This design comes from an exercise in tuning for small area and a short achievable clock period on the open sky130 flow, not from production work. Not every run is shown, and edits may drop behaviour that the tests do not exercise. No run shown here included a check of the RTL's function; only the layout flow was run. Power is estimated from default activity; no workload was simulated.

==> flow/design.v <==
module dsp_27x27u #(
    parameter LATENCY = 2,
    parameter AX_WIDTH = 27,
    parameter AY_WIDTH = 27,
    parameter RESULT_A_WIDTH = 54
) (
    input   clock,
    input   resetn,
    input   ivalid,
    input   iready,
    output  ovalid,
    output  oready,
    input [AX_WIDTH-1:0] ax,
    input [AY_WIDTH-1:0] ay,
    output [RESULT_A_WIDTH-1:0] resulta
);
    reg [26:0] xr;
    reg [13:0] negr;
    reg [13:0] oner;
    reg [13:0] twor;
    reg cs0_0;
    reg cs0_1;
    reg cs1_0;
    reg cs2_0;
    reg cs2_1;
    reg cs3_0;
    reg cs3_1;
    reg cs4_0;
    reg cs4_1;
    reg cs5_0;
    reg cs5_1;
    reg cs6_0;
    reg cs6_1;
    reg cs7_0;
    reg cs7_1;
    reg cs8_0;
    reg cs8_1;
    reg cs9_0;
    reg cs9_1;
    reg cs10_0;
    reg cs10_1;
    reg cs11_0;
    reg cs11_1;
    reg cs12_0;
    reg cs12_1;
    reg cs13_0;
    reg cs13_1;
    reg cs14_0;
    reg cs14_1;
    reg cs15_0;
    reg cs15_1;
    reg cs16_0;
    reg cs16_1;
    reg cs17_0;
    reg cs17_1;
    reg cs18_0;
    reg cs18_1;
    reg cs19_0;
    reg cs19_1;
    reg cs20_0;
    reg cs20_1;
    reg cs21_0;
    reg cs21_1;
    reg cs22_0;
    reg cs22_1;
    reg cs23_0;
    reg cs23_1;
    reg cs24_0;
    reg cs24_1;
    reg cs25_0;
    reg cs25_1;
    reg cs26_0;
    reg cs26_1;
    reg cs27_0;
    reg cs27_1;
    reg cs28_0;
    reg cs28_1;
    reg cs29_0;
    reg cs29_1;
    reg cs30_0;
    reg cs30_1;
    reg cs31_0;
    reg cs31_1;
    reg cs32_0;
    reg cs32_1;
    reg cs33_0;
    reg cs33_1;
    reg cs34_0;
    reg cs34_1;
    reg cs35_0;
    reg cs35_1;
    reg cs36_0;
    reg cs36_1;
    reg cs37_0;
    reg cs37_1;
    reg cs38_0;
    reg cs38_1;
    reg cs39_0;
    reg cs39_1;
    reg cs40_0;
    reg cs40_1;
    reg cs41_0;
    reg cs41_1;
    reg cs42_0;
    reg cs42_1;
    reg cs43_0;
    reg cs43_1;
    reg cs44_0;
    reg cs44_1;
    reg cs45_0;
    reg cs45_1;
    reg cs46_0;
    reg cs46_1;
    reg cs47_0;
    reg cs47_1;
    reg cs48_0;
    reg cs48_1;
    reg cs49_0;
    reg cs49_1;
    reg cs50_0;
    reg cs50_1;
    reg cs51_0;
    reg cs51_1;
    reg cs52_0;
    reg cs52_1;
    reg cs53_0;
    reg cs53_1;
    wire pp1;
    wire pp2;
    wire pp3;
    wire pp4;
    wire pp5;
    wire pp6;
    wire pp7;
    wire pp8;
    wire pp9;
    wire pp10;
    wire pp11;
    wire pp12;
    wire pp13;
    wire pp14;
    wire pp15;
    wire pp16;
    wire pp17;
    wire pp18;
    wire pp19;
    wire pp20;
    wire pp21;
    wire pp22;
    wire pp23;
    wire pp24;
    wire pp25;
    wire pp26;
    wire pp27;
    wire pp28;
    wire pp29;
    wire pp30;
    wire pp31;
    wire pp32;
    wire pp33;
    wire pp34;
    wire pp35;
    wire pp36;
    wire pp37;
    wire pp38;
    wire pp39;
    wire pp40;
    wire pp41;
    wire pp42;
    wire pp43;
    wire pp44;
    wire pp45;
    wire pp46;
    wire pp47;
    wire pp48;
    wire pp49;
    wire pp50;
    wire pp51;
    wire pp52;
    wire pp53;
    wire pp54;
    wire pp55;
    wire pp56;
    wire pp57;
    wire pp58;
    wire pp59;
    wire pp60;
    wire pp61;
    wire pp62;
    wire pp63;
    wire pp64;
    wire pp65;
    wire pp66;
    wire pp67;
    wire pp68;
    wire pp69;
    wire pp70;
    wire pp71;
    wire pp72;
    wire pp73;
    wire pp74;
    wire pp75;
    wire pp76;
    wire pp77;
    wire pp78;
    wire pp79;
    wire pp80;
    wire pp81;
    wire pp82;
    wire pp83;
    wire pp84;
    wire pp85;
    wire pp86;
    wire pp87;
    wire pp88;
    wire pp89;
    wire pp90;
    wire pp91;
    wire pp92;
    wire pp93;
    wire pp94;
    wire pp95;
    wire pp96;
    wire pp97;
    wire pp98;
    wire pp99;
    wire pp100;
    wire pp101;
    wire pp102;
    wire pp103;
    wire pp104;
    wire pp105;
    wire pp106;
    wire pp107;
    wire pp108;
    wire pp109;
    wire pp110;
    wire pp111;
    wire pp112;
    wire pp113;
    wire pp114;
    wire pp115;
    wire pp116;
    wire pp117;
    wire pp118;
    wire pp119;
    wire pp120;
    wire pp121;
    wire pp122;
    wire pp123;
    wire pp124;
    wire pp125;
    wire pp126;
    wire pp127;
    wire pp128;
    wire pp129;
    wire pp130;
    wire pp131;
    wire pp132;
    wire pp133;
    wire pp134;
    wire pp135;
    wire pp136;
    wire pp137;
    wire pp138;
    wire pp139;
    wire pp140;
    wire pp141;
    wire pp142;
    wire pp143;
    wire pp144;
    wire pp145;
    wire pp146;
    wire pp147;
    wire pp148;
    wire pp149;
    wire pp150;
    wire pp151;
    wire pp152;
    wire pp153;
    wire pp154;
    wire pp155;
    wire pp156;
    wire pp157;
    wire pp158;
    wire pp159;
    wire pp160;
    wire pp161;
    wire pp162;
    wire pp163;
    wire pp164;
    wire pp165;
    wire pp166;
    wire pp167;
    wire pp168;
    wire pp169;
    wire pp170;
    wire pp171;
    wire pp172;
    wire pp173;
    wire pp174;
    wire pp175;
    wire pp176;
    wire pp177;
    wire pp178;
    wire pp179;
    wire pp180;
    wire pp181;
    wire pp182;
    wire pp183;
    wire pp184;
    wire pp185;
    wire pp186;
    wire pp187;
    wire pp188;
    wire pp189;
    wire pp190;
    wire pp191;
    wire pp192;
    wire pp193;
    wire pp194;
    wire pp195;
    wire pp196;
    wire pp197;
    wire pp198;
    wire pp199;
    wire pp200;
    wire pp201;
    wire pp202;
    wire pp203;
    wire pp204;
    wire pp205;
    wire pp206;
    wire pp207;
    wire pp208;
    wire pp209;
    wire pp210;
    wire pp211;
    wire pp212;
    wire pp213;
    wire pp214;
    wire pp215;
    wire pp216;
    wire pp217;
    wire pp218;
    wire pp219;
    wire pp220;
    wire pp221;
    wire pp222;
    wire pp223;
    wire pp224;
    wire pp225;
    wire pp226;
    wire pp227;
    wire pp228;
    wire pp229;
    wire pp230;
    wire pp231;
    wire pp232;
    wire pp233;
    wire pp234;
    wire pp235;
    wire pp236;
    wire pp237;
    wire pp238;
    wire pp239;
    wire pp240;
    wire pp241;
    wire pp242;
    wire pp243;
    wire pp244;
    wire pp245;
    wire pp246;
    wire pp247;
    wire pp248;
    wire pp249;
    wire pp250;
    wire pp251;
    wire pp252;
    wire pp253;
    wire pp254;
    wire pp255;
    wire pp256;
    wire pp257;
    wire pp258;
    wire pp259;
    wire pp260;
    wire pp261;
    wire pp262;
    wire pp263;
    wire pp264;
    wire pp265;
    wire pp266;
    wire pp267;
    wire pp268;
    wire pp269;
    wire pp270;
    wire pp271;
    wire pp272;
    wire pp273;
    wire pp274;
    wire pp275;
    wire pp276;
    wire pp277;
    wire pp278;
    wire pp279;
    wire pp280;
    wire pp281;
    wire pp282;
    wire pp283;
    wire pp284;
    wire pp285;
    wire pp286;
    wire pp287;
    wire pp288;
    wire pp289;
    wire pp290;
    wire pp291;
    wire pp292;
    wire pp293;
    wire pp294;
    wire pp295;
    wire pp296;
    wire pp297;
    wire pp298;
    wire pp299;
    wire pp300;
    wire pp301;
    wire pp302;
    wire pp303;
    wire pp304;
    wire pp305;
    wire pp306;
    wire pp307;
    wire pp308;
    wire pp309;
    wire pp310;
    wire pp311;
    wire pp312;
    wire pp313;
    wire pp314;
    wire pp315;
    wire pp316;
    wire pp317;
    wire pp318;
    wire pp319;
    wire pp320;
    wire pp321;
    wire pp322;
    wire pp323;
    wire pp324;
    wire pp325;
    wire pp326;
    wire pp327;
    wire pp328;
    wire pp329;
    wire pp330;
    wire pp331;
    wire pp332;
    wire pp333;
    wire pp334;
    wire pp335;
    wire pp336;
    wire pp337;
    wire pp338;
    wire pp339;
    wire pp340;
    wire pp341;
    wire pp342;
    wire pp343;
    wire pp344;
    wire pp345;
    wire pp346;
    wire pp347;
    wire pp348;
    wire pp349;
    wire pp350;
    wire pp351;
    wire pp352;
    wire pp353;
    wire pp354;
    wire pp355;
    wire pp356;
    wire pp357;
    wire pp358;
    wire pp359;
    wire pp360;
    wire pp361;
    wire pp362;
    wire pp363;
    wire pp364;
    wire pp365;
    wire pp366;
    wire pp367;
    wire pp368;
    wire pp369;
    wire pp370;
    wire pp371;
    wire pp372;
    wire pp373;
    wire pp374;
    wire pp375;
    wire pp376;
    wire pp377;
    wire pp378;
    wire pp379;
    wire pp380;
    wire pp381;
    wire pp382;
    wire pp383;
    wire pp384;
    wire pp385;
    wire pp386;
    wire pp387;
    wire pp388;
    wire pp389;
    wire pp390;
    wire pp391;
    wire pp392;
    wire s393;
    wire c394;
    wire s395;
    wire c396;
    wire s397;
    wire c398;
    wire s399;
    wire c400;
    wire s401;
    wire c402;
    wire s403;
    wire c404;
    wire s405;
    wire c406;
    wire s407;
    wire c408;
    wire s409;
    wire c410;
    wire s411;
    wire c412;
    wire s413;
    wire c414;
    wire s415;
    wire c416;
    wire s417;
    wire c418;
    wire s419;
    wire c420;
    wire s421;
    wire c422;
    wire s423;
    wire c424;
    wire s425;
    wire c426;
    wire s427;
    wire c428;
    wire s429;
    wire c430;
    wire s431;
    wire c432;
    wire s433;
    wire c434;
    wire s435;
    wire c436;
    wire s437;
    wire c438;
    wire s439;
    wire c440;
    wire s441;
    wire c442;
    wire s443;
    wire c444;
    wire s445;
    wire c446;
    wire s447;
    wire c448;
    wire s449;
    wire c450;
    wire s451;
    wire c452;
    wire s453;
    wire c454;
    wire s455;
    wire c456;
    wire s457;
    wire c458;
    wire s459;
    wire c460;
    wire s461;
    wire c462;
    wire s463;
    wire c464;
    wire s465;
    wire c466;
    wire s467;
    wire c468;
    wire s469;
    wire c470;
    wire s471;
    wire c472;
    wire s473;
    wire c474;
    wire s475;
    wire c476;
    wire s477;
    wire c478;
    wire s479;
    wire c480;
    wire s481;
    wire c482;
    wire s483;
    wire c484;
    wire s485;
    wire c486;
    wire s487;
    wire c488;
    wire s489;
    wire c490;
    wire s491;
    wire c492;
    wire s493;
    wire c494;
    wire s495;
    wire c496;
    wire s497;
    wire c498;
    wire s499;
    wire c500;
    wire s501;
    wire c502;
    wire s503;
    wire c504;
    wire s505;
    wire c506;
    wire s507;
    wire c508;
    wire s509;
    wire c510;
    wire s511;
    wire c512;
    wire s513;
    wire c514;
    wire s515;
    wire c516;
    wire s517;
    wire c518;
    wire s519;
    wire c520;
    wire s521;
    wire c522;
    wire s523;
    wire c524;
    wire s525;
    wire c526;
    wire s527;
    wire c528;
    wire s529;
    wire c530;
    wire s531;
    wire c532;
    wire s533;
    wire c534;
    wire s535;
    wire c536;
    wire s537;
    wire c538;
    wire s539;
    wire c540;
    wire s541;
    wire c542;
    wire s543;
    wire c544;
    wire s545;
    wire c546;
    wire s547;
    wire c548;
    wire s549;
    wire c550;
    wire s551;
    wire c552;
    wire s553;
    wire c554;
    wire s555;
    wire c556;
    wire s557;
    wire c558;
    wire s559;
    wire c560;
    wire s561;
    wire c562;
    wire s563;
    wire c564;
    wire s565;
    wire c566;
    wire s567;
    wire c568;
    wire s569;
    wire c570;
    wire s571;
    wire c572;
    wire s573;
    wire c574;
    wire s575;
    wire c576;
    wire s577;
    wire c578;
    wire s579;
    wire c580;
    wire s581;
    wire c582;
    wire s583;
    wire c584;
    wire s585;
    wire c586;
    wire s587;
    wire c588;
    wire s589;
    wire c590;
    wire s591;
    wire c592;
    wire s593;
    wire c594;
    wire s595;
    wire c596;
    wire s597;
    wire c598;
    wire s599;
    wire c600;
    wire s601;
    wire c602;
    wire s603;
    wire c604;
    wire s605;
    wire c606;
    wire s607;
    wire c608;
    wire s609;
    wire c610;
    wire s611;
    wire c612;
    wire s613;
    wire c614;
    wire s615;
    wire c616;
    wire s617;
    wire c618;
    wire s619;
    wire c620;
    wire s621;
    wire c622;
    wire s623;
    wire c624;
    wire s625;
    wire c626;
    wire s627;
    wire c628;
    wire s629;
    wire c630;
    wire s631;
    wire c632;
    wire s633;
    wire c634;
    wire s635;
    wire c636;
    wire s637;
    wire c638;
    wire s639;
    wire c640;
    wire s641;
    wire c642;
    wire s643;
    wire c644;
    wire s645;
    wire c646;
    wire s647;
    wire c648;
    wire s649;
    wire c650;
    wire s651;
    wire c652;
    wire s653;
    wire c654;
    wire s655;
    wire c656;
    wire s657;
    wire c658;
    wire s659;
    wire c660;
    wire s661;
    wire c662;
    wire s663;
    wire c664;
    wire s665;
    wire c666;
    wire s667;
    wire c668;
    wire s669;
    wire c670;
    wire s671;
    wire c672;
    wire s673;
    wire c674;
    wire s675;
    wire c676;
    wire s677;
    wire c678;
    wire s679;
    wire c680;
    wire s681;
    wire c682;
    wire s683;
    wire c684;
    wire s685;
    wire c686;
    wire s687;
    wire c688;
    wire s689;
    wire c690;
    wire s691;
    wire c692;
    wire s693;
    wire c694;
    wire s695;
    wire c696;
    wire s697;
    wire c698;
    wire s699;
    wire c700;
    wire s701;
    wire c702;
    wire s703;
    wire c704;
    wire s705;
    wire c706;
    wire s707;
    wire c708;
    wire s709;
    wire c710;
    wire s711;
    wire c712;
    wire s713;
    wire c714;
    wire s715;
    wire c716;
    wire s717;
    wire c718;
    wire s719;
    wire c720;
    wire s721;
    wire c722;
    wire s723;
    wire c724;
    wire s725;
    wire c726;
    wire s727;
    wire c728;
    wire s729;
    wire c730;
    wire s731;
    wire c732;
    wire s733;
    wire c734;
    wire s735;
    wire c736;
    wire s737;
    wire c738;
    wire s739;
    wire c740;
    wire s741;
    wire c742;
    wire s743;
    wire c744;
    wire s745;
    wire c746;
    wire s747;
    wire c748;
    wire s749;
    wire c750;
    wire s751;
    wire c752;
    wire s753;
    wire c754;
    wire s755;
    wire c756;
    wire s757;
    wire c758;
    wire s759;
    wire c760;
    wire s761;
    wire c762;
    wire s763;
    wire c764;
    wire s765;
    wire c766;
    wire s767;
    wire c768;
    wire s769;
    wire c770;
    wire s771;
    wire c772;
    wire s773;
    wire c774;
    wire s775;
    wire c776;
    wire s777;
    wire c778;
    wire s779;
    wire c780;
    wire s781;
    wire c782;
    wire s783;
    wire c784;
    wire s785;
    wire c786;
    wire s787;
    wire c788;
    wire s789;
    wire c790;
    wire s791;
    wire c792;
    wire s793;
    wire c794;
    wire s795;
    wire c796;
    wire s797;
    wire c798;
    wire s799;
    wire c800;
    wire s801;
    wire c802;
    wire s803;
    wire c804;
    wire s805;
    wire c806;
    wire s807;
    wire c808;
    wire s809;
    wire c810;
    wire s811;
    wire c812;
    wire s813;
    wire c814;
    wire s815;
    wire c816;
    wire s817;
    wire c818;
    wire s819;
    wire c820;
    wire s821;
    wire c822;
    wire s823;
    wire c824;
    wire s825;
    wire c826;
    wire s827;
    wire c828;
    wire s829;
    wire c830;
    wire s831;
    wire c832;
    wire s833;
    wire c834;
    wire s835;
    wire c836;
    wire s837;
    wire c838;
    wire s839;
    wire c840;
    wire s841;
    wire c842;
    wire s843;
    wire c844;
    wire s845;
    wire c846;
    wire s847;
    wire c848;
    wire s849;
    wire c850;
    wire s851;
    wire c852;
    wire s853;
    wire c854;
    wire s855;
    wire c856;
    wire s857;
    wire c858;
    wire s859;
    wire c860;
    wire s861;
    wire c862;
    wire s863;
    wire c864;
    wire s865;
    wire c866;
    wire s867;
    wire c868;
    wire s869;
    wire c870;
    wire s871;
    wire c872;
    wire s873;
    wire c874;
    wire s875;
    wire c876;
    wire s877;
    wire c878;
    wire s879;
    wire c880;
    wire s881;
    wire c882;
    wire s883;
    wire c884;
    wire s885;
    wire c886;
    wire s887;
    wire c888;
    wire s889;
    wire c890;
    wire s891;
    wire c892;
    wire s893;
    wire c894;
    wire s895;
    wire c896;
    wire s897;
    wire c898;
    wire s899;
    wire c900;
    wire s901;
    wire c902;
    wire s903;
    wire c904;
    wire s905;
    wire c906;
    wire s907;
    wire c908;
    wire s909;
    wire c910;
    wire s911;
    wire c912;
    wire s913;
    wire c914;
    wire s915;
    wire c916;
    wire s917;
    wire c918;
    wire s919;
    wire c920;
    wire s921;
    wire c922;
    wire s923;
    wire c924;
    wire s925;
    wire c926;
    wire s927;
    wire c928;
    wire s929;
    wire c930;
    wire s931;
    wire c932;
    wire s933;
    wire c934;
    wire s935;
    wire c936;
    wire s937;
    wire c938;
    wire s939;
    wire c940;
    wire s941;
    wire c942;
    wire s943;
    wire c944;
    wire s945;
    wire c946;
    wire s947;
    wire c948;
    wire s949;
    wire c950;
    wire s951;
    wire c952;
    wire s953;
    wire c954;
    wire s955;
    wire c956;
    wire s957;
    wire c958;
    wire s959;
    wire c960;
    wire s961;
    wire c962;
    wire s963;
    wire c964;
    wire s965;
    wire c966;
    wire s967;
    wire c968;
    wire s969;
    wire c970;
    wire s971;
    wire c972;
    wire s973;
    wire c974;
    wire s975;
    wire c976;
    wire s977;
    wire c978;
    wire s979;
    wire c980;
    wire s981;
    wire c982;
    wire s983;
    wire c984;
    wire s985;
    wire c986;
    wire s987;
    wire c988;
    wire s989;
    wire c990;
    wire s991;
    wire c992;
    wire s993;
    wire c994;
    wire s995;
    wire c996;
    wire s997;
    wire c998;
    wire s999;
    wire c1000;
    wire s1001;
    wire c1002;
    wire s1003;
    wire c1004;
    wire s1005;
    wire c1006;
    wire s1007;
    wire c1008;
    wire s1009;
    wire c1010;
    wire s1011;
    wire c1012;
    wire s1013;
    wire c1014;
    wire s1015;
    wire c1016;
    wire s1017;
    wire c1018;
    wire s1019;
    wire c1020;
    wire s1021;
    wire c1022;
    wire s1023;
    wire c1024;
    wire s1025;
    wire c1026;
    wire s1027;
    wire c1028;
    wire s1029;
    wire c1030;
    wire s1031;
    wire c1032;
    wire s1033;
    wire c1034;
    wire s1035;
    wire c1036;
    wire s1037;
    wire c1038;
    wire s1039;
    wire c1040;
    wire s1041;
    wire c1042;
    wire s1043;
    wire c1044;
    wire s1045;
    wire c1046;
    wire s1047;
    wire c1048;
    wire s1049;
    wire c1050;
    wire s1051;
    wire c1052;
    wire s1053;
    wire c1054;
    wire s1055;
    wire c1056;
    wire s1057;
    wire c1058;
    wire s1059;
    wire c1060;
    wire s1061;
    wire c1062;
    wire s1063;
    wire c1064;
    wire s1065;
    wire c1066;
    wire s1067;
    wire c1068;
    wire s1069;
    wire c1070;
    wire s1071;
    wire c1072;
    wire s1073;
    wire c1074;
    wire s1075;
    wire c1076;
    wire s1077;
    wire c1078;
    wire s1079;
    wire c1080;
    wire s1081;
    wire c1082;
    wire s1083;
    wire c1084;
    wire s1085;
    wire c1086;
    wire s1087;
    wire c1088;
    wire s1089;
    wire c1090;
    wire s1091;
    wire c1092;
    wire s1093;
    wire c1094;
    wire s1095;
    wire c1096;
    wire s1097;
    wire c1098;
    wire s1099;
    wire c1100;
    wire s1101;
    wire c1102;
    wire s1103;
    wire c1104;
    wire s1105;
    wire c1106;
    wire s1107;
    wire c1108;
    wire s1109;
    wire c1110;
    wire s1111;
    wire c1112;
    wire s1113;
    wire c1114;
    wire s1115;
    wire c1116;
    wire [28:0] yz = {1'b0, ay, 1'b0};
    wire [13:0] neg_d, one_d, two_d;
    genvar gj;
    generate for (gj = 0; gj < 14; gj = gj + 1) begin : enc
        wire b0 = yz[2*gj], b1 = yz[2*gj+1], b2 = yz[2*gj+2];
        assign neg_d[gj] = b2;
        assign one_d[gj] = b1 ^ b0;
        assign two_d[gj] = (b2 & ~b1 & ~b0) | (~b2 & b1 & b0);
    end endgenerate
    assign pp1 = ((oner[0] & xr[0])) ^ negr[0];
    assign pp2 = ((oner[0] & xr[1]) | (twor[0] & xr[0])) ^ negr[0];
    assign pp3 = ((oner[0] & xr[2]) | (twor[0] & xr[1])) ^ negr[0];
    assign pp4 = ((oner[0] & xr[3]) | (twor[0] & xr[2])) ^ negr[0];
    assign pp5 = ((oner[0] & xr[4]) | (twor[0] & xr[3])) ^ negr[0];
    assign pp6 = ((oner[0] & xr[5]) | (twor[0] & xr[4])) ^ negr[0];
    assign pp7 = ((oner[0] & xr[6]) | (twor[0] & xr[5])) ^ negr[0];
    assign pp8 = ((oner[0] & xr[7]) | (twor[0] & xr[6])) ^ negr[0];
    assign pp9 = ((oner[0] & xr[8]) | (twor[0] & xr[7])) ^ negr[0];
    assign pp10 = ((oner[0] & xr[9]) | (twor[0] & xr[8])) ^ negr[0];
    assign pp11 = ((oner[0] & xr[10]) | (twor[0] & xr[9])) ^ negr[0];
    assign pp12 = ((oner[0] & xr[11]) | (twor[0] & xr[10])) ^ negr[0];
    assign pp13 = ((oner[0] & xr[12]) | (twor[0] & xr[11])) ^ negr[0];
    assign pp14 = ((oner[0] & xr[13]) | (twor[0] & xr[12])) ^ negr[0];
    assign pp15 = ((oner[0] & xr[14]) | (twor[0] & xr[13])) ^ negr[0];
    assign pp16 = ((oner[0] & xr[15]) | (twor[0] & xr[14])) ^ negr[0];
    assign pp17 = ((oner[0] & xr[16]) | (twor[0] & xr[15])) ^ negr[0];
    assign pp18 = ((oner[0] & xr[17]) | (twor[0] & xr[16])) ^ negr[0];
    assign pp19 = ((oner[0] & xr[18]) | (twor[0] & xr[17])) ^ negr[0];
    assign pp20 = ((oner[0] & xr[19]) | (twor[0] & xr[18])) ^ negr[0];
    assign pp21 = ((oner[0] & xr[20]) | (twor[0] & xr[19])) ^ negr[0];
    assign pp22 = ((oner[0] & xr[21]) | (twor[0] & xr[20])) ^ negr[0];
    assign pp23 = ((oner[0] & xr[22]) | (twor[0] & xr[21])) ^ negr[0];
    assign pp24 = ((oner[0] & xr[23]) | (twor[0] & xr[22])) ^ negr[0];
    assign pp25 = ((oner[0] & xr[24]) | (twor[0] & xr[23])) ^ negr[0];
    assign pp26 = ((oner[0] & xr[25]) | (twor[0] & xr[24])) ^ negr[0];
    assign pp27 = ((oner[0] & xr[26]) | (twor[0] & xr[25])) ^ negr[0];
    assign pp28 = ((twor[0] & xr[26])) ^ negr[0];
    assign pp29 = ((oner[1] & xr[0])) ^ negr[1];
    assign pp30 = ((oner[1] & xr[1]) | (twor[1] & xr[0])) ^ negr[1];
    assign pp31 = ((oner[1] & xr[2]) | (twor[1] & xr[1])) ^ negr[1];
    assign pp32 = ((oner[1] & xr[3]) | (twor[1] & xr[2])) ^ negr[1];
    assign pp33 = ((oner[1] & xr[4]) | (twor[1] & xr[3])) ^ negr[1];
    assign pp34 = ((oner[1] & xr[5]) | (twor[1] & xr[4])) ^ negr[1];
    assign pp35 = ((oner[1] & xr[6]) | (twor[1] & xr[5])) ^ negr[1];
    assign pp36 = ((oner[1] & xr[7]) | (twor[1] & xr[6])) ^ negr[1];
    assign pp37 = ((oner[1] & xr[8]) | (twor[1] & xr[7])) ^ negr[1];
    assign pp38 = ((oner[1] & xr[9]) | (twor[1] & xr[8])) ^ negr[1];
    assign pp39 = ((oner[1] & xr[10]) | (twor[1] & xr[9])) ^ negr[1];
    assign pp40 = ((oner[1] & xr[11]) | (twor[1] & xr[10])) ^ negr[1];
    assign pp41 = ((oner[1] & xr[12]) | (twor[1] & xr[11])) ^ negr[1];
    assign pp42 = ((oner[1] & xr[13]) | (twor[1] & xr[12])) ^ negr[1];
    assign pp43 = ((oner[1] & xr[14]) | (twor[1] & xr[13])) ^ negr[1];
    assign pp44 = ((oner[1] & xr[15]) | (twor[1] & xr[14])) ^ negr[1];
    assign pp45 = ((oner[1] & xr[16]) | (twor[1] & xr[15])) ^ negr[1];
    assign pp46 = ((oner[1] & xr[17]) | (twor[1] & xr[16])) ^ negr[1];
    assign pp47 = ((oner[1] & xr[18]) | (twor[1] & xr[17])) ^ negr[1];
    assign pp48 = ((oner[1] & xr[19]) | (twor[1] & xr[18])) ^ negr[1];
    assign pp49 = ((oner[1] & xr[20]) | (twor[1] & xr[19])) ^ negr[1];
    assign pp50 = ((oner[1] & xr[21]) | (twor[1] & xr[20])) ^ negr[1];
    assign pp51 = ((oner[1] & xr[22]) | (twor[1] & xr[21])) ^ negr[1];
    assign pp52 = ((oner[1] & xr[23]) | (twor[1] & xr[22])) ^ negr[1];
    assign pp53 = ((oner[1] & xr[24]) | (twor[1] & xr[23])) ^ negr[1];
    assign pp54 = ((oner[1] & xr[25]) | (twor[1] & xr[24])) ^ negr[1];
    assign pp55 = ((oner[1] & xr[26]) | (twor[1] & xr[25])) ^ negr[1];
    assign pp56 = ((twor[1] & xr[26])) ^ negr[1];
    assign pp57 = ((oner[2] & xr[0])) ^ negr[2];
    assign pp58 = ((oner[2] & xr[1]) | (twor[2] & xr[0])) ^ negr[2];
    assign pp59 = ((oner[2] & xr[2]) | (twor[2] & xr[1])) ^ negr[2];
    assign pp60 = ((oner[2] & xr[3]) | (twor[2] & xr[2])) ^ negr[2];
    assign pp61 = ((oner[2] & xr[4]) | (twor[2] & xr[3])) ^ negr[2];
    assign pp62 = ((oner[2] & xr[5]) | (twor[2] & xr[4])) ^ negr[2];
    assign pp63 = ((oner[2] & xr[6]) | (twor[2] & xr[5])) ^ negr[2];
    assign pp64 = ((oner[2] & xr[7]) | (twor[2] & xr[6])) ^ negr[2];
    assign pp65 = ((oner[2] & xr[8]) | (twor[2] & xr[7])) ^ negr[2];
    assign pp66 = ((oner[2] & xr[9]) | (twor[2] & xr[8])) ^ negr[2];
    assign pp67 = ((oner[2] & xr[10]) | (twor[2] & xr[9])) ^ negr[2];
    assign pp68 = ((oner[2] & xr[11]) | (twor[2] & xr[10])) ^ negr[2];
    assign pp69 = ((oner[2] & xr[12]) | (twor[2] & xr[11])) ^ negr[2];
    assign pp70 = ((oner[2] & xr[13]) | (twor[2] & xr[12])) ^ negr[2];
    assign pp71 = ((oner[2] & xr[14]) | (twor[2] & xr[13])) ^ negr[2];
    assign pp72 = ((oner[2] & xr[15]) | (twor[2] & xr[14])) ^ negr[2];
    assign pp73 = ((oner[2] & xr[16]) | (twor[2] & xr[15])) ^ negr[2];
    assign pp74 = ((oner[2] & xr[17]) | (twor[2] & xr[16])) ^ negr[2];
    assign pp75 = ((oner[2] & xr[18]) | (twor[2] & xr[17])) ^ negr[2];
    assign pp76 = ((oner[2] & xr[19]) | (twor[2] & xr[18])) ^ negr[2];
    assign pp77 = ((oner[2] & xr[20]) | (twor[2] & xr[19])) ^ negr[2];
    assign pp78 = ((oner[2] & xr[21]) | (twor[2] & xr[20])) ^ negr[2];
    assign pp79 = ((oner[2] & xr[22]) | (twor[2] & xr[21])) ^ negr[2];
    assign pp80 = ((oner[2] & xr[23]) | (twor[2] & xr[22])) ^ negr[2];
    assign pp81 = ((oner[2] & xr[24]) | (twor[2] & xr[23])) ^ negr[2];
    assign pp82 = ((oner[2] & xr[25]) | (twor[2] & xr[24])) ^ negr[2];
    assign pp83 = ((oner[2] & xr[26]) | (twor[2] & xr[25])) ^ negr[2];
    assign pp84 = ((twor[2] & xr[26])) ^ negr[2];
    assign pp85 = ((oner[3] & xr[0])) ^ negr[3];
    assign pp86 = ((oner[3] & xr[1]) | (twor[3] & xr[0])) ^ negr[3];
    assign pp87 = ((oner[3] & xr[2]) | (twor[3] & xr[1])) ^ negr[3];
    assign pp88 = ((oner[3] & xr[3]) | (twor[3] & xr[2])) ^ negr[3];
    assign pp89 = ((oner[3] & xr[4]) | (twor[3] & xr[3])) ^ negr[3];
    assign pp90 = ((oner[3] & xr[5]) | (twor[3] & xr[4])) ^ negr[3];
    assign pp91 = ((oner[3] & xr[6]) | (twor[3] & xr[5])) ^ negr[3];
    assign pp92 = ((oner[3] & xr[7]) | (twor[3] & xr[6])) ^ negr[3];
    assign pp93 = ((oner[3] & xr[8]) | (twor[3] & xr[7])) ^ negr[3];
    assign pp94 = ((oner[3] & xr[9]) | (twor[3] & xr[8])) ^ negr[3];
    assign pp95 = ((oner[3] & xr[10]) | (twor[3] & xr[9])) ^ negr[3];
    assign pp96 = ((oner[3] & xr[11]) | (twor[3] & xr[10])) ^ negr[3];
    assign pp97 = ((oner[3] & xr[12]) | (twor[3] & xr[11])) ^ negr[3];
    assign pp98 = ((oner[3] & xr[13]) | (twor[3] & xr[12])) ^ negr[3];
    assign pp99 = ((oner[3] & xr[14]) | (twor[3] & xr[13])) ^ negr[3];
    assign pp100 = ((oner[3] & xr[15]) | (twor[3] & xr[14])) ^ negr[3];
    assign pp101 = ((oner[3] & xr[16]) | (twor[3] & xr[15])) ^ negr[3];
    assign pp102 = ((oner[3] & xr[17]) | (twor[3] & xr[16])) ^ negr[3];
    assign pp103 = ((oner[3] & xr[18]) | (twor[3] & xr[17])) ^ negr[3];
    assign pp104 = ((oner[3] & xr[19]) | (twor[3] & xr[18])) ^ negr[3];
    assign pp105 = ((oner[3] & xr[20]) | (twor[3] & xr[19])) ^ negr[3];
    assign pp106 = ((oner[3] & xr[21]) | (twor[3] & xr[20])) ^ negr[3];
    assign pp107 = ((oner[3] & xr[22]) | (twor[3] & xr[21])) ^ negr[3];
    assign pp108 = ((oner[3] & xr[23]) | (twor[3] & xr[22])) ^ negr[3];
    assign pp109 = ((oner[3] & xr[24]) | (twor[3] & xr[23])) ^ negr[3];
    assign pp110 = ((oner[3] & xr[25]) | (twor[3] & xr[24])) ^ negr[3];
    assign pp111 = ((oner[3] & xr[26]) | (twor[3] & xr[25])) ^ negr[3];
    assign pp112 = ((twor[3] & xr[26])) ^ negr[3];
    assign pp113 = ((oner[4] & xr[0])) ^ negr[4];
    assign pp114 = ((oner[4] & xr[1]) | (twor[4] & xr[0])) ^ negr[4];
    assign pp115 = ((oner[4] & xr[2]) | (twor[4] & xr[1])) ^ negr[4];
    assign pp116 = ((oner[4] & xr[3]) | (twor[4] & xr[2])) ^ negr[4];
    assign pp117 = ((oner[4] & xr[4]) | (twor[4] & xr[3])) ^ negr[4];
    assign pp118 = ((oner[4] & xr[5]) | (twor[4] & xr[4])) ^ negr[4];
    assign pp119 = ((oner[4] & xr[6]) | (twor[4] & xr[5])) ^ negr[4];
    assign pp120 = ((oner[4] & xr[7]) | (twor[4] & xr[6])) ^ negr[4];
    assign pp121 = ((oner[4] & xr[8]) | (twor[4] & xr[7])) ^ negr[4];
    assign pp122 = ((oner[4] & xr[9]) | (twor[4] & xr[8])) ^ negr[4];
    assign pp123 = ((oner[4] & xr[10]) | (twor[4] & xr[9])) ^ negr[4];
    assign pp124 = ((oner[4] & xr[11]) | (twor[4] & xr[10])) ^ negr[4];
    assign pp125 = ((oner[4] & xr[12]) | (twor[4] & xr[11])) ^ negr[4];
    assign pp126 = ((oner[4] & xr[13]) | (twor[4] & xr[12])) ^ negr[4];
    assign pp127 = ((oner[4] & xr[14]) | (twor[4] & xr[13])) ^ negr[4];
    assign pp128 = ((oner[4] & xr[15]) | (twor[4] & xr[14])) ^ negr[4];
    assign pp129 = ((oner[4] & xr[16]) | (twor[4] & xr[15])) ^ negr[4];
    assign pp130 = ((oner[4] & xr[17]) | (twor[4] & xr[16])) ^ negr[4];
    assign pp131 = ((oner[4] & xr[18]) | (twor[4] & xr[17])) ^ negr[4];
    assign pp132 = ((oner[4] & xr[19]) | (twor[4] & xr[18])) ^ negr[4];
    assign pp133 = ((oner[4] & xr[20]) | (twor[4] & xr[19])) ^ negr[4];
    assign pp134 = ((oner[4] & xr[21]) | (twor[4] & xr[20])) ^ negr[4];
    assign pp135 = ((oner[4] & xr[22]) | (twor[4] & xr[21])) ^ negr[4];
    assign pp136 = ((oner[4] & xr[23]) | (twor[4] & xr[22])) ^ negr[4];
    assign pp137 = ((oner[4] & xr[24]) | (twor[4] & xr[23])) ^ negr[4];
    assign pp138 = ((oner[4] & xr[25]) | (twor[4] & xr[24])) ^ negr[4];
    assign pp139 = ((oner[4] & xr[26]) | (twor[4] & xr[25])) ^ negr[4];
    assign pp140 = ((twor[4] & xr[26])) ^ negr[4];
    assign pp141 = ((oner[5] & xr[0])) ^ negr[5];
    assign pp142 = ((oner[5] & xr[1]) | (twor[5] & xr[0])) ^ negr[5];
    assign pp143 = ((oner[5] & xr[2]) | (twor[5] & xr[1])) ^ negr[5];
    assign pp144 = ((oner[5] & xr[3]) | (twor[5] & xr[2])) ^ negr[5];
    assign pp145 = ((oner[5] & xr[4]) | (twor[5] & xr[3])) ^ negr[5];
    assign pp146 = ((oner[5] & xr[5]) | (twor[5] & xr[4])) ^ negr[5];
    assign pp147 = ((oner[5] & xr[6]) | (twor[5] & xr[5])) ^ negr[5];
    assign pp148 = ((oner[5] & xr[7]) | (twor[5] & xr[6])) ^ negr[5];
    assign pp149 = ((oner[5] & xr[8]) | (twor[5] & xr[7])) ^ negr[5];
    assign pp150 = ((oner[5] & xr[9]) | (twor[5] & xr[8])) ^ negr[5];
    assign pp151 = ((oner[5] & xr[10]) | (twor[5] & xr[9])) ^ negr[5];
    assign pp152 = ((oner[5] & xr[11]) | (twor[5] & xr[10])) ^ negr[5];
    assign pp153 = ((oner[5] & xr[12]) | (twor[5] & xr[11])) ^ negr[5];
    assign pp154 = ((oner[5] & xr[13]) | (twor[5] & xr[12])) ^ negr[5];
    assign pp155 = ((oner[5] & xr[14]) | (twor[5] & xr[13])) ^ negr[5];
    assign pp156 = ((oner[5] & xr[15]) | (twor[5] & xr[14])) ^ negr[5];
    assign pp157 = ((oner[5] & xr[16]) | (twor[5] & xr[15])) ^ negr[5];
    assign pp158 = ((oner[5] & xr[17]) | (twor[5] & xr[16])) ^ negr[5];
    assign pp159 = ((oner[5] & xr[18]) | (twor[5] & xr[17])) ^ negr[5];
    assign pp160 = ((oner[5] & xr[19]) | (twor[5] & xr[18])) ^ negr[5];
    assign pp161 = ((oner[5] & xr[20]) | (twor[5] & xr[19])) ^ negr[5];
    assign pp162 = ((oner[5] & xr[21]) | (twor[5] & xr[20])) ^ negr[5];
    assign pp163 = ((oner[5] & xr[22]) | (twor[5] & xr[21])) ^ negr[5];
    assign pp164 = ((oner[5] & xr[23]) | (twor[5] & xr[22])) ^ negr[5];
    assign pp165 = ((oner[5] & xr[24]) | (twor[5] & xr[23])) ^ negr[5];
    assign pp166 = ((oner[5] & xr[25]) | (twor[5] & xr[24])) ^ negr[5];
    assign pp167 = ((oner[5] & xr[26]) | (twor[5] & xr[25])) ^ negr[5];
    assign pp168 = ((twor[5] & xr[26])) ^ negr[5];
    assign pp169 = ((oner[6] & xr[0])) ^ negr[6];
    assign pp170 = ((oner[6] & xr[1]) | (twor[6] & xr[0])) ^ negr[6];
    assign pp171 = ((oner[6] & xr[2]) | (twor[6] & xr[1])) ^ negr[6];
    assign pp172 = ((oner[6] & xr[3]) | (twor[6] & xr[2])) ^ negr[6];
    assign pp173 = ((oner[6] & xr[4]) | (twor[6] & xr[3])) ^ negr[6];
    assign pp174 = ((oner[6] & xr[5]) | (twor[6] & xr[4])) ^ negr[6];
    assign pp175 = ((oner[6] & xr[6]) | (twor[6] & xr[5])) ^ negr[6];
    assign pp176 = ((oner[6] & xr[7]) | (twor[6] & xr[6])) ^ negr[6];
    assign pp177 = ((oner[6] & xr[8]) | (twor[6] & xr[7])) ^ negr[6];
    assign pp178 = ((oner[6] & xr[9]) | (twor[6] & xr[8])) ^ negr[6];
    assign pp179 = ((oner[6] & xr[10]) | (twor[6] & xr[9])) ^ negr[6];
    assign pp180 = ((oner[6] & xr[11]) | (twor[6] & xr[10])) ^ negr[6];
    assign pp181 = ((oner[6] & xr[12]) | (twor[6] & xr[11])) ^ negr[6];
    assign pp182 = ((oner[6] & xr[13]) | (twor[6] & xr[12])) ^ negr[6];
    assign pp183 = ((oner[6] & xr[14]) | (twor[6] & xr[13])) ^ negr[6];
    assign pp184 = ((oner[6] & xr[15]) | (twor[6] & xr[14])) ^ negr[6];
    assign pp185 = ((oner[6] & xr[16]) | (twor[6] & xr[15])) ^ negr[6];
    assign pp186 = ((oner[6] & xr[17]) | (twor[6] & xr[16])) ^ negr[6];
    assign pp187 = ((oner[6] & xr[18]) | (twor[6] & xr[17])) ^ negr[6];
    assign pp188 = ((oner[6] & xr[19]) | (twor[6] & xr[18])) ^ negr[6];
    assign pp189 = ((oner[6] & xr[20]) | (twor[6] & xr[19])) ^ negr[6];
    assign pp190 = ((oner[6] & xr[21]) | (twor[6] & xr[20])) ^ negr[6];
    assign pp191 = ((oner[6] & xr[22]) | (twor[6] & xr[21])) ^ negr[6];
    assign pp192 = ((oner[6] & xr[23]) | (twor[6] & xr[22])) ^ negr[6];
    assign pp193 = ((oner[6] & xr[24]) | (twor[6] & xr[23])) ^ negr[6];
    assign pp194 = ((oner[6] & xr[25]) | (twor[6] & xr[24])) ^ negr[6];
    assign pp195 = ((oner[6] & xr[26]) | (twor[6] & xr[25])) ^ negr[6];
    assign pp196 = ((twor[6] & xr[26])) ^ negr[6];
    assign pp197 = ((oner[7] & xr[0])) ^ negr[7];
    assign pp198 = ((oner[7] & xr[1]) | (twor[7] & xr[0])) ^ negr[7];
    assign pp199 = ((oner[7] & xr[2]) | (twor[7] & xr[1])) ^ negr[7];
    assign pp200 = ((oner[7] & xr[3]) | (twor[7] & xr[2])) ^ negr[7];
    assign pp201 = ((oner[7] & xr[4]) | (twor[7] & xr[3])) ^ negr[7];
    assign pp202 = ((oner[7] & xr[5]) | (twor[7] & xr[4])) ^ negr[7];
    assign pp203 = ((oner[7] & xr[6]) | (twor[7] & xr[5])) ^ negr[7];
    assign pp204 = ((oner[7] & xr[7]) | (twor[7] & xr[6])) ^ negr[7];
    assign pp205 = ((oner[7] & xr[8]) | (twor[7] & xr[7])) ^ negr[7];
    assign pp206 = ((oner[7] & xr[9]) | (twor[7] & xr[8])) ^ negr[7];
    assign pp207 = ((oner[7] & xr[10]) | (twor[7] & xr[9])) ^ negr[7];
    assign pp208 = ((oner[7] & xr[11]) | (twor[7] & xr[10])) ^ negr[7];
    assign pp209 = ((oner[7] & xr[12]) | (twor[7] & xr[11])) ^ negr[7];
    assign pp210 = ((oner[7] & xr[13]) | (twor[7] & xr[12])) ^ negr[7];
    assign pp211 = ((oner[7] & xr[14]) | (twor[7] & xr[13])) ^ negr[7];
    assign pp212 = ((oner[7] & xr[15]) | (twor[7] & xr[14])) ^ negr[7];
    assign pp213 = ((oner[7] & xr[16]) | (twor[7] & xr[15])) ^ negr[7];
    assign pp214 = ((oner[7] & xr[17]) | (twor[7] & xr[16])) ^ negr[7];
    assign pp215 = ((oner[7] & xr[18]) | (twor[7] & xr[17])) ^ negr[7];
    assign pp216 = ((oner[7] & xr[19]) | (twor[7] & xr[18])) ^ negr[7];
    assign pp217 = ((oner[7] & xr[20]) | (twor[7] & xr[19])) ^ negr[7];
    assign pp218 = ((oner[7] & xr[21]) | (twor[7] & xr[20])) ^ negr[7];
    assign pp219 = ((oner[7] & xr[22]) | (twor[7] & xr[21])) ^ negr[7];
    assign pp220 = ((oner[7] & xr[23]) | (twor[7] & xr[22])) ^ negr[7];
    assign pp221 = ((oner[7] & xr[24]) | (twor[7] & xr[23])) ^ negr[7];
    assign pp222 = ((oner[7] & xr[25]) | (twor[7] & xr[24])) ^ negr[7];
    assign pp223 = ((oner[7] & xr[26]) | (twor[7] & xr[25])) ^ negr[7];
    assign pp224 = ((twor[7] & xr[26])) ^ negr[7];
    assign pp225 = ((oner[8] & xr[0])) ^ negr[8];
    assign pp226 = ((oner[8] & xr[1]) | (twor[8] & xr[0])) ^ negr[8];
    assign pp227 = ((oner[8] & xr[2]) | (twor[8] & xr[1])) ^ negr[8];
    assign pp228 = ((oner[8] & xr[3]) | (twor[8] & xr[2])) ^ negr[8];
    assign pp229 = ((oner[8] & xr[4]) | (twor[8] & xr[3])) ^ negr[8];
    assign pp230 = ((oner[8] & xr[5]) | (twor[8] & xr[4])) ^ negr[8];
    assign pp231 = ((oner[8] & xr[6]) | (twor[8] & xr[5])) ^ negr[8];
    assign pp232 = ((oner[8] & xr[7]) | (twor[8] & xr[6])) ^ negr[8];
    assign pp233 = ((oner[8] & xr[8]) | (twor[8] & xr[7])) ^ negr[8];
    assign pp234 = ((oner[8] & xr[9]) | (twor[8] & xr[8])) ^ negr[8];
    assign pp235 = ((oner[8] & xr[10]) | (twor[8] & xr[9])) ^ negr[8];
    assign pp236 = ((oner[8] & xr[11]) | (twor[8] & xr[10])) ^ negr[8];
    assign pp237 = ((oner[8] & xr[12]) | (twor[8] & xr[11])) ^ negr[8];
    assign pp238 = ((oner[8] & xr[13]) | (twor[8] & xr[12])) ^ negr[8];
    assign pp239 = ((oner[8] & xr[14]) | (twor[8] & xr[13])) ^ negr[8];
    assign pp240 = ((oner[8] & xr[15]) | (twor[8] & xr[14])) ^ negr[8];
    assign pp241 = ((oner[8] & xr[16]) | (twor[8] & xr[15])) ^ negr[8];
    assign pp242 = ((oner[8] & xr[17]) | (twor[8] & xr[16])) ^ negr[8];
    assign pp243 = ((oner[8] & xr[18]) | (twor[8] & xr[17])) ^ negr[8];
    assign pp244 = ((oner[8] & xr[19]) | (twor[8] & xr[18])) ^ negr[8];
    assign pp245 = ((oner[8] & xr[20]) | (twor[8] & xr[19])) ^ negr[8];
    assign pp246 = ((oner[8] & xr[21]) | (twor[8] & xr[20])) ^ negr[8];
    assign pp247 = ((oner[8] & xr[22]) | (twor[8] & xr[21])) ^ negr[8];
    assign pp248 = ((oner[8] & xr[23]) | (twor[8] & xr[22])) ^ negr[8];
    assign pp249 = ((oner[8] & xr[24]) | (twor[8] & xr[23])) ^ negr[8];
    assign pp250 = ((oner[8] & xr[25]) | (twor[8] & xr[24])) ^ negr[8];
    assign pp251 = ((oner[8] & xr[26]) | (twor[8] & xr[25])) ^ negr[8];
    assign pp252 = ((twor[8] & xr[26])) ^ negr[8];
    assign pp253 = ((oner[9] & xr[0])) ^ negr[9];
    assign pp254 = ((oner[9] & xr[1]) | (twor[9] & xr[0])) ^ negr[9];
    assign pp255 = ((oner[9] & xr[2]) | (twor[9] & xr[1])) ^ negr[9];
    assign pp256 = ((oner[9] & xr[3]) | (twor[9] & xr[2])) ^ negr[9];
    assign pp257 = ((oner[9] & xr[4]) | (twor[9] & xr[3])) ^ negr[9];
    assign pp258 = ((oner[9] & xr[5]) | (twor[9] & xr[4])) ^ negr[9];
    assign pp259 = ((oner[9] & xr[6]) | (twor[9] & xr[5])) ^ negr[9];
    assign pp260 = ((oner[9] & xr[7]) | (twor[9] & xr[6])) ^ negr[9];
    assign pp261 = ((oner[9] & xr[8]) | (twor[9] & xr[7])) ^ negr[9];
    assign pp262 = ((oner[9] & xr[9]) | (twor[9] & xr[8])) ^ negr[9];
    assign pp263 = ((oner[9] & xr[10]) | (twor[9] & xr[9])) ^ negr[9];
    assign pp264 = ((oner[9] & xr[11]) | (twor[9] & xr[10])) ^ negr[9];
    assign pp265 = ((oner[9] & xr[12]) | (twor[9] & xr[11])) ^ negr[9];
    assign pp266 = ((oner[9] & xr[13]) | (twor[9] & xr[12])) ^ negr[9];
    assign pp267 = ((oner[9] & xr[14]) | (twor[9] & xr[13])) ^ negr[9];
    assign pp268 = ((oner[9] & xr[15]) | (twor[9] & xr[14])) ^ negr[9];
    assign pp269 = ((oner[9] & xr[16]) | (twor[9] & xr[15])) ^ negr[9];
    assign pp270 = ((oner[9] & xr[17]) | (twor[9] & xr[16])) ^ negr[9];
    assign pp271 = ((oner[9] & xr[18]) | (twor[9] & xr[17])) ^ negr[9];
    assign pp272 = ((oner[9] & xr[19]) | (twor[9] & xr[18])) ^ negr[9];
    assign pp273 = ((oner[9] & xr[20]) | (twor[9] & xr[19])) ^ negr[9];
    assign pp274 = ((oner[9] & xr[21]) | (twor[9] & xr[20])) ^ negr[9];
    assign pp275 = ((oner[9] & xr[22]) | (twor[9] & xr[21])) ^ negr[9];
    assign pp276 = ((oner[9] & xr[23]) | (twor[9] & xr[22])) ^ negr[9];
    assign pp277 = ((oner[9] & xr[24]) | (twor[9] & xr[23])) ^ negr[9];
    assign pp278 = ((oner[9] & xr[25]) | (twor[9] & xr[24])) ^ negr[9];
    assign pp279 = ((oner[9] & xr[26]) | (twor[9] & xr[25])) ^ negr[9];
    assign pp280 = ((twor[9] & xr[26])) ^ negr[9];
    assign pp281 = ((oner[10] & xr[0])) ^ negr[10];
    assign pp282 = ((oner[10] & xr[1]) | (twor[10] & xr[0])) ^ negr[10];
    assign pp283 = ((oner[10] & xr[2]) | (twor[10] & xr[1])) ^ negr[10];
    assign pp284 = ((oner[10] & xr[3]) | (twor[10] & xr[2])) ^ negr[10];
    assign pp285 = ((oner[10] & xr[4]) | (twor[10] & xr[3])) ^ negr[10];
    assign pp286 = ((oner[10] & xr[5]) | (twor[10] & xr[4])) ^ negr[10];
    assign pp287 = ((oner[10] & xr[6]) | (twor[10] & xr[5])) ^ negr[10];
    assign pp288 = ((oner[10] & xr[7]) | (twor[10] & xr[6])) ^ negr[10];
    assign pp289 = ((oner[10] & xr[8]) | (twor[10] & xr[7])) ^ negr[10];
    assign pp290 = ((oner[10] & xr[9]) | (twor[10] & xr[8])) ^ negr[10];
    assign pp291 = ((oner[10] & xr[10]) | (twor[10] & xr[9])) ^ negr[10];
    assign pp292 = ((oner[10] & xr[11]) | (twor[10] & xr[10])) ^ negr[10];
    assign pp293 = ((oner[10] & xr[12]) | (twor[10] & xr[11])) ^ negr[10];
    assign pp294 = ((oner[10] & xr[13]) | (twor[10] & xr[12])) ^ negr[10];
    assign pp295 = ((oner[10] & xr[14]) | (twor[10] & xr[13])) ^ negr[10];
    assign pp296 = ((oner[10] & xr[15]) | (twor[10] & xr[14])) ^ negr[10];
    assign pp297 = ((oner[10] & xr[16]) | (twor[10] & xr[15])) ^ negr[10];
    assign pp298 = ((oner[10] & xr[17]) | (twor[10] & xr[16])) ^ negr[10];
    assign pp299 = ((oner[10] & xr[18]) | (twor[10] & xr[17])) ^ negr[10];
    assign pp300 = ((oner[10] & xr[19]) | (twor[10] & xr[18])) ^ negr[10];
    assign pp301 = ((oner[10] & xr[20]) | (twor[10] & xr[19])) ^ negr[10];
    assign pp302 = ((oner[10] & xr[21]) | (twor[10] & xr[20])) ^ negr[10];
    assign pp303 = ((oner[10] & xr[22]) | (twor[10] & xr[21])) ^ negr[10];
    assign pp304 = ((oner[10] & xr[23]) | (twor[10] & xr[22])) ^ negr[10];
    assign pp305 = ((oner[10] & xr[24]) | (twor[10] & xr[23])) ^ negr[10];
    assign pp306 = ((oner[10] & xr[25]) | (twor[10] & xr[24])) ^ negr[10];
    assign pp307 = ((oner[10] & xr[26]) | (twor[10] & xr[25])) ^ negr[10];
    assign pp308 = ((twor[10] & xr[26])) ^ negr[10];
    assign pp309 = ((oner[11] & xr[0])) ^ negr[11];
    assign pp310 = ((oner[11] & xr[1]) | (twor[11] & xr[0])) ^ negr[11];
    assign pp311 = ((oner[11] & xr[2]) | (twor[11] & xr[1])) ^ negr[11];
    assign pp312 = ((oner[11] & xr[3]) | (twor[11] & xr[2])) ^ negr[11];
    assign pp313 = ((oner[11] & xr[4]) | (twor[11] & xr[3])) ^ negr[11];
    assign pp314 = ((oner[11] & xr[5]) | (twor[11] & xr[4])) ^ negr[11];
    assign pp315 = ((oner[11] & xr[6]) | (twor[11] & xr[5])) ^ negr[11];
    assign pp316 = ((oner[11] & xr[7]) | (twor[11] & xr[6])) ^ negr[11];
    assign pp317 = ((oner[11] & xr[8]) | (twor[11] & xr[7])) ^ negr[11];
    assign pp318 = ((oner[11] & xr[9]) | (twor[11] & xr[8])) ^ negr[11];
    assign pp319 = ((oner[11] & xr[10]) | (twor[11] & xr[9])) ^ negr[11];
    assign pp320 = ((oner[11] & xr[11]) | (twor[11] & xr[10])) ^ negr[11];
    assign pp321 = ((oner[11] & xr[12]) | (twor[11] & xr[11])) ^ negr[11];
    assign pp322 = ((oner[11] & xr[13]) | (twor[11] & xr[12])) ^ negr[11];
    assign pp323 = ((oner[11] & xr[14]) | (twor[11] & xr[13])) ^ negr[11];
    assign pp324 = ((oner[11] & xr[15]) | (twor[11] & xr[14])) ^ negr[11];
    assign pp325 = ((oner[11] & xr[16]) | (twor[11] & xr[15])) ^ negr[11];
    assign pp326 = ((oner[11] & xr[17]) | (twor[11] & xr[16])) ^ negr[11];
    assign pp327 = ((oner[11] & xr[18]) | (twor[11] & xr[17])) ^ negr[11];
    assign pp328 = ((oner[11] & xr[19]) | (twor[11] & xr[18])) ^ negr[11];
    assign pp329 = ((oner[11] & xr[20]) | (twor[11] & xr[19])) ^ negr[11];
    assign pp330 = ((oner[11] & xr[21]) | (twor[11] & xr[20])) ^ negr[11];
    assign pp331 = ((oner[11] & xr[22]) | (twor[11] & xr[21])) ^ negr[11];
    assign pp332 = ((oner[11] & xr[23]) | (twor[11] & xr[22])) ^ negr[11];
    assign pp333 = ((oner[11] & xr[24]) | (twor[11] & xr[23])) ^ negr[11];
    assign pp334 = ((oner[11] & xr[25]) | (twor[11] & xr[24])) ^ negr[11];
    assign pp335 = ((oner[11] & xr[26]) | (twor[11] & xr[25])) ^ negr[11];
    assign pp336 = ((twor[11] & xr[26])) ^ negr[11];
    assign pp337 = ((oner[12] & xr[0])) ^ negr[12];
    assign pp338 = ((oner[12] & xr[1]) | (twor[12] & xr[0])) ^ negr[12];
    assign pp339 = ((oner[12] & xr[2]) | (twor[12] & xr[1])) ^ negr[12];
    assign pp340 = ((oner[12] & xr[3]) | (twor[12] & xr[2])) ^ negr[12];
    assign pp341 = ((oner[12] & xr[4]) | (twor[12] & xr[3])) ^ negr[12];
    assign pp342 = ((oner[12] & xr[5]) | (twor[12] & xr[4])) ^ negr[12];
    assign pp343 = ((oner[12] & xr[6]) | (twor[12] & xr[5])) ^ negr[12];
    assign pp344 = ((oner[12] & xr[7]) | (twor[12] & xr[6])) ^ negr[12];
    assign pp345 = ((oner[12] & xr[8]) | (twor[12] & xr[7])) ^ negr[12];
    assign pp346 = ((oner[12] & xr[9]) | (twor[12] & xr[8])) ^ negr[12];
    assign pp347 = ((oner[12] & xr[10]) | (twor[12] & xr[9])) ^ negr[12];
    assign pp348 = ((oner[12] & xr[11]) | (twor[12] & xr[10])) ^ negr[12];
    assign pp349 = ((oner[12] & xr[12]) | (twor[12] & xr[11])) ^ negr[12];
    assign pp350 = ((oner[12] & xr[13]) | (twor[12] & xr[12])) ^ negr[12];
    assign pp351 = ((oner[12] & xr[14]) | (twor[12] & xr[13])) ^ negr[12];
    assign pp352 = ((oner[12] & xr[15]) | (twor[12] & xr[14])) ^ negr[12];
    assign pp353 = ((oner[12] & xr[16]) | (twor[12] & xr[15])) ^ negr[12];
    assign pp354 = ((oner[12] & xr[17]) | (twor[12] & xr[16])) ^ negr[12];
    assign pp355 = ((oner[12] & xr[18]) | (twor[12] & xr[17])) ^ negr[12];
    assign pp356 = ((oner[12] & xr[19]) | (twor[12] & xr[18])) ^ negr[12];
    assign pp357 = ((oner[12] & xr[20]) | (twor[12] & xr[19])) ^ negr[12];
    assign pp358 = ((oner[12] & xr[21]) | (twor[12] & xr[20])) ^ negr[12];
    assign pp359 = ((oner[12] & xr[22]) | (twor[12] & xr[21])) ^ negr[12];
    assign pp360 = ((oner[12] & xr[23]) | (twor[12] & xr[22])) ^ negr[12];
    assign pp361 = ((oner[12] & xr[24]) | (twor[12] & xr[23])) ^ negr[12];
    assign pp362 = ((oner[12] & xr[25]) | (twor[12] & xr[24])) ^ negr[12];
    assign pp363 = ((oner[12] & xr[26]) | (twor[12] & xr[25])) ^ negr[12];
    assign pp364 = ((twor[12] & xr[26])) ^ negr[12];
    assign pp365 = (oner[13] & xr[0]);
    assign pp366 = (oner[13] & xr[1]) | (twor[13] & xr[0]);
    assign pp367 = (oner[13] & xr[2]) | (twor[13] & xr[1]);
    assign pp368 = (oner[13] & xr[3]) | (twor[13] & xr[2]);
    assign pp369 = (oner[13] & xr[4]) | (twor[13] & xr[3]);
    assign pp370 = (oner[13] & xr[5]) | (twor[13] & xr[4]);
    assign pp371 = (oner[13] & xr[6]) | (twor[13] & xr[5]);
    assign pp372 = (oner[13] & xr[7]) | (twor[13] & xr[6]);
    assign pp373 = (oner[13] & xr[8]) | (twor[13] & xr[7]);
    assign pp374 = (oner[13] & xr[9]) | (twor[13] & xr[8]);
    assign pp375 = (oner[13] & xr[10]) | (twor[13] & xr[9]);
    assign pp376 = (oner[13] & xr[11]) | (twor[13] & xr[10]);
    assign pp377 = (oner[13] & xr[12]) | (twor[13] & xr[11]);
    assign pp378 = (oner[13] & xr[13]) | (twor[13] & xr[12]);
    assign pp379 = (oner[13] & xr[14]) | (twor[13] & xr[13]);
    assign pp380 = (oner[13] & xr[15]) | (twor[13] & xr[14]);
    assign pp381 = (oner[13] & xr[16]) | (twor[13] & xr[15]);
    assign pp382 = (oner[13] & xr[17]) | (twor[13] & xr[16]);
    assign pp383 = (oner[13] & xr[18]) | (twor[13] & xr[17]);
    assign pp384 = (oner[13] & xr[19]) | (twor[13] & xr[18]);
    assign pp385 = (oner[13] & xr[20]) | (twor[13] & xr[19]);
    assign pp386 = (oner[13] & xr[21]) | (twor[13] & xr[20]);
    assign pp387 = (oner[13] & xr[22]) | (twor[13] & xr[21]);
    assign pp388 = (oner[13] & xr[23]) | (twor[13] & xr[22]);
    assign pp389 = (oner[13] & xr[24]) | (twor[13] & xr[23]);
    assign pp390 = (oner[13] & xr[25]) | (twor[13] & xr[24]);
    assign pp391 = (oner[13] & xr[26]) | (twor[13] & xr[25]);
    assign pp392 = (twor[13] & xr[26]);
    assign s393 = pp25 ^ pp51;
    assign c394 = pp25 & pp51;
    assign s395 = pp26 ^ pp52;
    assign c396 = pp26 & pp52;
    mul_fa u_s397 (.a(pp27), .b(pp53), .c(pp79), .s(s397), .co(c398));
    mul_fa u_s399 (.a(pp28), .b(pp54), .c(pp80), .s(s399), .co(c400));
    mul_fa u_s401 (.a(pp55), .b(pp81), .c(pp107), .s(s401), .co(c402));
    assign s403 = pp133 ^ pp159;
    assign c404 = pp133 & pp159;
    mul_fa u_s405 (.a(pp56), .b(pp82), .c(pp108), .s(s405), .co(c406));
    assign s407 = pp134 ^ pp160;
    assign c408 = pp134 & pp160;
    mul_fa u_s409 (.a(pp83), .b(pp109), .c(pp135), .s(s409), .co(c410));
    assign s411 = pp84 ^ pp110;
    assign c412 = pp84 & pp110;
    assign s413 = pp17 ^ pp43;
    assign c414 = pp17 & pp43;
    assign s415 = pp18 ^ pp44;
    assign c416 = pp18 & pp44;
    mul_fa u_s417 (.a(pp19), .b(pp45), .c(pp71), .s(s417), .co(c418));
    assign s419 = pp97 ^ pp123;
    assign c420 = pp97 & pp123;
    mul_fa u_s421 (.a(pp20), .b(pp46), .c(pp72), .s(s421), .co(c422));
    assign s423 = pp98 ^ pp124;
    assign c424 = pp98 & pp124;
    mul_fa u_s425 (.a(pp21), .b(pp47), .c(pp73), .s(s425), .co(c426));
    mul_fa u_s427 (.a(pp99), .b(pp125), .c(pp151), .s(s427), .co(c428));
    assign s429 = pp177 ^ pp203;
    assign c430 = pp177 & pp203;
    mul_fa u_s431 (.a(pp22), .b(pp48), .c(pp74), .s(s431), .co(c432));
    mul_fa u_s433 (.a(pp100), .b(pp126), .c(pp152), .s(s433), .co(c434));
    assign s435 = pp178 ^ pp204;
    assign c436 = pp178 & pp204;
    mul_fa u_s437 (.a(pp23), .b(pp49), .c(pp75), .s(s437), .co(c438));
    mul_fa u_s439 (.a(pp101), .b(pp127), .c(pp153), .s(s439), .co(c440));
    mul_fa u_s441 (.a(pp179), .b(pp205), .c(pp231), .s(s441), .co(c442));
    assign s443 = pp257 ^ pp283;
    assign c444 = pp257 & pp283;
    mul_fa u_s445 (.a(pp24), .b(pp50), .c(pp76), .s(s445), .co(c446));
    mul_fa u_s447 (.a(pp102), .b(pp128), .c(pp154), .s(s447), .co(c448));
    mul_fa u_s449 (.a(pp180), .b(pp206), .c(pp232), .s(s449), .co(c450));
    assign s451 = pp258 ^ pp284;
    assign c452 = pp258 & pp284;
    mul_fa u_s453 (.a(s393), .b(pp77), .c(pp103), .s(s453), .co(c454));
    mul_fa u_s455 (.a(pp129), .b(pp155), .c(pp181), .s(s455), .co(c456));
    mul_fa u_s457 (.a(pp207), .b(pp233), .c(pp259), .s(s457), .co(c458));
    mul_fa u_s459 (.a(pp285), .b(pp311), .c(pp337), .s(s459), .co(c460));
    mul_fa u_s461 (.a(c394), .b(s395), .c(pp78), .s(s461), .co(c462));
    mul_fa u_s463 (.a(pp104), .b(pp130), .c(pp156), .s(s463), .co(c464));
    mul_fa u_s465 (.a(pp182), .b(pp208), .c(pp234), .s(s465), .co(c466));
    mul_fa u_s467 (.a(pp260), .b(pp286), .c(pp312), .s(s467), .co(c468));
    mul_fa u_s469 (.a(c396), .b(s397), .c(pp105), .s(s469), .co(c470));
    mul_fa u_s471 (.a(pp131), .b(pp157), .c(pp183), .s(s471), .co(c472));
    mul_fa u_s473 (.a(pp209), .b(pp235), .c(pp261), .s(s473), .co(c474));
    mul_fa u_s475 (.a(pp287), .b(pp313), .c(pp339), .s(s475), .co(c476));
    mul_fa u_s477 (.a(c398), .b(s399), .c(pp106), .s(s477), .co(c478));
    mul_fa u_s479 (.a(pp132), .b(pp158), .c(pp184), .s(s479), .co(c480));
    mul_fa u_s481 (.a(pp210), .b(pp236), .c(pp262), .s(s481), .co(c482));
    mul_fa u_s483 (.a(pp288), .b(pp314), .c(pp340), .s(s483), .co(c484));
    mul_fa u_s485 (.a(c400), .b(s401), .c(s403), .s(s485), .co(c486));
    mul_fa u_s487 (.a(pp185), .b(pp211), .c(pp237), .s(s487), .co(c488));
    mul_fa u_s489 (.a(pp263), .b(pp289), .c(pp315), .s(s489), .co(c490));
    mul_fa u_s491 (.a(pp341), .b(pp367), .c(~negr[0]), .s(s491), .co(c492));
    mul_fa u_s493 (.a(c402), .b(c404), .c(s405), .s(s493), .co(c494));
    mul_fa u_s495 (.a(s407), .b(pp186), .c(pp212), .s(s495), .co(c496));
    mul_fa u_s497 (.a(pp238), .b(pp264), .c(pp290), .s(s497), .co(c498));
    mul_fa u_s499 (.a(pp316), .b(pp342), .c(pp368), .s(s499), .co(c500));
    mul_fa u_s501 (.a(c406), .b(c408), .c(s409), .s(s501), .co(c502));
    mul_fa u_s503 (.a(pp161), .b(pp187), .c(pp213), .s(s503), .co(c504));
    mul_fa u_s505 (.a(pp239), .b(pp265), .c(pp291), .s(s505), .co(c506));
    mul_fa u_s507 (.a(pp317), .b(pp343), .c(pp369), .s(s507), .co(c508));
    mul_fa u_s509 (.a(c410), .b(s411), .c(pp136), .s(s509), .co(c510));
    mul_fa u_s511 (.a(pp162), .b(pp188), .c(pp214), .s(s511), .co(c512));
    mul_fa u_s513 (.a(pp240), .b(pp266), .c(pp292), .s(s513), .co(c514));
    mul_fa u_s515 (.a(pp318), .b(pp344), .c(pp370), .s(s515), .co(c516));
    mul_fa u_s517 (.a(c412), .b(pp111), .c(pp137), .s(s517), .co(c518));
    mul_fa u_s519 (.a(pp163), .b(pp189), .c(pp215), .s(s519), .co(c520));
    mul_fa u_s521 (.a(pp241), .b(pp267), .c(pp293), .s(s521), .co(c522));
    mul_fa u_s523 (.a(pp319), .b(pp345), .c(pp371), .s(s523), .co(c524));
    mul_fa u_s525 (.a(pp112), .b(pp138), .c(pp164), .s(s525), .co(c526));
    mul_fa u_s527 (.a(pp190), .b(pp216), .c(pp242), .s(s527), .co(c528));
    mul_fa u_s529 (.a(pp268), .b(pp294), .c(pp320), .s(s529), .co(c530));
    assign s531 = pp346 ^ pp372;
    assign c532 = pp346 & pp372;
    mul_fa u_s533 (.a(pp139), .b(pp165), .c(pp191), .s(s533), .co(c534));
    mul_fa u_s535 (.a(pp217), .b(pp243), .c(pp269), .s(s535), .co(c536));
    mul_fa u_s537 (.a(pp295), .b(pp321), .c(pp347), .s(s537), .co(c538));
    mul_fa u_s539 (.a(pp140), .b(pp166), .c(pp192), .s(s539), .co(c540));
    mul_fa u_s541 (.a(pp218), .b(pp244), .c(pp270), .s(s541), .co(c542));
    assign s543 = pp296 ^ pp322;
    assign c544 = pp296 & pp322;
    mul_fa u_s545 (.a(pp167), .b(pp193), .c(pp219), .s(s545), .co(c546));
    mul_fa u_s547 (.a(pp245), .b(pp271), .c(pp297), .s(s547), .co(c548));
    mul_fa u_s549 (.a(pp168), .b(pp194), .c(pp220), .s(s549), .co(c550));
    assign s551 = pp246 ^ pp272;
    assign c552 = pp246 & pp272;
    mul_fa u_s553 (.a(pp195), .b(pp221), .c(pp247), .s(s553), .co(c554));
    assign s555 = pp196 ^ pp222;
    assign c556 = pp196 & pp222;
    assign s557 = pp11 ^ pp37;
    assign c558 = pp11 & pp37;
    assign s559 = pp12 ^ pp38;
    assign c560 = pp12 & pp38;
    mul_fa u_s561 (.a(pp13), .b(pp39), .c(pp65), .s(s561), .co(c562));
    assign s563 = pp91 ^ pp117;
    assign c564 = pp91 & pp117;
    mul_fa u_s565 (.a(pp14), .b(pp40), .c(pp66), .s(s565), .co(c566));
    assign s567 = pp92 ^ pp118;
    assign c568 = pp92 & pp118;
    mul_fa u_s569 (.a(pp15), .b(pp41), .c(pp67), .s(s569), .co(c570));
    mul_fa u_s571 (.a(pp93), .b(pp119), .c(pp145), .s(s571), .co(c572));
    assign s573 = pp171 ^ pp197;
    assign c574 = pp171 & pp197;
    mul_fa u_s575 (.a(pp16), .b(pp42), .c(pp68), .s(s575), .co(c576));
    mul_fa u_s577 (.a(pp94), .b(pp120), .c(pp146), .s(s577), .co(c578));
    assign s579 = pp172 ^ pp198;
    assign c580 = pp172 & pp198;
    mul_fa u_s581 (.a(s413), .b(pp69), .c(pp95), .s(s581), .co(c582));
    mul_fa u_s583 (.a(pp121), .b(pp147), .c(pp173), .s(s583), .co(c584));
    mul_fa u_s585 (.a(pp199), .b(pp225), .c(negr[8]), .s(s585), .co(c586));
    mul_fa u_s587 (.a(c414), .b(s415), .c(pp70), .s(s587), .co(c588));
    mul_fa u_s589 (.a(pp96), .b(pp122), .c(pp148), .s(s589), .co(c590));
    mul_fa u_s591 (.a(pp174), .b(pp200), .c(pp226), .s(s591), .co(c592));
    mul_fa u_s593 (.a(c416), .b(s417), .c(s419), .s(s593), .co(c594));
    mul_fa u_s595 (.a(pp149), .b(pp175), .c(pp201), .s(s595), .co(c596));
    mul_fa u_s597 (.a(pp227), .b(pp253), .c(negr[9]), .s(s597), .co(c598));
    mul_fa u_s599 (.a(c418), .b(c420), .c(s421), .s(s599), .co(c600));
    mul_fa u_s601 (.a(s423), .b(pp150), .c(pp176), .s(s601), .co(c602));
    mul_fa u_s603 (.a(pp202), .b(pp228), .c(pp254), .s(s603), .co(c604));
    mul_fa u_s605 (.a(c422), .b(c424), .c(s425), .s(s605), .co(c606));
    mul_fa u_s607 (.a(s427), .b(s429), .c(pp229), .s(s607), .co(c608));
    mul_fa u_s609 (.a(pp255), .b(pp281), .c(negr[10]), .s(s609), .co(c610));
    mul_fa u_s611 (.a(c426), .b(c428), .c(c430), .s(s611), .co(c612));
    mul_fa u_s613 (.a(s431), .b(s433), .c(s435), .s(s613), .co(c614));
    mul_fa u_s615 (.a(pp230), .b(pp256), .c(pp282), .s(s615), .co(c616));
    mul_fa u_s617 (.a(c432), .b(c434), .c(c436), .s(s617), .co(c618));
    mul_fa u_s619 (.a(s437), .b(s439), .c(s441), .s(s619), .co(c620));
    mul_fa u_s621 (.a(s443), .b(pp309), .c(negr[11]), .s(s621), .co(c622));
    mul_fa u_s623 (.a(c438), .b(c440), .c(c442), .s(s623), .co(c624));
    mul_fa u_s625 (.a(c444), .b(s445), .c(s447), .s(s625), .co(c626));
    mul_fa u_s627 (.a(s449), .b(s451), .c(pp310), .s(s627), .co(c628));
    mul_fa u_s629 (.a(c446), .b(c448), .c(c450), .s(s629), .co(c630));
    mul_fa u_s631 (.a(c452), .b(s453), .c(s455), .s(s631), .co(c632));
    mul_fa u_s633 (.a(s457), .b(s459), .c(negr[12]), .s(s633), .co(c634));
    mul_fa u_s635 (.a(c454), .b(c456), .c(c458), .s(s635), .co(c636));
    mul_fa u_s637 (.a(c460), .b(s461), .c(s463), .s(s637), .co(c638));
    mul_fa u_s639 (.a(s465), .b(s467), .c(pp338), .s(s639), .co(c640));
    mul_fa u_s641 (.a(c462), .b(c464), .c(c466), .s(s641), .co(c642));
    mul_fa u_s643 (.a(c468), .b(s469), .c(s471), .s(s643), .co(c644));
    mul_fa u_s645 (.a(s473), .b(s475), .c(pp365), .s(s645), .co(c646));
    mul_fa u_s647 (.a(c470), .b(c472), .c(c474), .s(s647), .co(c648));
    mul_fa u_s649 (.a(c476), .b(s477), .c(s479), .s(s649), .co(c650));
    mul_fa u_s651 (.a(s481), .b(s483), .c(pp366), .s(s651), .co(c652));
    mul_fa u_s653 (.a(c478), .b(c480), .c(c482), .s(s653), .co(c654));
    mul_fa u_s655 (.a(c484), .b(s485), .c(s487), .s(s655), .co(c656));
    assign s657 = ~(s489 ^ s491);
    assign c658 = s489 | s491;
    mul_fa u_s659 (.a(c486), .b(c488), .c(c490), .s(s659), .co(c660));
    mul_fa u_s661 (.a(c492), .b(s493), .c(s495), .s(s661), .co(c662));
    assign s663 = ~(s497 ^ s499);
    assign c664 = s497 | s499;
    mul_fa u_s665 (.a(c494), .b(c496), .c(c498), .s(s665), .co(c666));
    mul_fa u_s667 (.a(c500), .b(s501), .c(s503), .s(s667), .co(c668));
    mul_fa u_s669 (.a(s505), .b(s507), .c(~negr[1]), .s(s669), .co(c670));
    mul_fa u_s671 (.a(c502), .b(c504), .c(c506), .s(s671), .co(c672));
    mul_fa u_s673 (.a(c508), .b(s509), .c(s511), .s(s673), .co(c674));
    assign s675 = ~(s513 ^ s515);
    assign c676 = s513 | s515;
    mul_fa u_s677 (.a(c510), .b(c512), .c(c514), .s(s677), .co(c678));
    mul_fa u_s679 (.a(c516), .b(s517), .c(s519), .s(s679), .co(c680));
    mul_fa u_s681 (.a(s521), .b(s523), .c(~negr[2]), .s(s681), .co(c682));
    mul_fa u_s683 (.a(c518), .b(c520), .c(c522), .s(s683), .co(c684));
    mul_fa u_s685 (.a(c524), .b(s525), .c(s527), .s(s685), .co(c686));
    assign s687 = ~(s529 ^ s531);
    assign c688 = s529 | s531;
    mul_fa u_s689 (.a(c526), .b(c528), .c(c530), .s(s689), .co(c690));
    mul_fa u_s691 (.a(c532), .b(s533), .c(s535), .s(s691), .co(c692));
    mul_fa u_s693 (.a(s537), .b(pp373), .c(~negr[3]), .s(s693), .co(c694));
    mul_fa u_s695 (.a(c534), .b(c536), .c(c538), .s(s695), .co(c696));
    mul_fa u_s697 (.a(s539), .b(s541), .c(s543), .s(s697), .co(c698));
    assign s699 = ~(pp348 ^ pp374);
    assign c700 = pp348 | pp374;
    mul_fa u_s701 (.a(c540), .b(c542), .c(c544), .s(s701), .co(c702));
    mul_fa u_s703 (.a(s545), .b(s547), .c(pp323), .s(s703), .co(c704));
    mul_fa u_s705 (.a(pp349), .b(pp375), .c(~negr[4]), .s(s705), .co(c706));
    mul_fa u_s707 (.a(c546), .b(c548), .c(s549), .s(s707), .co(c708));
    mul_fa u_s709 (.a(s551), .b(pp298), .c(pp324), .s(s709), .co(c710));
    assign s711 = ~(pp350 ^ pp376);
    assign c712 = pp350 | pp376;
    mul_fa u_s713 (.a(c550), .b(c552), .c(s553), .s(s713), .co(c714));
    mul_fa u_s715 (.a(pp273), .b(pp299), .c(pp325), .s(s715), .co(c716));
    mul_fa u_s717 (.a(pp351), .b(pp377), .c(~negr[5]), .s(s717), .co(c718));
    mul_fa u_s719 (.a(c554), .b(s555), .c(pp248), .s(s719), .co(c720));
    mul_fa u_s721 (.a(pp274), .b(pp300), .c(pp326), .s(s721), .co(c722));
    assign s723 = ~(pp352 ^ pp378);
    assign c724 = pp352 | pp378;
    mul_fa u_s725 (.a(c556), .b(pp223), .c(pp249), .s(s725), .co(c726));
    mul_fa u_s727 (.a(pp275), .b(pp301), .c(pp327), .s(s727), .co(c728));
    mul_fa u_s729 (.a(pp353), .b(pp379), .c(~negr[6]), .s(s729), .co(c730));
    mul_fa u_s731 (.a(pp224), .b(pp250), .c(pp276), .s(s731), .co(c732));
    mul_fa u_s733 (.a(pp302), .b(pp328), .c(pp354), .s(s733), .co(c734));
    mul_fa u_s737 (.a(pp251), .b(pp277), .c(pp303), .s(s737), .co(c738));
    mul_fa u_s739 (.a(pp329), .b(pp355), .c(pp381), .s(s739), .co(c740));
    mul_fa u_s741 (.a(pp252), .b(pp278), .c(pp304), .s(s741), .co(c742));
    assign s743 = pp330 ^ pp356;
    assign c744 = pp330 & pp356;
    mul_fa u_s745 (.a(pp279), .b(pp305), .c(pp331), .s(s745), .co(c746));
    assign s747 = pp280 ^ pp306;
    assign c748 = pp280 & pp306;
    assign s749 = pp7 ^ pp33;
    assign c750 = pp7 & pp33;
    assign s751 = pp8 ^ pp34;
    assign c752 = pp8 & pp34;
    mul_fa u_s753 (.a(pp9), .b(pp35), .c(pp61), .s(s753), .co(c754));
    assign s755 = pp87 ^ pp113;
    assign c756 = pp87 & pp113;
    mul_fa u_s757 (.a(pp10), .b(pp36), .c(pp62), .s(s757), .co(c758));
    assign s759 = pp88 ^ pp114;
    assign c760 = pp88 & pp114;
    mul_fa u_s761 (.a(s557), .b(pp63), .c(pp89), .s(s761), .co(c762));
    mul_fa u_s763 (.a(pp115), .b(pp141), .c(negr[5]), .s(s763), .co(c764));
    mul_fa u_s765 (.a(c558), .b(s559), .c(pp64), .s(s765), .co(c766));
    mul_fa u_s767 (.a(pp90), .b(pp116), .c(pp142), .s(s767), .co(c768));
    mul_fa u_s769 (.a(c560), .b(s561), .c(s563), .s(s769), .co(c770));
    mul_fa u_s771 (.a(pp143), .b(pp169), .c(negr[6]), .s(s771), .co(c772));
    mul_fa u_s773 (.a(c562), .b(c564), .c(s565), .s(s773), .co(c774));
    mul_fa u_s775 (.a(s567), .b(pp144), .c(pp170), .s(s775), .co(c776));
    mul_fa u_s777 (.a(c566), .b(c568), .c(s569), .s(s777), .co(c778));
    mul_fa u_s779 (.a(s571), .b(s573), .c(negr[7]), .s(s779), .co(c780));
    mul_fa u_s781 (.a(c570), .b(c572), .c(c574), .s(s781), .co(c782));
    mul_fa u_s783 (.a(s575), .b(s577), .c(s579), .s(s783), .co(c784));
    mul_fa u_s785 (.a(c576), .b(c578), .c(c580), .s(s785), .co(c786));
    mul_fa u_s787 (.a(s581), .b(s583), .c(s585), .s(s787), .co(c788));
    mul_fa u_s789 (.a(c582), .b(c584), .c(c586), .s(s789), .co(c790));
    mul_fa u_s791 (.a(s587), .b(s589), .c(s591), .s(s791), .co(c792));
    mul_fa u_s793 (.a(c588), .b(c590), .c(c592), .s(s793), .co(c794));
    mul_fa u_s795 (.a(s593), .b(s595), .c(s597), .s(s795), .co(c796));
    mul_fa u_s797 (.a(c594), .b(c596), .c(c598), .s(s797), .co(c798));
    mul_fa u_s799 (.a(s599), .b(s601), .c(s603), .s(s799), .co(c800));
    mul_fa u_s801 (.a(c600), .b(c602), .c(c604), .s(s801), .co(c802));
    mul_fa u_s803 (.a(s605), .b(s607), .c(s609), .s(s803), .co(c804));
    mul_fa u_s805 (.a(c606), .b(c608), .c(c610), .s(s805), .co(c806));
    mul_fa u_s807 (.a(s611), .b(s613), .c(s615), .s(s807), .co(c808));
    mul_fa u_s809 (.a(c612), .b(c614), .c(c616), .s(s809), .co(c810));
    mul_fa u_s811 (.a(s617), .b(s619), .c(s621), .s(s811), .co(c812));
    mul_fa u_s813 (.a(c618), .b(c620), .c(c622), .s(s813), .co(c814));
    mul_fa u_s815 (.a(s623), .b(s625), .c(s627), .s(s815), .co(c816));
    mul_fa u_s817 (.a(c624), .b(c626), .c(c628), .s(s817), .co(c818));
    mul_fa u_s819 (.a(s629), .b(s631), .c(s633), .s(s819), .co(c820));
    mul_fa u_s821 (.a(c630), .b(c632), .c(c634), .s(s821), .co(c822));
    mul_fa u_s823 (.a(s635), .b(s637), .c(s639), .s(s823), .co(c824));
    mul_fa u_s825 (.a(c636), .b(c638), .c(c640), .s(s825), .co(c826));
    mul_fa u_s827 (.a(s641), .b(s643), .c(s645), .s(s827), .co(c828));
    mul_fa u_s829 (.a(c642), .b(c644), .c(c646), .s(s829), .co(c830));
    mul_fa u_s831 (.a(s647), .b(s649), .c(s651), .s(s831), .co(c832));
    mul_fa u_s833 (.a(c648), .b(c650), .c(c652), .s(s833), .co(c834));
    mul_fa u_s835 (.a(s653), .b(s655), .c(s657), .s(s835), .co(c836));
    mul_fa u_s837 (.a(c654), .b(c656), .c(c658), .s(s837), .co(c838));
    mul_fa u_s839 (.a(s659), .b(s661), .c(s663), .s(s839), .co(c840));
    mul_fa u_s841 (.a(c660), .b(c662), .c(c664), .s(s841), .co(c842));
    mul_fa u_s843 (.a(s665), .b(s667), .c(s669), .s(s843), .co(c844));
    mul_fa u_s845 (.a(c666), .b(c668), .c(c670), .s(s845), .co(c846));
    mul_fa u_s847 (.a(s671), .b(s673), .c(s675), .s(s847), .co(c848));
    mul_fa u_s849 (.a(c672), .b(c674), .c(c676), .s(s849), .co(c850));
    mul_fa u_s851 (.a(s677), .b(s679), .c(s681), .s(s851), .co(c852));
    mul_fa u_s853 (.a(c678), .b(c680), .c(c682), .s(s853), .co(c854));
    mul_fa u_s855 (.a(s683), .b(s685), .c(s687), .s(s855), .co(c856));
    mul_fa u_s857 (.a(c684), .b(c686), .c(c688), .s(s857), .co(c858));
    mul_fa u_s859 (.a(s689), .b(s691), .c(s693), .s(s859), .co(c860));
    mul_fa u_s861 (.a(c690), .b(c692), .c(c694), .s(s861), .co(c862));
    mul_fa u_s863 (.a(s695), .b(s697), .c(s699), .s(s863), .co(c864));
    mul_fa u_s865 (.a(c696), .b(c698), .c(c700), .s(s865), .co(c866));
    mul_fa u_s867 (.a(s701), .b(s703), .c(s705), .s(s867), .co(c868));
    mul_fa u_s869 (.a(c702), .b(c704), .c(c706), .s(s869), .co(c870));
    mul_fa u_s871 (.a(s707), .b(s709), .c(s711), .s(s871), .co(c872));
    mul_fa u_s873 (.a(c708), .b(c710), .c(c712), .s(s873), .co(c874));
    mul_fa u_s875 (.a(s713), .b(s715), .c(s717), .s(s875), .co(c876));
    mul_fa u_s877 (.a(c714), .b(c716), .c(c718), .s(s877), .co(c878));
    mul_fa u_s879 (.a(s719), .b(s721), .c(s723), .s(s879), .co(c880));
    mul_fa u_s881 (.a(c720), .b(c722), .c(c724), .s(s881), .co(c882));
    mul_fa u_s883 (.a(s725), .b(s727), .c(s729), .s(s883), .co(c884));
    mul_fa u_s885 (.a(c726), .b(c728), .c(c730), .s(s885), .co(c886));
    mul_fa u_s887 (.a(s731), .b(s733), .c(~pp380), .s(s887), .co(c888));
    mul_fa u_s889 (.a(c732), .b(c734), .c(pp380), .s(s889), .co(c890));
    mul_fa u_s891 (.a(s737), .b(s739), .c(~negr[7]), .s(s891), .co(c892));
    mul_fa u_s893 (.a(c738), .b(c740), .c(s741), .s(s893), .co(c894));
    assign s895 = ~(s743 ^ pp382);
    assign c896 = s743 | pp382;
    mul_fa u_s897 (.a(c742), .b(c744), .c(s745), .s(s897), .co(c898));
    mul_fa u_s899 (.a(pp357), .b(pp383), .c(~negr[8]), .s(s899), .co(c900));
    mul_fa u_s901 (.a(c746), .b(s747), .c(pp332), .s(s901), .co(c902));
    assign s903 = ~(pp358 ^ pp384);
    assign c904 = pp358 | pp384;
    mul_fa u_s905 (.a(c748), .b(pp307), .c(pp333), .s(s905), .co(c906));
    mul_fa u_s907 (.a(pp359), .b(pp385), .c(~negr[9]), .s(s907), .co(c908));
    mul_fa u_s909 (.a(pp308), .b(pp334), .c(pp360), .s(s909), .co(c910));
    mul_fa u_s913 (.a(pp335), .b(pp361), .c(pp387), .s(s913), .co(c914));
    assign s915 = pp336 ^ pp362;
    assign c916 = pp336 & pp362;
    assign s917 = pp5 ^ pp31;
    assign c918 = pp5 & pp31;
    assign s919 = pp6 ^ pp32;
    assign c920 = pp6 & pp32;
    mul_fa u_s921 (.a(s749), .b(pp59), .c(pp85), .s(s921), .co(c922));
    mul_fa u_s923 (.a(c750), .b(s751), .c(pp60), .s(s923), .co(c924));
    mul_fa u_s925 (.a(c752), .b(s753), .c(s755), .s(s925), .co(c926));
    mul_fa u_s927 (.a(c754), .b(c756), .c(s757), .s(s927), .co(c928));
    mul_fa u_s929 (.a(c758), .b(c760), .c(s761), .s(s929), .co(c930));
    mul_fa u_s931 (.a(c762), .b(c764), .c(s765), .s(s931), .co(c932));
    mul_fa u_s933 (.a(c766), .b(c768), .c(s769), .s(s933), .co(c934));
    mul_fa u_s935 (.a(c770), .b(c772), .c(s773), .s(s935), .co(c936));
    mul_fa u_s937 (.a(c774), .b(c776), .c(s777), .s(s937), .co(c938));
    mul_fa u_s939 (.a(c778), .b(c780), .c(s781), .s(s939), .co(c940));
    mul_fa u_s941 (.a(c782), .b(c784), .c(s785), .s(s941), .co(c942));
    mul_fa u_s943 (.a(c786), .b(c788), .c(s789), .s(s943), .co(c944));
    mul_fa u_s945 (.a(c790), .b(c792), .c(s793), .s(s945), .co(c946));
    mul_fa u_s947 (.a(c794), .b(c796), .c(s797), .s(s947), .co(c948));
    mul_fa u_s949 (.a(c798), .b(c800), .c(s801), .s(s949), .co(c950));
    mul_fa u_s951 (.a(c802), .b(c804), .c(s805), .s(s951), .co(c952));
    mul_fa u_s953 (.a(c806), .b(c808), .c(s809), .s(s953), .co(c954));
    mul_fa u_s955 (.a(c810), .b(c812), .c(s813), .s(s955), .co(c956));
    mul_fa u_s957 (.a(c814), .b(c816), .c(s817), .s(s957), .co(c958));
    mul_fa u_s959 (.a(c818), .b(c820), .c(s821), .s(s959), .co(c960));
    mul_fa u_s961 (.a(c822), .b(c824), .c(s825), .s(s961), .co(c962));
    mul_fa u_s963 (.a(c826), .b(c828), .c(s829), .s(s963), .co(c964));
    mul_fa u_s965 (.a(c830), .b(c832), .c(s833), .s(s965), .co(c966));
    mul_fa u_s967 (.a(c834), .b(c836), .c(s837), .s(s967), .co(c968));
    mul_fa u_s969 (.a(c838), .b(c840), .c(s841), .s(s969), .co(c970));
    mul_fa u_s971 (.a(c842), .b(c844), .c(s845), .s(s971), .co(c972));
    mul_fa u_s973 (.a(c846), .b(c848), .c(s849), .s(s973), .co(c974));
    mul_fa u_s975 (.a(c850), .b(c852), .c(s853), .s(s975), .co(c976));
    mul_fa u_s977 (.a(c854), .b(c856), .c(s857), .s(s977), .co(c978));
    mul_fa u_s979 (.a(c858), .b(c860), .c(s861), .s(s979), .co(c980));
    mul_fa u_s981 (.a(c862), .b(c864), .c(s865), .s(s981), .co(c982));
    mul_fa u_s983 (.a(c866), .b(c868), .c(s869), .s(s983), .co(c984));
    mul_fa u_s985 (.a(c870), .b(c872), .c(s873), .s(s985), .co(c986));
    mul_fa u_s987 (.a(c874), .b(c876), .c(s877), .s(s987), .co(c988));
    mul_fa u_s989 (.a(c878), .b(c880), .c(s881), .s(s989), .co(c990));
    mul_fa u_s991 (.a(c882), .b(c884), .c(s885), .s(s991), .co(c992));
    mul_fa u_s993 (.a(c886), .b(c888), .c(s889), .s(s993), .co(c994));
    mul_fa u_s995 (.a(c890), .b(c892), .c(s893), .s(s995), .co(c996));
    mul_fa u_s997 (.a(c894), .b(c896), .c(s897), .s(s997), .co(c998));
    mul_fa u_s999 (.a(c898), .b(c900), .c(s901), .s(s999), .co(c1000));
    mul_fa u_s1001 (.a(c902), .b(c904), .c(s905), .s(s1001), .co(c1002));
    mul_fa u_s1003 (.a(c906), .b(c908), .c(s909), .s(s1003), .co(c1004));
    mul_fa u_s1005 (.a(c910), .b(pp386), .c(s913), .s(s1005), .co(c1006));
    mul_fa u_s1007 (.a(c914), .b(s915), .c(pp388), .s(s1007), .co(c1008));
    mul_fa u_s1009 (.a(c916), .b(pp363), .c(pp389), .s(s1009), .co(c1010));
    assign s1011 = pp364 ^ pp390;
    assign c1012 = pp364 & pp390;
    assign s1013 = pp3 ^ pp29;
    assign c1014 = pp3 & pp29;
    assign s1015 = pp4 ^ pp30;
    assign c1016 = pp4 & pp30;
    mul_fa u_s1017 (.a(s917), .b(pp57), .c(negr[2]), .s(s1017), .co(c1018));
    mul_fa u_s1019 (.a(c918), .b(s919), .c(pp58), .s(s1019), .co(c1020));
    mul_fa u_s1021 (.a(c920), .b(s921), .c(negr[3]), .s(s1021), .co(c1022));
    mul_fa u_s1023 (.a(c922), .b(s923), .c(pp86), .s(s1023), .co(c1024));
    mul_fa u_s1025 (.a(c924), .b(s925), .c(negr[4]), .s(s1025), .co(c1026));
    mul_fa u_s1027 (.a(c926), .b(s927), .c(s759), .s(s1027), .co(c1028));
    mul_fa u_s1029 (.a(c928), .b(s929), .c(s763), .s(s1029), .co(c1030));
    mul_fa u_s1031 (.a(c930), .b(s931), .c(s767), .s(s1031), .co(c1032));
    mul_fa u_s1033 (.a(c932), .b(s933), .c(s771), .s(s1033), .co(c1034));
    mul_fa u_s1035 (.a(c934), .b(s935), .c(s775), .s(s1035), .co(c1036));
    mul_fa u_s1037 (.a(c936), .b(s937), .c(s779), .s(s1037), .co(c1038));
    mul_fa u_s1039 (.a(c938), .b(s939), .c(s783), .s(s1039), .co(c1040));
    mul_fa u_s1041 (.a(c940), .b(s941), .c(s787), .s(s1041), .co(c1042));
    mul_fa u_s1043 (.a(c942), .b(s943), .c(s791), .s(s1043), .co(c1044));
    mul_fa u_s1045 (.a(c944), .b(s945), .c(s795), .s(s1045), .co(c1046));
    mul_fa u_s1047 (.a(c946), .b(s947), .c(s799), .s(s1047), .co(c1048));
    mul_fa u_s1049 (.a(c948), .b(s949), .c(s803), .s(s1049), .co(c1050));
    mul_fa u_s1051 (.a(c950), .b(s951), .c(s807), .s(s1051), .co(c1052));
    mul_fa u_s1053 (.a(c952), .b(s953), .c(s811), .s(s1053), .co(c1054));
    mul_fa u_s1055 (.a(c954), .b(s955), .c(s815), .s(s1055), .co(c1056));
    mul_fa u_s1057 (.a(c956), .b(s957), .c(s819), .s(s1057), .co(c1058));
    mul_fa u_s1059 (.a(c958), .b(s959), .c(s823), .s(s1059), .co(c1060));
    mul_fa u_s1061 (.a(c960), .b(s961), .c(s827), .s(s1061), .co(c1062));
    mul_fa u_s1063 (.a(c962), .b(s963), .c(s831), .s(s1063), .co(c1064));
    mul_fa u_s1065 (.a(c964), .b(s965), .c(s835), .s(s1065), .co(c1066));
    mul_fa u_s1067 (.a(c966), .b(s967), .c(s839), .s(s1067), .co(c1068));
    mul_fa u_s1069 (.a(c968), .b(s969), .c(s843), .s(s1069), .co(c1070));
    mul_fa u_s1071 (.a(c970), .b(s971), .c(s847), .s(s1071), .co(c1072));
    mul_fa u_s1073 (.a(c972), .b(s973), .c(s851), .s(s1073), .co(c1074));
    mul_fa u_s1075 (.a(c974), .b(s975), .c(s855), .s(s1075), .co(c1076));
    mul_fa u_s1077 (.a(c976), .b(s977), .c(s859), .s(s1077), .co(c1078));
    mul_fa u_s1079 (.a(c978), .b(s979), .c(s863), .s(s1079), .co(c1080));
    mul_fa u_s1081 (.a(c980), .b(s981), .c(s867), .s(s1081), .co(c1082));
    mul_fa u_s1083 (.a(c982), .b(s983), .c(s871), .s(s1083), .co(c1084));
    mul_fa u_s1085 (.a(c984), .b(s985), .c(s875), .s(s1085), .co(c1086));
    mul_fa u_s1087 (.a(c986), .b(s987), .c(s879), .s(s1087), .co(c1088));
    mul_fa u_s1089 (.a(c988), .b(s989), .c(s883), .s(s1089), .co(c1090));
    mul_fa u_s1091 (.a(c990), .b(s991), .c(s887), .s(s1091), .co(c1092));
    mul_fa u_s1093 (.a(c992), .b(s993), .c(s891), .s(s1093), .co(c1094));
    mul_fa u_s1095 (.a(c994), .b(s995), .c(s895), .s(s1095), .co(c1096));
    mul_fa u_s1097 (.a(c996), .b(s997), .c(s899), .s(s1097), .co(c1098));
    mul_fa u_s1099 (.a(c998), .b(s999), .c(s903), .s(s1099), .co(c1100));
    mul_fa u_s1101 (.a(c1000), .b(s1001), .c(s907), .s(s1101), .co(c1102));
    mul_fa u_s1103 (.a(c1002), .b(s1003), .c(~pp386), .s(s1103), .co(c1104));
    mul_fa u_s1105 (.a(c1004), .b(s1005), .c(~negr[10]), .s(s1105), .co(c1106));
    assign s1107 = ~(c1006 ^ s1007);
    assign c1108 = c1006 | s1007;
    mul_fa u_s1109 (.a(c1008), .b(s1009), .c(~negr[11]), .s(s1109), .co(c1110));
    assign s1111 = ~(c1010 ^ s1011);
    assign c1112 = c1010 | s1011;
    mul_fa u_s1113 (.a(c1012), .b(pp391), .c(~negr[12]), .s(s1113), .co(c1114));
    wire [53:0] hi = {cs53_0, cs52_0, cs51_0, cs50_0, cs49_0, cs48_0, cs47_0, cs46_0, cs45_0, cs44_0, cs43_0, cs42_0, cs41_0, cs40_0, cs39_0, cs38_0, cs37_0, cs36_0, cs35_0, cs34_0, cs33_0, cs32_0, cs31_0, cs30_0, cs29_0, cs28_0, cs27_0, cs26_0, cs25_0, cs24_0, cs23_0, cs22_0, cs21_0, cs20_0, cs19_0, cs18_0, cs17_0, cs16_0, cs15_0, cs14_0, cs13_0, cs12_0, cs11_0, cs10_0, cs9_0, cs8_0, cs7_0, cs6_0, cs5_0, cs4_0, cs3_0, cs2_0, cs1_0, cs0_0} + {cs53_1, cs52_1, cs51_1, cs50_1, cs49_1, cs48_1, cs47_1, cs46_1, cs45_1, cs44_1, cs43_1, cs42_1, cs41_1, cs40_1, cs39_1, cs38_1, cs37_1, cs36_1, cs35_1, cs34_1, cs33_1, cs32_1, cs31_1, cs30_1, cs29_1, cs28_1, cs27_1, cs26_1, cs25_1, cs24_1, cs23_1, cs22_1, cs21_1, cs20_1, cs19_1, cs18_1, cs17_1, cs16_1, cs15_1, cs14_1, cs13_1, cs12_1, cs11_1, cs10_1, cs9_1, cs8_1, cs7_1, cs6_1, cs5_1, cs4_1, cs3_1, cs2_1, 1'b0, cs0_1};
    assign resulta = hi;
    always @(posedge clock) begin
        xr <= ax;
        negr <= neg_d;
        oner <= one_d;
        twor <= two_d;
        cs0_0 <= pp1;
        cs0_1 <= negr[0];
        cs1_0 <= pp2;
        cs2_0 <= s1013;
        cs2_1 <= negr[1];
        cs3_0 <= c1014;
        cs3_1 <= s1015;
        cs4_0 <= c1016;
        cs4_1 <= s1017;
        cs5_0 <= c1018;
        cs5_1 <= s1019;
        cs6_0 <= c1020;
        cs6_1 <= s1021;
        cs7_0 <= c1022;
        cs7_1 <= s1023;
        cs8_0 <= c1024;
        cs8_1 <= s1025;
        cs9_0 <= c1026;
        cs9_1 <= s1027;
        cs10_0 <= c1028;
        cs10_1 <= s1029;
        cs11_0 <= c1030;
        cs11_1 <= s1031;
        cs12_0 <= c1032;
        cs12_1 <= s1033;
        cs13_0 <= c1034;
        cs13_1 <= s1035;
        cs14_0 <= c1036;
        cs14_1 <= s1037;
        cs15_0 <= c1038;
        cs15_1 <= s1039;
        cs16_0 <= c1040;
        cs16_1 <= s1041;
        cs17_0 <= c1042;
        cs17_1 <= s1043;
        cs18_0 <= c1044;
        cs18_1 <= s1045;
        cs19_0 <= c1046;
        cs19_1 <= s1047;
        cs20_0 <= c1048;
        cs20_1 <= s1049;
        cs21_0 <= c1050;
        cs21_1 <= s1051;
        cs22_0 <= c1052;
        cs22_1 <= s1053;
        cs23_0 <= c1054;
        cs23_1 <= s1055;
        cs24_0 <= c1056;
        cs24_1 <= s1057;
        cs25_0 <= c1058;
        cs25_1 <= s1059;
        cs26_0 <= c1060;
        cs26_1 <= s1061;
        cs27_0 <= c1062;
        cs27_1 <= s1063;
        cs28_0 <= c1064;
        cs28_1 <= s1065;
        cs29_0 <= c1066;
        cs29_1 <= s1067;
        cs30_0 <= c1068;
        cs30_1 <= s1069;
        cs31_0 <= c1070;
        cs31_1 <= s1071;
        cs32_0 <= c1072;
        cs32_1 <= s1073;
        cs33_0 <= c1074;
        cs33_1 <= s1075;
        cs34_0 <= c1076;
        cs34_1 <= s1077;
        cs35_0 <= c1078;
        cs35_1 <= s1079;
        cs36_0 <= c1080;
        cs36_1 <= s1081;
        cs37_0 <= c1082;
        cs37_1 <= s1083;
        cs38_0 <= c1084;
        cs38_1 <= s1085;
        cs39_0 <= c1086;
        cs39_1 <= s1087;
        cs40_0 <= c1088;
        cs40_1 <= s1089;
        cs41_0 <= c1090;
        cs41_1 <= s1091;
        cs42_0 <= c1092;
        cs42_1 <= s1093;
        cs43_0 <= c1094;
        cs43_1 <= s1095;
        cs44_0 <= c1096;
        cs44_1 <= s1097;
        cs45_0 <= c1098;
        cs45_1 <= s1099;
        cs46_0 <= c1100;
        cs46_1 <= s1101;
        cs47_0 <= c1102;
        cs47_1 <= s1103;
        cs48_0 <= c1104;
        cs48_1 <= s1105;
        cs49_0 <= c1106;
        cs49_1 <= s1107;
        cs50_0 <= c1108;
        cs50_1 <= s1109;
        cs51_0 <= c1110;
        cs51_1 <= s1111;
        cs52_0 <= c1112;
        cs52_1 <= s1113;
        cs53_0 <= c1114;
        cs53_1 <= ~pp392;
    end
    assign  ovalid = 1'b1;
    assign  oready = 1'b1;
endmodule
module mul_fa (
    input a,
    input b,
    input c,
    output s,
    output co
);
    assign s = a ^ b ^ c;
    assign co = (a & b) | (a & c) | (b & c);
endmodule
==> flow/run.sh <==
#!/bin/bash
# synth_recipe.tcl (not shown) runs the flow's synth.tcl, then flattens the netlist and writes it again
# the make line also repeats each setting of config.mk as NAME=value (left out here)
make -C /OpenROAD-flow-scripts/flow DESIGN_CONFIG=/design/flow/config.mk WORK_HOME=/design/flow/orfs CLKGATE_MAP_FILE= SYNTH_SCRIPT=/design/flow/synth_recipe.tcl finish
==> flow/config.mk <==
export PLATFORM = sky130hd
export DESIGN_NAME = dsp_27x27u
export DESIGN_NICKNAME = dsp_27x27u
export VERILOG_FILES = /design/flow/design.v
export SDC_FILE = /design/flow/constraint.sdc
export NUM_CORES = 4
export LEC_CHECK = 0
export CAP_MARGIN = 20
export CORE_MARGIN = 2
export CORE_UTILIZATION = 40
export SLEW_MARGIN = 20
export SYNTH_HIERARCHICAL = 1
export SYNTH_MINIMUM_KEEP_SIZE = 0
==> flow/constraint.sdc <==
create_clock -name core_clock -period 8.5 [get_ports {clock}]
set_input_delay 1.7000 -clock core_clock [delete_from_list [all_inputs] [get_ports {clock}]]
set_output_delay 1.7000 -clock core_clock [all_outputs]
set_load 0.01 [all_outputs]
Figure 1. Sequential cells grouped by signal name (run 1).
Scale bar: 50 um. Other sequential cells in the stronger grey, the rest of the logic in the fainter grey.
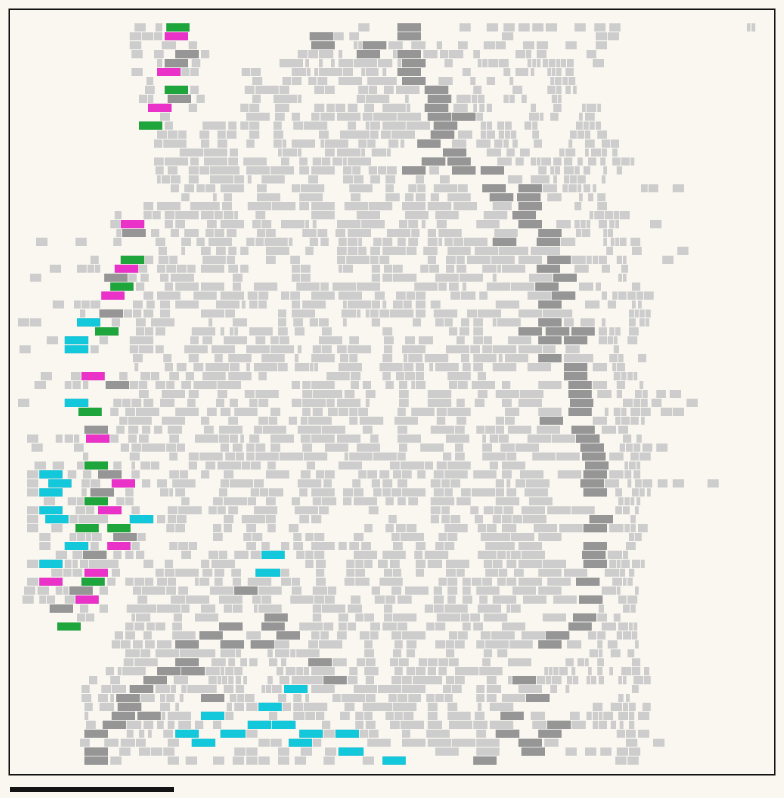
name in the netlist	colour	flops
oner	magenta	14
negr	green	13
xr	cyan	27

Figure 2. Floorplan with the power grid (run 1).
Scale bar: 50 um. Pins as bars on the die edge.
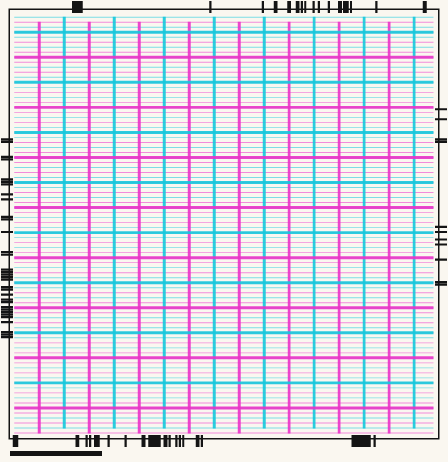
net	colour
VDD	cyan
VSS	magenta
met1 rails	84
met5 straps	16
rows	83
met4 straps	16

Figure 3. Congestion heat map (run 1).
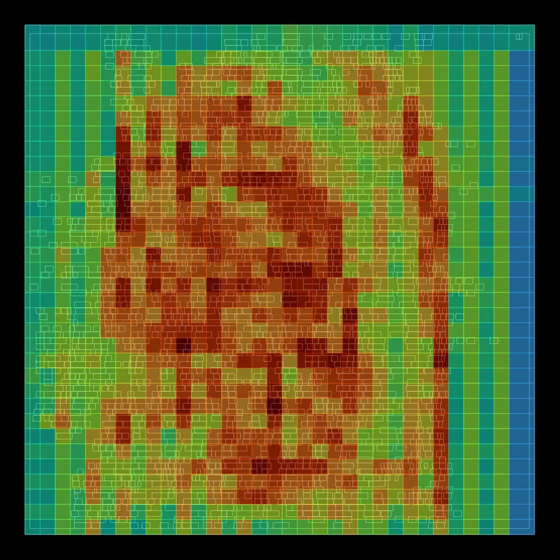
M1 GR Usage: 0.328
met3 Usage GRT: 0.0853
busiest grt layer: met2
GRT Resource Usage Total: 0.253
Util after Layout: 0.449

Figure 4. The metal 4 layer (run 1).
Supply wires on this layer in grey.
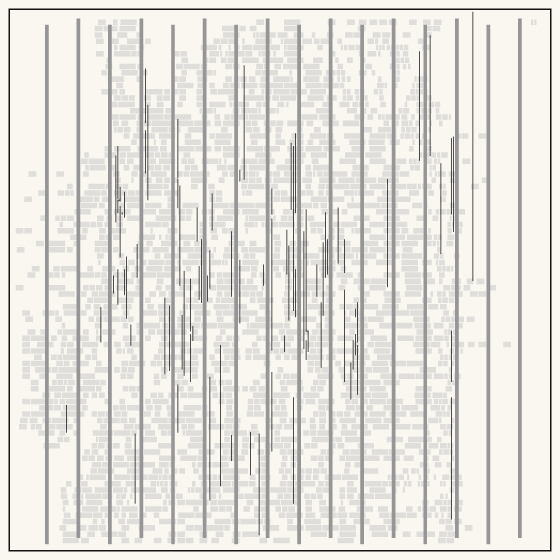
longest straight run	116 um
share of all routed wire	3.2%

==> out/results.ini, run 1 <==
[status]
status = timing/DRC/antenna clean

[sta]
relSlewSlack = 0.256
post-route-min-period_ps = 6270
grt_setup_unrepaired = false
fin_setup_tns_ps = 0
finClkSkew_ps = 17.4
period_share = 0.738
setup_viol = 0
max_freq_ghz = 0.159
hold_viol_final = 0
drv_slew = 0
worstMarginPinSlew_ps = 1110

[critical_path]
worstSetupStartpointType = flop
cp.required_ps = 6800
slowest_delay_ps = 930
crit_type = reg -> out
crit_family = compound AO/OA/AOI/OAI gates
crit_fanout = 5
worst-path-buf-inv = 2
crit_arrival_ps = 4570
cp_num_cells = 12
reg2reg_depth = 8
rrSetupSlack_ps = 4140

[floorplan]
floorplan.initialDensity = 0.406
fp-row-count = 83
num_io_pins = 114
die_y_um = 232
dieWidth_um = 232
core_area_um2 = 51400
dieArea_um2 = 54000

[hold_path]
hold_depth = 2
hp-class = reg -> reg

[pwr]
leakagePower_nw = 8.59
power_density_nw_per_um2 = 466
max-vdd-ir-drop_mv = 0.243

[cts]
clk_transition_reported_paths_ps = 70
cts_inserted_buffers = 17
insertion_delay_ps = 480
htree_levels = 4
holdBufCountCts = 0
cts_tree = done
clock_tree.root_cell = clkbuf_16
cts-resized-gates = 0
cts_setup_buffers = 0
cts_buffer_depth = 2
cts_num_sinks = 175

[synthesis]
yosys-top-cells-count = xnor2_1, a22oi_1, fa_1
yosys-top-cells-area = fa_1, dfxtp_1, xnor2_1, a22oi_1, ha_1
ys_seq_elements = 175
ys_seq_area_frac = 0.168
synth_edf_count = 0
synth.most_common_cell = xnor2_1
post-synth-top-area-fraction = 0.300
synth.largest_area_cell = fa_1
syn_area_per_cell_um2 = 10.1
ys_types = 56
yosysWarnings = 7
async_reset_ff_frac = 0
syn_inst = 2062
syn_area_um2 = 20900

[global_route]
grt_max_degree = 31
globalRoute.totalOverflow = 0
grt_pass1_vias = 17300
grt_antenna_before_repair = 0
grt_pass1_wl_um = 103000

[finish]
fin_nets = 2510
n_antenna_cell = 0
drive_gt1_frac = 0.0551
regArea_um2 = 3510
multiInputGateArea_um2 = 16300
n_fill_cell = 4862
syn2layout_area_growth_pct = 10.7

[route]
drt_iter0_drc = 1826
met3_length_um = 8240
avgRoutedWirePerCell_um = 24.9
wl_met1_um = 27000
drcViolationCount = 0
num_vias = 16600
dr.pass1.iters = 6
ant_nets = 0
met2WireLength_um = 30500
viasPerCell = 6.07
routed.top_layer = met4

[placed_design]
hpwl_um = 44900
port_buffers = 108
place_congestion = 0.905

[run 1: placed cells by master (no fill, tap or decap), types with 30 or more instances in the layout]
| cell type | instances |
|---|---|
| a22oi_1 | 344 |
| buf_4 | 66 |
| clkdlybuf4s50_1 | 108 |
| o21ai_0 | 44 |
| a21oi_1 | 60 |
| nor2_1 | 36 |
| xor2_1 | 30 |
| inv_1 | 56 |
| ha_1 | 100 |
| nand2_1 | 71 |
| dfxtp_1 | 172 |
| fa_1 | 313 |
| xnor2_1 | 398 |
[run 1: per-module statistics from Yosys, one instance, submodules excluded]
module	times used	cells	flops+latches	cell area (um^2)
dsp_27x27u	1	1749	175	14600
mul_fa	313	1	0	20.0
[run 1: metal layers]
| metal | up-vias | track usage |
|---|---|---|
| met5 | - | 0 |
| met4 | 0 | 0.0984 |
| met3 | 192 | 0.0853 |
| met2 | 1076 | 0.388 |
| met1 | 8254 | 0.328 |
| li1 | 7056 | - |
[run 1: report_power, final]
group / total (mW) / switching [mW] / internal, mW
Clock: 0.807 / 0.384 / 0.423
Sequential: 1.32 / 0.0931 / 1.23
Combinational: 8.63 / 4.73 / 3.90
Total: 10.8 / 5.21 / 5.55
[run 1: state kept, by name, summed over array words and instances, names as in the netlist, 13 cells and up]
register  count
xr           27
oner         14
twor         14
negr         13
[run 1: cell families (layout without fill, tap and decap cells)]
kind of cell | Yosys count | in the layout | share of synthesized area
AO/OA/AOI/OAI | 559 | 559 | 0.192
AND/OR/NAND/NOR | 212 | 212 | 0.0503
other | 1 | 2 | 0.000180
flip-flops | 175 | 175 | 0.168
adder cells (fa/ha/maj) | 413 | 413 | 0.360
buffers and inverters | 274 | 263 | 0.0498
XOR/XNOR | 428 | 428 | 0.180
[run 1: final timing paths]
| kind | start | endpoint |
|---|---|---|
| max | cs0_0$_DFF_P_ | resulta[46] |
| min reg2reg | xr[26]$_DFF_P_ | cs53_1$_DFF_P_ |
| min | xr[26]$_DFF_P_ | cs53_1$_DFF_P_ |
| max reg2reg | xr[17]$_DFF_P_ | cs29_1$_DFF_P_ |
[run 1: cell type report]
type / instances / area share
clock buffer: 17 / 0.0184
clock inverter: 15 / 0.00813
inverter: 57 / 0.00927
multi-input combinational: 1614 / 0.707
sequential: 175 / 0.152
tap: 680 / 0.0369
timing repair buffer: 174 / 0.0683
[run 1: tightest hold or removal path, delay by kind of cell, from the launching register on]
| kind | cells | cell delay, ps |
|---|---|---|
| buffers and inverters | 1 | 240 |
| DFF | 1 | 300 |
| and+or+nand+nor | 1 | 100 |
[run 1: through the flow]
step	power (mW)	hold slack [ps]	cell area, um^2	setup WS, ps	instances
after floorplan	6.54	347	20900	4340	2063
after global placement	9.77	667	22500	2880	2700
after detailed placement	9.87	674	22500	2870	2700
after CTS	10.7	693	23100	2300	2732
after global routing	11.7	719	23100	1950	2732
final	10.8	703	23100	2230	2732
Figure 5. Selected gate families (run 1).
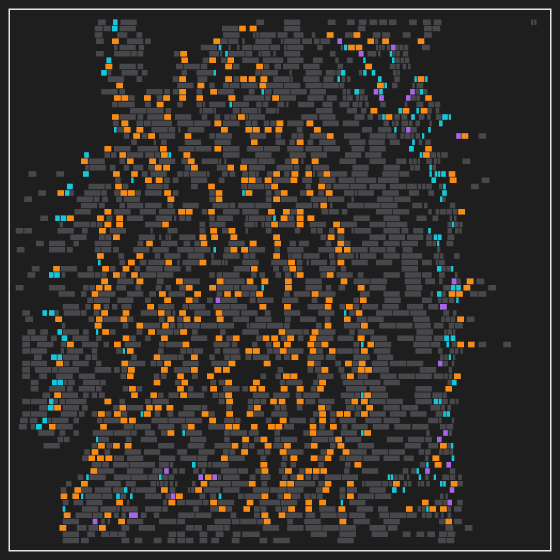

--- run 2 (diff from run 1) ---
--- a/flow/config.mk
+++ b/flow/config.mk
@@ -5,9 +5,11 @@
 export SDC_FILE = /design/flow/constraint.sdc
 export NUM_CORES = 4
 export LEC_CHECK = 0
+export ABC_CLOCK_PERIOD_IN_PS = 4000
 export CAP_MARGIN = 20
 export CORE_MARGIN = 2
 export CORE_UTILIZATION = 40
+export SETUP_SLACK_MARGIN = 5
 export SLEW_MARGIN = 20
 export SYNTH_HIERARCHICAL = 1
 export SYNTH_MINIMUM_KEEP_SIZE = 0
Figure 6. Selected gate families (run 2).
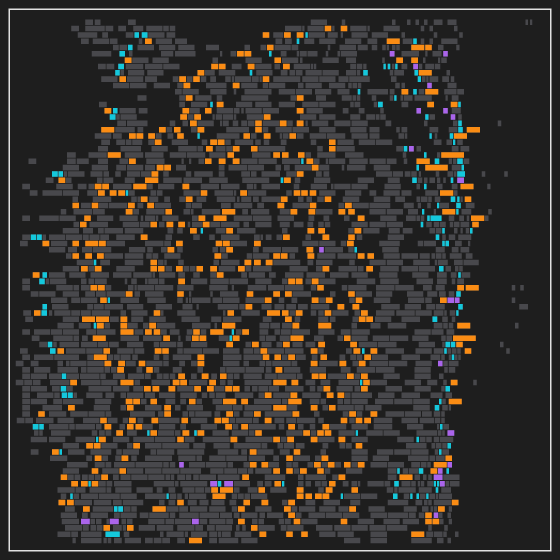
family	colour	cells	most used
AND and OR gates	purple	25	and3_1
NAND gates	cyan	126	nand2_1
XOR/XNOR gates	orange	428	xnor2_1

==> run 2 against run 1 <==
  * Flip-flop and latch count unchanged
  * Register-to-register slack improved by 380 ps
  * Global-route usage is 2.8 points higher
  * Synthesized cell count stayed put
  * Maximum frequency is 28% higher
==> out/results.ini, run 2 <==
[global_route]
grt_pass1_wl_um = 114000  ; was 103000 um
grt_antenna_before_repair = 0  ; unchanged
grt_pass1_vias = 18500  ; was 17300
grt_max_degree = 31  ; unchanged
globalRoute.totalOverflow = 0  ; unchanged
grt_usage = 0.281  ; was 0.253

[critical_path]
cp-end-kind = output port  ; unchanged
cp_num_cells = 11  ; was 12
worst-path-buf-inv = 2  ; unchanged
crit_path_start = cs3_0$_DFF_P_  ; was cs0_0$_DFF_P_
crit_fanout = 3  ; was 5
rrSetupSlack_ps = 4520  ; was 4140 ps
slowest_delay_ps = 400  ; was 930 ps
worstSetupStartpointType = flop  ; unchanged
worstPathCellList = ha_4 > or3_4 > o221a_4 > a311oi_4 > buf_6 > a21oi_4 > o21ai_4 > o211ai_1 > o41a_1 > xor2_2 > buf_2  ; was ha_1 > ha_1 > a21oi_1 > nor2_1 > nor4_1 > nor4_1 > buf_4 > o21a_1 > o211ai_1 > a21oi_1 > a311oi_1 > clkdlybuf4s50_1
cp.required_ps = 6800  ; about the same
rr_startpoint = xr[24]$_DFF_P_  ; was xr[17]$_DFF_P_
crit_type = reg -> out  ; unchanged
worst_path_max_delay_cell = o41a_1  ; was nor4_1
timing.rr.end = cs29_1$_DFF_P_  ; unchanged
reg2reg_depth = 10  ; was 8
crit_family = compound AO/OA/AOI/OAI gates  ; unchanged
crit_arrival_ps = 3210  ; was 4570 ps
crit_end = resulta[51]  ; was resulta[46]

[floorplan]
floorplan.initialDensity = 0.406  ; unchanged
core_area_um2 = 51400  ; unchanged
num_io_pins = 114  ; unchanged
fp-row-count = 83  ; unchanged
die_y_um = 232  ; unchanged
dieArea_um2 = 54000  ; unchanged
dieWidth_um = 232  ; unchanged

[sta]
max_freq_ghz = 0.204  ; was 0.159 GHz
worstMarginPinSlew_ps = 503  ; was 1110 ps
period_share = 0.577  ; was 0.738
setup_viol = 0  ; unchanged
holdWs_ps = 634  ; was 703 ps
post-route-min-period_ps = 4910  ; was 6270 ps
drv_slew = 0  ; unchanged
relSlewSlack = 0.665  ; was 0.256
finClkSkew_ps = 14.9  ; was 17.4 ps
grt_setup_unrepaired = true  ; was false
hold_viol_final = 0  ; unchanged
fin_setup_tns_ps = 0  ; unchanged

[hold_path]
hp-class = reg -> reg  ; unchanged

[cts]
cts_inserted_buffers = 17  ; unchanged
holdBufCountCts = 0  ; unchanged
clk_transition_reported_paths_ps = 70  ; about the same
cts_num_sinks = 175  ; unchanged
htree_levels = 4  ; unchanged
insertion_delay_ps = 480  ; about the same
cts_buffer_depth = 2  ; unchanged
clock_tree.root_cell = clkbuf_16  ; unchanged
cts_tree = done  ; unchanged

[finish]
multiInputGateArea_um2 = 18200  ; was 16300 um^2
syn2layout_area_growth_pct = 31.5  ; was 10.7%
fin_nets = 2668  ; was 2510
mostFrequentLayoutCells = xnor2_1, a22oi_1, fa_1  ; unchanged
n_fill_cell = 4328  ; was 4862
n_antenna_cell = 0  ; unchanged
top_regs = xr x27, oner x14, twor x14  ; unchanged
regMostFlops = xr  ; unchanged
regArea_um2 = 3610  ; was 3510 um^2
largest_reg_flops = 27  ; unchanged
drive_gt1_frac = 0.323  ; was 0.0551
final_common_cell = xnor2_1  ; unchanged
instances_no_fill = 2890  ; was 2732

[synthesis]
synth.largest_area_cell = fa_1  ; unchanged
post-synth-top-area-fraction = 0.300  ; unchanged
syn_inst = 2062  ; unchanged
yosys-top-cells-count = xnor2_1, a22oi_1, fa_1  ; unchanged
ys_types = 56  ; unchanged
async_reset_ff_frac = 0  ; unchanged
syn_area_um2 = 20900  ; unchanged
ys_seq_area_frac = 0.168  ; unchanged
ys_seq_elements = 175  ; unchanged
synth_edf_count = 0  ; unchanged
synth.most_common_cell = xnor2_1  ; unchanged
yosys-top-cells-area = fa_1, dfxtp_1, xnor2_1, a22oi_1, ha_1  ; unchanged
synth_flop_cell = dfxtp_1  ; unchanged
syn_area_per_cell_um2 = 10.1  ; unchanged
yosysWarnings = 7  ; unchanged

[placed_design]
place_congestion = 0.864  ; was 0.905
dpl.cell_count = 2697  ; was 2700
hpwl_um = 44500  ; was 44900 um
port_buffers = 108  ; unchanged

[route]
drcViolationCount = 0  ; unchanged
drt_iter0_drc = 2004  ; was 1826
num_vias = 17800  ; was 16600
ant_nets = 0  ; unchanged
dr.pass1.iters = 6  ; unchanged
avgRoutedWirePerCell_um = 26.5  ; was 24.9 um
viasPerCell = 6.15  ; was 6.07

[run]
drv_cap = 0  ; unchanged

[pwr]
max-vdd-ir-drop_mv = 0.268  ; was 0.243 mV
power_density_nw_per_um2 = 461  ; was 466 nW/um^2
leakagePower_nw = 10.2  ; was 8.59 nW

[status]
status = timing/DRC/antenna clean  ; unchanged

Figure 7. Congestion heat map (run 2).
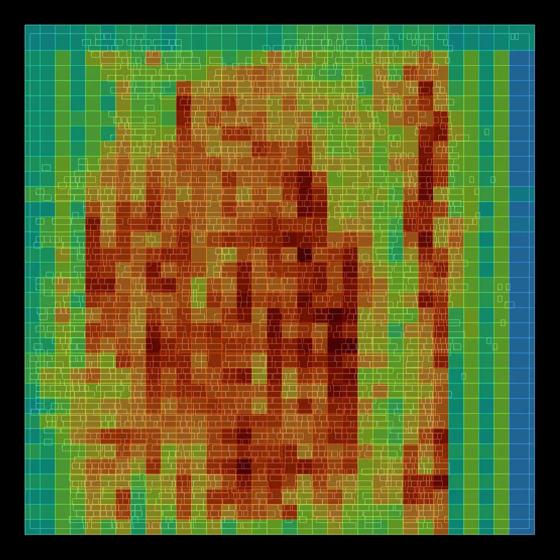
grt met2 use: 0.437
Util after Layout: 0.534
M1 GR Usage: 0.362

run 2: cell types whose count changed in the layout (fill, tap and decap cells not counted), sizes merged:
cell,previous run,this run
buf,66,249
bufbuf,0,19
bufinv,1,2
clkbuf,17,24
clkdlybuf4s15,0,1
clkdlybuf4s50,108,55
clkinv,7,5
clkinvlp,0,1
dlygate4sd2,0,2
inv,64,63
run 2: worst min path at each step:
stage | start | depth (start not counted) | slack, ps | end
after floorplan | negr[1]$_DFF_P_ | 0 | 350 | cs2_1$_DFF_P_
after global placement | twor[13]$_DFF_P_ | 2 | 670 | cs53_1$_DFF_P_
after CTS | negr[1]$_DFF_P_ | 1 | 600 | cs2_1$_DFF_P_
final | negr[1]$_DFF_P_ | 1 | 630 | cs2_1$_DFF_P_
after global routing | negr[1]$_DFF_P_ | 1 | 640 | cs2_1$_DFF_P_
after detailed placement | twor[13]$_DFF_P_ | 2 | 660 | cs53_1$_DFF_P_
run 2: layer usage:
layer	GRT usage	part of all wire
met2	0.437	0.46
met4	0.127	0.043
met3	0.0821	0.11
met5	0	0
met1	0.362	0.39
run 2: timing repair:
action | CTS | global route
endpoints found under the setup margin | 115 | 103
cloned | 21 | 2
pin swaps | 202 | 114
setup buffers | 79 | 59
resized for setup | 622 | 151
run 2: worst reg2reg max path, stage by stage (launching register included):
cell and delay, ps:
dfxtp_4 350, buf_12 140, buf_6 110, a22oi_2 180
xnor2_2 100, fa_1 540, fa_2 580, fa_2 450
fa_2 360, fa_2 600, fa_2 450
run 2: logic make-up (layout without fill, tap and decap cells):
family | Yosys count | count (layout) | synth area share
buf+inv | 274 | 421 | 0.0498
fa+ha+maj | 413 | 413 | 0.360
xor+xnor | 428 | 428 | 0.180
simple gates | 212 | 212 | 0.0503
compound gates | 559 | 559 | 0.192
flops | 175 | 175 | 0.168
other cells | 1 | 2 | 0.000180
run 2: report_power, final:
group | internal [mW] | leakage, nW | switching, mW
registers | 1.23 | 1.48 | 0.144
clock network | 0.456 | 0.305 | 0.384
logic | 4.87 | 8.43 | 5.57
run 2: through the flow:
step / worst slack (ps) / power [mW] / area, um^2
after floorplan: 4490 / 6.92 / 21700
after global placement: 3020 / 10.4 / 22900
after detailed placement: 3020 / 10.6 / 22900
after CTS: 3420 / 11.9 / 26300
after global routing: 3520 / 13.6 / 27400
final: 3590 / 12.7 / 27400
run 2: cell type report:
class,instances,area share
Clock buffer,18,0.0160
Clock inverter,14,0.00688
Inverter,57,0.00780
Multi-Input combinational cell,1614,0.661
Sequential cell,175,0.132
Tap cell,680,0.0310
Timing Repair Buffer,332,0.145
run 2: modules after synthesis, one instance, submodules excluded:
module      area (um^2)  cells
dsp_27x27u        14600   1749
mul_fa             20.0      1
Figure 8. Sequential cells grouped by signal name (run 2).
Scale bar: 50 um. Other sequential cells in the stronger grey, the rest of the logic in the fainter grey.
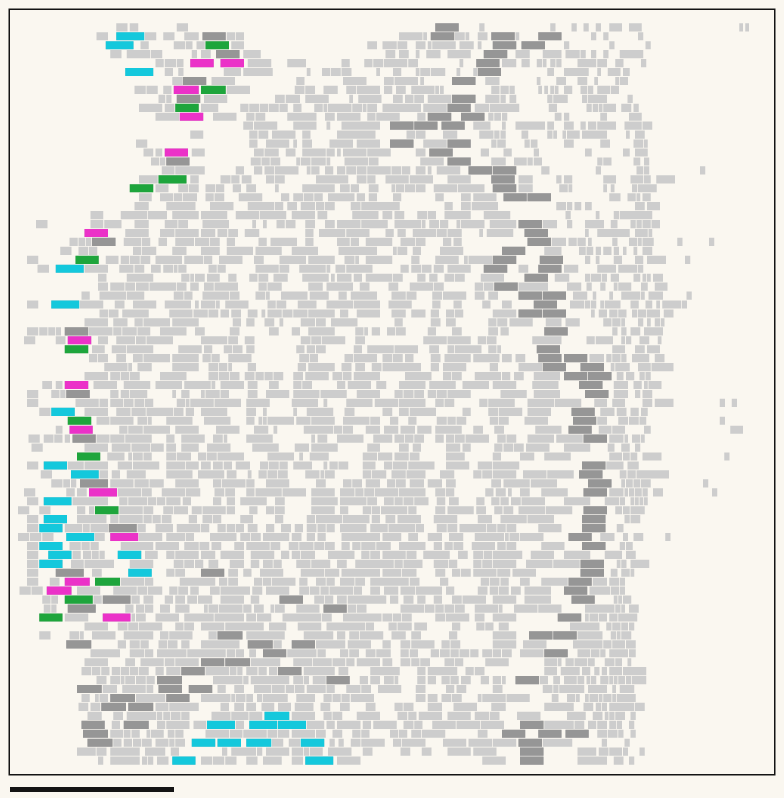

--- run 3 (diff from run 2) ---
--- a/flow/config.mk
+++ b/flow/config.mk
@@ -9,7 +9,7 @@
 export CAP_MARGIN = 20
 export CORE_MARGIN = 2
 export CORE_UTILIZATION = 40
-export SETUP_SLACK_MARGIN = 5
+export SETUP_SLACK_MARGIN = 4
 export SLEW_MARGIN = 20
 export SYNTH_HIERARCHICAL = 1
 export SYNTH_MINIMUM_KEEP_SIZE = 0
Figure 9. Sequential cells grouped by signal name (run 3).
Scale bar: 50 um. Other sequential cells in the stronger grey, the rest of the logic in the fainter grey.
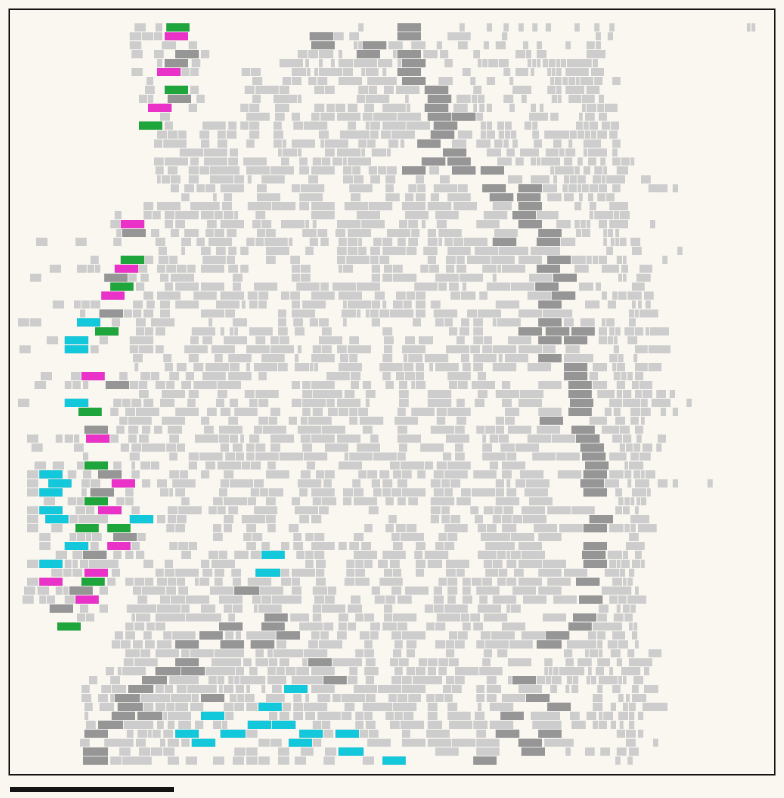
name in the netlist	colour	flops
oner	magenta	14
negr	green	13
xr	cyan	27
sequential share of cell area: 0.146
Util after Layout: 0.470

==> run 3 against run 2 <==
  * Cell count down 3.7%
  * Non-clock buffer count down 108
  * Design area down 12%
  * Global-route usage shrank 2.4 points
  * Largest cell class unchanged
  * Largest power group unchanged
==> out/results.ini, run 3 <==
[critical_path]
crit_end = resulta[46]  ; was resulta[51]
crit_path_start = cs9_1$_DFF_P_  ; was cs3_0$_DFF_P_
timing.rr.end = cs29_1$_DFF_P_  ; unchanged
crit_fanout = 3  ; unchanged
slowest_delay_ps = 340  ; was 400 ps
crit_type = reg -> out  ; unchanged
rrSetupSlack_ps = 4140  ; was 4520 ps
worstSetupStartpointType = flop  ; unchanged
reg2reg_depth = 8  ; was 10
cp-end-kind = output port  ; unchanged
cp.required_ps = 6800  ; about the same
rr_startpoint = xr[17]$_DFF_P_  ; was xr[24]$_DFF_P_
worst_path_max_delay_cell = dfxtp_2  ; was o41a_1
crit_arrival_ps = 3280  ; was 3210 ps

[finish]
regArea_um2 = 3520  ; was 3610 um^2
n_antenna_cell = 0  ; unchanged
mostFrequentLayoutCells = xnor2_1, a22oi_1, fa_1  ; unchanged
n_fill_cell = 4784  ; was 4328
syn2layout_area_growth_pct = 15.7  ; was 31.5%
multiInputGateArea_um2 = 17100  ; was 18200 um^2
fin_nets = 2560  ; was 2668
largest_reg_flops = 27  ; unchanged
top_regs = xr x27, oner x14, twor x14  ; unchanged
regMostFlops = xr  ; unchanged
drive_gt1_frac = 0.146  ; was 0.323

[synthesis]
yosys-top-cells-count = xnor2_1, a22oi_1, fa_1  ; unchanged
syn_inst = 2062  ; unchanged
async_reset_ff_frac = 0  ; unchanged
yosysWarnings = 7  ; unchanged
synth_flop_cell = dfxtp_1  ; unchanged
post-synth-top-area-fraction = 0.300  ; unchanged
ys_seq_area_frac = 0.168  ; unchanged
yosys-top-cells-area = fa_1, dfxtp_1, xnor2_1, a22oi_1, ha_1  ; unchanged
synth_edf_count = 0  ; unchanged
syn_area_per_cell_um2 = 10.1  ; unchanged
synth.most_common_cell = xnor2_1  ; unchanged
synth.largest_area_cell = fa_1  ; unchanged
ys_types = 56  ; unchanged

[floorplan]
dieWidth_um = 232  ; unchanged
dieArea_um2 = 54000  ; unchanged
die_y_um = 232  ; unchanged
fp-row-count = 83  ; unchanged
num_io_pins = 114  ; unchanged
core_area_um2 = 51400  ; unchanged
floorplan.initialDensity = 0.406  ; unchanged

[global_route]
globalRoute.totalOverflow = 0  ; unchanged
grt_pass1_vias = 17800  ; was 18500
grt_antenna_before_repair = 0  ; unchanged
grt_pass1_wl_um = 106000  ; was 114000 um
grt_max_degree = 31  ; unchanged
grt_usage = 0.257  ; was 0.281

[sta]
drv_slew = 0  ; unchanged
worstMarginPinSlew_ps = 949  ; was 503 ps
holdWs_ps = 706  ; was 634 ps
grt_setup_unrepaired = true  ; unchanged
max_freq_ghz = 0.201  ; was 0.204 GHz
fin_ws_ps = 3520  ; was 3590 ps
relSlewSlack = 0.367  ; was 0.665
post-route-min-period_ps = 4980  ; was 4910 ps
hold_viol_final = 0  ; unchanged
period_share = 0.586  ; was 0.577
finClkSkew_ps = 18.7  ; was 14.9 ps
fin_setup_tns_ps = 0  ; unchanged

[pwr]
leakagePower_nw = 9.00  ; was 10.2 nW
combPwrFrac = 0.807  ; was 0.825
p_sw_frac = 0.495  ; was 0.482
seq_power_share = 0.121  ; was 0.109
power_density_nw_per_um2 = 467  ; was 461 nW/um^2
clkPwrFrac = 0.072  ; was 0.066
max-vdd-ir-drop_mv = 0.225  ; was 0.268 mV
switchingPower_mw = 5.59  ; was 6.10 mW

[cts]
insertion_delay_ps = 480  ; about the same
clock_tree.root_cell = clkbuf_16  ; unchanged
cts_num_sinks = 175  ; unchanged
clk_transition_reported_paths_ps = 80  ; was 70 ps
cts_buffer_depth = 2  ; unchanged
cts_tree = done  ; unchanged
htree_levels = 4  ; unchanged

[run]
drv_cap = 0  ; unchanged

[placed_design]
dpl_worst_slack_ps = 2870  ; was 3020 ps
place_congestion = 0.905  ; was 0.864
port_buffers = 108  ; unchanged
hpwl_um = 44900  ; was 44500 um

[hold_path]
holdCritStartpoint = xr[26]$_DFF_P_  ; was negr[1]$_DFF_P_
hp-class = reg -> reg  ; unchanged
hold_depth = 2  ; was 1

[route]
avgRoutedWirePerCell_um = 24.9  ; was 26.5 um
drcViolationCount = 0  ; unchanged
ant_nets = 0  ; unchanged
num_vias = 16900  ; was 17800
viasPerCell = 6.06  ; was 6.15
dr.pass1.iters = 8  ; was 6
drt_iter0_drc = 1879  ; was 2004

[status]
status = timing/DRC/antenna clean  ; unchanged

Figure 10. Selected gate families (run 3).
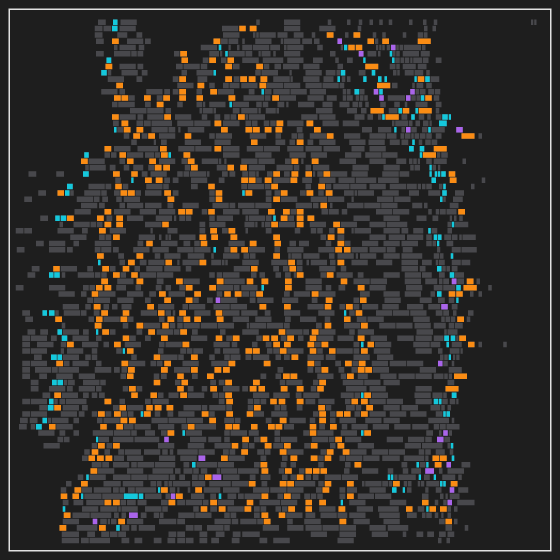
family	colour	cells	most used
NAND gates	cyan	126	nand2_1
AND and OR gates	purple	25	and3_1
XOR/XNOR gates	orange	428	xnor2_1
fraction of area in multi-input gates: 0.709
most common cell after layout, fill and taps aside: xnor2_1
Non-Filler Instances: 2782

==> run 3: area by class of cell <==
class	count	area share
tap	680	0.0352
inverter	57	0.00886
clock buffer	17	0.0176
sequential	175	0.146
timing repair buffer	224	0.0759
multi-input combinational	1614	0.709
clock inverter	15	0.00777
==> run 3: Yosys stat by module (local to each module, per instance) <==
module	cells inside	flip-flops and latches	copies in the design	cell area, um^2
dsp_27x27u	1749	175	1	14600
mul_fa	1	0	313	20.0
==> run 3: through the flow <==
stage,total power [mW],cells,util,area (um^2)
final,11.3,2782,0.470,24100
after global routing,12.3,2782,0.470,24100
after CTS,10.9,2765,0.463,23800
after detailed placement,9.87,2700,0.437,22500
after global placement,9.77,2700,0.437,22500
after floorplan,6.54,2063,-,20900
==> run 3: metal layers <==
layer	up-vias	global-route usage	part of all wire
met4	0	0.100	0.033
met5	-	0	0
met3	199	0.0844	0.12
li1	7148	-	-
met1	8445	0.329	0.39
met2	1080	0.401	0.46
==> run 3: power groups by stage <==
stage          sequential [mW]  clock (mW)  combinational [mW]
6_report                  1.36       0.809                9.11
2_1_floorplan             1.31           0                5.24
3_3_place_gp              1.34           0                8.43
3_5_place_dp              1.34           0                8.53
5_1_grt                   1.39       0.863                10.0
4_1_cts                   1.36       0.836                8.73
==> run 3: logic make-up after synthesis <==
| family | Yosys count | share of synthesized area |
|---|---|---|
| other | 1 | 0.000180 |
| AND/OR/NAND/NOR | 212 | 0.0503 |
| AO/OA/AOI/OAI | 559 | 0.192 |
| adder cells (fa/ha/maj) | 413 | 0.360 |
| buffers and inverters | 274 | 0.0498 |
| XOR/XNOR | 428 | 0.180 |
| flip-flops | 175 | 0.168 |
==> run 3: timing repair <==
item | CTS | global route
pin swaps | 62 | 40
gates resized for setup | 266 | 68
hold endpoints to repair | 0 | 0
setup buffers | 33 | 17
endpoints found under the setup margin | 46 | 40
hold buffers | 0 | 0
==> run 3: worst min path at each step <==
stage | endpoint | slack [ps]
2_1_floorplan | cs2_1$_DFF_P_ | 350
3_3_place_gp | cs53_1$_DFF_P_ | 670
3_5_place_dp | cs53_1$_DFF_P_ | 670
4_1_cts | cs53_1$_DFF_P_ | 690
5_1_grt | cs53_1$_DFF_P_ | 720
6_report | cs53_1$_DFF_P_ | 710
==> run 3: worst max-delay path: cells and delay by family (launching register included) <==
family | cells | cell delay, ps
AOI/OAI and AO/OA | 5 | 1100
buffers and inverters | 5 | 780
and+or+nand+nor | 2 | 350
DFF | 1 | 340
adders and majority gates | 1 | 240
--- run 4 (diff from run 3) ---
--- a/flow/config.mk
+++ b/flow/config.mk
@@ -5,7 +5,7 @@
 export SDC_FILE = /design/flow/constraint.sdc
 export NUM_CORES = 4
 export LEC_CHECK = 0
-export ABC_CLOCK_PERIOD_IN_PS = 4000
+export ABC_CLOCK_PERIOD_IN_PS = 1200
 export CAP_MARGIN = 20
 export CORE_MARGIN = 2
 export CORE_UTILIZATION = 40
Figure 11. Congestion heat map (run 4).
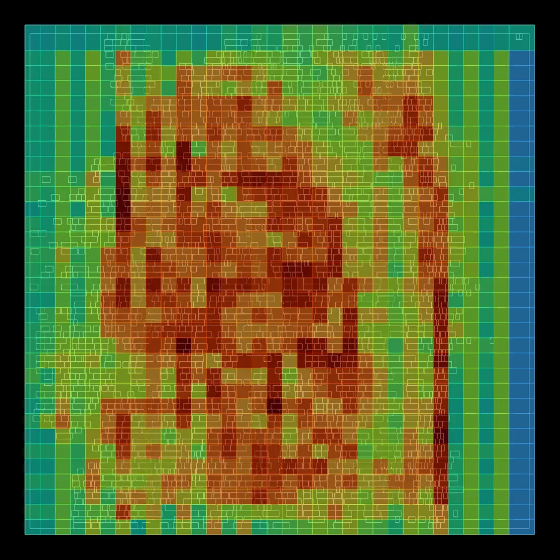
M1 GR Usage: 0.329
wire per inst: 24.9 um
met3 Usage GRT: 0.0844

Figure 12. The metal 4 layer (run 4).
Supply wires on this layer in grey.
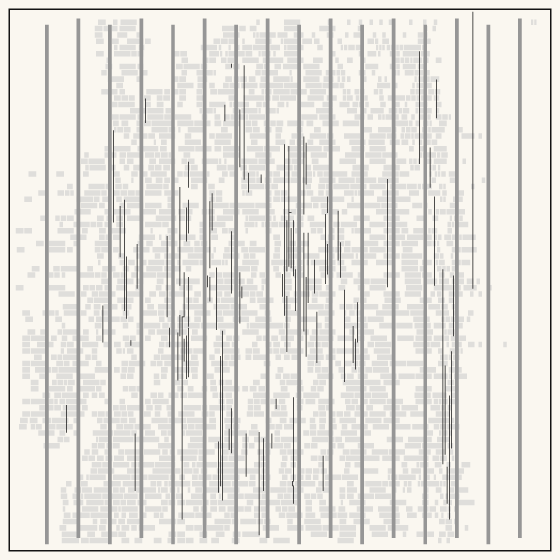
nets with wire on the layer	52
main direction	vertical
wire length on this layer	2260 um

==> run 4 against run 3 <==
  * Synthesized cell count unchanged
  * Highest routed layer unchanged
  * Worst hold slack unchanged
  * Combinational power about the same
  * Area after synthesis unchanged
  * Wire length unchanged
  * Largest power group unchanged
  * Still clean
==> out/results.ini, run 4 <==
[run]
drv_cap = 0  ; unchanged

[sta]
finClkSkew_ps = 18.7  ; unchanged
relSlewSlack = 0.367  ; unchanged
period_share = 0.586  ; unchanged
max_freq_ghz = 0.201  ; unchanged
drv_slew = 0  ; unchanged
post-route-min-period_ps = 4980  ; unchanged
setup_viol = 0  ; unchanged
hold_viol_final = 0  ; unchanged
holdWs_ps = 706  ; unchanged
grt_setup_unrepaired = true  ; unchanged

[global_route]
grt_max_degree = 31  ; unchanged
globalRoute.totalOverflow = 0  ; unchanged
grt_pass1_vias = 17800  ; unchanged
grt_antenna_before_repair = 0  ; unchanged
grt_pass1_wl_um = 106000  ; unchanged

[finish]
largest_reg_flops = 27  ; unchanged
fin_nets = 2560  ; unchanged
n_antenna_cell = 0  ; unchanged
stdcell_area_um2 = 24100  ; unchanged
regMostFlops = xr  ; unchanged
drive_gt1_frac = 0.146  ; unchanged
final_common_cell = xnor2_1  ; unchanged
mostFrequentLayoutCells = xnor2_1, a22oi_1, fa_1  ; unchanged
syn2layout_area_growth_pct = 15.7  ; unchanged

[synthesis]
yosysWarnings = 7  ; unchanged
post-synth-top-area-fraction = 0.300  ; unchanged
syn_area_per_cell_um2 = 10.1  ; unchanged
synth_flop_cell = dfxtp_1  ; unchanged
ys_types = 56  ; unchanged
async_reset_ff_frac = 0  ; unchanged
syn_inst = 2062  ; unchanged
ys_seq_elements = 175  ; unchanged
synth.most_common_cell = xnor2_1  ; unchanged
synth.largest_area_cell = fa_1  ; unchanged
synth_edf_count = 0  ; unchanged
yosys-top-cells-count = xnor2_1, a22oi_1, fa_1  ; unchanged
syn_area_um2 = 20900  ; unchanged

[route]
drt_iter0_drc = 1879  ; unchanged
drcViolationCount = 0  ; unchanged
ant_nets = 0  ; unchanged
viasPerCell = 6.06  ; unchanged
num_vias = 16900  ; unchanged

[floorplan]
dieArea_um2 = 54000  ; unchanged
num_io_pins = 114  ; unchanged
core_area_um2 = 51400  ; unchanged
floorplan.initialDensity = 0.406  ; unchanged
fp-row-count = 83  ; unchanged
die_y_um = 232  ; unchanged
dieWidth_um = 232  ; unchanged

[cts]
clock_tree.root_cell = clkbuf_16  ; unchanged
cts_num_sinks = 175  ; unchanged
insertion_delay_ps = 480  ; about the same
cts_tree = done  ; unchanged
cts_buffer_depth = 2  ; unchanged
clk_transition_reported_paths_ps = 80  ; about the same
cts_inserted_buffers = 17  ; unchanged

[placed_design]
port_buffers = 108  ; unchanged
dpl_cell_area_um2 = 22500  ; unchanged
hpwl_um = 44900  ; unchanged
place_congestion = 0.905  ; unchanged

[pwr]
power_density_nw_per_um2 = 467  ; unchanged
leakagePower_nw = 9.00  ; unchanged
max-vdd-ir-drop_mv = 0.225  ; unchanged

[critical_path]
crit_type = reg -> out  ; unchanged
worst-path-buf-inv = 5  ; unchanged
cp.required_ps = 6800  ; about the same
cp-end-kind = output port  ; unchanged
worstPathCellList = ha_4 > a21o_1 > nor4_4 > buf_6 > nor4_2 > buf_4 > o21a_4 > o211ai_1 > buf_4 > buf_4 > a21oi_1 > a311oi_2 > buf_2  ; unchanged
worstSetupStartpointType = flop  ; unchanged

[hold_path]
hp-class = reg -> reg  ; unchanged

[status]
status = timing/DRC/antenna clean  ; unchanged

## run 4: final timing paths
kind	from	to	slack, ps	cells past startpoint
worst max-delay path	cs9_1$_DFF_P_	resulta[46]	3520	13
worst min-delay path	xr[26]$_DFF_P_	cs53_1$_DFF_P_	710	2
worst max register to register	xr[17]$_DFF_P_	cs29_1$_DFF_P_	4140	8
worst min register to register	xr[26]$_DFF_P_	cs53_1$_DFF_P_	710	2
## run 4: cell type report
class                      count  area [um^2]
fill                        4784        27300
multi-input combinational   1614        17100
sequential                   175         3520
timing repair buffer         224         1830
tap                          680          851
clock buffer                  17          425
inverter                      57          214
clock inverter                15          188
## run 4: kinds of logic after synthesis
group	count (synthesis)	synth area share
simple gates	212	0.0503
other cells	1	0.000180
fa+ha+maj	413	0.360
xor+xnor	428	0.180
buf+inv	274	0.0498
compound gates	559	0.192
flops	175	0.168
## run 4: repair_timing
item                       CTS  global route
pin swaps                   62            40
hold buffers                 0             0
setup endpoints to repair   46            40
resized for setup          266            68
hold endpoints to repair     0             0
buffers inserted            33            17
## run 4: worst register-to-register path: stages, from the launching register on
cell and delay (ps):
dfxtp_2 960, a22oi_1 200, xnor2_1 180, ha_1 310, fa_1 670, fa_1 500, fa_1 450, fa_1 550
fa_1 410
## run 4: power breakdown
part           total (mW)  internal [mW]  switching [mW]
Clock               0.809          0.423           0.385
Combinational        9.11           4.04            5.07
Sequential           1.36           1.23           0.130
Total                11.3           5.70            5.59
## run 4: per-module statistics from Yosys, one instance, submodules excluded
| module | copies in the design | cells |
|---|---|---|
| mul_fa | 313 | 1 |
| dsp_27x27u | 1 | 1749 |
## run 4: routing by layer
layer,share of wire,track usage,wire length [um],vias up
li1,-,-,-,7148
met1,0.39,0.329,27300,8445
met2,0.46,0.401,31600,1080
met3,0.12,0.0844,8160,199
met4,0.033,0.100,2260,0
met5,0,0,0,-
## run 4: metrics by stage
stage                     cells  utilization  worst slack, ps
final                      2782        0.470             3520
after global routing       2782        0.470             3420
after CTS                  2765        0.463             3400
after detailed placement   2700        0.437             2870
after global placement     2700        0.437             2880
after floorplan            2063            -             4340
--- run 5: outline of the changes from run 4 ---
flow/design.v: 2177 -> 2114 lines; modules unchanged: 1
  dsp_27x27u: edited, 2167 -> 2104 lines
Figure 13. Floorplan with the power grid (run 5).
Scale bar: 50 um. Pins as bars on the die edge.
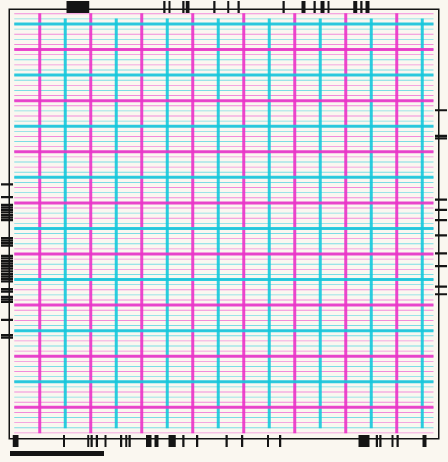
net	colour
VSS	magenta
VDD	cyan
met1 rails	83
met4 straps	16
met5 straps	16
signal pins	114

==> run 5 against run 4 <==
  * Worst hold slack got worse by 47 ps
  * Combinational power is 6.9% lower
  * First-iteration DRC count fell by 15%
  * Die area fell by 3.9%
  * Wire length fell by 6.5%
  * Clock skew shrank 0.73 ps
  * Critical endpoint is now resulta[50]
  * Highest routed layer is now met5
==> out/results.ini, run 5 <==
[synthesis]
yosysWarnings = 7  ; unchanged
async_reset_ff_frac = 0  ; unchanged
syn_area_um2 = 20000  ; was 20900 um^2
synth_flop_cell = dfxtp_1  ; unchanged
ys_seq_area_frac = 0.159  ; was 0.168
syn_inst = 1931  ; was 2062
synth.most_common_cell = xnor2_1  ; unchanged
synth_edf_count = 0  ; unchanged
yosys-top-cells-count = xnor2_1, a22oi_1, fa_1  ; unchanged
ys_types = 50  ; was 56
ys_seq_elements = 159  ; was 175

[hold_path]
hp-class = reg -> reg  ; unchanged
holdCritStartpoint = xr[26]$_DFF_P_  ; unchanged

[finish]
regArea_um2 = 3230  ; was 3520 um^2
final_common_cell = xnor2_1  ; unchanged
postLayoutCoreUtil = 0.466  ; was 0.470
top_regs = xr x27, lowr x19  ; was xr x27, oner x14, twor x14
syn2layout_area_growth_pct = 15.8  ; was 15.7%
regMostFlops = xr  ; unchanged
multiInputGateArea_um2 = 16100  ; was 17100 um^2
n_antenna_cell = 0  ; unchanged
n_fill_cell = 4587  ; was 4784
largest_reg_flops = 27  ; unchanged
mostFrequentLayoutCells = xnor2_1, a22oi_1, fa_1  ; unchanged
drive_gt1_frac = 0.127  ; was 0.146

[sta]
holdWs_ps = 660  ; was 706 ps
setup_viol = 0  ; unchanged
fin_setup_tns_ps = 0  ; unchanged
relSlewSlack = 0.485  ; was 0.367
post-route-min-period_ps = 5060  ; was 4980 ps
hold_viol_final = 0  ; unchanged
grt_setup_unrepaired = true  ; unchanged
max_freq_ghz = 0.198  ; was 0.201 GHz
finClkSkew_ps = 18.0  ; was 18.7 ps
worstMarginPinSlew_ps = 765  ; was 949 ps
period_share = 0.595  ; was 0.586
fin_ws_ps = 3440  ; was 3520 ps

[pwr]
p_sw_frac = 0.469  ; was 0.495
seq_power_share = 0.119  ; was 0.121
combPwrFrac = 0.810  ; was 0.807
max-vdd-ir-drop_mv = 0.329  ; was 0.225 mV
switchingPower_mw = 4.91  ; was 5.59 mW
p_int_mw = 5.57  ; was 5.70 mW
p_total_mw = 10.5  ; was 11.3 mW
power_density_nw_per_um2 = 452  ; was 467 nW/um^2
clkPwrFrac = 0.071  ; was 0.072

[floorplan]
num_io_pins = 114  ; unchanged
core_area_um2 = 49800  ; was 51400 um^2
die_y_um = 228  ; was 232 um
floorplan.initialDensity = 0.403  ; was 0.406
dieWidth_um = 228  ; was 232 um
fp-row-count = 82  ; was 83

[cts]
cts_inserted_buffers = 17  ; unchanged
clock_tree.root_cell = clkbuf_16  ; unchanged
insertion_delay_ps = 490  ; was 480 ps
clk_transition_reported_paths_ps = 70  ; was 80 ps
cts_num_sinks = 159  ; was 175
holdBufCountCts = 0  ; unchanged
cts_buffer_depth = 2  ; unchanged
htree_levels = 4  ; unchanged

[critical_path]
rr_startpoint = xr[5]$_DFF_P_  ; was xr[17]$_DFF_P_
crit_type = reg -> out  ; unchanged
reg2reg_depth = 17  ; was 8
cp-end-kind = output port  ; unchanged
cp.required_ps = 6800  ; about the same
crit_arrival_ps = 3360  ; was 3280 ps

[placed_design]
port_buffers = 108  ; unchanged
dpl_worst_slack_ps = 3120  ; was 2870 ps
place_congestion = 0.856  ; was 0.905

[global_route]
grt_max_degree = 31  ; unchanged
globalRoute.totalOverflow = 0  ; unchanged
grt_usage = 0.245  ; was 0.257
grt_pass1_wl_um = 97700  ; was 106000 um
grt_pass1_vias = 16700  ; was 17800
grt_antenna_before_repair = 0  ; unchanged

[status]
status = timing/DRC/antenna clean  ; unchanged

[route]
ant_nets = 0  ; unchanged
drcViolationCount = 0  ; unchanged

[run]
drv_cap = 0  ; unchanged

Figure 14. The metal 4 layer (run 5).
Supply wires on this layer in grey.
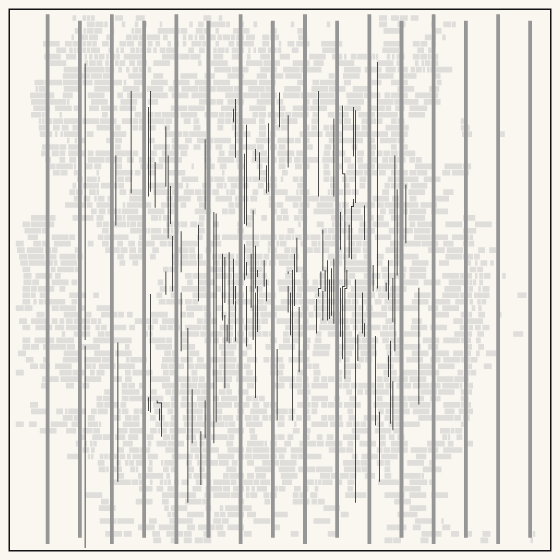
main direction	vertical
longest straight run	116 um
total wire length: 64800 um
routed vias: 15800

==> run 5: cell count changes after synthesis, moves of 7 or more <==
cell and delta:
buf_4 +20, a21oi_1 -15, o21a_1 -8, buf_1 -27, nor2_1 -19, nand2_1 -17
and3_1 -8, clkbuf_1 +15, dfxtp_1 -16, inv_1 -7
==> run 5: final cells by class <==
cell class / instances / area share
Multi-Input combinational cell: 1498 / 0.692
Sequential cell: 159 / 0.139
Timing Repair Buffer: 215 / 0.100
Tap cell: 672 / 0.0363
Clock buffer: 20 / 0.0197
Inverter: 49 / 0.00793
Clock inverter: 12 / 0.00432
==> run 5: power by group through the flow <==
stage          Clock (mW)  Sequential (mW)  Combinational (mW)
2_1_floorplan           0             1.24                5.58
3_3_place_gp            0             1.26                7.99
3_5_place_dp            0             1.26                8.10
4_1_cts             0.770             1.25                8.29
5_1_grt             0.796             1.27                9.59
6_report            0.744             1.25                8.48
==> run 5: per-layer routing <==
layer | vias up | wire, um | global-route usage | part of all wire
met2 | 951 | 29700 | 0.391 | 0.46
met4 | 4 | 2930 | 0.115 | 0.045
met5 | - | 117 | 0 | 0.0018
li1 | 6632 | - | - | -
met1 | 7965 | 25400 | 0.307 | 0.39
met3 | 227 | 6690 | 0.0669 | 0.10
==> run 5: worst max-delay path, stage by stage, from the launching register on <==
cell      delay, ps
dfxtp_2         320
inv_2            30
fa_2            390
inv_2            70
fa_2            210
a21oi_2          70
o211ai_1        330
a31oi_4         170
o21ai_4         170
buf_12          140
nor3_2           50
o21ai_2         220
nand4_1         150
a31oi_1         240
xor2_1          170
buf_2           160
==> run 5: through the flow <==
stage,cell area [um^2],instances
after global placement,21500,2554
after CTS,22600,2611
after global routing,23200,2625
after floorplan,20100,1932
after detailed placement,21500,2554
final,23200,2625
==> run 5: final timing paths <==
check / endpoint / slack (ps)
worst max-delay path: resulta[50] / 3440
worst min-delay path: cs53_1$_DFF_P_ / 660
worst max register to register: lowr[17]$_DFF_P_ / 4120
worst min register to register: cs53_1$_DFF_P_ / 660
==> run 5: cells by family after synthesis <==
family                   share of synthesized area
AO/OA/AOI/OAI                                0.185
XOR/XNOR                                     0.185
adder cells (fa/ha/maj)                      0.378
buffers and inverters                       0.0562
flip-flops                                   0.159
AND/OR/NAND/NOR                             0.0368
other                                     0.000187
==> run 5: Yosys stat by module, one instance, submodules excluded <==
module	flip-flops and latches	area [um^2]
mul_fa	0	20.0
dsp_27x27u	159	13800
==> run 5: repair_timing <==
item,CTS,global route
pin swaps,37,28
gates resized for setup,214,79
gates cloned,3,7
buffers inserted,22,7
endpoints found under the setup margin,36,33
Figure 15. Congestion heat map (run 5).
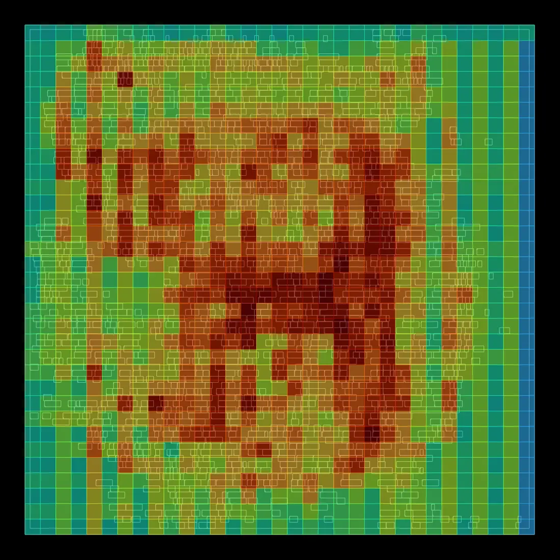

--- run 6 (diff from run 5) ---
--- a/flow/design.v
+++ b/flow/design.v
@@ -1205,6 +1205,288 @@
     wire c1112;
     wire s1113;
     wire c1114;
+    wire pg1115;
+    wire pg1116;
+    wire pp1117;
+    wire pg1118;
+    wire pp1119;
+    wire pg1120;
+    wire pp1121;
+    wire pg1122;
+    wire pp1123;
+    wire pg1124;
+    wire pp1125;
+    wire pg1126;
+    wire pp1127;
+    wire pg1128;
+    wire pp1129;
+    wire pg1130;
+    wire pp1131;
+    wire pg1132;
+    wire pp1133;
+    wire pg1134;
+    wire pp1135;
+    wire pg1136;
+    wire pp1137;
+    wire pg1138;
+    wire pp1139;
+    wire pg1140;
+    wire pp1141;
+    wire pg1142;
+    wire pp1143;
+    wire pg1144;
+    wire pp1145;
+    wire pg1146;
+    wire pp1147;
+    wire pg1148;
+    wire pp1149;
+    wire pg1150;
+    wire pp1151;
+    wire pg1152;
+    wire pp1153;
+    wire pg1154;
+    wire pp1155;
+    wire pg1156;
+    wire pp1157;
+    wire pg1158;
+    wire pp1159;
+    wire pg1160;
+    wire pp1161;
+    wire pg1162;
+    wire pp1163;
+    wire pg1164;
+    wire pp1165;
+    wire pg1166;
+    wire pp1167;
+    wire pg1168;
+    wire pp1169;
+    wire pg1170;
+    wire pp1171;
+    wire pg1172;
+    wire pp1173;
+    wire pg1174;
+    wire pp1175;
+    wire pg1176;
+    wire pp1177;
+    wire pg1178;
+    wire pp1179;
+    wire pg1180;
+    wire pp1181;
+    wire pg1182;
+    wire pp1183;
+    wire pg1184;
+    wire pp1185;
+    wire pg1186;
+    wire pg1187;
+    wire pg1188;
+    wire pp1189;
+    wire pg1190;
+    wire pp1191;
+    wire pg1192;
+    wire pp1193;
+    wire pg1194;
+    wire pp1195;
+    wire pg1196;
+    wire pp1197;
+    wire pg1198;
+    wire pp1199;
+    wire pg1200;
+    wire pp1201;
+    wire pg1202;
+    wire pp1203;
+    wire pg1204;
+    wire pp1205;
+    wire pg1206;
+    wire pp1207;
+    wire pg1208;
+    wire pp1209;
+    wire pg1210;
+    wire pp1211;
+    wire pg1212;
+    wire pp1213;
+    wire pg1214;
+    wire pp1215;
+    wire pg1216;
+    wire pp1217;
+    wire pg1218;
+    wire pp1219;
+    wire pg1220;
+    wire pp1221;
+    wire pg1222;
+    wire pp1223;
+    wire pg1224;
+    wire pp1225;
+    wire pg1226;
+    wire pp1227;
+    wire pg1228;
+    wire pp1229;
+    wire pg1230;
+    wire pp1231;
+    wire pg1232;
+    wire pp1233;
+    wire pg1234;
+    wire pp1235;
+    wire pg1236;
+    wire pp1237;
+    wire pg1238;
+    wire pp1239;
+    wire pg1240;
+    wire pp1241;
+    wire pg1242;
+    wire pp1243;
+    wire pg1244;
+    wire pp1245;
+    wire pg1246;
+    wire pp1247;
+    wire pg1248;
+    wire pp1249;
+    wire pg1250;
+    wire pp1251;
+    wire pg1252;
+    wire pp1253;
+    wire pg1254;
+    wire pg1255;
+    wire pg1256;
+    wire pg1257;
+    wire pg1258;
+    wire pp1259;
+    wire pg1260;
+    wire pp1261;
+    wire pg1262;
+    wire pp1263;
+    wire pg1264;
+    wire pp1265;
+    wire pg1266;
+    wire pp1267;
+    wire pg1268;
+    wire pp1269;
+    wire pg1270;
+    wire pp1271;
+    wire pg1272;
+    wire pp1273;
+    wire pg1274;
+    wire pp1275;
+    wire pg1276;
+    wire pp1277;
+    wire pg1278;
+    wire pp1279;
+    wire pg1280;
+    wire pp1281;
+    wire pg1282;
+    wire pp1283;
+    wire pg1284;
+    wire pp1285;
+    wire pg1286;
+    wire pp1287;
+    wire pg1288;
+    wire pp1289;
+    wire pg1290;
+    wire pp1291;
+    wire pg1292;
+    wire pp1293;
+    wire pg1294;
+    wire pp1295;
+    wire pg1296;
+    wire pp1297;
+    wire pg1298;
+    wire pp1299;
+    wire pg1300;
+    wire pp1301;
+    wire pg1302;
+    wire pp1303;
+    wire pg1304;
+    wire pp1305;
+    wire pg1306;
+    wire pp1307;
+    wire pg1308;
+    wire pp1309;
+    wire pg1310;
+    wire pp1311;
+    wire pg1312;
+    wire pp1313;
+    wire pg1314;
+    wire pp1315;
+    wire pg1316;
+    wire pg1317;
+    wire pg1318;
+    wire pg1319;
+    wire pg1320;
+    wire pg1321;
+    wire pg1322;
+    wire pg1323;
+    wire pg1324;
+    wire pp1325;
+    wire pg1326;
+    wire pp1327;
+    wire pg1328;
+    wire pp1329;
+    wire pg1330;
+    wire pp1331;
+    wire pg1332;
+    wire pp1333;
+    wire pg1334;
+    wire pp1335;
+    wire pg1336;
+    wire pp1337;
+    wire pg1338;
+    wire pp1339;
+    wire pg1340;
+    wire pp1341;
+    wire pg1342;
+    wire pp1343;
+    wire pg1344;
+    wire pp1345;
+    wire pg1346;
+    wire pp1347;
+    wire pg1348;
+    wire pp1349;
+    wire pg1350;
+    wire pp1351;
+    wire pg1352;
+    wire pp1353;
+    wire pg1354;
+    wire pp1355;
+    wire pg1356;
+    wire pp1357;
+    wire pg1358;
+    wire pp1359;
+    wire pg1360;
+    wire pp1361;
+    wire pg1362;
+    wire pp1363;
+    wire pg1364;
+    wire pp1365;
+    wire pg1366;
+    wire pg1367;
+    wire pg1368;
+    wire pg1369;
+    wire pg1370;
+    wire pg1371;
+    wire pg1372;
+    wire pg1373;
+    wire pg1374;
+    wire pg1375;
+    wire pg1376;
+    wire pg1377;
+    wire pg1378;
+    wire pg1379;
+    wire pg1380;
+    wire pg1381;
+    wire pg1382;
+    wire pp1383;
+    wire pg1384;
+    wire pp1385;
+    wire pg1386;
+    wire pp1387;
+    wire pg1388;
+    wire pp1389;
+    wire pg1390;
+    wire pp1391;
+    wire pg1392;
+    wire pg1393;
+    wire pg1394;
+    wire pg1395;
+    wire pg1396;
     wire [28:0] yz = {1'b0, ay, 1'b0};
     wire [13:0] neg_d, one_d, two_d;
     genvar gj;
@@ -2018,7 +2300,294 @@
     assign c1112 = s1109 & c1106;
     mul_fa u_s1113 (.a(~negr[12]), .b(pp391), .c(c1110), .s(s1113), .co(c1114));
     wire [18:0] lowsum = {1'b0, c520, c504, c490, c476, s473, c452, c442, c432, s429, c416, c410, s407, s401, s397, c394, pp29, pp2, pp1} + {1'b0, s535, s519, s503, s489, s475, s463, s451, s441, s431, s423, s415, s409, s403, s399, s395, s393, 1'b0, negr[0]};
-    wire [35:0] hi = {cs53_0, cs52_0, cs51_0, cs50_0, cs49_0, cs48_0, cs47_0, cs46_0, cs45_0, cs44_0, cs43_0, cs42_0, cs41_0, cs40_0, cs39_0, cs38_0, cs37_0, cs36_0, cs35_0, cs34_0, cs33_0, cs32_0, cs31_0, cs30_0, cs29_0, cs28_0, cs27_0, cs26_0, cs25_0, cs24_0, cs23_0, cs22_0, cs21_0, cs20_0, cs19_0, cs18_0} + {cs53_1, cs52_1, cs51_1, cs50_1, cs49_1, cs48_1, cs47_1, cs46_1, cs45_1, cs44_1, cs43_1, cs42_1, cs41_1, cs40_1, cs39_1, cs38_1, cs37_1, cs36_1, cs35_1, cs34_1, cs33_1, cs32_1, cs31_1, cs30_1, cs29_1, cs28_1, cs27_1, cs26_1, cs25_1, cs24_1, cs23_1, cs22_1, cs21_1, cs20_1, cs19_1, cs18_1} + {35'b0, lowr[18]};
+    wire [35:0] fa_a = {cs53_0, cs52_0, cs51_0, cs50_0, cs49_0, cs48_0, cs47_0, cs46_0, cs45_0, cs44_0, cs43_0, cs42_0, cs41_0, cs40_0, cs39_0, cs38_0, cs37_0, cs36_0, cs35_0, cs34_0, cs33_0, cs32_0, cs31_0, cs30_0, cs29_0, cs28_0, cs27_0, cs26_0, cs25_0, cs24_0, cs23_0, cs22_0, cs21_0, cs20_0, cs19_0, cs18_0};
+    wire [35:0] fa_b = {cs53_1, cs52_1, cs51_1, cs50_1, cs49_1, cs48_1, cs47_1, cs46_1, cs45_1, cs44_1, cs43_1, cs42_1, cs41_1, cs40_1, cs39_1, cs38_1, cs37_1, cs36_1, cs35_1, cs34_1, cs33_1, cs32_1, cs31_1, cs30_1, cs29_1, cs28_1, cs27_1, cs26_1, cs25_1, cs24_1, cs23_1, cs22_1, cs21_1, cs20_1, cs19_1, cs18_1};
+    wire [35:0] fp = fa_a ^ fa_b;
+    wire [35:0] fg = fa_a & fa_b;
+    wire cin0 = lowr[18];
+    assign pg1115 = fg[0] | (fp[0] & cin0);
+    assign pg1116 = fg[1] | (fp[1] & fg[0]);
+    assign pp1117 = fp[1] & fp[0];
+    assign pg1118 = fg[2] | (fp[2] & fg[1]);
+    assign pp1119 = fp[2] & fp[1];
+    assign pg1120 = fg[3] | (fp[3] & fg[2]);
+    assign pp1121 = fp[3] & fp[2];
+    assign pg1122 = fg[4] | (fp[4] & fg[3]);
+    assign pp1123 = fp[4] & fp[3];
+    assign pg1124 = fg[5] | (fp[5] & fg[4]);
+    assign pp1125 = fp[5] & fp[4];
+    assign pg1126 = fg[6] | (fp[6] & fg[5]);
+    assign pp1127 = fp[6] & fp[5];
+    assign pg1128 = fg[7] | (fp[7] & fg[6]);
+    assign pp1129 = fp[7] & fp[6];
+    assign pg1130 = fg[8] | (fp[8] & fg[7]);
+    assign pp1131 = fp[8] & fp[7];
+    assign pg1132 = fg[9] | (fp[9] & fg[8]);
+    assign pp1133 = fp[9] & fp[8];
+    assign pg1134 = fg[10] | (fp[10] & fg[9]);
+    assign pp1135 = fp[10] & fp[9];
+    assign pg1136 = fg[11] | (fp[11] & fg[10]);
+    assign pp1137 = fp[11] & fp[10];
+    assign pg1138 = fg[12] | (fp[12] & fg[11]);
+    assign pp1139 = fp[12] & fp[11];
+    assign pg1140 = fg[13] | (fp[13] & fg[12]);
+    assign pp1141 = fp[13] & fp[12];
+    assign pg1142 = fg[14] | (fp[14] & fg[13]);
+    assign pp1143 = fp[14] & fp[13];
+    assign pg1144 = fg[15] | (fp[15] & fg[14]);
+    assign pp1145 = fp[15] & fp[14];
+    assign pg1146 = fg[16] | (fp[16] & fg[15]);
+    assign pp1147 = fp[16] & fp[15];
+    assign pg1148 = fg[17] | (fp[17] & fg[16]);
+    assign pp1149 = fp[17] & fp[16];
+    assign pg1150 = fg[18] | (fp[18] & fg[17]);
+    assign pp1151 = fp[18] & fp[17];
+    assign pg1152 = fg[19] | (fp[19] & fg[18]);
+    assign pp1153 = fp[19] & fp[18];
+    assign pg1154 = fg[20] | (fp[20] & fg[19]);
+    assign pp1155 = fp[20] & fp[19];
+    assign pg1156 = fg[21] | (fp[21] & fg[20]);
+    assign pp1157 = fp[21] & fp[20];
+    assign pg1158 = fg[22] | (fp[22] & fg[21]);
+    assign pp1159 = fp[22] & fp[21];
+    assign pg1160 = fg[23] | (fp[23] & fg[22]);
+    assign pp1161 = fp[23] & fp[22];
+    assign pg1162 = fg[24] | (fp[24] & fg[23]);
+    assign pp1163 = fp[24] & fp[23];
+    assign pg1164 = fg[25] | (fp[25] & fg[24]);
+    assign pp1165 = fp[25] & fp[24];
+    assign pg1166 = fg[26] | (fp[26] & fg[25]);
+    assign pp1167 = fp[26] & fp[25];
+    assign pg1168 = fg[27] | (fp[27] & fg[26]);
+    assign pp1169 = fp[27] & fp[26];
+    assign pg1170 = fg[28] | (fp[28] & fg[27]);
+    assign pp1171 = fp[28] & fp[27];
+    assign pg1172 = fg[29] | (fp[29] & fg[28]);
+    assign pp1173 = fp[29] & fp[28];
+    assign pg1174 = fg[30] | (fp[30] & fg[29]);
+    assign pp1175 = fp[30] & fp[29];
+    assign pg1176 = fg[31] | (fp[31] & fg[30]);
+    assign pp1177 = fp[31] & fp[30];
+    assign pg1178 = fg[32] | (fp[32] & fg[31]);
+    assign pp1179 = fp[32] & fp[31];
+    assign pg1180 = fg[33] | (fp[33] & fg[32]);
+    assign pp1181 = fp[33] & fp[32];
+    assign pg1182 = fg[34] | (fp[34] & fg[33]);
+    assign pp1183 = fp[34] & fp[33];
+    assign pg1184 = fg[35] | (fp[35] & fg[34]);
+    assign pp1185 = fp[35] & fp[34];
+    assign pg1186 = pg1116 | (pp1117 & cin0);
+    assign pg1187 = pg1118 | (pp1119 & pg1115);
+    assign pg1188 = pg1120 | (pp1121 & pg1116);
+    assign pp1189 = pp1121 & pp1117;
+    assign pg1190 = pg1122 | (pp1123 & pg1118);
+    assign pp1191 = pp1123 & pp1119;
+    assign pg1192 = pg1124 | (pp1125 & pg1120);
+    assign pp1193 = pp1125 & pp1121;
+    assign pg1194 = pg1126 | (pp1127 & pg1122);
+    assign pp1195 = pp1127 & pp1123;
+    assign pg1196 = pg1128 | (pp1129 & pg1124);
+    assign pp1197 = pp1129 & pp1125;
+    assign pg1198 = pg1130 | (pp1131 & pg1126);
+    assign pp1199 = pp1131 & pp1127;
+    assign pg1200 = pg1132 | (pp1133 & pg1128);
+    assign pp1201 = pp1133 & pp1129;
+    assign pg1202 = pg1134 | (pp1135 & pg1130);
+    assign pp1203 = pp1135 & pp1131;
+    assign pg1204 = pg1136 | (pp1137 & pg1132);
+    assign pp1205 = pp1137 & pp1133;
+    assign pg1206 = pg1138 | (pp1139 & pg1134);
+    assign pp1207 = pp1139 & pp1135;
+    assign pg1208 = pg1140 | (pp1141 & pg1136);
+    assign pp1209 = pp1141 & pp1137;
+    assign pg1210 = pg1142 | (pp1143 & pg1138);
+    assign pp1211 = pp1143 & pp1139;
+    assign pg1212 = pg1144 | (pp1145 & pg1140);
+    assign pp1213 = pp1145 & pp1141;
+    assign pg1214 = pg1146 | (pp1147 & pg1142);
+    assign pp1215 = pp1147 & pp1143;
+    assign pg1216 = pg1148 | (pp1149 & pg1144);
+    assign pp1217 = pp1149 & pp1145;
+    assign pg1218 = pg1150 | (pp1151 & pg1146);
+    assign pp1219 = pp1151 & pp1147;
+    assign pg1220 = pg1152 | (pp1153 & pg1148);
+    assign pp1221 = pp1153 & pp1149;
+    assign pg1222 = pg1154 | (pp1155 & pg1150);
+    assign pp1223 = pp1155 & pp1151;
+    assign pg1224 = pg1156 | (pp1157 & pg1152);
+    assign pp1225 = pp1157 & pp1153;
+    assign pg1226 = pg1158 | (pp1159 & pg1154);
+    assign pp1227 = pp1159 & pp1155;
+    assign pg1228 = pg1160 | (pp1161 & pg1156);
+    assign pp1229 = pp1161 & pp1157;
+    assign pg1230 = pg1162 | (pp1163 & pg1158);
+    assign pp1231 = pp1163 & pp1159;
+    assign pg1232 = pg1164 | (pp1165 & pg1160);
+    assign pp1233 = pp1165 & pp1161;
+    assign pg1234 = pg1166 | (pp1167 & pg1162);
+    assign pp1235 = pp1167 & pp1163;
+    assign pg1236 = pg1168 | (pp1169 & pg1164);
+    assign pp1237 = pp1169 & pp1165;
+    assign pg1238 = pg1170 | (pp1171 & pg1166);
+    assign pp1239 = pp1171 & pp1167;
+    assign pg1240 = pg1172 | (pp1173 & pg1168);
+    assign pp1241 = pp1173 & pp1169;
+    assign pg1242 = pg1174 | (pp1175 & pg1170);
+    assign pp1243 = pp1175 & pp1171;
+    assign pg1244 = pg1176 | (pp1177 & pg1172);
+    assign pp1245 = pp1177 & pp1173;
+    assign pg1246 = pg1178 | (pp1179 & pg1174);
+    assign pp1247 = pp1179 & pp1175;
+    assign pg1248 = pg1180 | (pp1181 & pg1176);
+    assign pp1249 = pp1181 & pp1177;
+    assign pg1250 = pg1182 | (pp1183 & pg1178);
+    assign pp1251 = pp1183 & pp1179;
+    assign pg1252 = pg1184 | (pp1185 & pg1180);
+    assign pp1253 = pp1185 & pp1181;
+    assign pg1254 = pg1188 | (pp1189 & cin0);
+    assign pg1255 = pg1190 | (pp1191 & pg1115);
+    assign pg1256 = pg1192 | (pp1193 & pg1186);
+    assign pg1257 = pg1194 | (pp1195 & pg1187);
+    assign pg1258 = pg1196 | (pp1197 & pg1188);
+    assign pp1259 = pp1197 & pp1189;
+    assign pg1260 = pg1198 | (pp1199 & pg1190);
+    assign pp1261 = pp1199 & pp1191;
+    assign pg1262 = pg1200 | (pp1201 & pg1192);
+    assign pp1263 = pp1201 & pp1193;
+    assign pg1264 = pg1202 | (pp1203 & pg1194);
+    assign pp1265 = pp1203 & pp1195;
+    assign pg1266 = pg1204 | (pp1205 & pg1196);
+    assign pp1267 = pp1205 & pp1197;
+    assign pg1268 = pg1206 | (pp1207 & pg1198);
+    assign pp1269 = pp1207 & pp1199;
+    assign pg1270 = pg1208 | (pp1209 & pg1200);
+    assign pp1271 = pp1209 & pp1201;
+    assign pg1272 = pg1210 | (pp1211 & pg1202);
+    assign pp1273 = pp1211 & pp1203;
+    assign pg1274 = pg1212 | (pp1213 & pg1204);
+    assign pp1275 = pp1213 & pp1205;
+    assign pg1276 = pg1214 | (pp1215 & pg1206);
+    assign pp1277 = pp1215 & pp1207;
+    assign pg1278 = pg1216 | (pp1217 & pg1208);
+    assign pp1279 = pp1217 & pp1209;
+    assign pg1280 = pg1218 | (pp1219 & pg1210);
+    assign pp1281 = pp1219 & pp1211;
+    assign pg1282 = pg1220 | (pp1221 & pg1212);
+    assign pp1283 = pp1221 & pp1213;
+    assign pg1284 = pg1222 | (pp1223 & pg1214);
+    assign pp1285 = pp1223 & pp1215;
+    assign pg1286 = pg1224 | (pp1225 & pg1216);
+    assign pp1287 = pp1225 & pp1217;
+    assign pg1288 = pg1226 | (pp1227 & pg1218);
+    assign pp1289 = pp1227 & pp1219;
+    assign pg1290 = pg1228 | (pp1229 & pg1220);
+    assign pp1291 = pp1229 & pp1221;
+    assign pg1292 = pg1230 | (pp1231 & pg1222);
+    assign pp1293 = pp1231 & pp1223;
+    assign pg1294 = pg1232 | (pp1233 & pg1224);
+    assign pp1295 = pp1233 & pp1225;
+    assign pg1296 = pg1234 | (pp1235 & pg1226);
+    assign pp1297 = pp1235 & pp1227;
+    assign pg1298 = pg1236 | (pp1237 & pg1228);
+    assign pp1299 = pp1237 & pp1229;
+    assign pg1300 = pg1238 | (pp1239 & pg1230);
+    assign pp1301 = pp1239 & pp1231;
+    assign pg1302 = pg1240 | (pp1241 & pg1232);
+    assign pp1303 = pp1241 & pp1233;
+    assign pg1304 = pg1242 | (pp1243 & pg1234);
+    assign pp1305 = pp1243 & pp1235;
+    assign pg1306 = pg1244 | (pp1245 & pg1236);
+    assign pp1307 = pp1245 & pp1237;
+    assign pg1308 = pg1246 | (pp1247 & pg1238);
+    assign pp1309 = pp1247 & pp1239;
+    assign pg1310 = pg1248 | (pp1249 & pg1240);
+    assign pp1311 = pp1249 & pp1241;
+    assign pg1312 = pg1250 | (pp1251 & pg1242);
+    assign pp1313 = pp1251 & pp1243;
+    assign pg1314 = pg1252 | (pp1253 & pg1244);
+    assign pp1315 = pp1253 & pp1245;
+    assign pg1316 = pg1258 | (pp1259 & cin0);
+    assign pg1317 = pg1260 | (pp1261 & pg1115);
+    assign pg1318 = pg1262 | (pp1263 & pg1186);
+    assign pg1319 = pg1264 | (pp1265 & pg1187);
+    assign pg1320 = pg1266 | (pp1267 & pg1254);
+    assign pg1321 = pg1268 | (pp1269 & pg1255);
+    assign pg1322 = pg1270 | (pp1271 & pg1256);
+    assign pg1323 = pg1272 | (pp1273 & pg1257);
+    assign pg1324 = pg1274 | (pp1275 & pg1258);
+    assign pp1325 = pp1275 & pp1259;
+    assign pg1326 = pg1276 | (pp1277 & pg1260);
+    assign pp1327 = pp1277 & pp1261;
+    assign pg1328 = pg1278 | (pp1279 & pg1262);
+    assign pp1329 = pp1279 & pp1263;
+    assign pg1330 = pg1280 | (pp1281 & pg1264);
+    assign pp1331 = pp1281 & pp1265;
+    assign pg1332 = pg1282 | (pp1283 & pg1266);
+    assign pp1333 = pp1283 & pp1267;
+    assign pg1334 = pg1284 | (pp1285 & pg1268);
+    assign pp1335 = pp1285 & pp1269;
+    assign pg1336 = pg1286 | (pp1287 & pg1270);
+    assign pp1337 = pp1287 & pp1271;
+    assign pg1338 = pg1288 | (pp1289 & pg1272);
+    assign pp1339 = pp1289 & pp1273;
+    assign pg1340 = pg1290 | (pp1291 & pg1274);
+    assign pp1341 = pp1291 & pp1275;
+    assign pg1342 = pg1292 | (pp1293 & pg1276);
+    assign pp1343 = pp1293 & pp1277;
+    assign pg1344 = pg1294 | (pp1295 & pg1278);
+    assign pp1345 = pp1295 & pp1279;
+    assign pg1346 = pg1296 | (pp1297 & pg1280);
+    assign pp1347 = pp1297 & pp1281;
+    assign pg1348 = pg1298 | (pp1299 & pg1282);
+    assign pp1349 = pp1299 & pp1283;
+    assign pg1350 = pg1300 | (pp1301 & pg1284);
+    assign pp1351 = pp1301 & pp1285;
+    assign pg1352 = pg1302 | (pp1303 & pg1286);
+    assign pp1353 = pp1303 & pp1287;
+    assign pg1354 = pg1304 | (pp1305 & pg1288);
+    assign pp1355 = pp1305 & pp1289;
+    assign pg1356 = pg1306 | (pp1307 & pg1290);
+    assign pp1357 = pp1307 & pp1291;
+    assign pg1358 = pg1308 | (pp1309 & pg1292);
+    assign pp1359 = pp1309 & pp1293;
+    assign pg1360 = pg1310 | (pp1311 & pg1294);
+    assign pp1361 = pp1311 & pp1295;
+    assign pg1362 = pg1312 | (pp1313 & pg1296);
+    assign pp1363 = pp1313 & pp1297;
+    assign pg1364 = pg1314 | (pp1315 & pg1298);
+    assign pp1365 = pp1315 & pp1299;
+    assign pg1366 = pg1324 | (pp1325 & cin0);
+    assign pg1367 = pg1326 | (pp1327 & pg1115);
+    assign pg1368 = pg1328 | (pp1329 & pg1186);
+    assign pg1369 = pg1330 | (pp1331 & pg1187);
+    assign pg1370 = pg1332 | (pp1333 & pg1254);
+    assign pg1371 = pg1334 | (pp1335 & pg1255);
+    assign pg1372 = pg1336 | (pp1337 & pg1256);
+    assign pg1373 = pg1338 | (pp1339 & pg1257);
+    assign pg1374 = pg1340 | (pp1341 & pg1316);
+    assign pg1375 = pg1342 | (pp1343 & pg1317);
+    assign pg1376 = pg1344 | (pp1345 & pg1318);
+    assign pg1377 = pg1346 | (pp1347 & pg1319);
+    assign pg1378 = pg1348 | (pp1349 & pg1320);
+    assign pg1379 = pg1350 | (pp1351 & pg1321);
+    assign pg1380 = pg1352 | (pp1353 & pg1322);
+    assign pg1381 = pg1354 | (pp1355 & pg1323);
+    assign pg1382 = pg1356 | (pp1357 & pg1324);
+    assign pp1383 = pp1357 & pp1325;
+    assign pg1384 = pg1358 | (pp1359 & pg1326);
+    assign pp1385 = pp1359 & pp1327;
+    assign pg1386 = pg1360 | (pp1361 & pg1328);
+    assign pp1387 = pp1361 & pp1329;
+    assign pg1388 = pg1362 | (pp1363 & pg1330);
+    assign pp1389 = pp1363 & pp1331;
+    assign pg1390 = pg1364 | (pp1365 & pg1332);
+    assign pp1391 = pp1365 & pp1333;
+    assign pg1392 = pg1382 | (pp1383 & cin0);
+    assign pg1393 = pg1384 | (pp1385 & pg1115);
+    assign pg1394 = pg1386 | (pp1387 & pg1186);
+    assign pg1395 = pg1388 | (pp1389 & pg1187);
+    assign pg1396 = pg1390 | (pp1391 & pg1254);
+    wire [35:0] hi = fp ^ {pg1395, pg1394, pg1393, pg1392, pg1381, pg1380, pg1379, pg1378, pg1377, pg1376, pg1375, pg1374, pg1373, pg1372, pg1371, pg1370, pg1369, pg1368, pg1367, pg1366, pg1323, pg1322, pg1321, pg1320, pg1319, pg1318, pg1317, pg1316, pg1257, pg1256, pg1255, pg1254, pg1187, pg1186, pg1115, cin0};
     assign resulta = {hi, lowr[17:0]};
     always @(posedge clock) begin
         xr <= ax;
--- a/flow/config.mk
+++ b/flow/config.mk
@@ -5,11 +5,10 @@
 export SDC_FILE = /design/flow/constraint.sdc
 export NUM_CORES = 4
 export LEC_CHECK = 0
-export ABC_CLOCK_PERIOD_IN_PS = 1200
 export CAP_MARGIN = 20
 export CORE_MARGIN = 2
 export CORE_UTILIZATION = 40
-export SETUP_SLACK_MARGIN = 4
+export SETUP_SLACK_MARGIN = 4.5
 export SLEW_MARGIN = 20
 export SYNTH_HIERARCHICAL = 1
 export SYNTH_MINIMUM_KEEP_SIZE = 0
Figure 16. Congestion heat map (run 6).
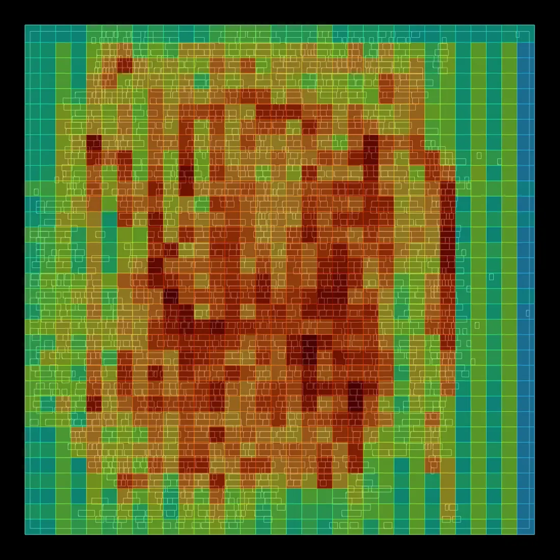
met3 Usage GRT: 0.0757
M1 GR Usage: 0.327
Util after Layout: 0.505
grt met2 use: 0.418

==> run 6 against run 5 <==
  * Maximum frequency is 4.2% higher
  * Via count up 5.7%
  * Worst hold slack got worse by 73 ps
  * Global-route usage increased by 1.7 points
  * Sequential share of layout area fell by 1.0 points
  * Critical path type unchanged
  * Highest routed layer is now met4
==> out/results.ini, run 6 <==
[critical_path]
reg2reg_depth = 14  ; was 17
rrSetupSlack_ps = 4200  ; was 4120 ps
cp.required_ps = 6800  ; about the same
timing.rr.end = lowr[18]$_DFF_P_  ; was lowr[17]$_DFF_P_
crit_fanout = 4  ; was 3
slowest_delay_ps = 410  ; was 390 ps
crit_arrival_ps = 3150  ; was 3360 ps
worstPathCellList = inv_2 > fa_2 > nor2b_4 > o31a_1 > o2111ai_2 > o211ai_4 > buf_4 > a21boi_4 > o311ai_4 > buf_12 > a31oi_1 > xnor2_1 > buf_2  ; was inv_2 > fa_2 > inv_2 > fa_2 > a21oi_2 > o211ai_1 > a31oi_4 > o21ai_4 > buf_12 > nor3_2 > o21ai_2 > nand4_1 > a31oi_1 > xor2_1 > buf_2
worst_path_max_delay_cell = fa_2  ; unchanged
rr_startpoint = xr[9]$_DFF_P_  ; was xr[5]$_DFF_P_
cp-end-kind = output port  ; unchanged
crit_type = reg -> out  ; unchanged
worstSetupStartpointType = flop  ; unchanged

[finish]
regMostFlops = xr  ; unchanged
largest_reg_flops = 27  ; unchanged
top_regs = xr x27, lowr x19  ; unchanged
multiInputGateArea_um2 = 17100  ; was 16100 um^2
n_antenna_cell = 0  ; unchanged
instances_no_fill = 2722  ; was 2625
regArea_um2 = 3260  ; was 3230 um^2
syn2layout_area_growth_pct = 25.1  ; was 15.8%
n_fill_cell = 4372  ; was 4587
fin_nets = 2511  ; was 2415
drive_gt1_frac = 0.227  ; was 0.127
mostFrequentLayoutCells = xnor2_1, a22oi_1, fa_1  ; unchanged
final_common_cell = xnor2_1  ; unchanged

[sta]
worstMarginPinSlew_ps = 541  ; was 765 ps
grt_setup_unrepaired = true  ; unchanged
relSlewSlack = 0.635  ; was 0.485
drv_slew = 0  ; unchanged
fin_ws_ps = 3650  ; was 3440 ps
period_share = 0.571  ; was 0.595
setup_viol = 0  ; unchanged
hold_viol_final = 0  ; unchanged
fin_setup_tns_ps = 0  ; unchanged
max_freq_ghz = 0.206  ; was 0.198 GHz
finClkSkew_ps = 10.8  ; was 18.0 ps
post-route-min-period_ps = 4850  ; was 5060 ps

[global_route]
globalRoute.totalOverflow = 0  ; unchanged
grt_usage = 0.262  ; was 0.245
grt_antenna_before_repair = 0  ; unchanged
grt_pass1_vias = 17500  ; was 16700
grt_pass1_wl_um = 105000  ; was 97700 um
grt_max_degree = 29  ; was 31

[synthesis]
yosysWarnings = 7  ; unchanged
synth.most_common_cell = xnor2_1  ; unchanged
synth.largest_area_cell = fa_1  ; unchanged
syn_inst = 1951  ; was 1931
syn_area_per_cell_um2 = 10.3  ; was 10.4 um^2
yosys-top-cells-area = fa_1, xnor2_1, dfxtp_1, a22oi_1, ha_1  ; unchanged
syn_area_um2 = 20200  ; was 20000 um^2
ys_seq_elements = 159  ; unchanged
synth_flop_cell = dfxtp_1  ; unchanged
post-synth-top-area-fraction = 0.309  ; was 0.313
ys_seq_area_frac = 0.158  ; was 0.159
async_reset_ff_frac = 0  ; unchanged
synth_edf_count = 0  ; unchanged
yosys-top-cells-count = xnor2_1, a22oi_1, fa_1  ; unchanged
ys_types = 66  ; was 50

[route]
drt_iter0_drc = 1769  ; was 1599
avgRoutedWirePerCell_um = 25.4  ; was 24.7 um
num_vias = 16700  ; was 15800
viasPerCell = 6.13  ; was 6.01
ant_nets = 0  ; unchanged
dr.pass1.iters = 7  ; was 6
routed_wirelength_um = 69100  ; was 64800 um
drcViolationCount = 0  ; unchanged

[floorplan]
num_io_pins = 114  ; unchanged
fp-row-count = 82  ; unchanged
floorplan.initialDensity = 0.404  ; was 0.403
dieArea_um2 = 52300  ; was 51900 um^2

[run]
drv_cap = 0  ; unchanged

[cts]
cts_inserted_buffers = 17  ; unchanged
clock_tree.root_cell = clkbuf_16  ; unchanged
cts_num_sinks = 159  ; unchanged
insertion_delay_ps = 480  ; was 490 ps
cts_tree = done  ; unchanged
htree_levels = 4  ; unchanged
clk_transition_reported_paths_ps = 70  ; about the same
cts_buffer_depth = 2  ; unchanged

[placed_design]
dpl.cell_count = 2584  ; was 2554
hpwl_um = 41200  ; was 39600 um
place_congestion = 0.928  ; was 0.856
dpl_worst_slack_ps = 3460  ; was 3120 ps
port_buffers = 108  ; unchanged

[pwr]
p_total_mw = 12.4  ; was 10.5 mW
leakagePower_nw = 9.53  ; was 8.83 nW
power_density_nw_per_um2 = 492  ; was 452 nW/um^2

[status]
status = timing/DRC/antenna clean  ; unchanged

[hold_path]
hold_depth = 2  ; unchanged
holdPathEnd = cs53_1$_DFF_P_  ; unchanged
hp-class = reg -> reg  ; unchanged
holdCritStartpoint = xr[26]$_DFF_P_  ; unchanged

Figure 17. Floorplan with the power grid (run 6).
Scale bar: 50 um. Pins as bars on the die edge.
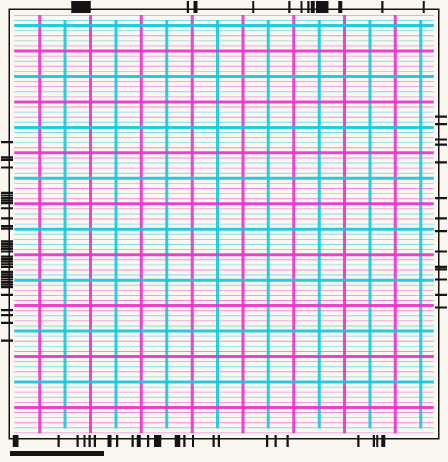
net	colour
VSS	magenta
VDD	cyan
met5 straps	16
met4 straps	16
signal pins	114
rows	82
Die Span Y: 229 um
core area: 50000 um^2
die width: 229 um
Max IR drop VDD: 0.476 mV

run 6: worst max path at each step:
stage                      from                to  slack (ps)  depth (start not counted)
2_1_floorplan   negr[1]$_DFF_P_  lowr[17]$_DFF_P_        4420                         14
3_3_place_gp     cs18_0$_DFF_P_       resulta[47]        3450                         11
3_5_place_dp     cs18_0$_DFF_P_       resulta[47]        3460                         11
4_1_cts        lowr[18]$_DFF_P_       resulta[53]        3610                         13
5_1_grt          cs18_0$_DFF_P_       resulta[50]        3520                         15
6_report       lowr[18]$_DFF_P_       resulta[47]        3650                         13
run 6: cell type report:
class                      count  area share
sequential                   159       0.129
inverter                      53     0.00788
tap                          672      0.0333
multi-input combinational   1524       0.677
timing repair buffer         282       0.130
clock buffer                  18      0.0174
clock inverter                14     0.00590
run 6: power by group:
group | switching, mW | leakage, nW | total (mW) | internal [mW]
combinational | 5.38 | 7.90 | 10.4 | 4.97
sequential | 0.106 | 1.35 | 1.28 | 1.18
clock | 0.359 | 0.284 | 0.779 | 0.420
total | 5.85 | 9.53 | 12.4 | 6.57
run 6: cells by family after synthesis:
group / after synthesis / synth area share
simple gates: 155 / 0.0386
compound gates: 527 / 0.195
flops: 159 / 0.158
other cells: 1 / 0.000186
xor+xnor: 423 / 0.184
fa+ha+maj: 416 / 0.374
buf+inv: 269 / 0.0508
mux: 1 / 0.000558
run 6: per-layer routing:
layer / track usage / vias up / wire, um
met3: 0.0757 / 258 / 7520
met2: 0.418 / 1057 / 31700
met4: 0.123 / 0 / 3480
met5: 0 / - / 0
met1: 0.327 / 8444 / 26400
li1: - / 6920 / -
run 6: critical path: cells and delay by family (launching register included):
kind / cells / cell delay, ps
buffers and inverters: 4 / 550
adders and majority gates: 1 / 410
AOI/OAI and AO/OA: 6 / 1010
xor gates and xnor gates: 1 / 220
DFF: 1 / 340
and+or+nand+nor: 1 / 130
run 6: per-module statistics from Yosys, one instance, submodules excluded:
module      flops+latches  area [um^2]  copies in the design
dsp_27x27u            159        14000                     1
mul_fa                  0         20.0                   311
run 6: timing repair:
action                                  4_1_cts  5_1_grt
endpoints found under the setup margin       80       54
setup buffers                                69       24
resized for setup                           377      174
pin swaps                                   102       80
cloned                                       13        0
hold buffers                                  0        0
run 6: per-stage QoR:
step	instance area [um^2]	hold WS [ps]
floorplan	20500	628
global placement	21900	628
detailed placement	21900	630
CTS	24400	649
global route	25200	632
finish	25200	587
Figure 18. Sequential cells grouped by signal name (run 6).
Scale bar: 50 um. Other sequential cells in the stronger grey, the rest of the logic in the fainter grey.
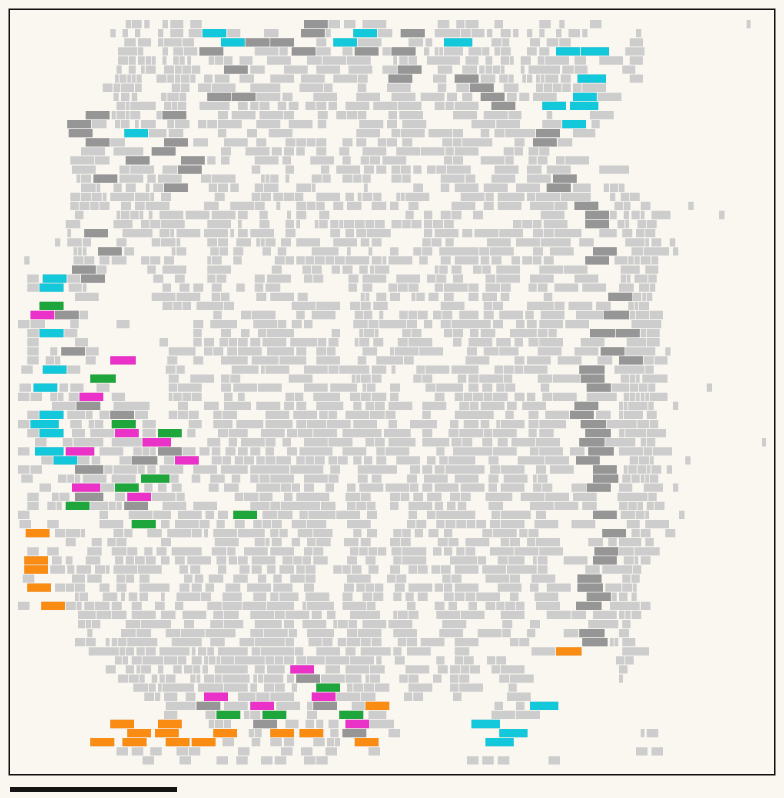

## Run 7: large edit since run 6, in outline
flow/design.v: 2683 -> 2729 lines; modules unchanged: 1
  dsp_27x27u: edited, 2673 -> 2673 lines
  mul_g0001: new, 8 lines
  mul_g0010: new, 8 lines
  mul_g1100: new, 8 lines
  mul_g1110: new, 8 lines
  mul_p001: new, 7 lines
  mul_p110: new, 7 lines
==> module mul_g0001 as of run 7 <==
module mul_g0001 (
    input gh,
    input ph,
    input gl,
    output go
);
    assign go = ~(gh | (ph & gl));
endmodule
==> module mul_p110 as of run 7 <==
module mul_p110 (
    input ph,
    input pl,
    output po
);
    assign po = ~ph & ~pl;
endmodule
==> module mul_g1100 as of run 7 <==
module mul_g1100 (
    input gh,
    input ph,
    input gl,
    output go
);
    assign go = ~gh | (~ph & gl);
endmodule
==> module mul_g0010 as of run 7 <==
module mul_g0010 (
    input gh,
    input ph,
    input gl,
    output go
);
    assign go = gh | (ph & ~gl);
endmodule
==> module mul_p001 as of run 7 <==
module mul_p001 (
    input ph,
    input pl,
    output po
);
    assign po = ~(ph & pl);
endmodule
==> module mul_g1110 as of run 7 <==
module mul_g1110 (
    input gh,
    input ph,
    input gl,
    output go
);
    assign go = ~gh | (~ph & ~gl);
endmodule
--- a/flow/config.mk
+++ b/flow/config.mk
@@ -9,5 +9,5 @@
 export CORE_MARGIN = 2
 export CORE_UTILIZATION = 40
-export SETUP_SLACK_MARGIN = 4.5
+export SETUP_SLACK_MARGIN = 4
 export SLEW_MARGIN = 20
 export SYNTH_HIERARCHICAL = 1
Figure 19. Sequential cells grouped by signal name (run 7).
Scale bar: 50 um. Other sequential cells in the stronger grey, the rest of the logic in the fainter grey.
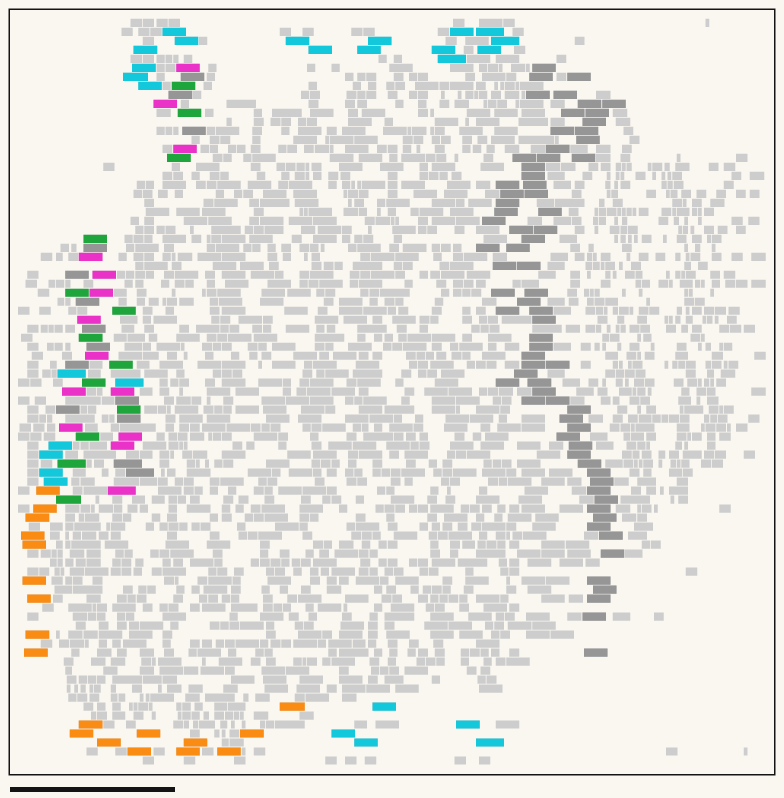
name in the netlist	colour	flops
lowr	orange	19
negr	green	13
xr	cyan	27
oner	magenta	14
not coloured	86
sequential share of cell area: 0.135
Util after Layout: 0.467

Figure 20. The metal 4 layer (run 7).
Supply wires on this layer in grey.
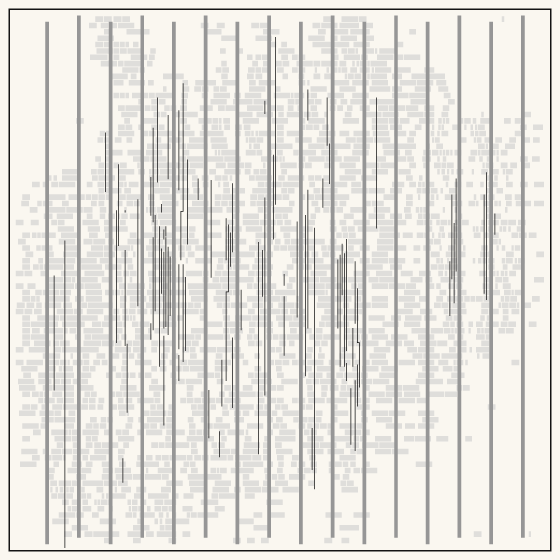
longest straight run	131 um
nets with wire on the layer	52
share of all routed wire	4.0%
wire length on this layer	2790 um

==> run 7 against run 6 <==
  * Worst setup slack gained 380 ps
  * Clock-buffer cell count is the same
  * Utilization shrank 3.8 points
  * Highest routed layer unchanged
  * Register-to-register slack lost 170 ps
  * Sequential share of layout area grew 0.58 points
  * Cell count grew 0.44%
  * Non-clock buffer count shrank 91
  * Die area grew 2.1%
  * Clock power grew 8.5%
  * Still clean
  * Area after synthesis grew 2.1%
  * Critical path depth is the same
  * Largest cell class unchanged
  * Synthesized cell count grew 4.4%
==> out/results.ini, run 7 <==
[pwr]
max-vdd-ir-drop_mv = 0.526  ; was 0.476 mV
leakagePower_nw = 8.78  ; was 9.53 nW

[critical_path]
cp-end-kind = flop  ; was output port
reg2reg_depth = 13  ; was 14
crit_fanout = 27  ; was 4
worstSetupStartpointType = flop  ; unchanged
crit_end = lowr[17]$_DFF_P_  ; was resulta[47]
cp.required_ps = 8910  ; was 6800 ps
cp_num_cells = 13  ; unchanged
worst-path-buf-inv = 1  ; was 4
timing.rr.end = lowr[17]$_DFF_P_  ; was lowr[18]$_DFF_P_

[finish]
regMostFlops = xr  ; unchanged
top_regs = xr x27, lowr x19  ; unchanged
n_antenna_cell = 0  ; unchanged
drive_gt1_frac = 0.150  ; was 0.227
regArea_um2 = 3220  ; was 3260 um^2
largest_reg_flops = 27  ; unchanged
stdcell_area_um2 = 23900  ; was 25200 um^2
mostFrequentLayoutCells = xnor2_1, a22oi_1, fa_1  ; unchanged

[global_route]
grt_pass1_wl_um = 103000  ; was 105000 um
grt_max_degree = 33  ; was 29
globalRoute.totalOverflow = 0  ; unchanged

[sta]
drv_slew = 0  ; unchanged
period_share = 0.526  ; was 0.571
finClkSkew_ps = 21.6  ; was 10.8 ps
post-route-min-period_ps = 4470  ; was 4850 ps
hold_viol_final = 0  ; unchanged
max_freq_ghz = 0.224  ; was 0.206 GHz
relSlewSlack = 0.444  ; was 0.635

[floorplan]
dieArea_um2 = 53400  ; was 52300 um^2
core_area_um2 = 51100  ; was 50000 um^2

[cts]
clock_tree.root_cell = clkbuf_16  ; unchanged
cts_num_sinks = 159  ; unchanged
htree_levels = 4  ; unchanged
holdBufCountCts = 0  ; unchanged
insertion_delay_ps = 480  ; about the same

[status]
status = timing/DRC/antenna clean  ; unchanged

[route]
drcViolationCount = 0  ; unchanged
dr.pass1.iters = 6  ; was 7

[synthesis]
yosys-top-cells-area = fa_1, xnor2_1, dfxtp_1, a22oi_1, ha_1  ; unchanged
syn_area_per_cell_um2 = 10.1  ; was 10.3 um^2
ys_seq_elements = 159  ; unchanged
async_reset_ff_frac = 0  ; unchanged
ys_seq_area_frac = 0.154  ; was 0.158
ys_types = 47  ; was 66

[placed_design]
dpl_cell_area_um2 = 22200  ; was 21900 um^2

## run 7: cell count changes after synthesis, sizes merged, moves of 7 or more
cell | before | now
nand2 | 48 | 98
o21ai | 33 | 81
a21oi | 48 | 90
nor2 | 29 | 58
buf | 81 | 66
a21o | 26 | 15
inv | 53 | 60
nand3 | 11 | 4
o211ai | 7 | 0
xor2 | 27 | 34
## run 7: layout make-up
class,count,area share
multi-input combinational,1612,0.704
sequential,159,0.135
timing repair buffer,191,0.0891
tap,680,0.0356
clock buffer,18,0.0180
inverter,60,0.00943
clock inverter,14,0.00854
## run 7: modules after synthesis, one instance, submodules excluded
module,flops+latches,cells inside,copies in the design
mul_g1110,0,1,58
mul_g0010,0,2,5
mul_g0001,0,1,82
mul_g1100,0,2,8
dsp_27x27u,159,1441,1
mul_p110,0,1,52
mul_fa,0,1,311
mul_p001,0,1,66
## run 7: through the flow
| step | power (mW) | setup WS (ps) | std cells | utilization | hold slack [ps] |
|---|---|---|---|---|---|
| after detailed placement | 10.9 | 3240 | 2682 | 0.435 | 681 |
| final | 12.5 | 4030 | 2734 | 0.467 | 709 |
| after global placement | 10.7 | 3270 | 2682 | 0.435 | 683 |
| after floorplan | 7.36 | 3990 | 2037 | - | 612 |
| after CTS | 12.0 | 3800 | 2720 | 0.454 | 698 |
| after global routing | 13.4 | 3920 | 2734 | 0.467 | 747 |
## run 7: how the worst min path moves through the flow
stage,startpoint,to,slack (ps),cells after the start
final,xr[26]$_DFF_P_,cs53_1$_DFF_P_,710,2
after floorplan,negr[0]$_DFF_P_,lowr[0]$_DFF_P_,610,2
after CTS,twor[13]$_DFF_P_,cs53_1$_DFF_P_,700,2
after detailed placement,twor[13]$_DFF_P_,cs53_1$_DFF_P_,680,2
after global placement,twor[13]$_DFF_P_,cs53_1$_DFF_P_,680,2
after global routing,xr[26]$_DFF_P_,cs53_1$_DFF_P_,750,2
## run 7: cells by family (layout without fill, tap and decap cells)
kind of cell               after synthesis  after routing  synth area share
xor gates and xnor gates               428            428             0.182
adders and majority gates              416            416             0.366
buffers and inverters                  266            283            0.0497
AOI/OAI and AO/OA                      565            565             0.205
and+or+nand+nor                        200            200            0.0424
other                                    1              2          0.000182
DFF                                    159            159             0.154
muxes                                    1              1           0.00109
## run 7: what timing repair did
| action | CTS | global route |
|---|---|---|
| resized for setup | 90 | 125 |
| endpoints found under the setup margin | 31 | 21 |
| gates cloned | 0 | 6 |
| pin swaps | 11 | 13 |
| buffers inserted | 6 | 8 |
## run 7: power by group
part | switching [mW] | internal, mW | total (mW)
logic | 5.72 | 4.62 | 10.3
clock network | 0.370 | 0.475 | 0.845
registers | 0.102 | 1.17 | 1.27
total | 6.19 | 6.26 | 12.5
## run 7: worst register-to-register path: cells and delay by family (launching register included)
family / cells / cell delay [ps]
and+or+nand+nor: 2 / 130
adders and majority gates: 6 / 2430
AOI/OAI and AO/OA: 3 / 1070
buffers and inverters: 1 / 310
xor gates and xnor gates: 1 / 160
DFF: 1 / 330
## run 7: routing by layer
layer | track usage | share of wire | vias up | wire length [um]
met3 | 0.0587 | 0.12 | 192 | 8110
met1 | 0.341 | 0.40 | 8269 | 27800
li1 | - | - | 7000 | -
met5 | 0 | 0 | - | 0
met4 | 0.111 | 0.040 | 0 | 2790
met2 | 0.392 | 0.45 | 1111 | 31000
Figure 21. Selected gate families (run 7).
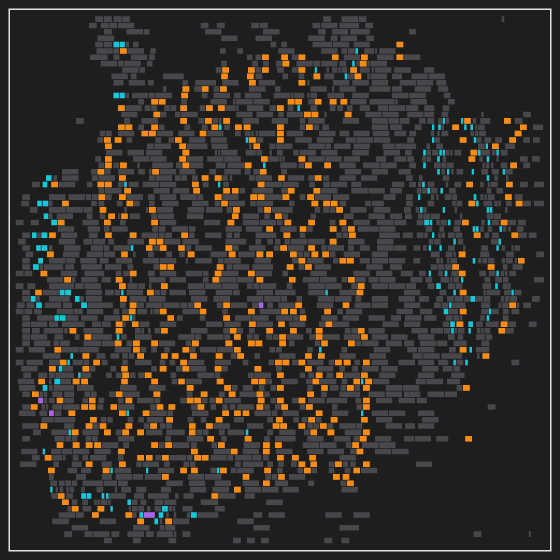

--- run 8: outline of the changes from run 7 ---
flow/design.v: 2729 -> 2638 lines; modules unchanged: 7
  dsp_27x27u: edited, 2673 -> 2568 lines
  mul_p010: new, 7 lines
  mul_p100: new, 7 lines
==> module mul_p010 as of run 8 <==
module mul_p010 (
    input ph,
    input pl,
    output po
);
    assign po = ph & ~pl;
endmodule
==> module mul_p100 as of run 8 <==
module mul_p100 (
    input ph,
    input pl,
    output po
);
    assign po = ~ph & pl;
endmodule
--- a/flow/config.mk
+++ b/flow/config.mk
@@ -8,6 +8,6 @@
 export CAP_MARGIN = 20
 export CORE_MARGIN = 2
-export CORE_UTILIZATION = 40
-export SETUP_SLACK_MARGIN = 4
+export CORE_UTILIZATION = 55
+export SETUP_SLACK_MARGIN = 4.7
 export SLEW_MARGIN = 20
 export SYNTH_HIERARCHICAL = 1
Figure 22. Selected gate families (run 8).
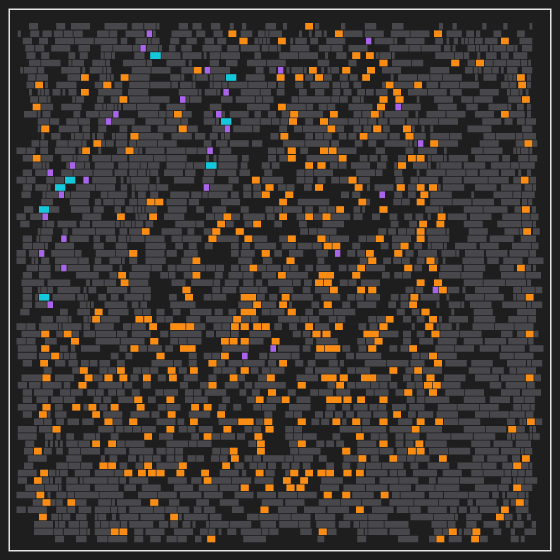
family	colour	cells	most used
AND and OR gates	purple	29	and2_1
XOR/XNOR gates	orange	340	xnor2_1
multiplexers	cyan	8	mux2_2

Figure 23. Sequential cells grouped by signal name (run 8).
Scale bar: 50 um. Other sequential cells in the stronger grey, the rest of the logic in the fainter grey.
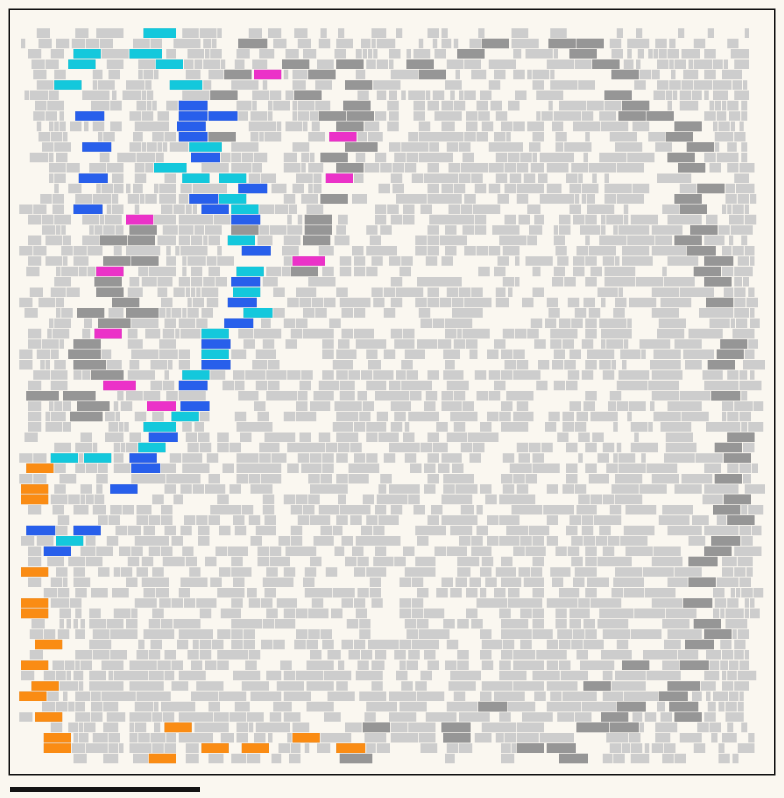
name in the netlist	colour	flops
lowr	orange	19
oner	magenta	9
x3r	blue	29
xr	cyan	26
not coloured	107

==> run 8 against run 7 <==
  * Area after synthesis grew 3.1%
  * Largest cell class unchanged
  * Critical path depth shrank 2
  * Flip-flop and latch count grew 31
  * Design area grew 8.9%
  * Highest routed layer is now met5
  * Still clean on timing, DRC and antenna
==> out/results.ini, run 8 <==
[status]
status = timing/DRC/antenna clean  ; unchanged

[finish]
final_common_cell = xnor2_1  ; unchanged
n_fill_cell = 2956  ; was 4791
drive_gt1_frac = 0.319  ; was 0.150
syn2layout_area_growth_pct = 22.4  ; was 15.8%
multiInputGateArea_um2 = 17500  ; was 16800 um^2

[synthesis]
yosys-top-cells-area = fa_1, dfxtp_1, xnor2_1, ha_1, a221oi_1  ; was fa_1, xnor2_1, dfxtp_1, a22oi_1, ha_1
post-synth-top-area-fraction = 0.188  ; was 0.302
yosysWarnings = 8  ; was 7
synth_edf_count = 0  ; unchanged
ys_types = 32  ; was 47
syn_area_um2 = 21200  ; was 20600 um^2
syn_area_per_cell_um2 = 9.95  ; was 10.1 um^2
async_reset_ff_frac = 0  ; unchanged
syn_inst = 2135  ; was 2036

[sta]
fin_setup_tns_ps = 0  ; unchanged
max_freq_ghz = 0.236  ; was 0.224 GHz
setup_viol = 0  ; unchanged
period_share = 0.499  ; was 0.526
post-route-min-period_ps = 4240  ; was 4470 ps
worstMarginPinSlew_ps = 786  ; was 834 ps

[global_route]
globalRoute.totalOverflow = 0  ; unchanged
grt_antenna_before_repair = 0  ; unchanged
grt_pass1_vias = 18200  ; was 17300
grt_pass1_wl_um = 108000  ; was 103000 um

[critical_path]
crit_family = adder cells  ; unchanged
crit_type = reg -> reg  ; unchanged
cp-end-kind = flop  ; unchanged
worstSetupStartpointType = flop  ; unchanged
worst_path_max_delay_cell = a222oi_1  ; was fa_1
crit_arrival_ps = 4610  ; was 4880 ps

[floorplan]
dieWidth_um = 201  ; was 231 um
dieArea_um2 = 40200  ; was 53400 um^2
num_io_pins = 114  ; unchanged
floorplan.initialDensity = 0.561  ; was 0.403
fp-row-count = 71  ; was 83

[route]
num_vias = 18100  ; was 16600
viasPerCell = 6.71  ; was 6.06
ant_nets = 0  ; unchanged

[cts]
cts_tree = done  ; unchanged
insertion_delay_ps = 480  ; about the same
cts_num_sinks = 190  ; was 159

[placed_design]
place_congestion = 0.923  ; was 0.936

[pwr]
power_density_nw_per_um2 = 455  ; was 521 nW/um^2

## run 8: cell type report
type,instances,share of cell area
flip-flops and latches,190,0.151
well taps,511,0.0246
repair buffers,263,0.109
multi-input cells,1565,0.673
clock buffers,18,0.0169
clock inverters,14,0.00678
inverters,132,0.0191
## run 8: modules after synthesis (local to each module, per instance), excerpt
module	cells	copies in the design	flops+latches
mul_p001	1	54	0
mul_g1100	2	21	0
mul_g0010	2	41	0
mul_p010	1	26	0
mul_g1110	1	33	0
mul_g0001	1	89	0
mul_p110	1	22	0
## run 8: worst paths after layout
kind	from	end	slack (ps)	cells after the start
setup / recovery	xr[25]$_DFF_P_	pr32$_DFF_P_	4260	11
setup reg to reg	xr[25]$_DFF_P_	pr32$_DFF_P_	4260	11
hold / removal	negr[0]$_DFF_P_	lowr[0]$_DFF_P_	790	1
hold reg to reg	negr[0]$_DFF_P_	lowr[0]$_DFF_P_	790	1
## run 8: worst register-to-register path: cells and delay by family (launching register included)
| family | cells | cell delay [ps] |
|---|---|---|
| XOR/XNOR | 1 | 170 |
| buffers and inverters | 2 | 220 |
| AO/OA/AOI/OAI | 1 | 690 |
| flip-flops | 1 | 360 |
| adder cells (fa/ha/maj) | 7 | 2690 |
## run 8: power by group
part           total, mW  switching (mW)  internal (mW)
sequential          1.72           0.368           1.35
clock              0.844           0.434          0.409
combinational       9.27            4.49           4.79
total               11.8            5.29           6.55
## run 8: what timing repair did
action	CTS	global route
cloned	7	2
hold buffers	0	0
endpoints found under the setup margin	102	82
endpoints found under the hold margin	0	0
resized for setup	435	154
buffers inserted	52	31
pin swaps	130	119
## run 8: per-stage QoR
stage / power (mW) / setup slack, ps / utilization / instances / cell area, um^2
floorplan: 6.60 / 4640 / - / 2136 / 21500
global placement: 8.50 / 3830 / 0.598 / 2569 / 22600
detailed placement: 8.71 / 3780 / 0.598 / 2569 / 22600
CTS: 10.6 / 4380 / 0.661 / 2660 / 25000
global route: 13.2 / 4180 / 0.687 / 2693 / 26000
finish: 11.8 / 4260 / 0.687 / 2693 / 26000
## run 8: kinds of logic after synthesis
kind of cell	after synthesis	share of synthesized area
AO/OA/AOI/OAI	680	0.271
XOR/XNOR	340	0.140
adder cells (fa/ha/maj)	368	0.287
buffers and inverters	381	0.0691
flip-flops	190	0.179
multiplexers	8	0.00424
other	1	0.000176
AND/OR/NAND/NOR	167	0.0493
## run 8: metal layers
| layer | vias to the layer above | wire length [um] | global-route usage |
|---|---|---|---|
| met5 | - | 98 | 0 |
| met4 | 2 | 3230 | 0.137 |
| met3 | 259 | 8810 | 0.126 |
| met2 | 1217 | 29800 | 0.503 |
| met1 | 8852 | 28200 | 0.455 |
| li1 | 7751 | - | - |

## Gallery

Floorplan with the power grid.
Scale bar: 50 um. Pins as bars on the die edge.
picture 1
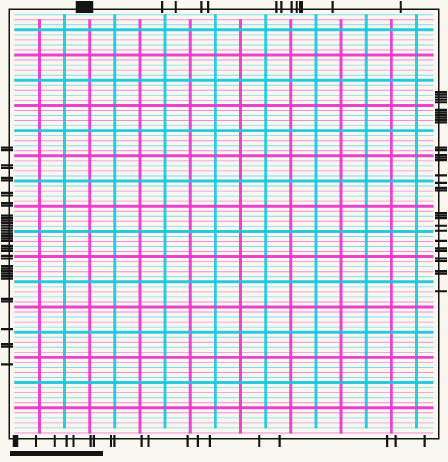
picture 2
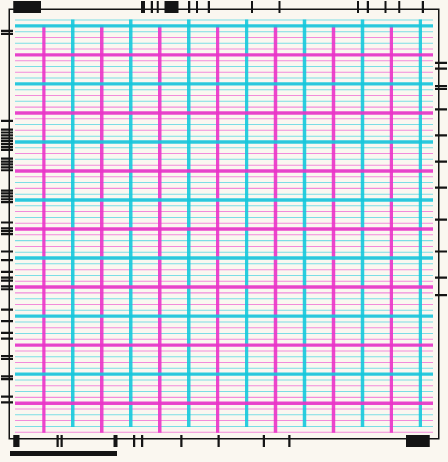
picture 3
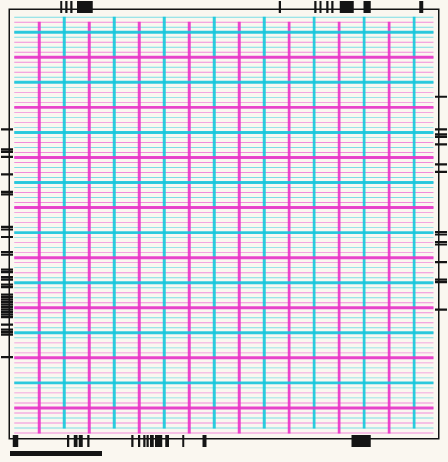
run 8: picture 2
run 7: picture 1
run 2: picture 3
- smallest die: picture 2


==> layout pictures side by side <==
The metal 4 layer.
Supply wires on this layer in grey.
shot_01.png
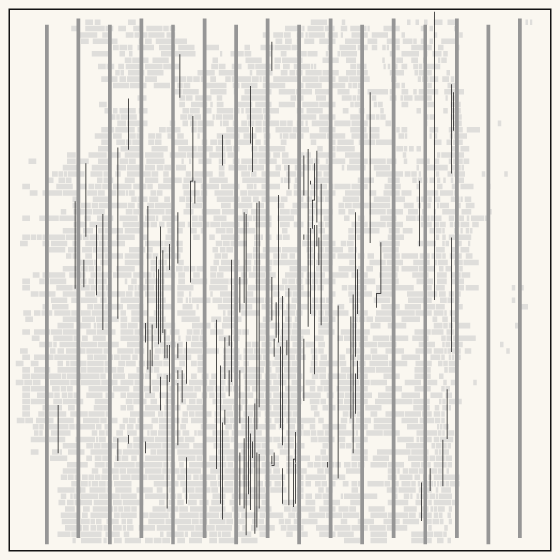
shot_02.png
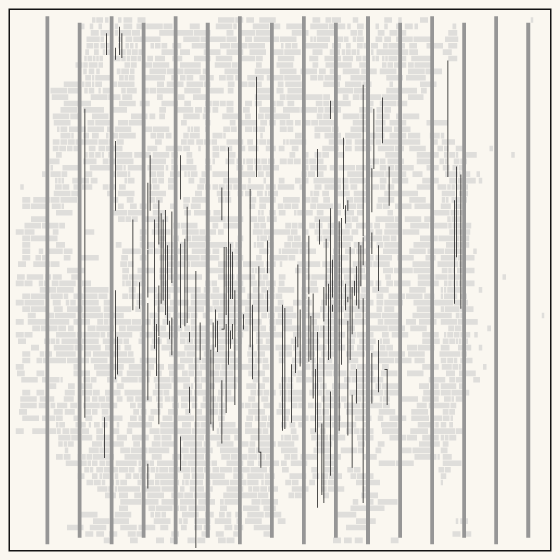
shot_03.png
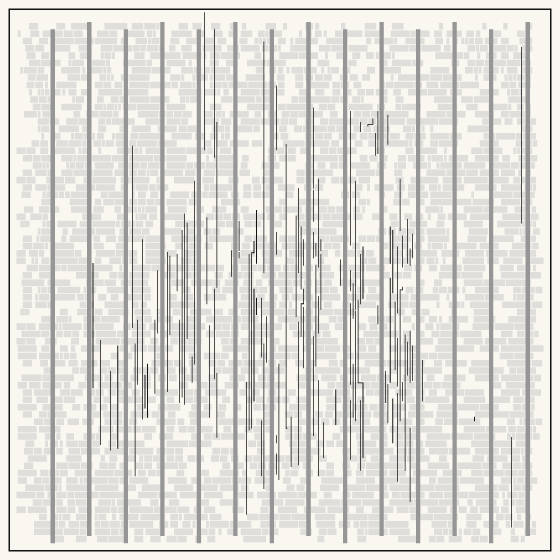
run 2 -> shot_01.png
run 8 -> shot_03.png
run 6 -> shot_02.png

Key to shot_02.png:
longest straight run	131 um
wire length on this layer	3480 um

## static timing again, ports no longer ideal
The flow's constraints put no driver on any port. The routed layouts listed below were extracted and timed again, unchanged, in two steps.
Step 1 (the two cells are an assumption about what drives the block):
set clk [get_ports {clock}]
set_driving_cell -lib_cell sky130_fd_sc_hd__clkbuf_16 $clk
set_driving_cell -lib_cell sky130_fd_sc_hd__buf_2 [delete_from_list [all_inputs] $clk]
Step 2, shift: input delay + t, output delay - t, t = (earliest + latest rising clock arrival at the registers) / 2. This alone moves slack from input paths to output paths.
a / b / c = ideal ports / drivers / drivers and shift; a / b = the first two.
| run | t (ns) | slack for setup (ns) | clock arrival spread, ns | slew at the worst register clock pin (ns) |
|---|---|---|---|---|
| run 1 | 0.528 | 2.230 / 2.172 / 2.700 | 0.017 / 0.018 | 0.08 / 0.08 |
| run 2 | 0.544 | 3.591 / 3.522 / 4.066 | 0.015 / 0.014 | 0.08 / 0.08 |
| run 3 | 0.531 | 3.523 / 3.462 / 3.993 | 0.018 / 0.018 | 0.08 / 0.08 |
| run 4 | 0.531 | 3.523 / 3.462 / 3.993 | 0.018 / 0.018 | 0.08 / 0.08 |
| run 5 | 0.537 | 3.443 / 3.386 / 3.923 | 0.018 / 0.018 | 0.07 / 0.07 |
| run 6 | 0.530 | 3.648 / 3.592 / 4.123 | 0.012 / 0.011 | 0.07 / 0.07 |
| run 7 | 0.529 | 4.027 / 3.975 / 4.027 | 0.024 / 0.024 | 0.09 / 0.09 |
| run 8 | 0.526 | 4.259 / 4.259 / 4.259 | 0.020 / 0.020 | 0.09 / 0.09 |
After both steps every run listed still meets setup and hold.
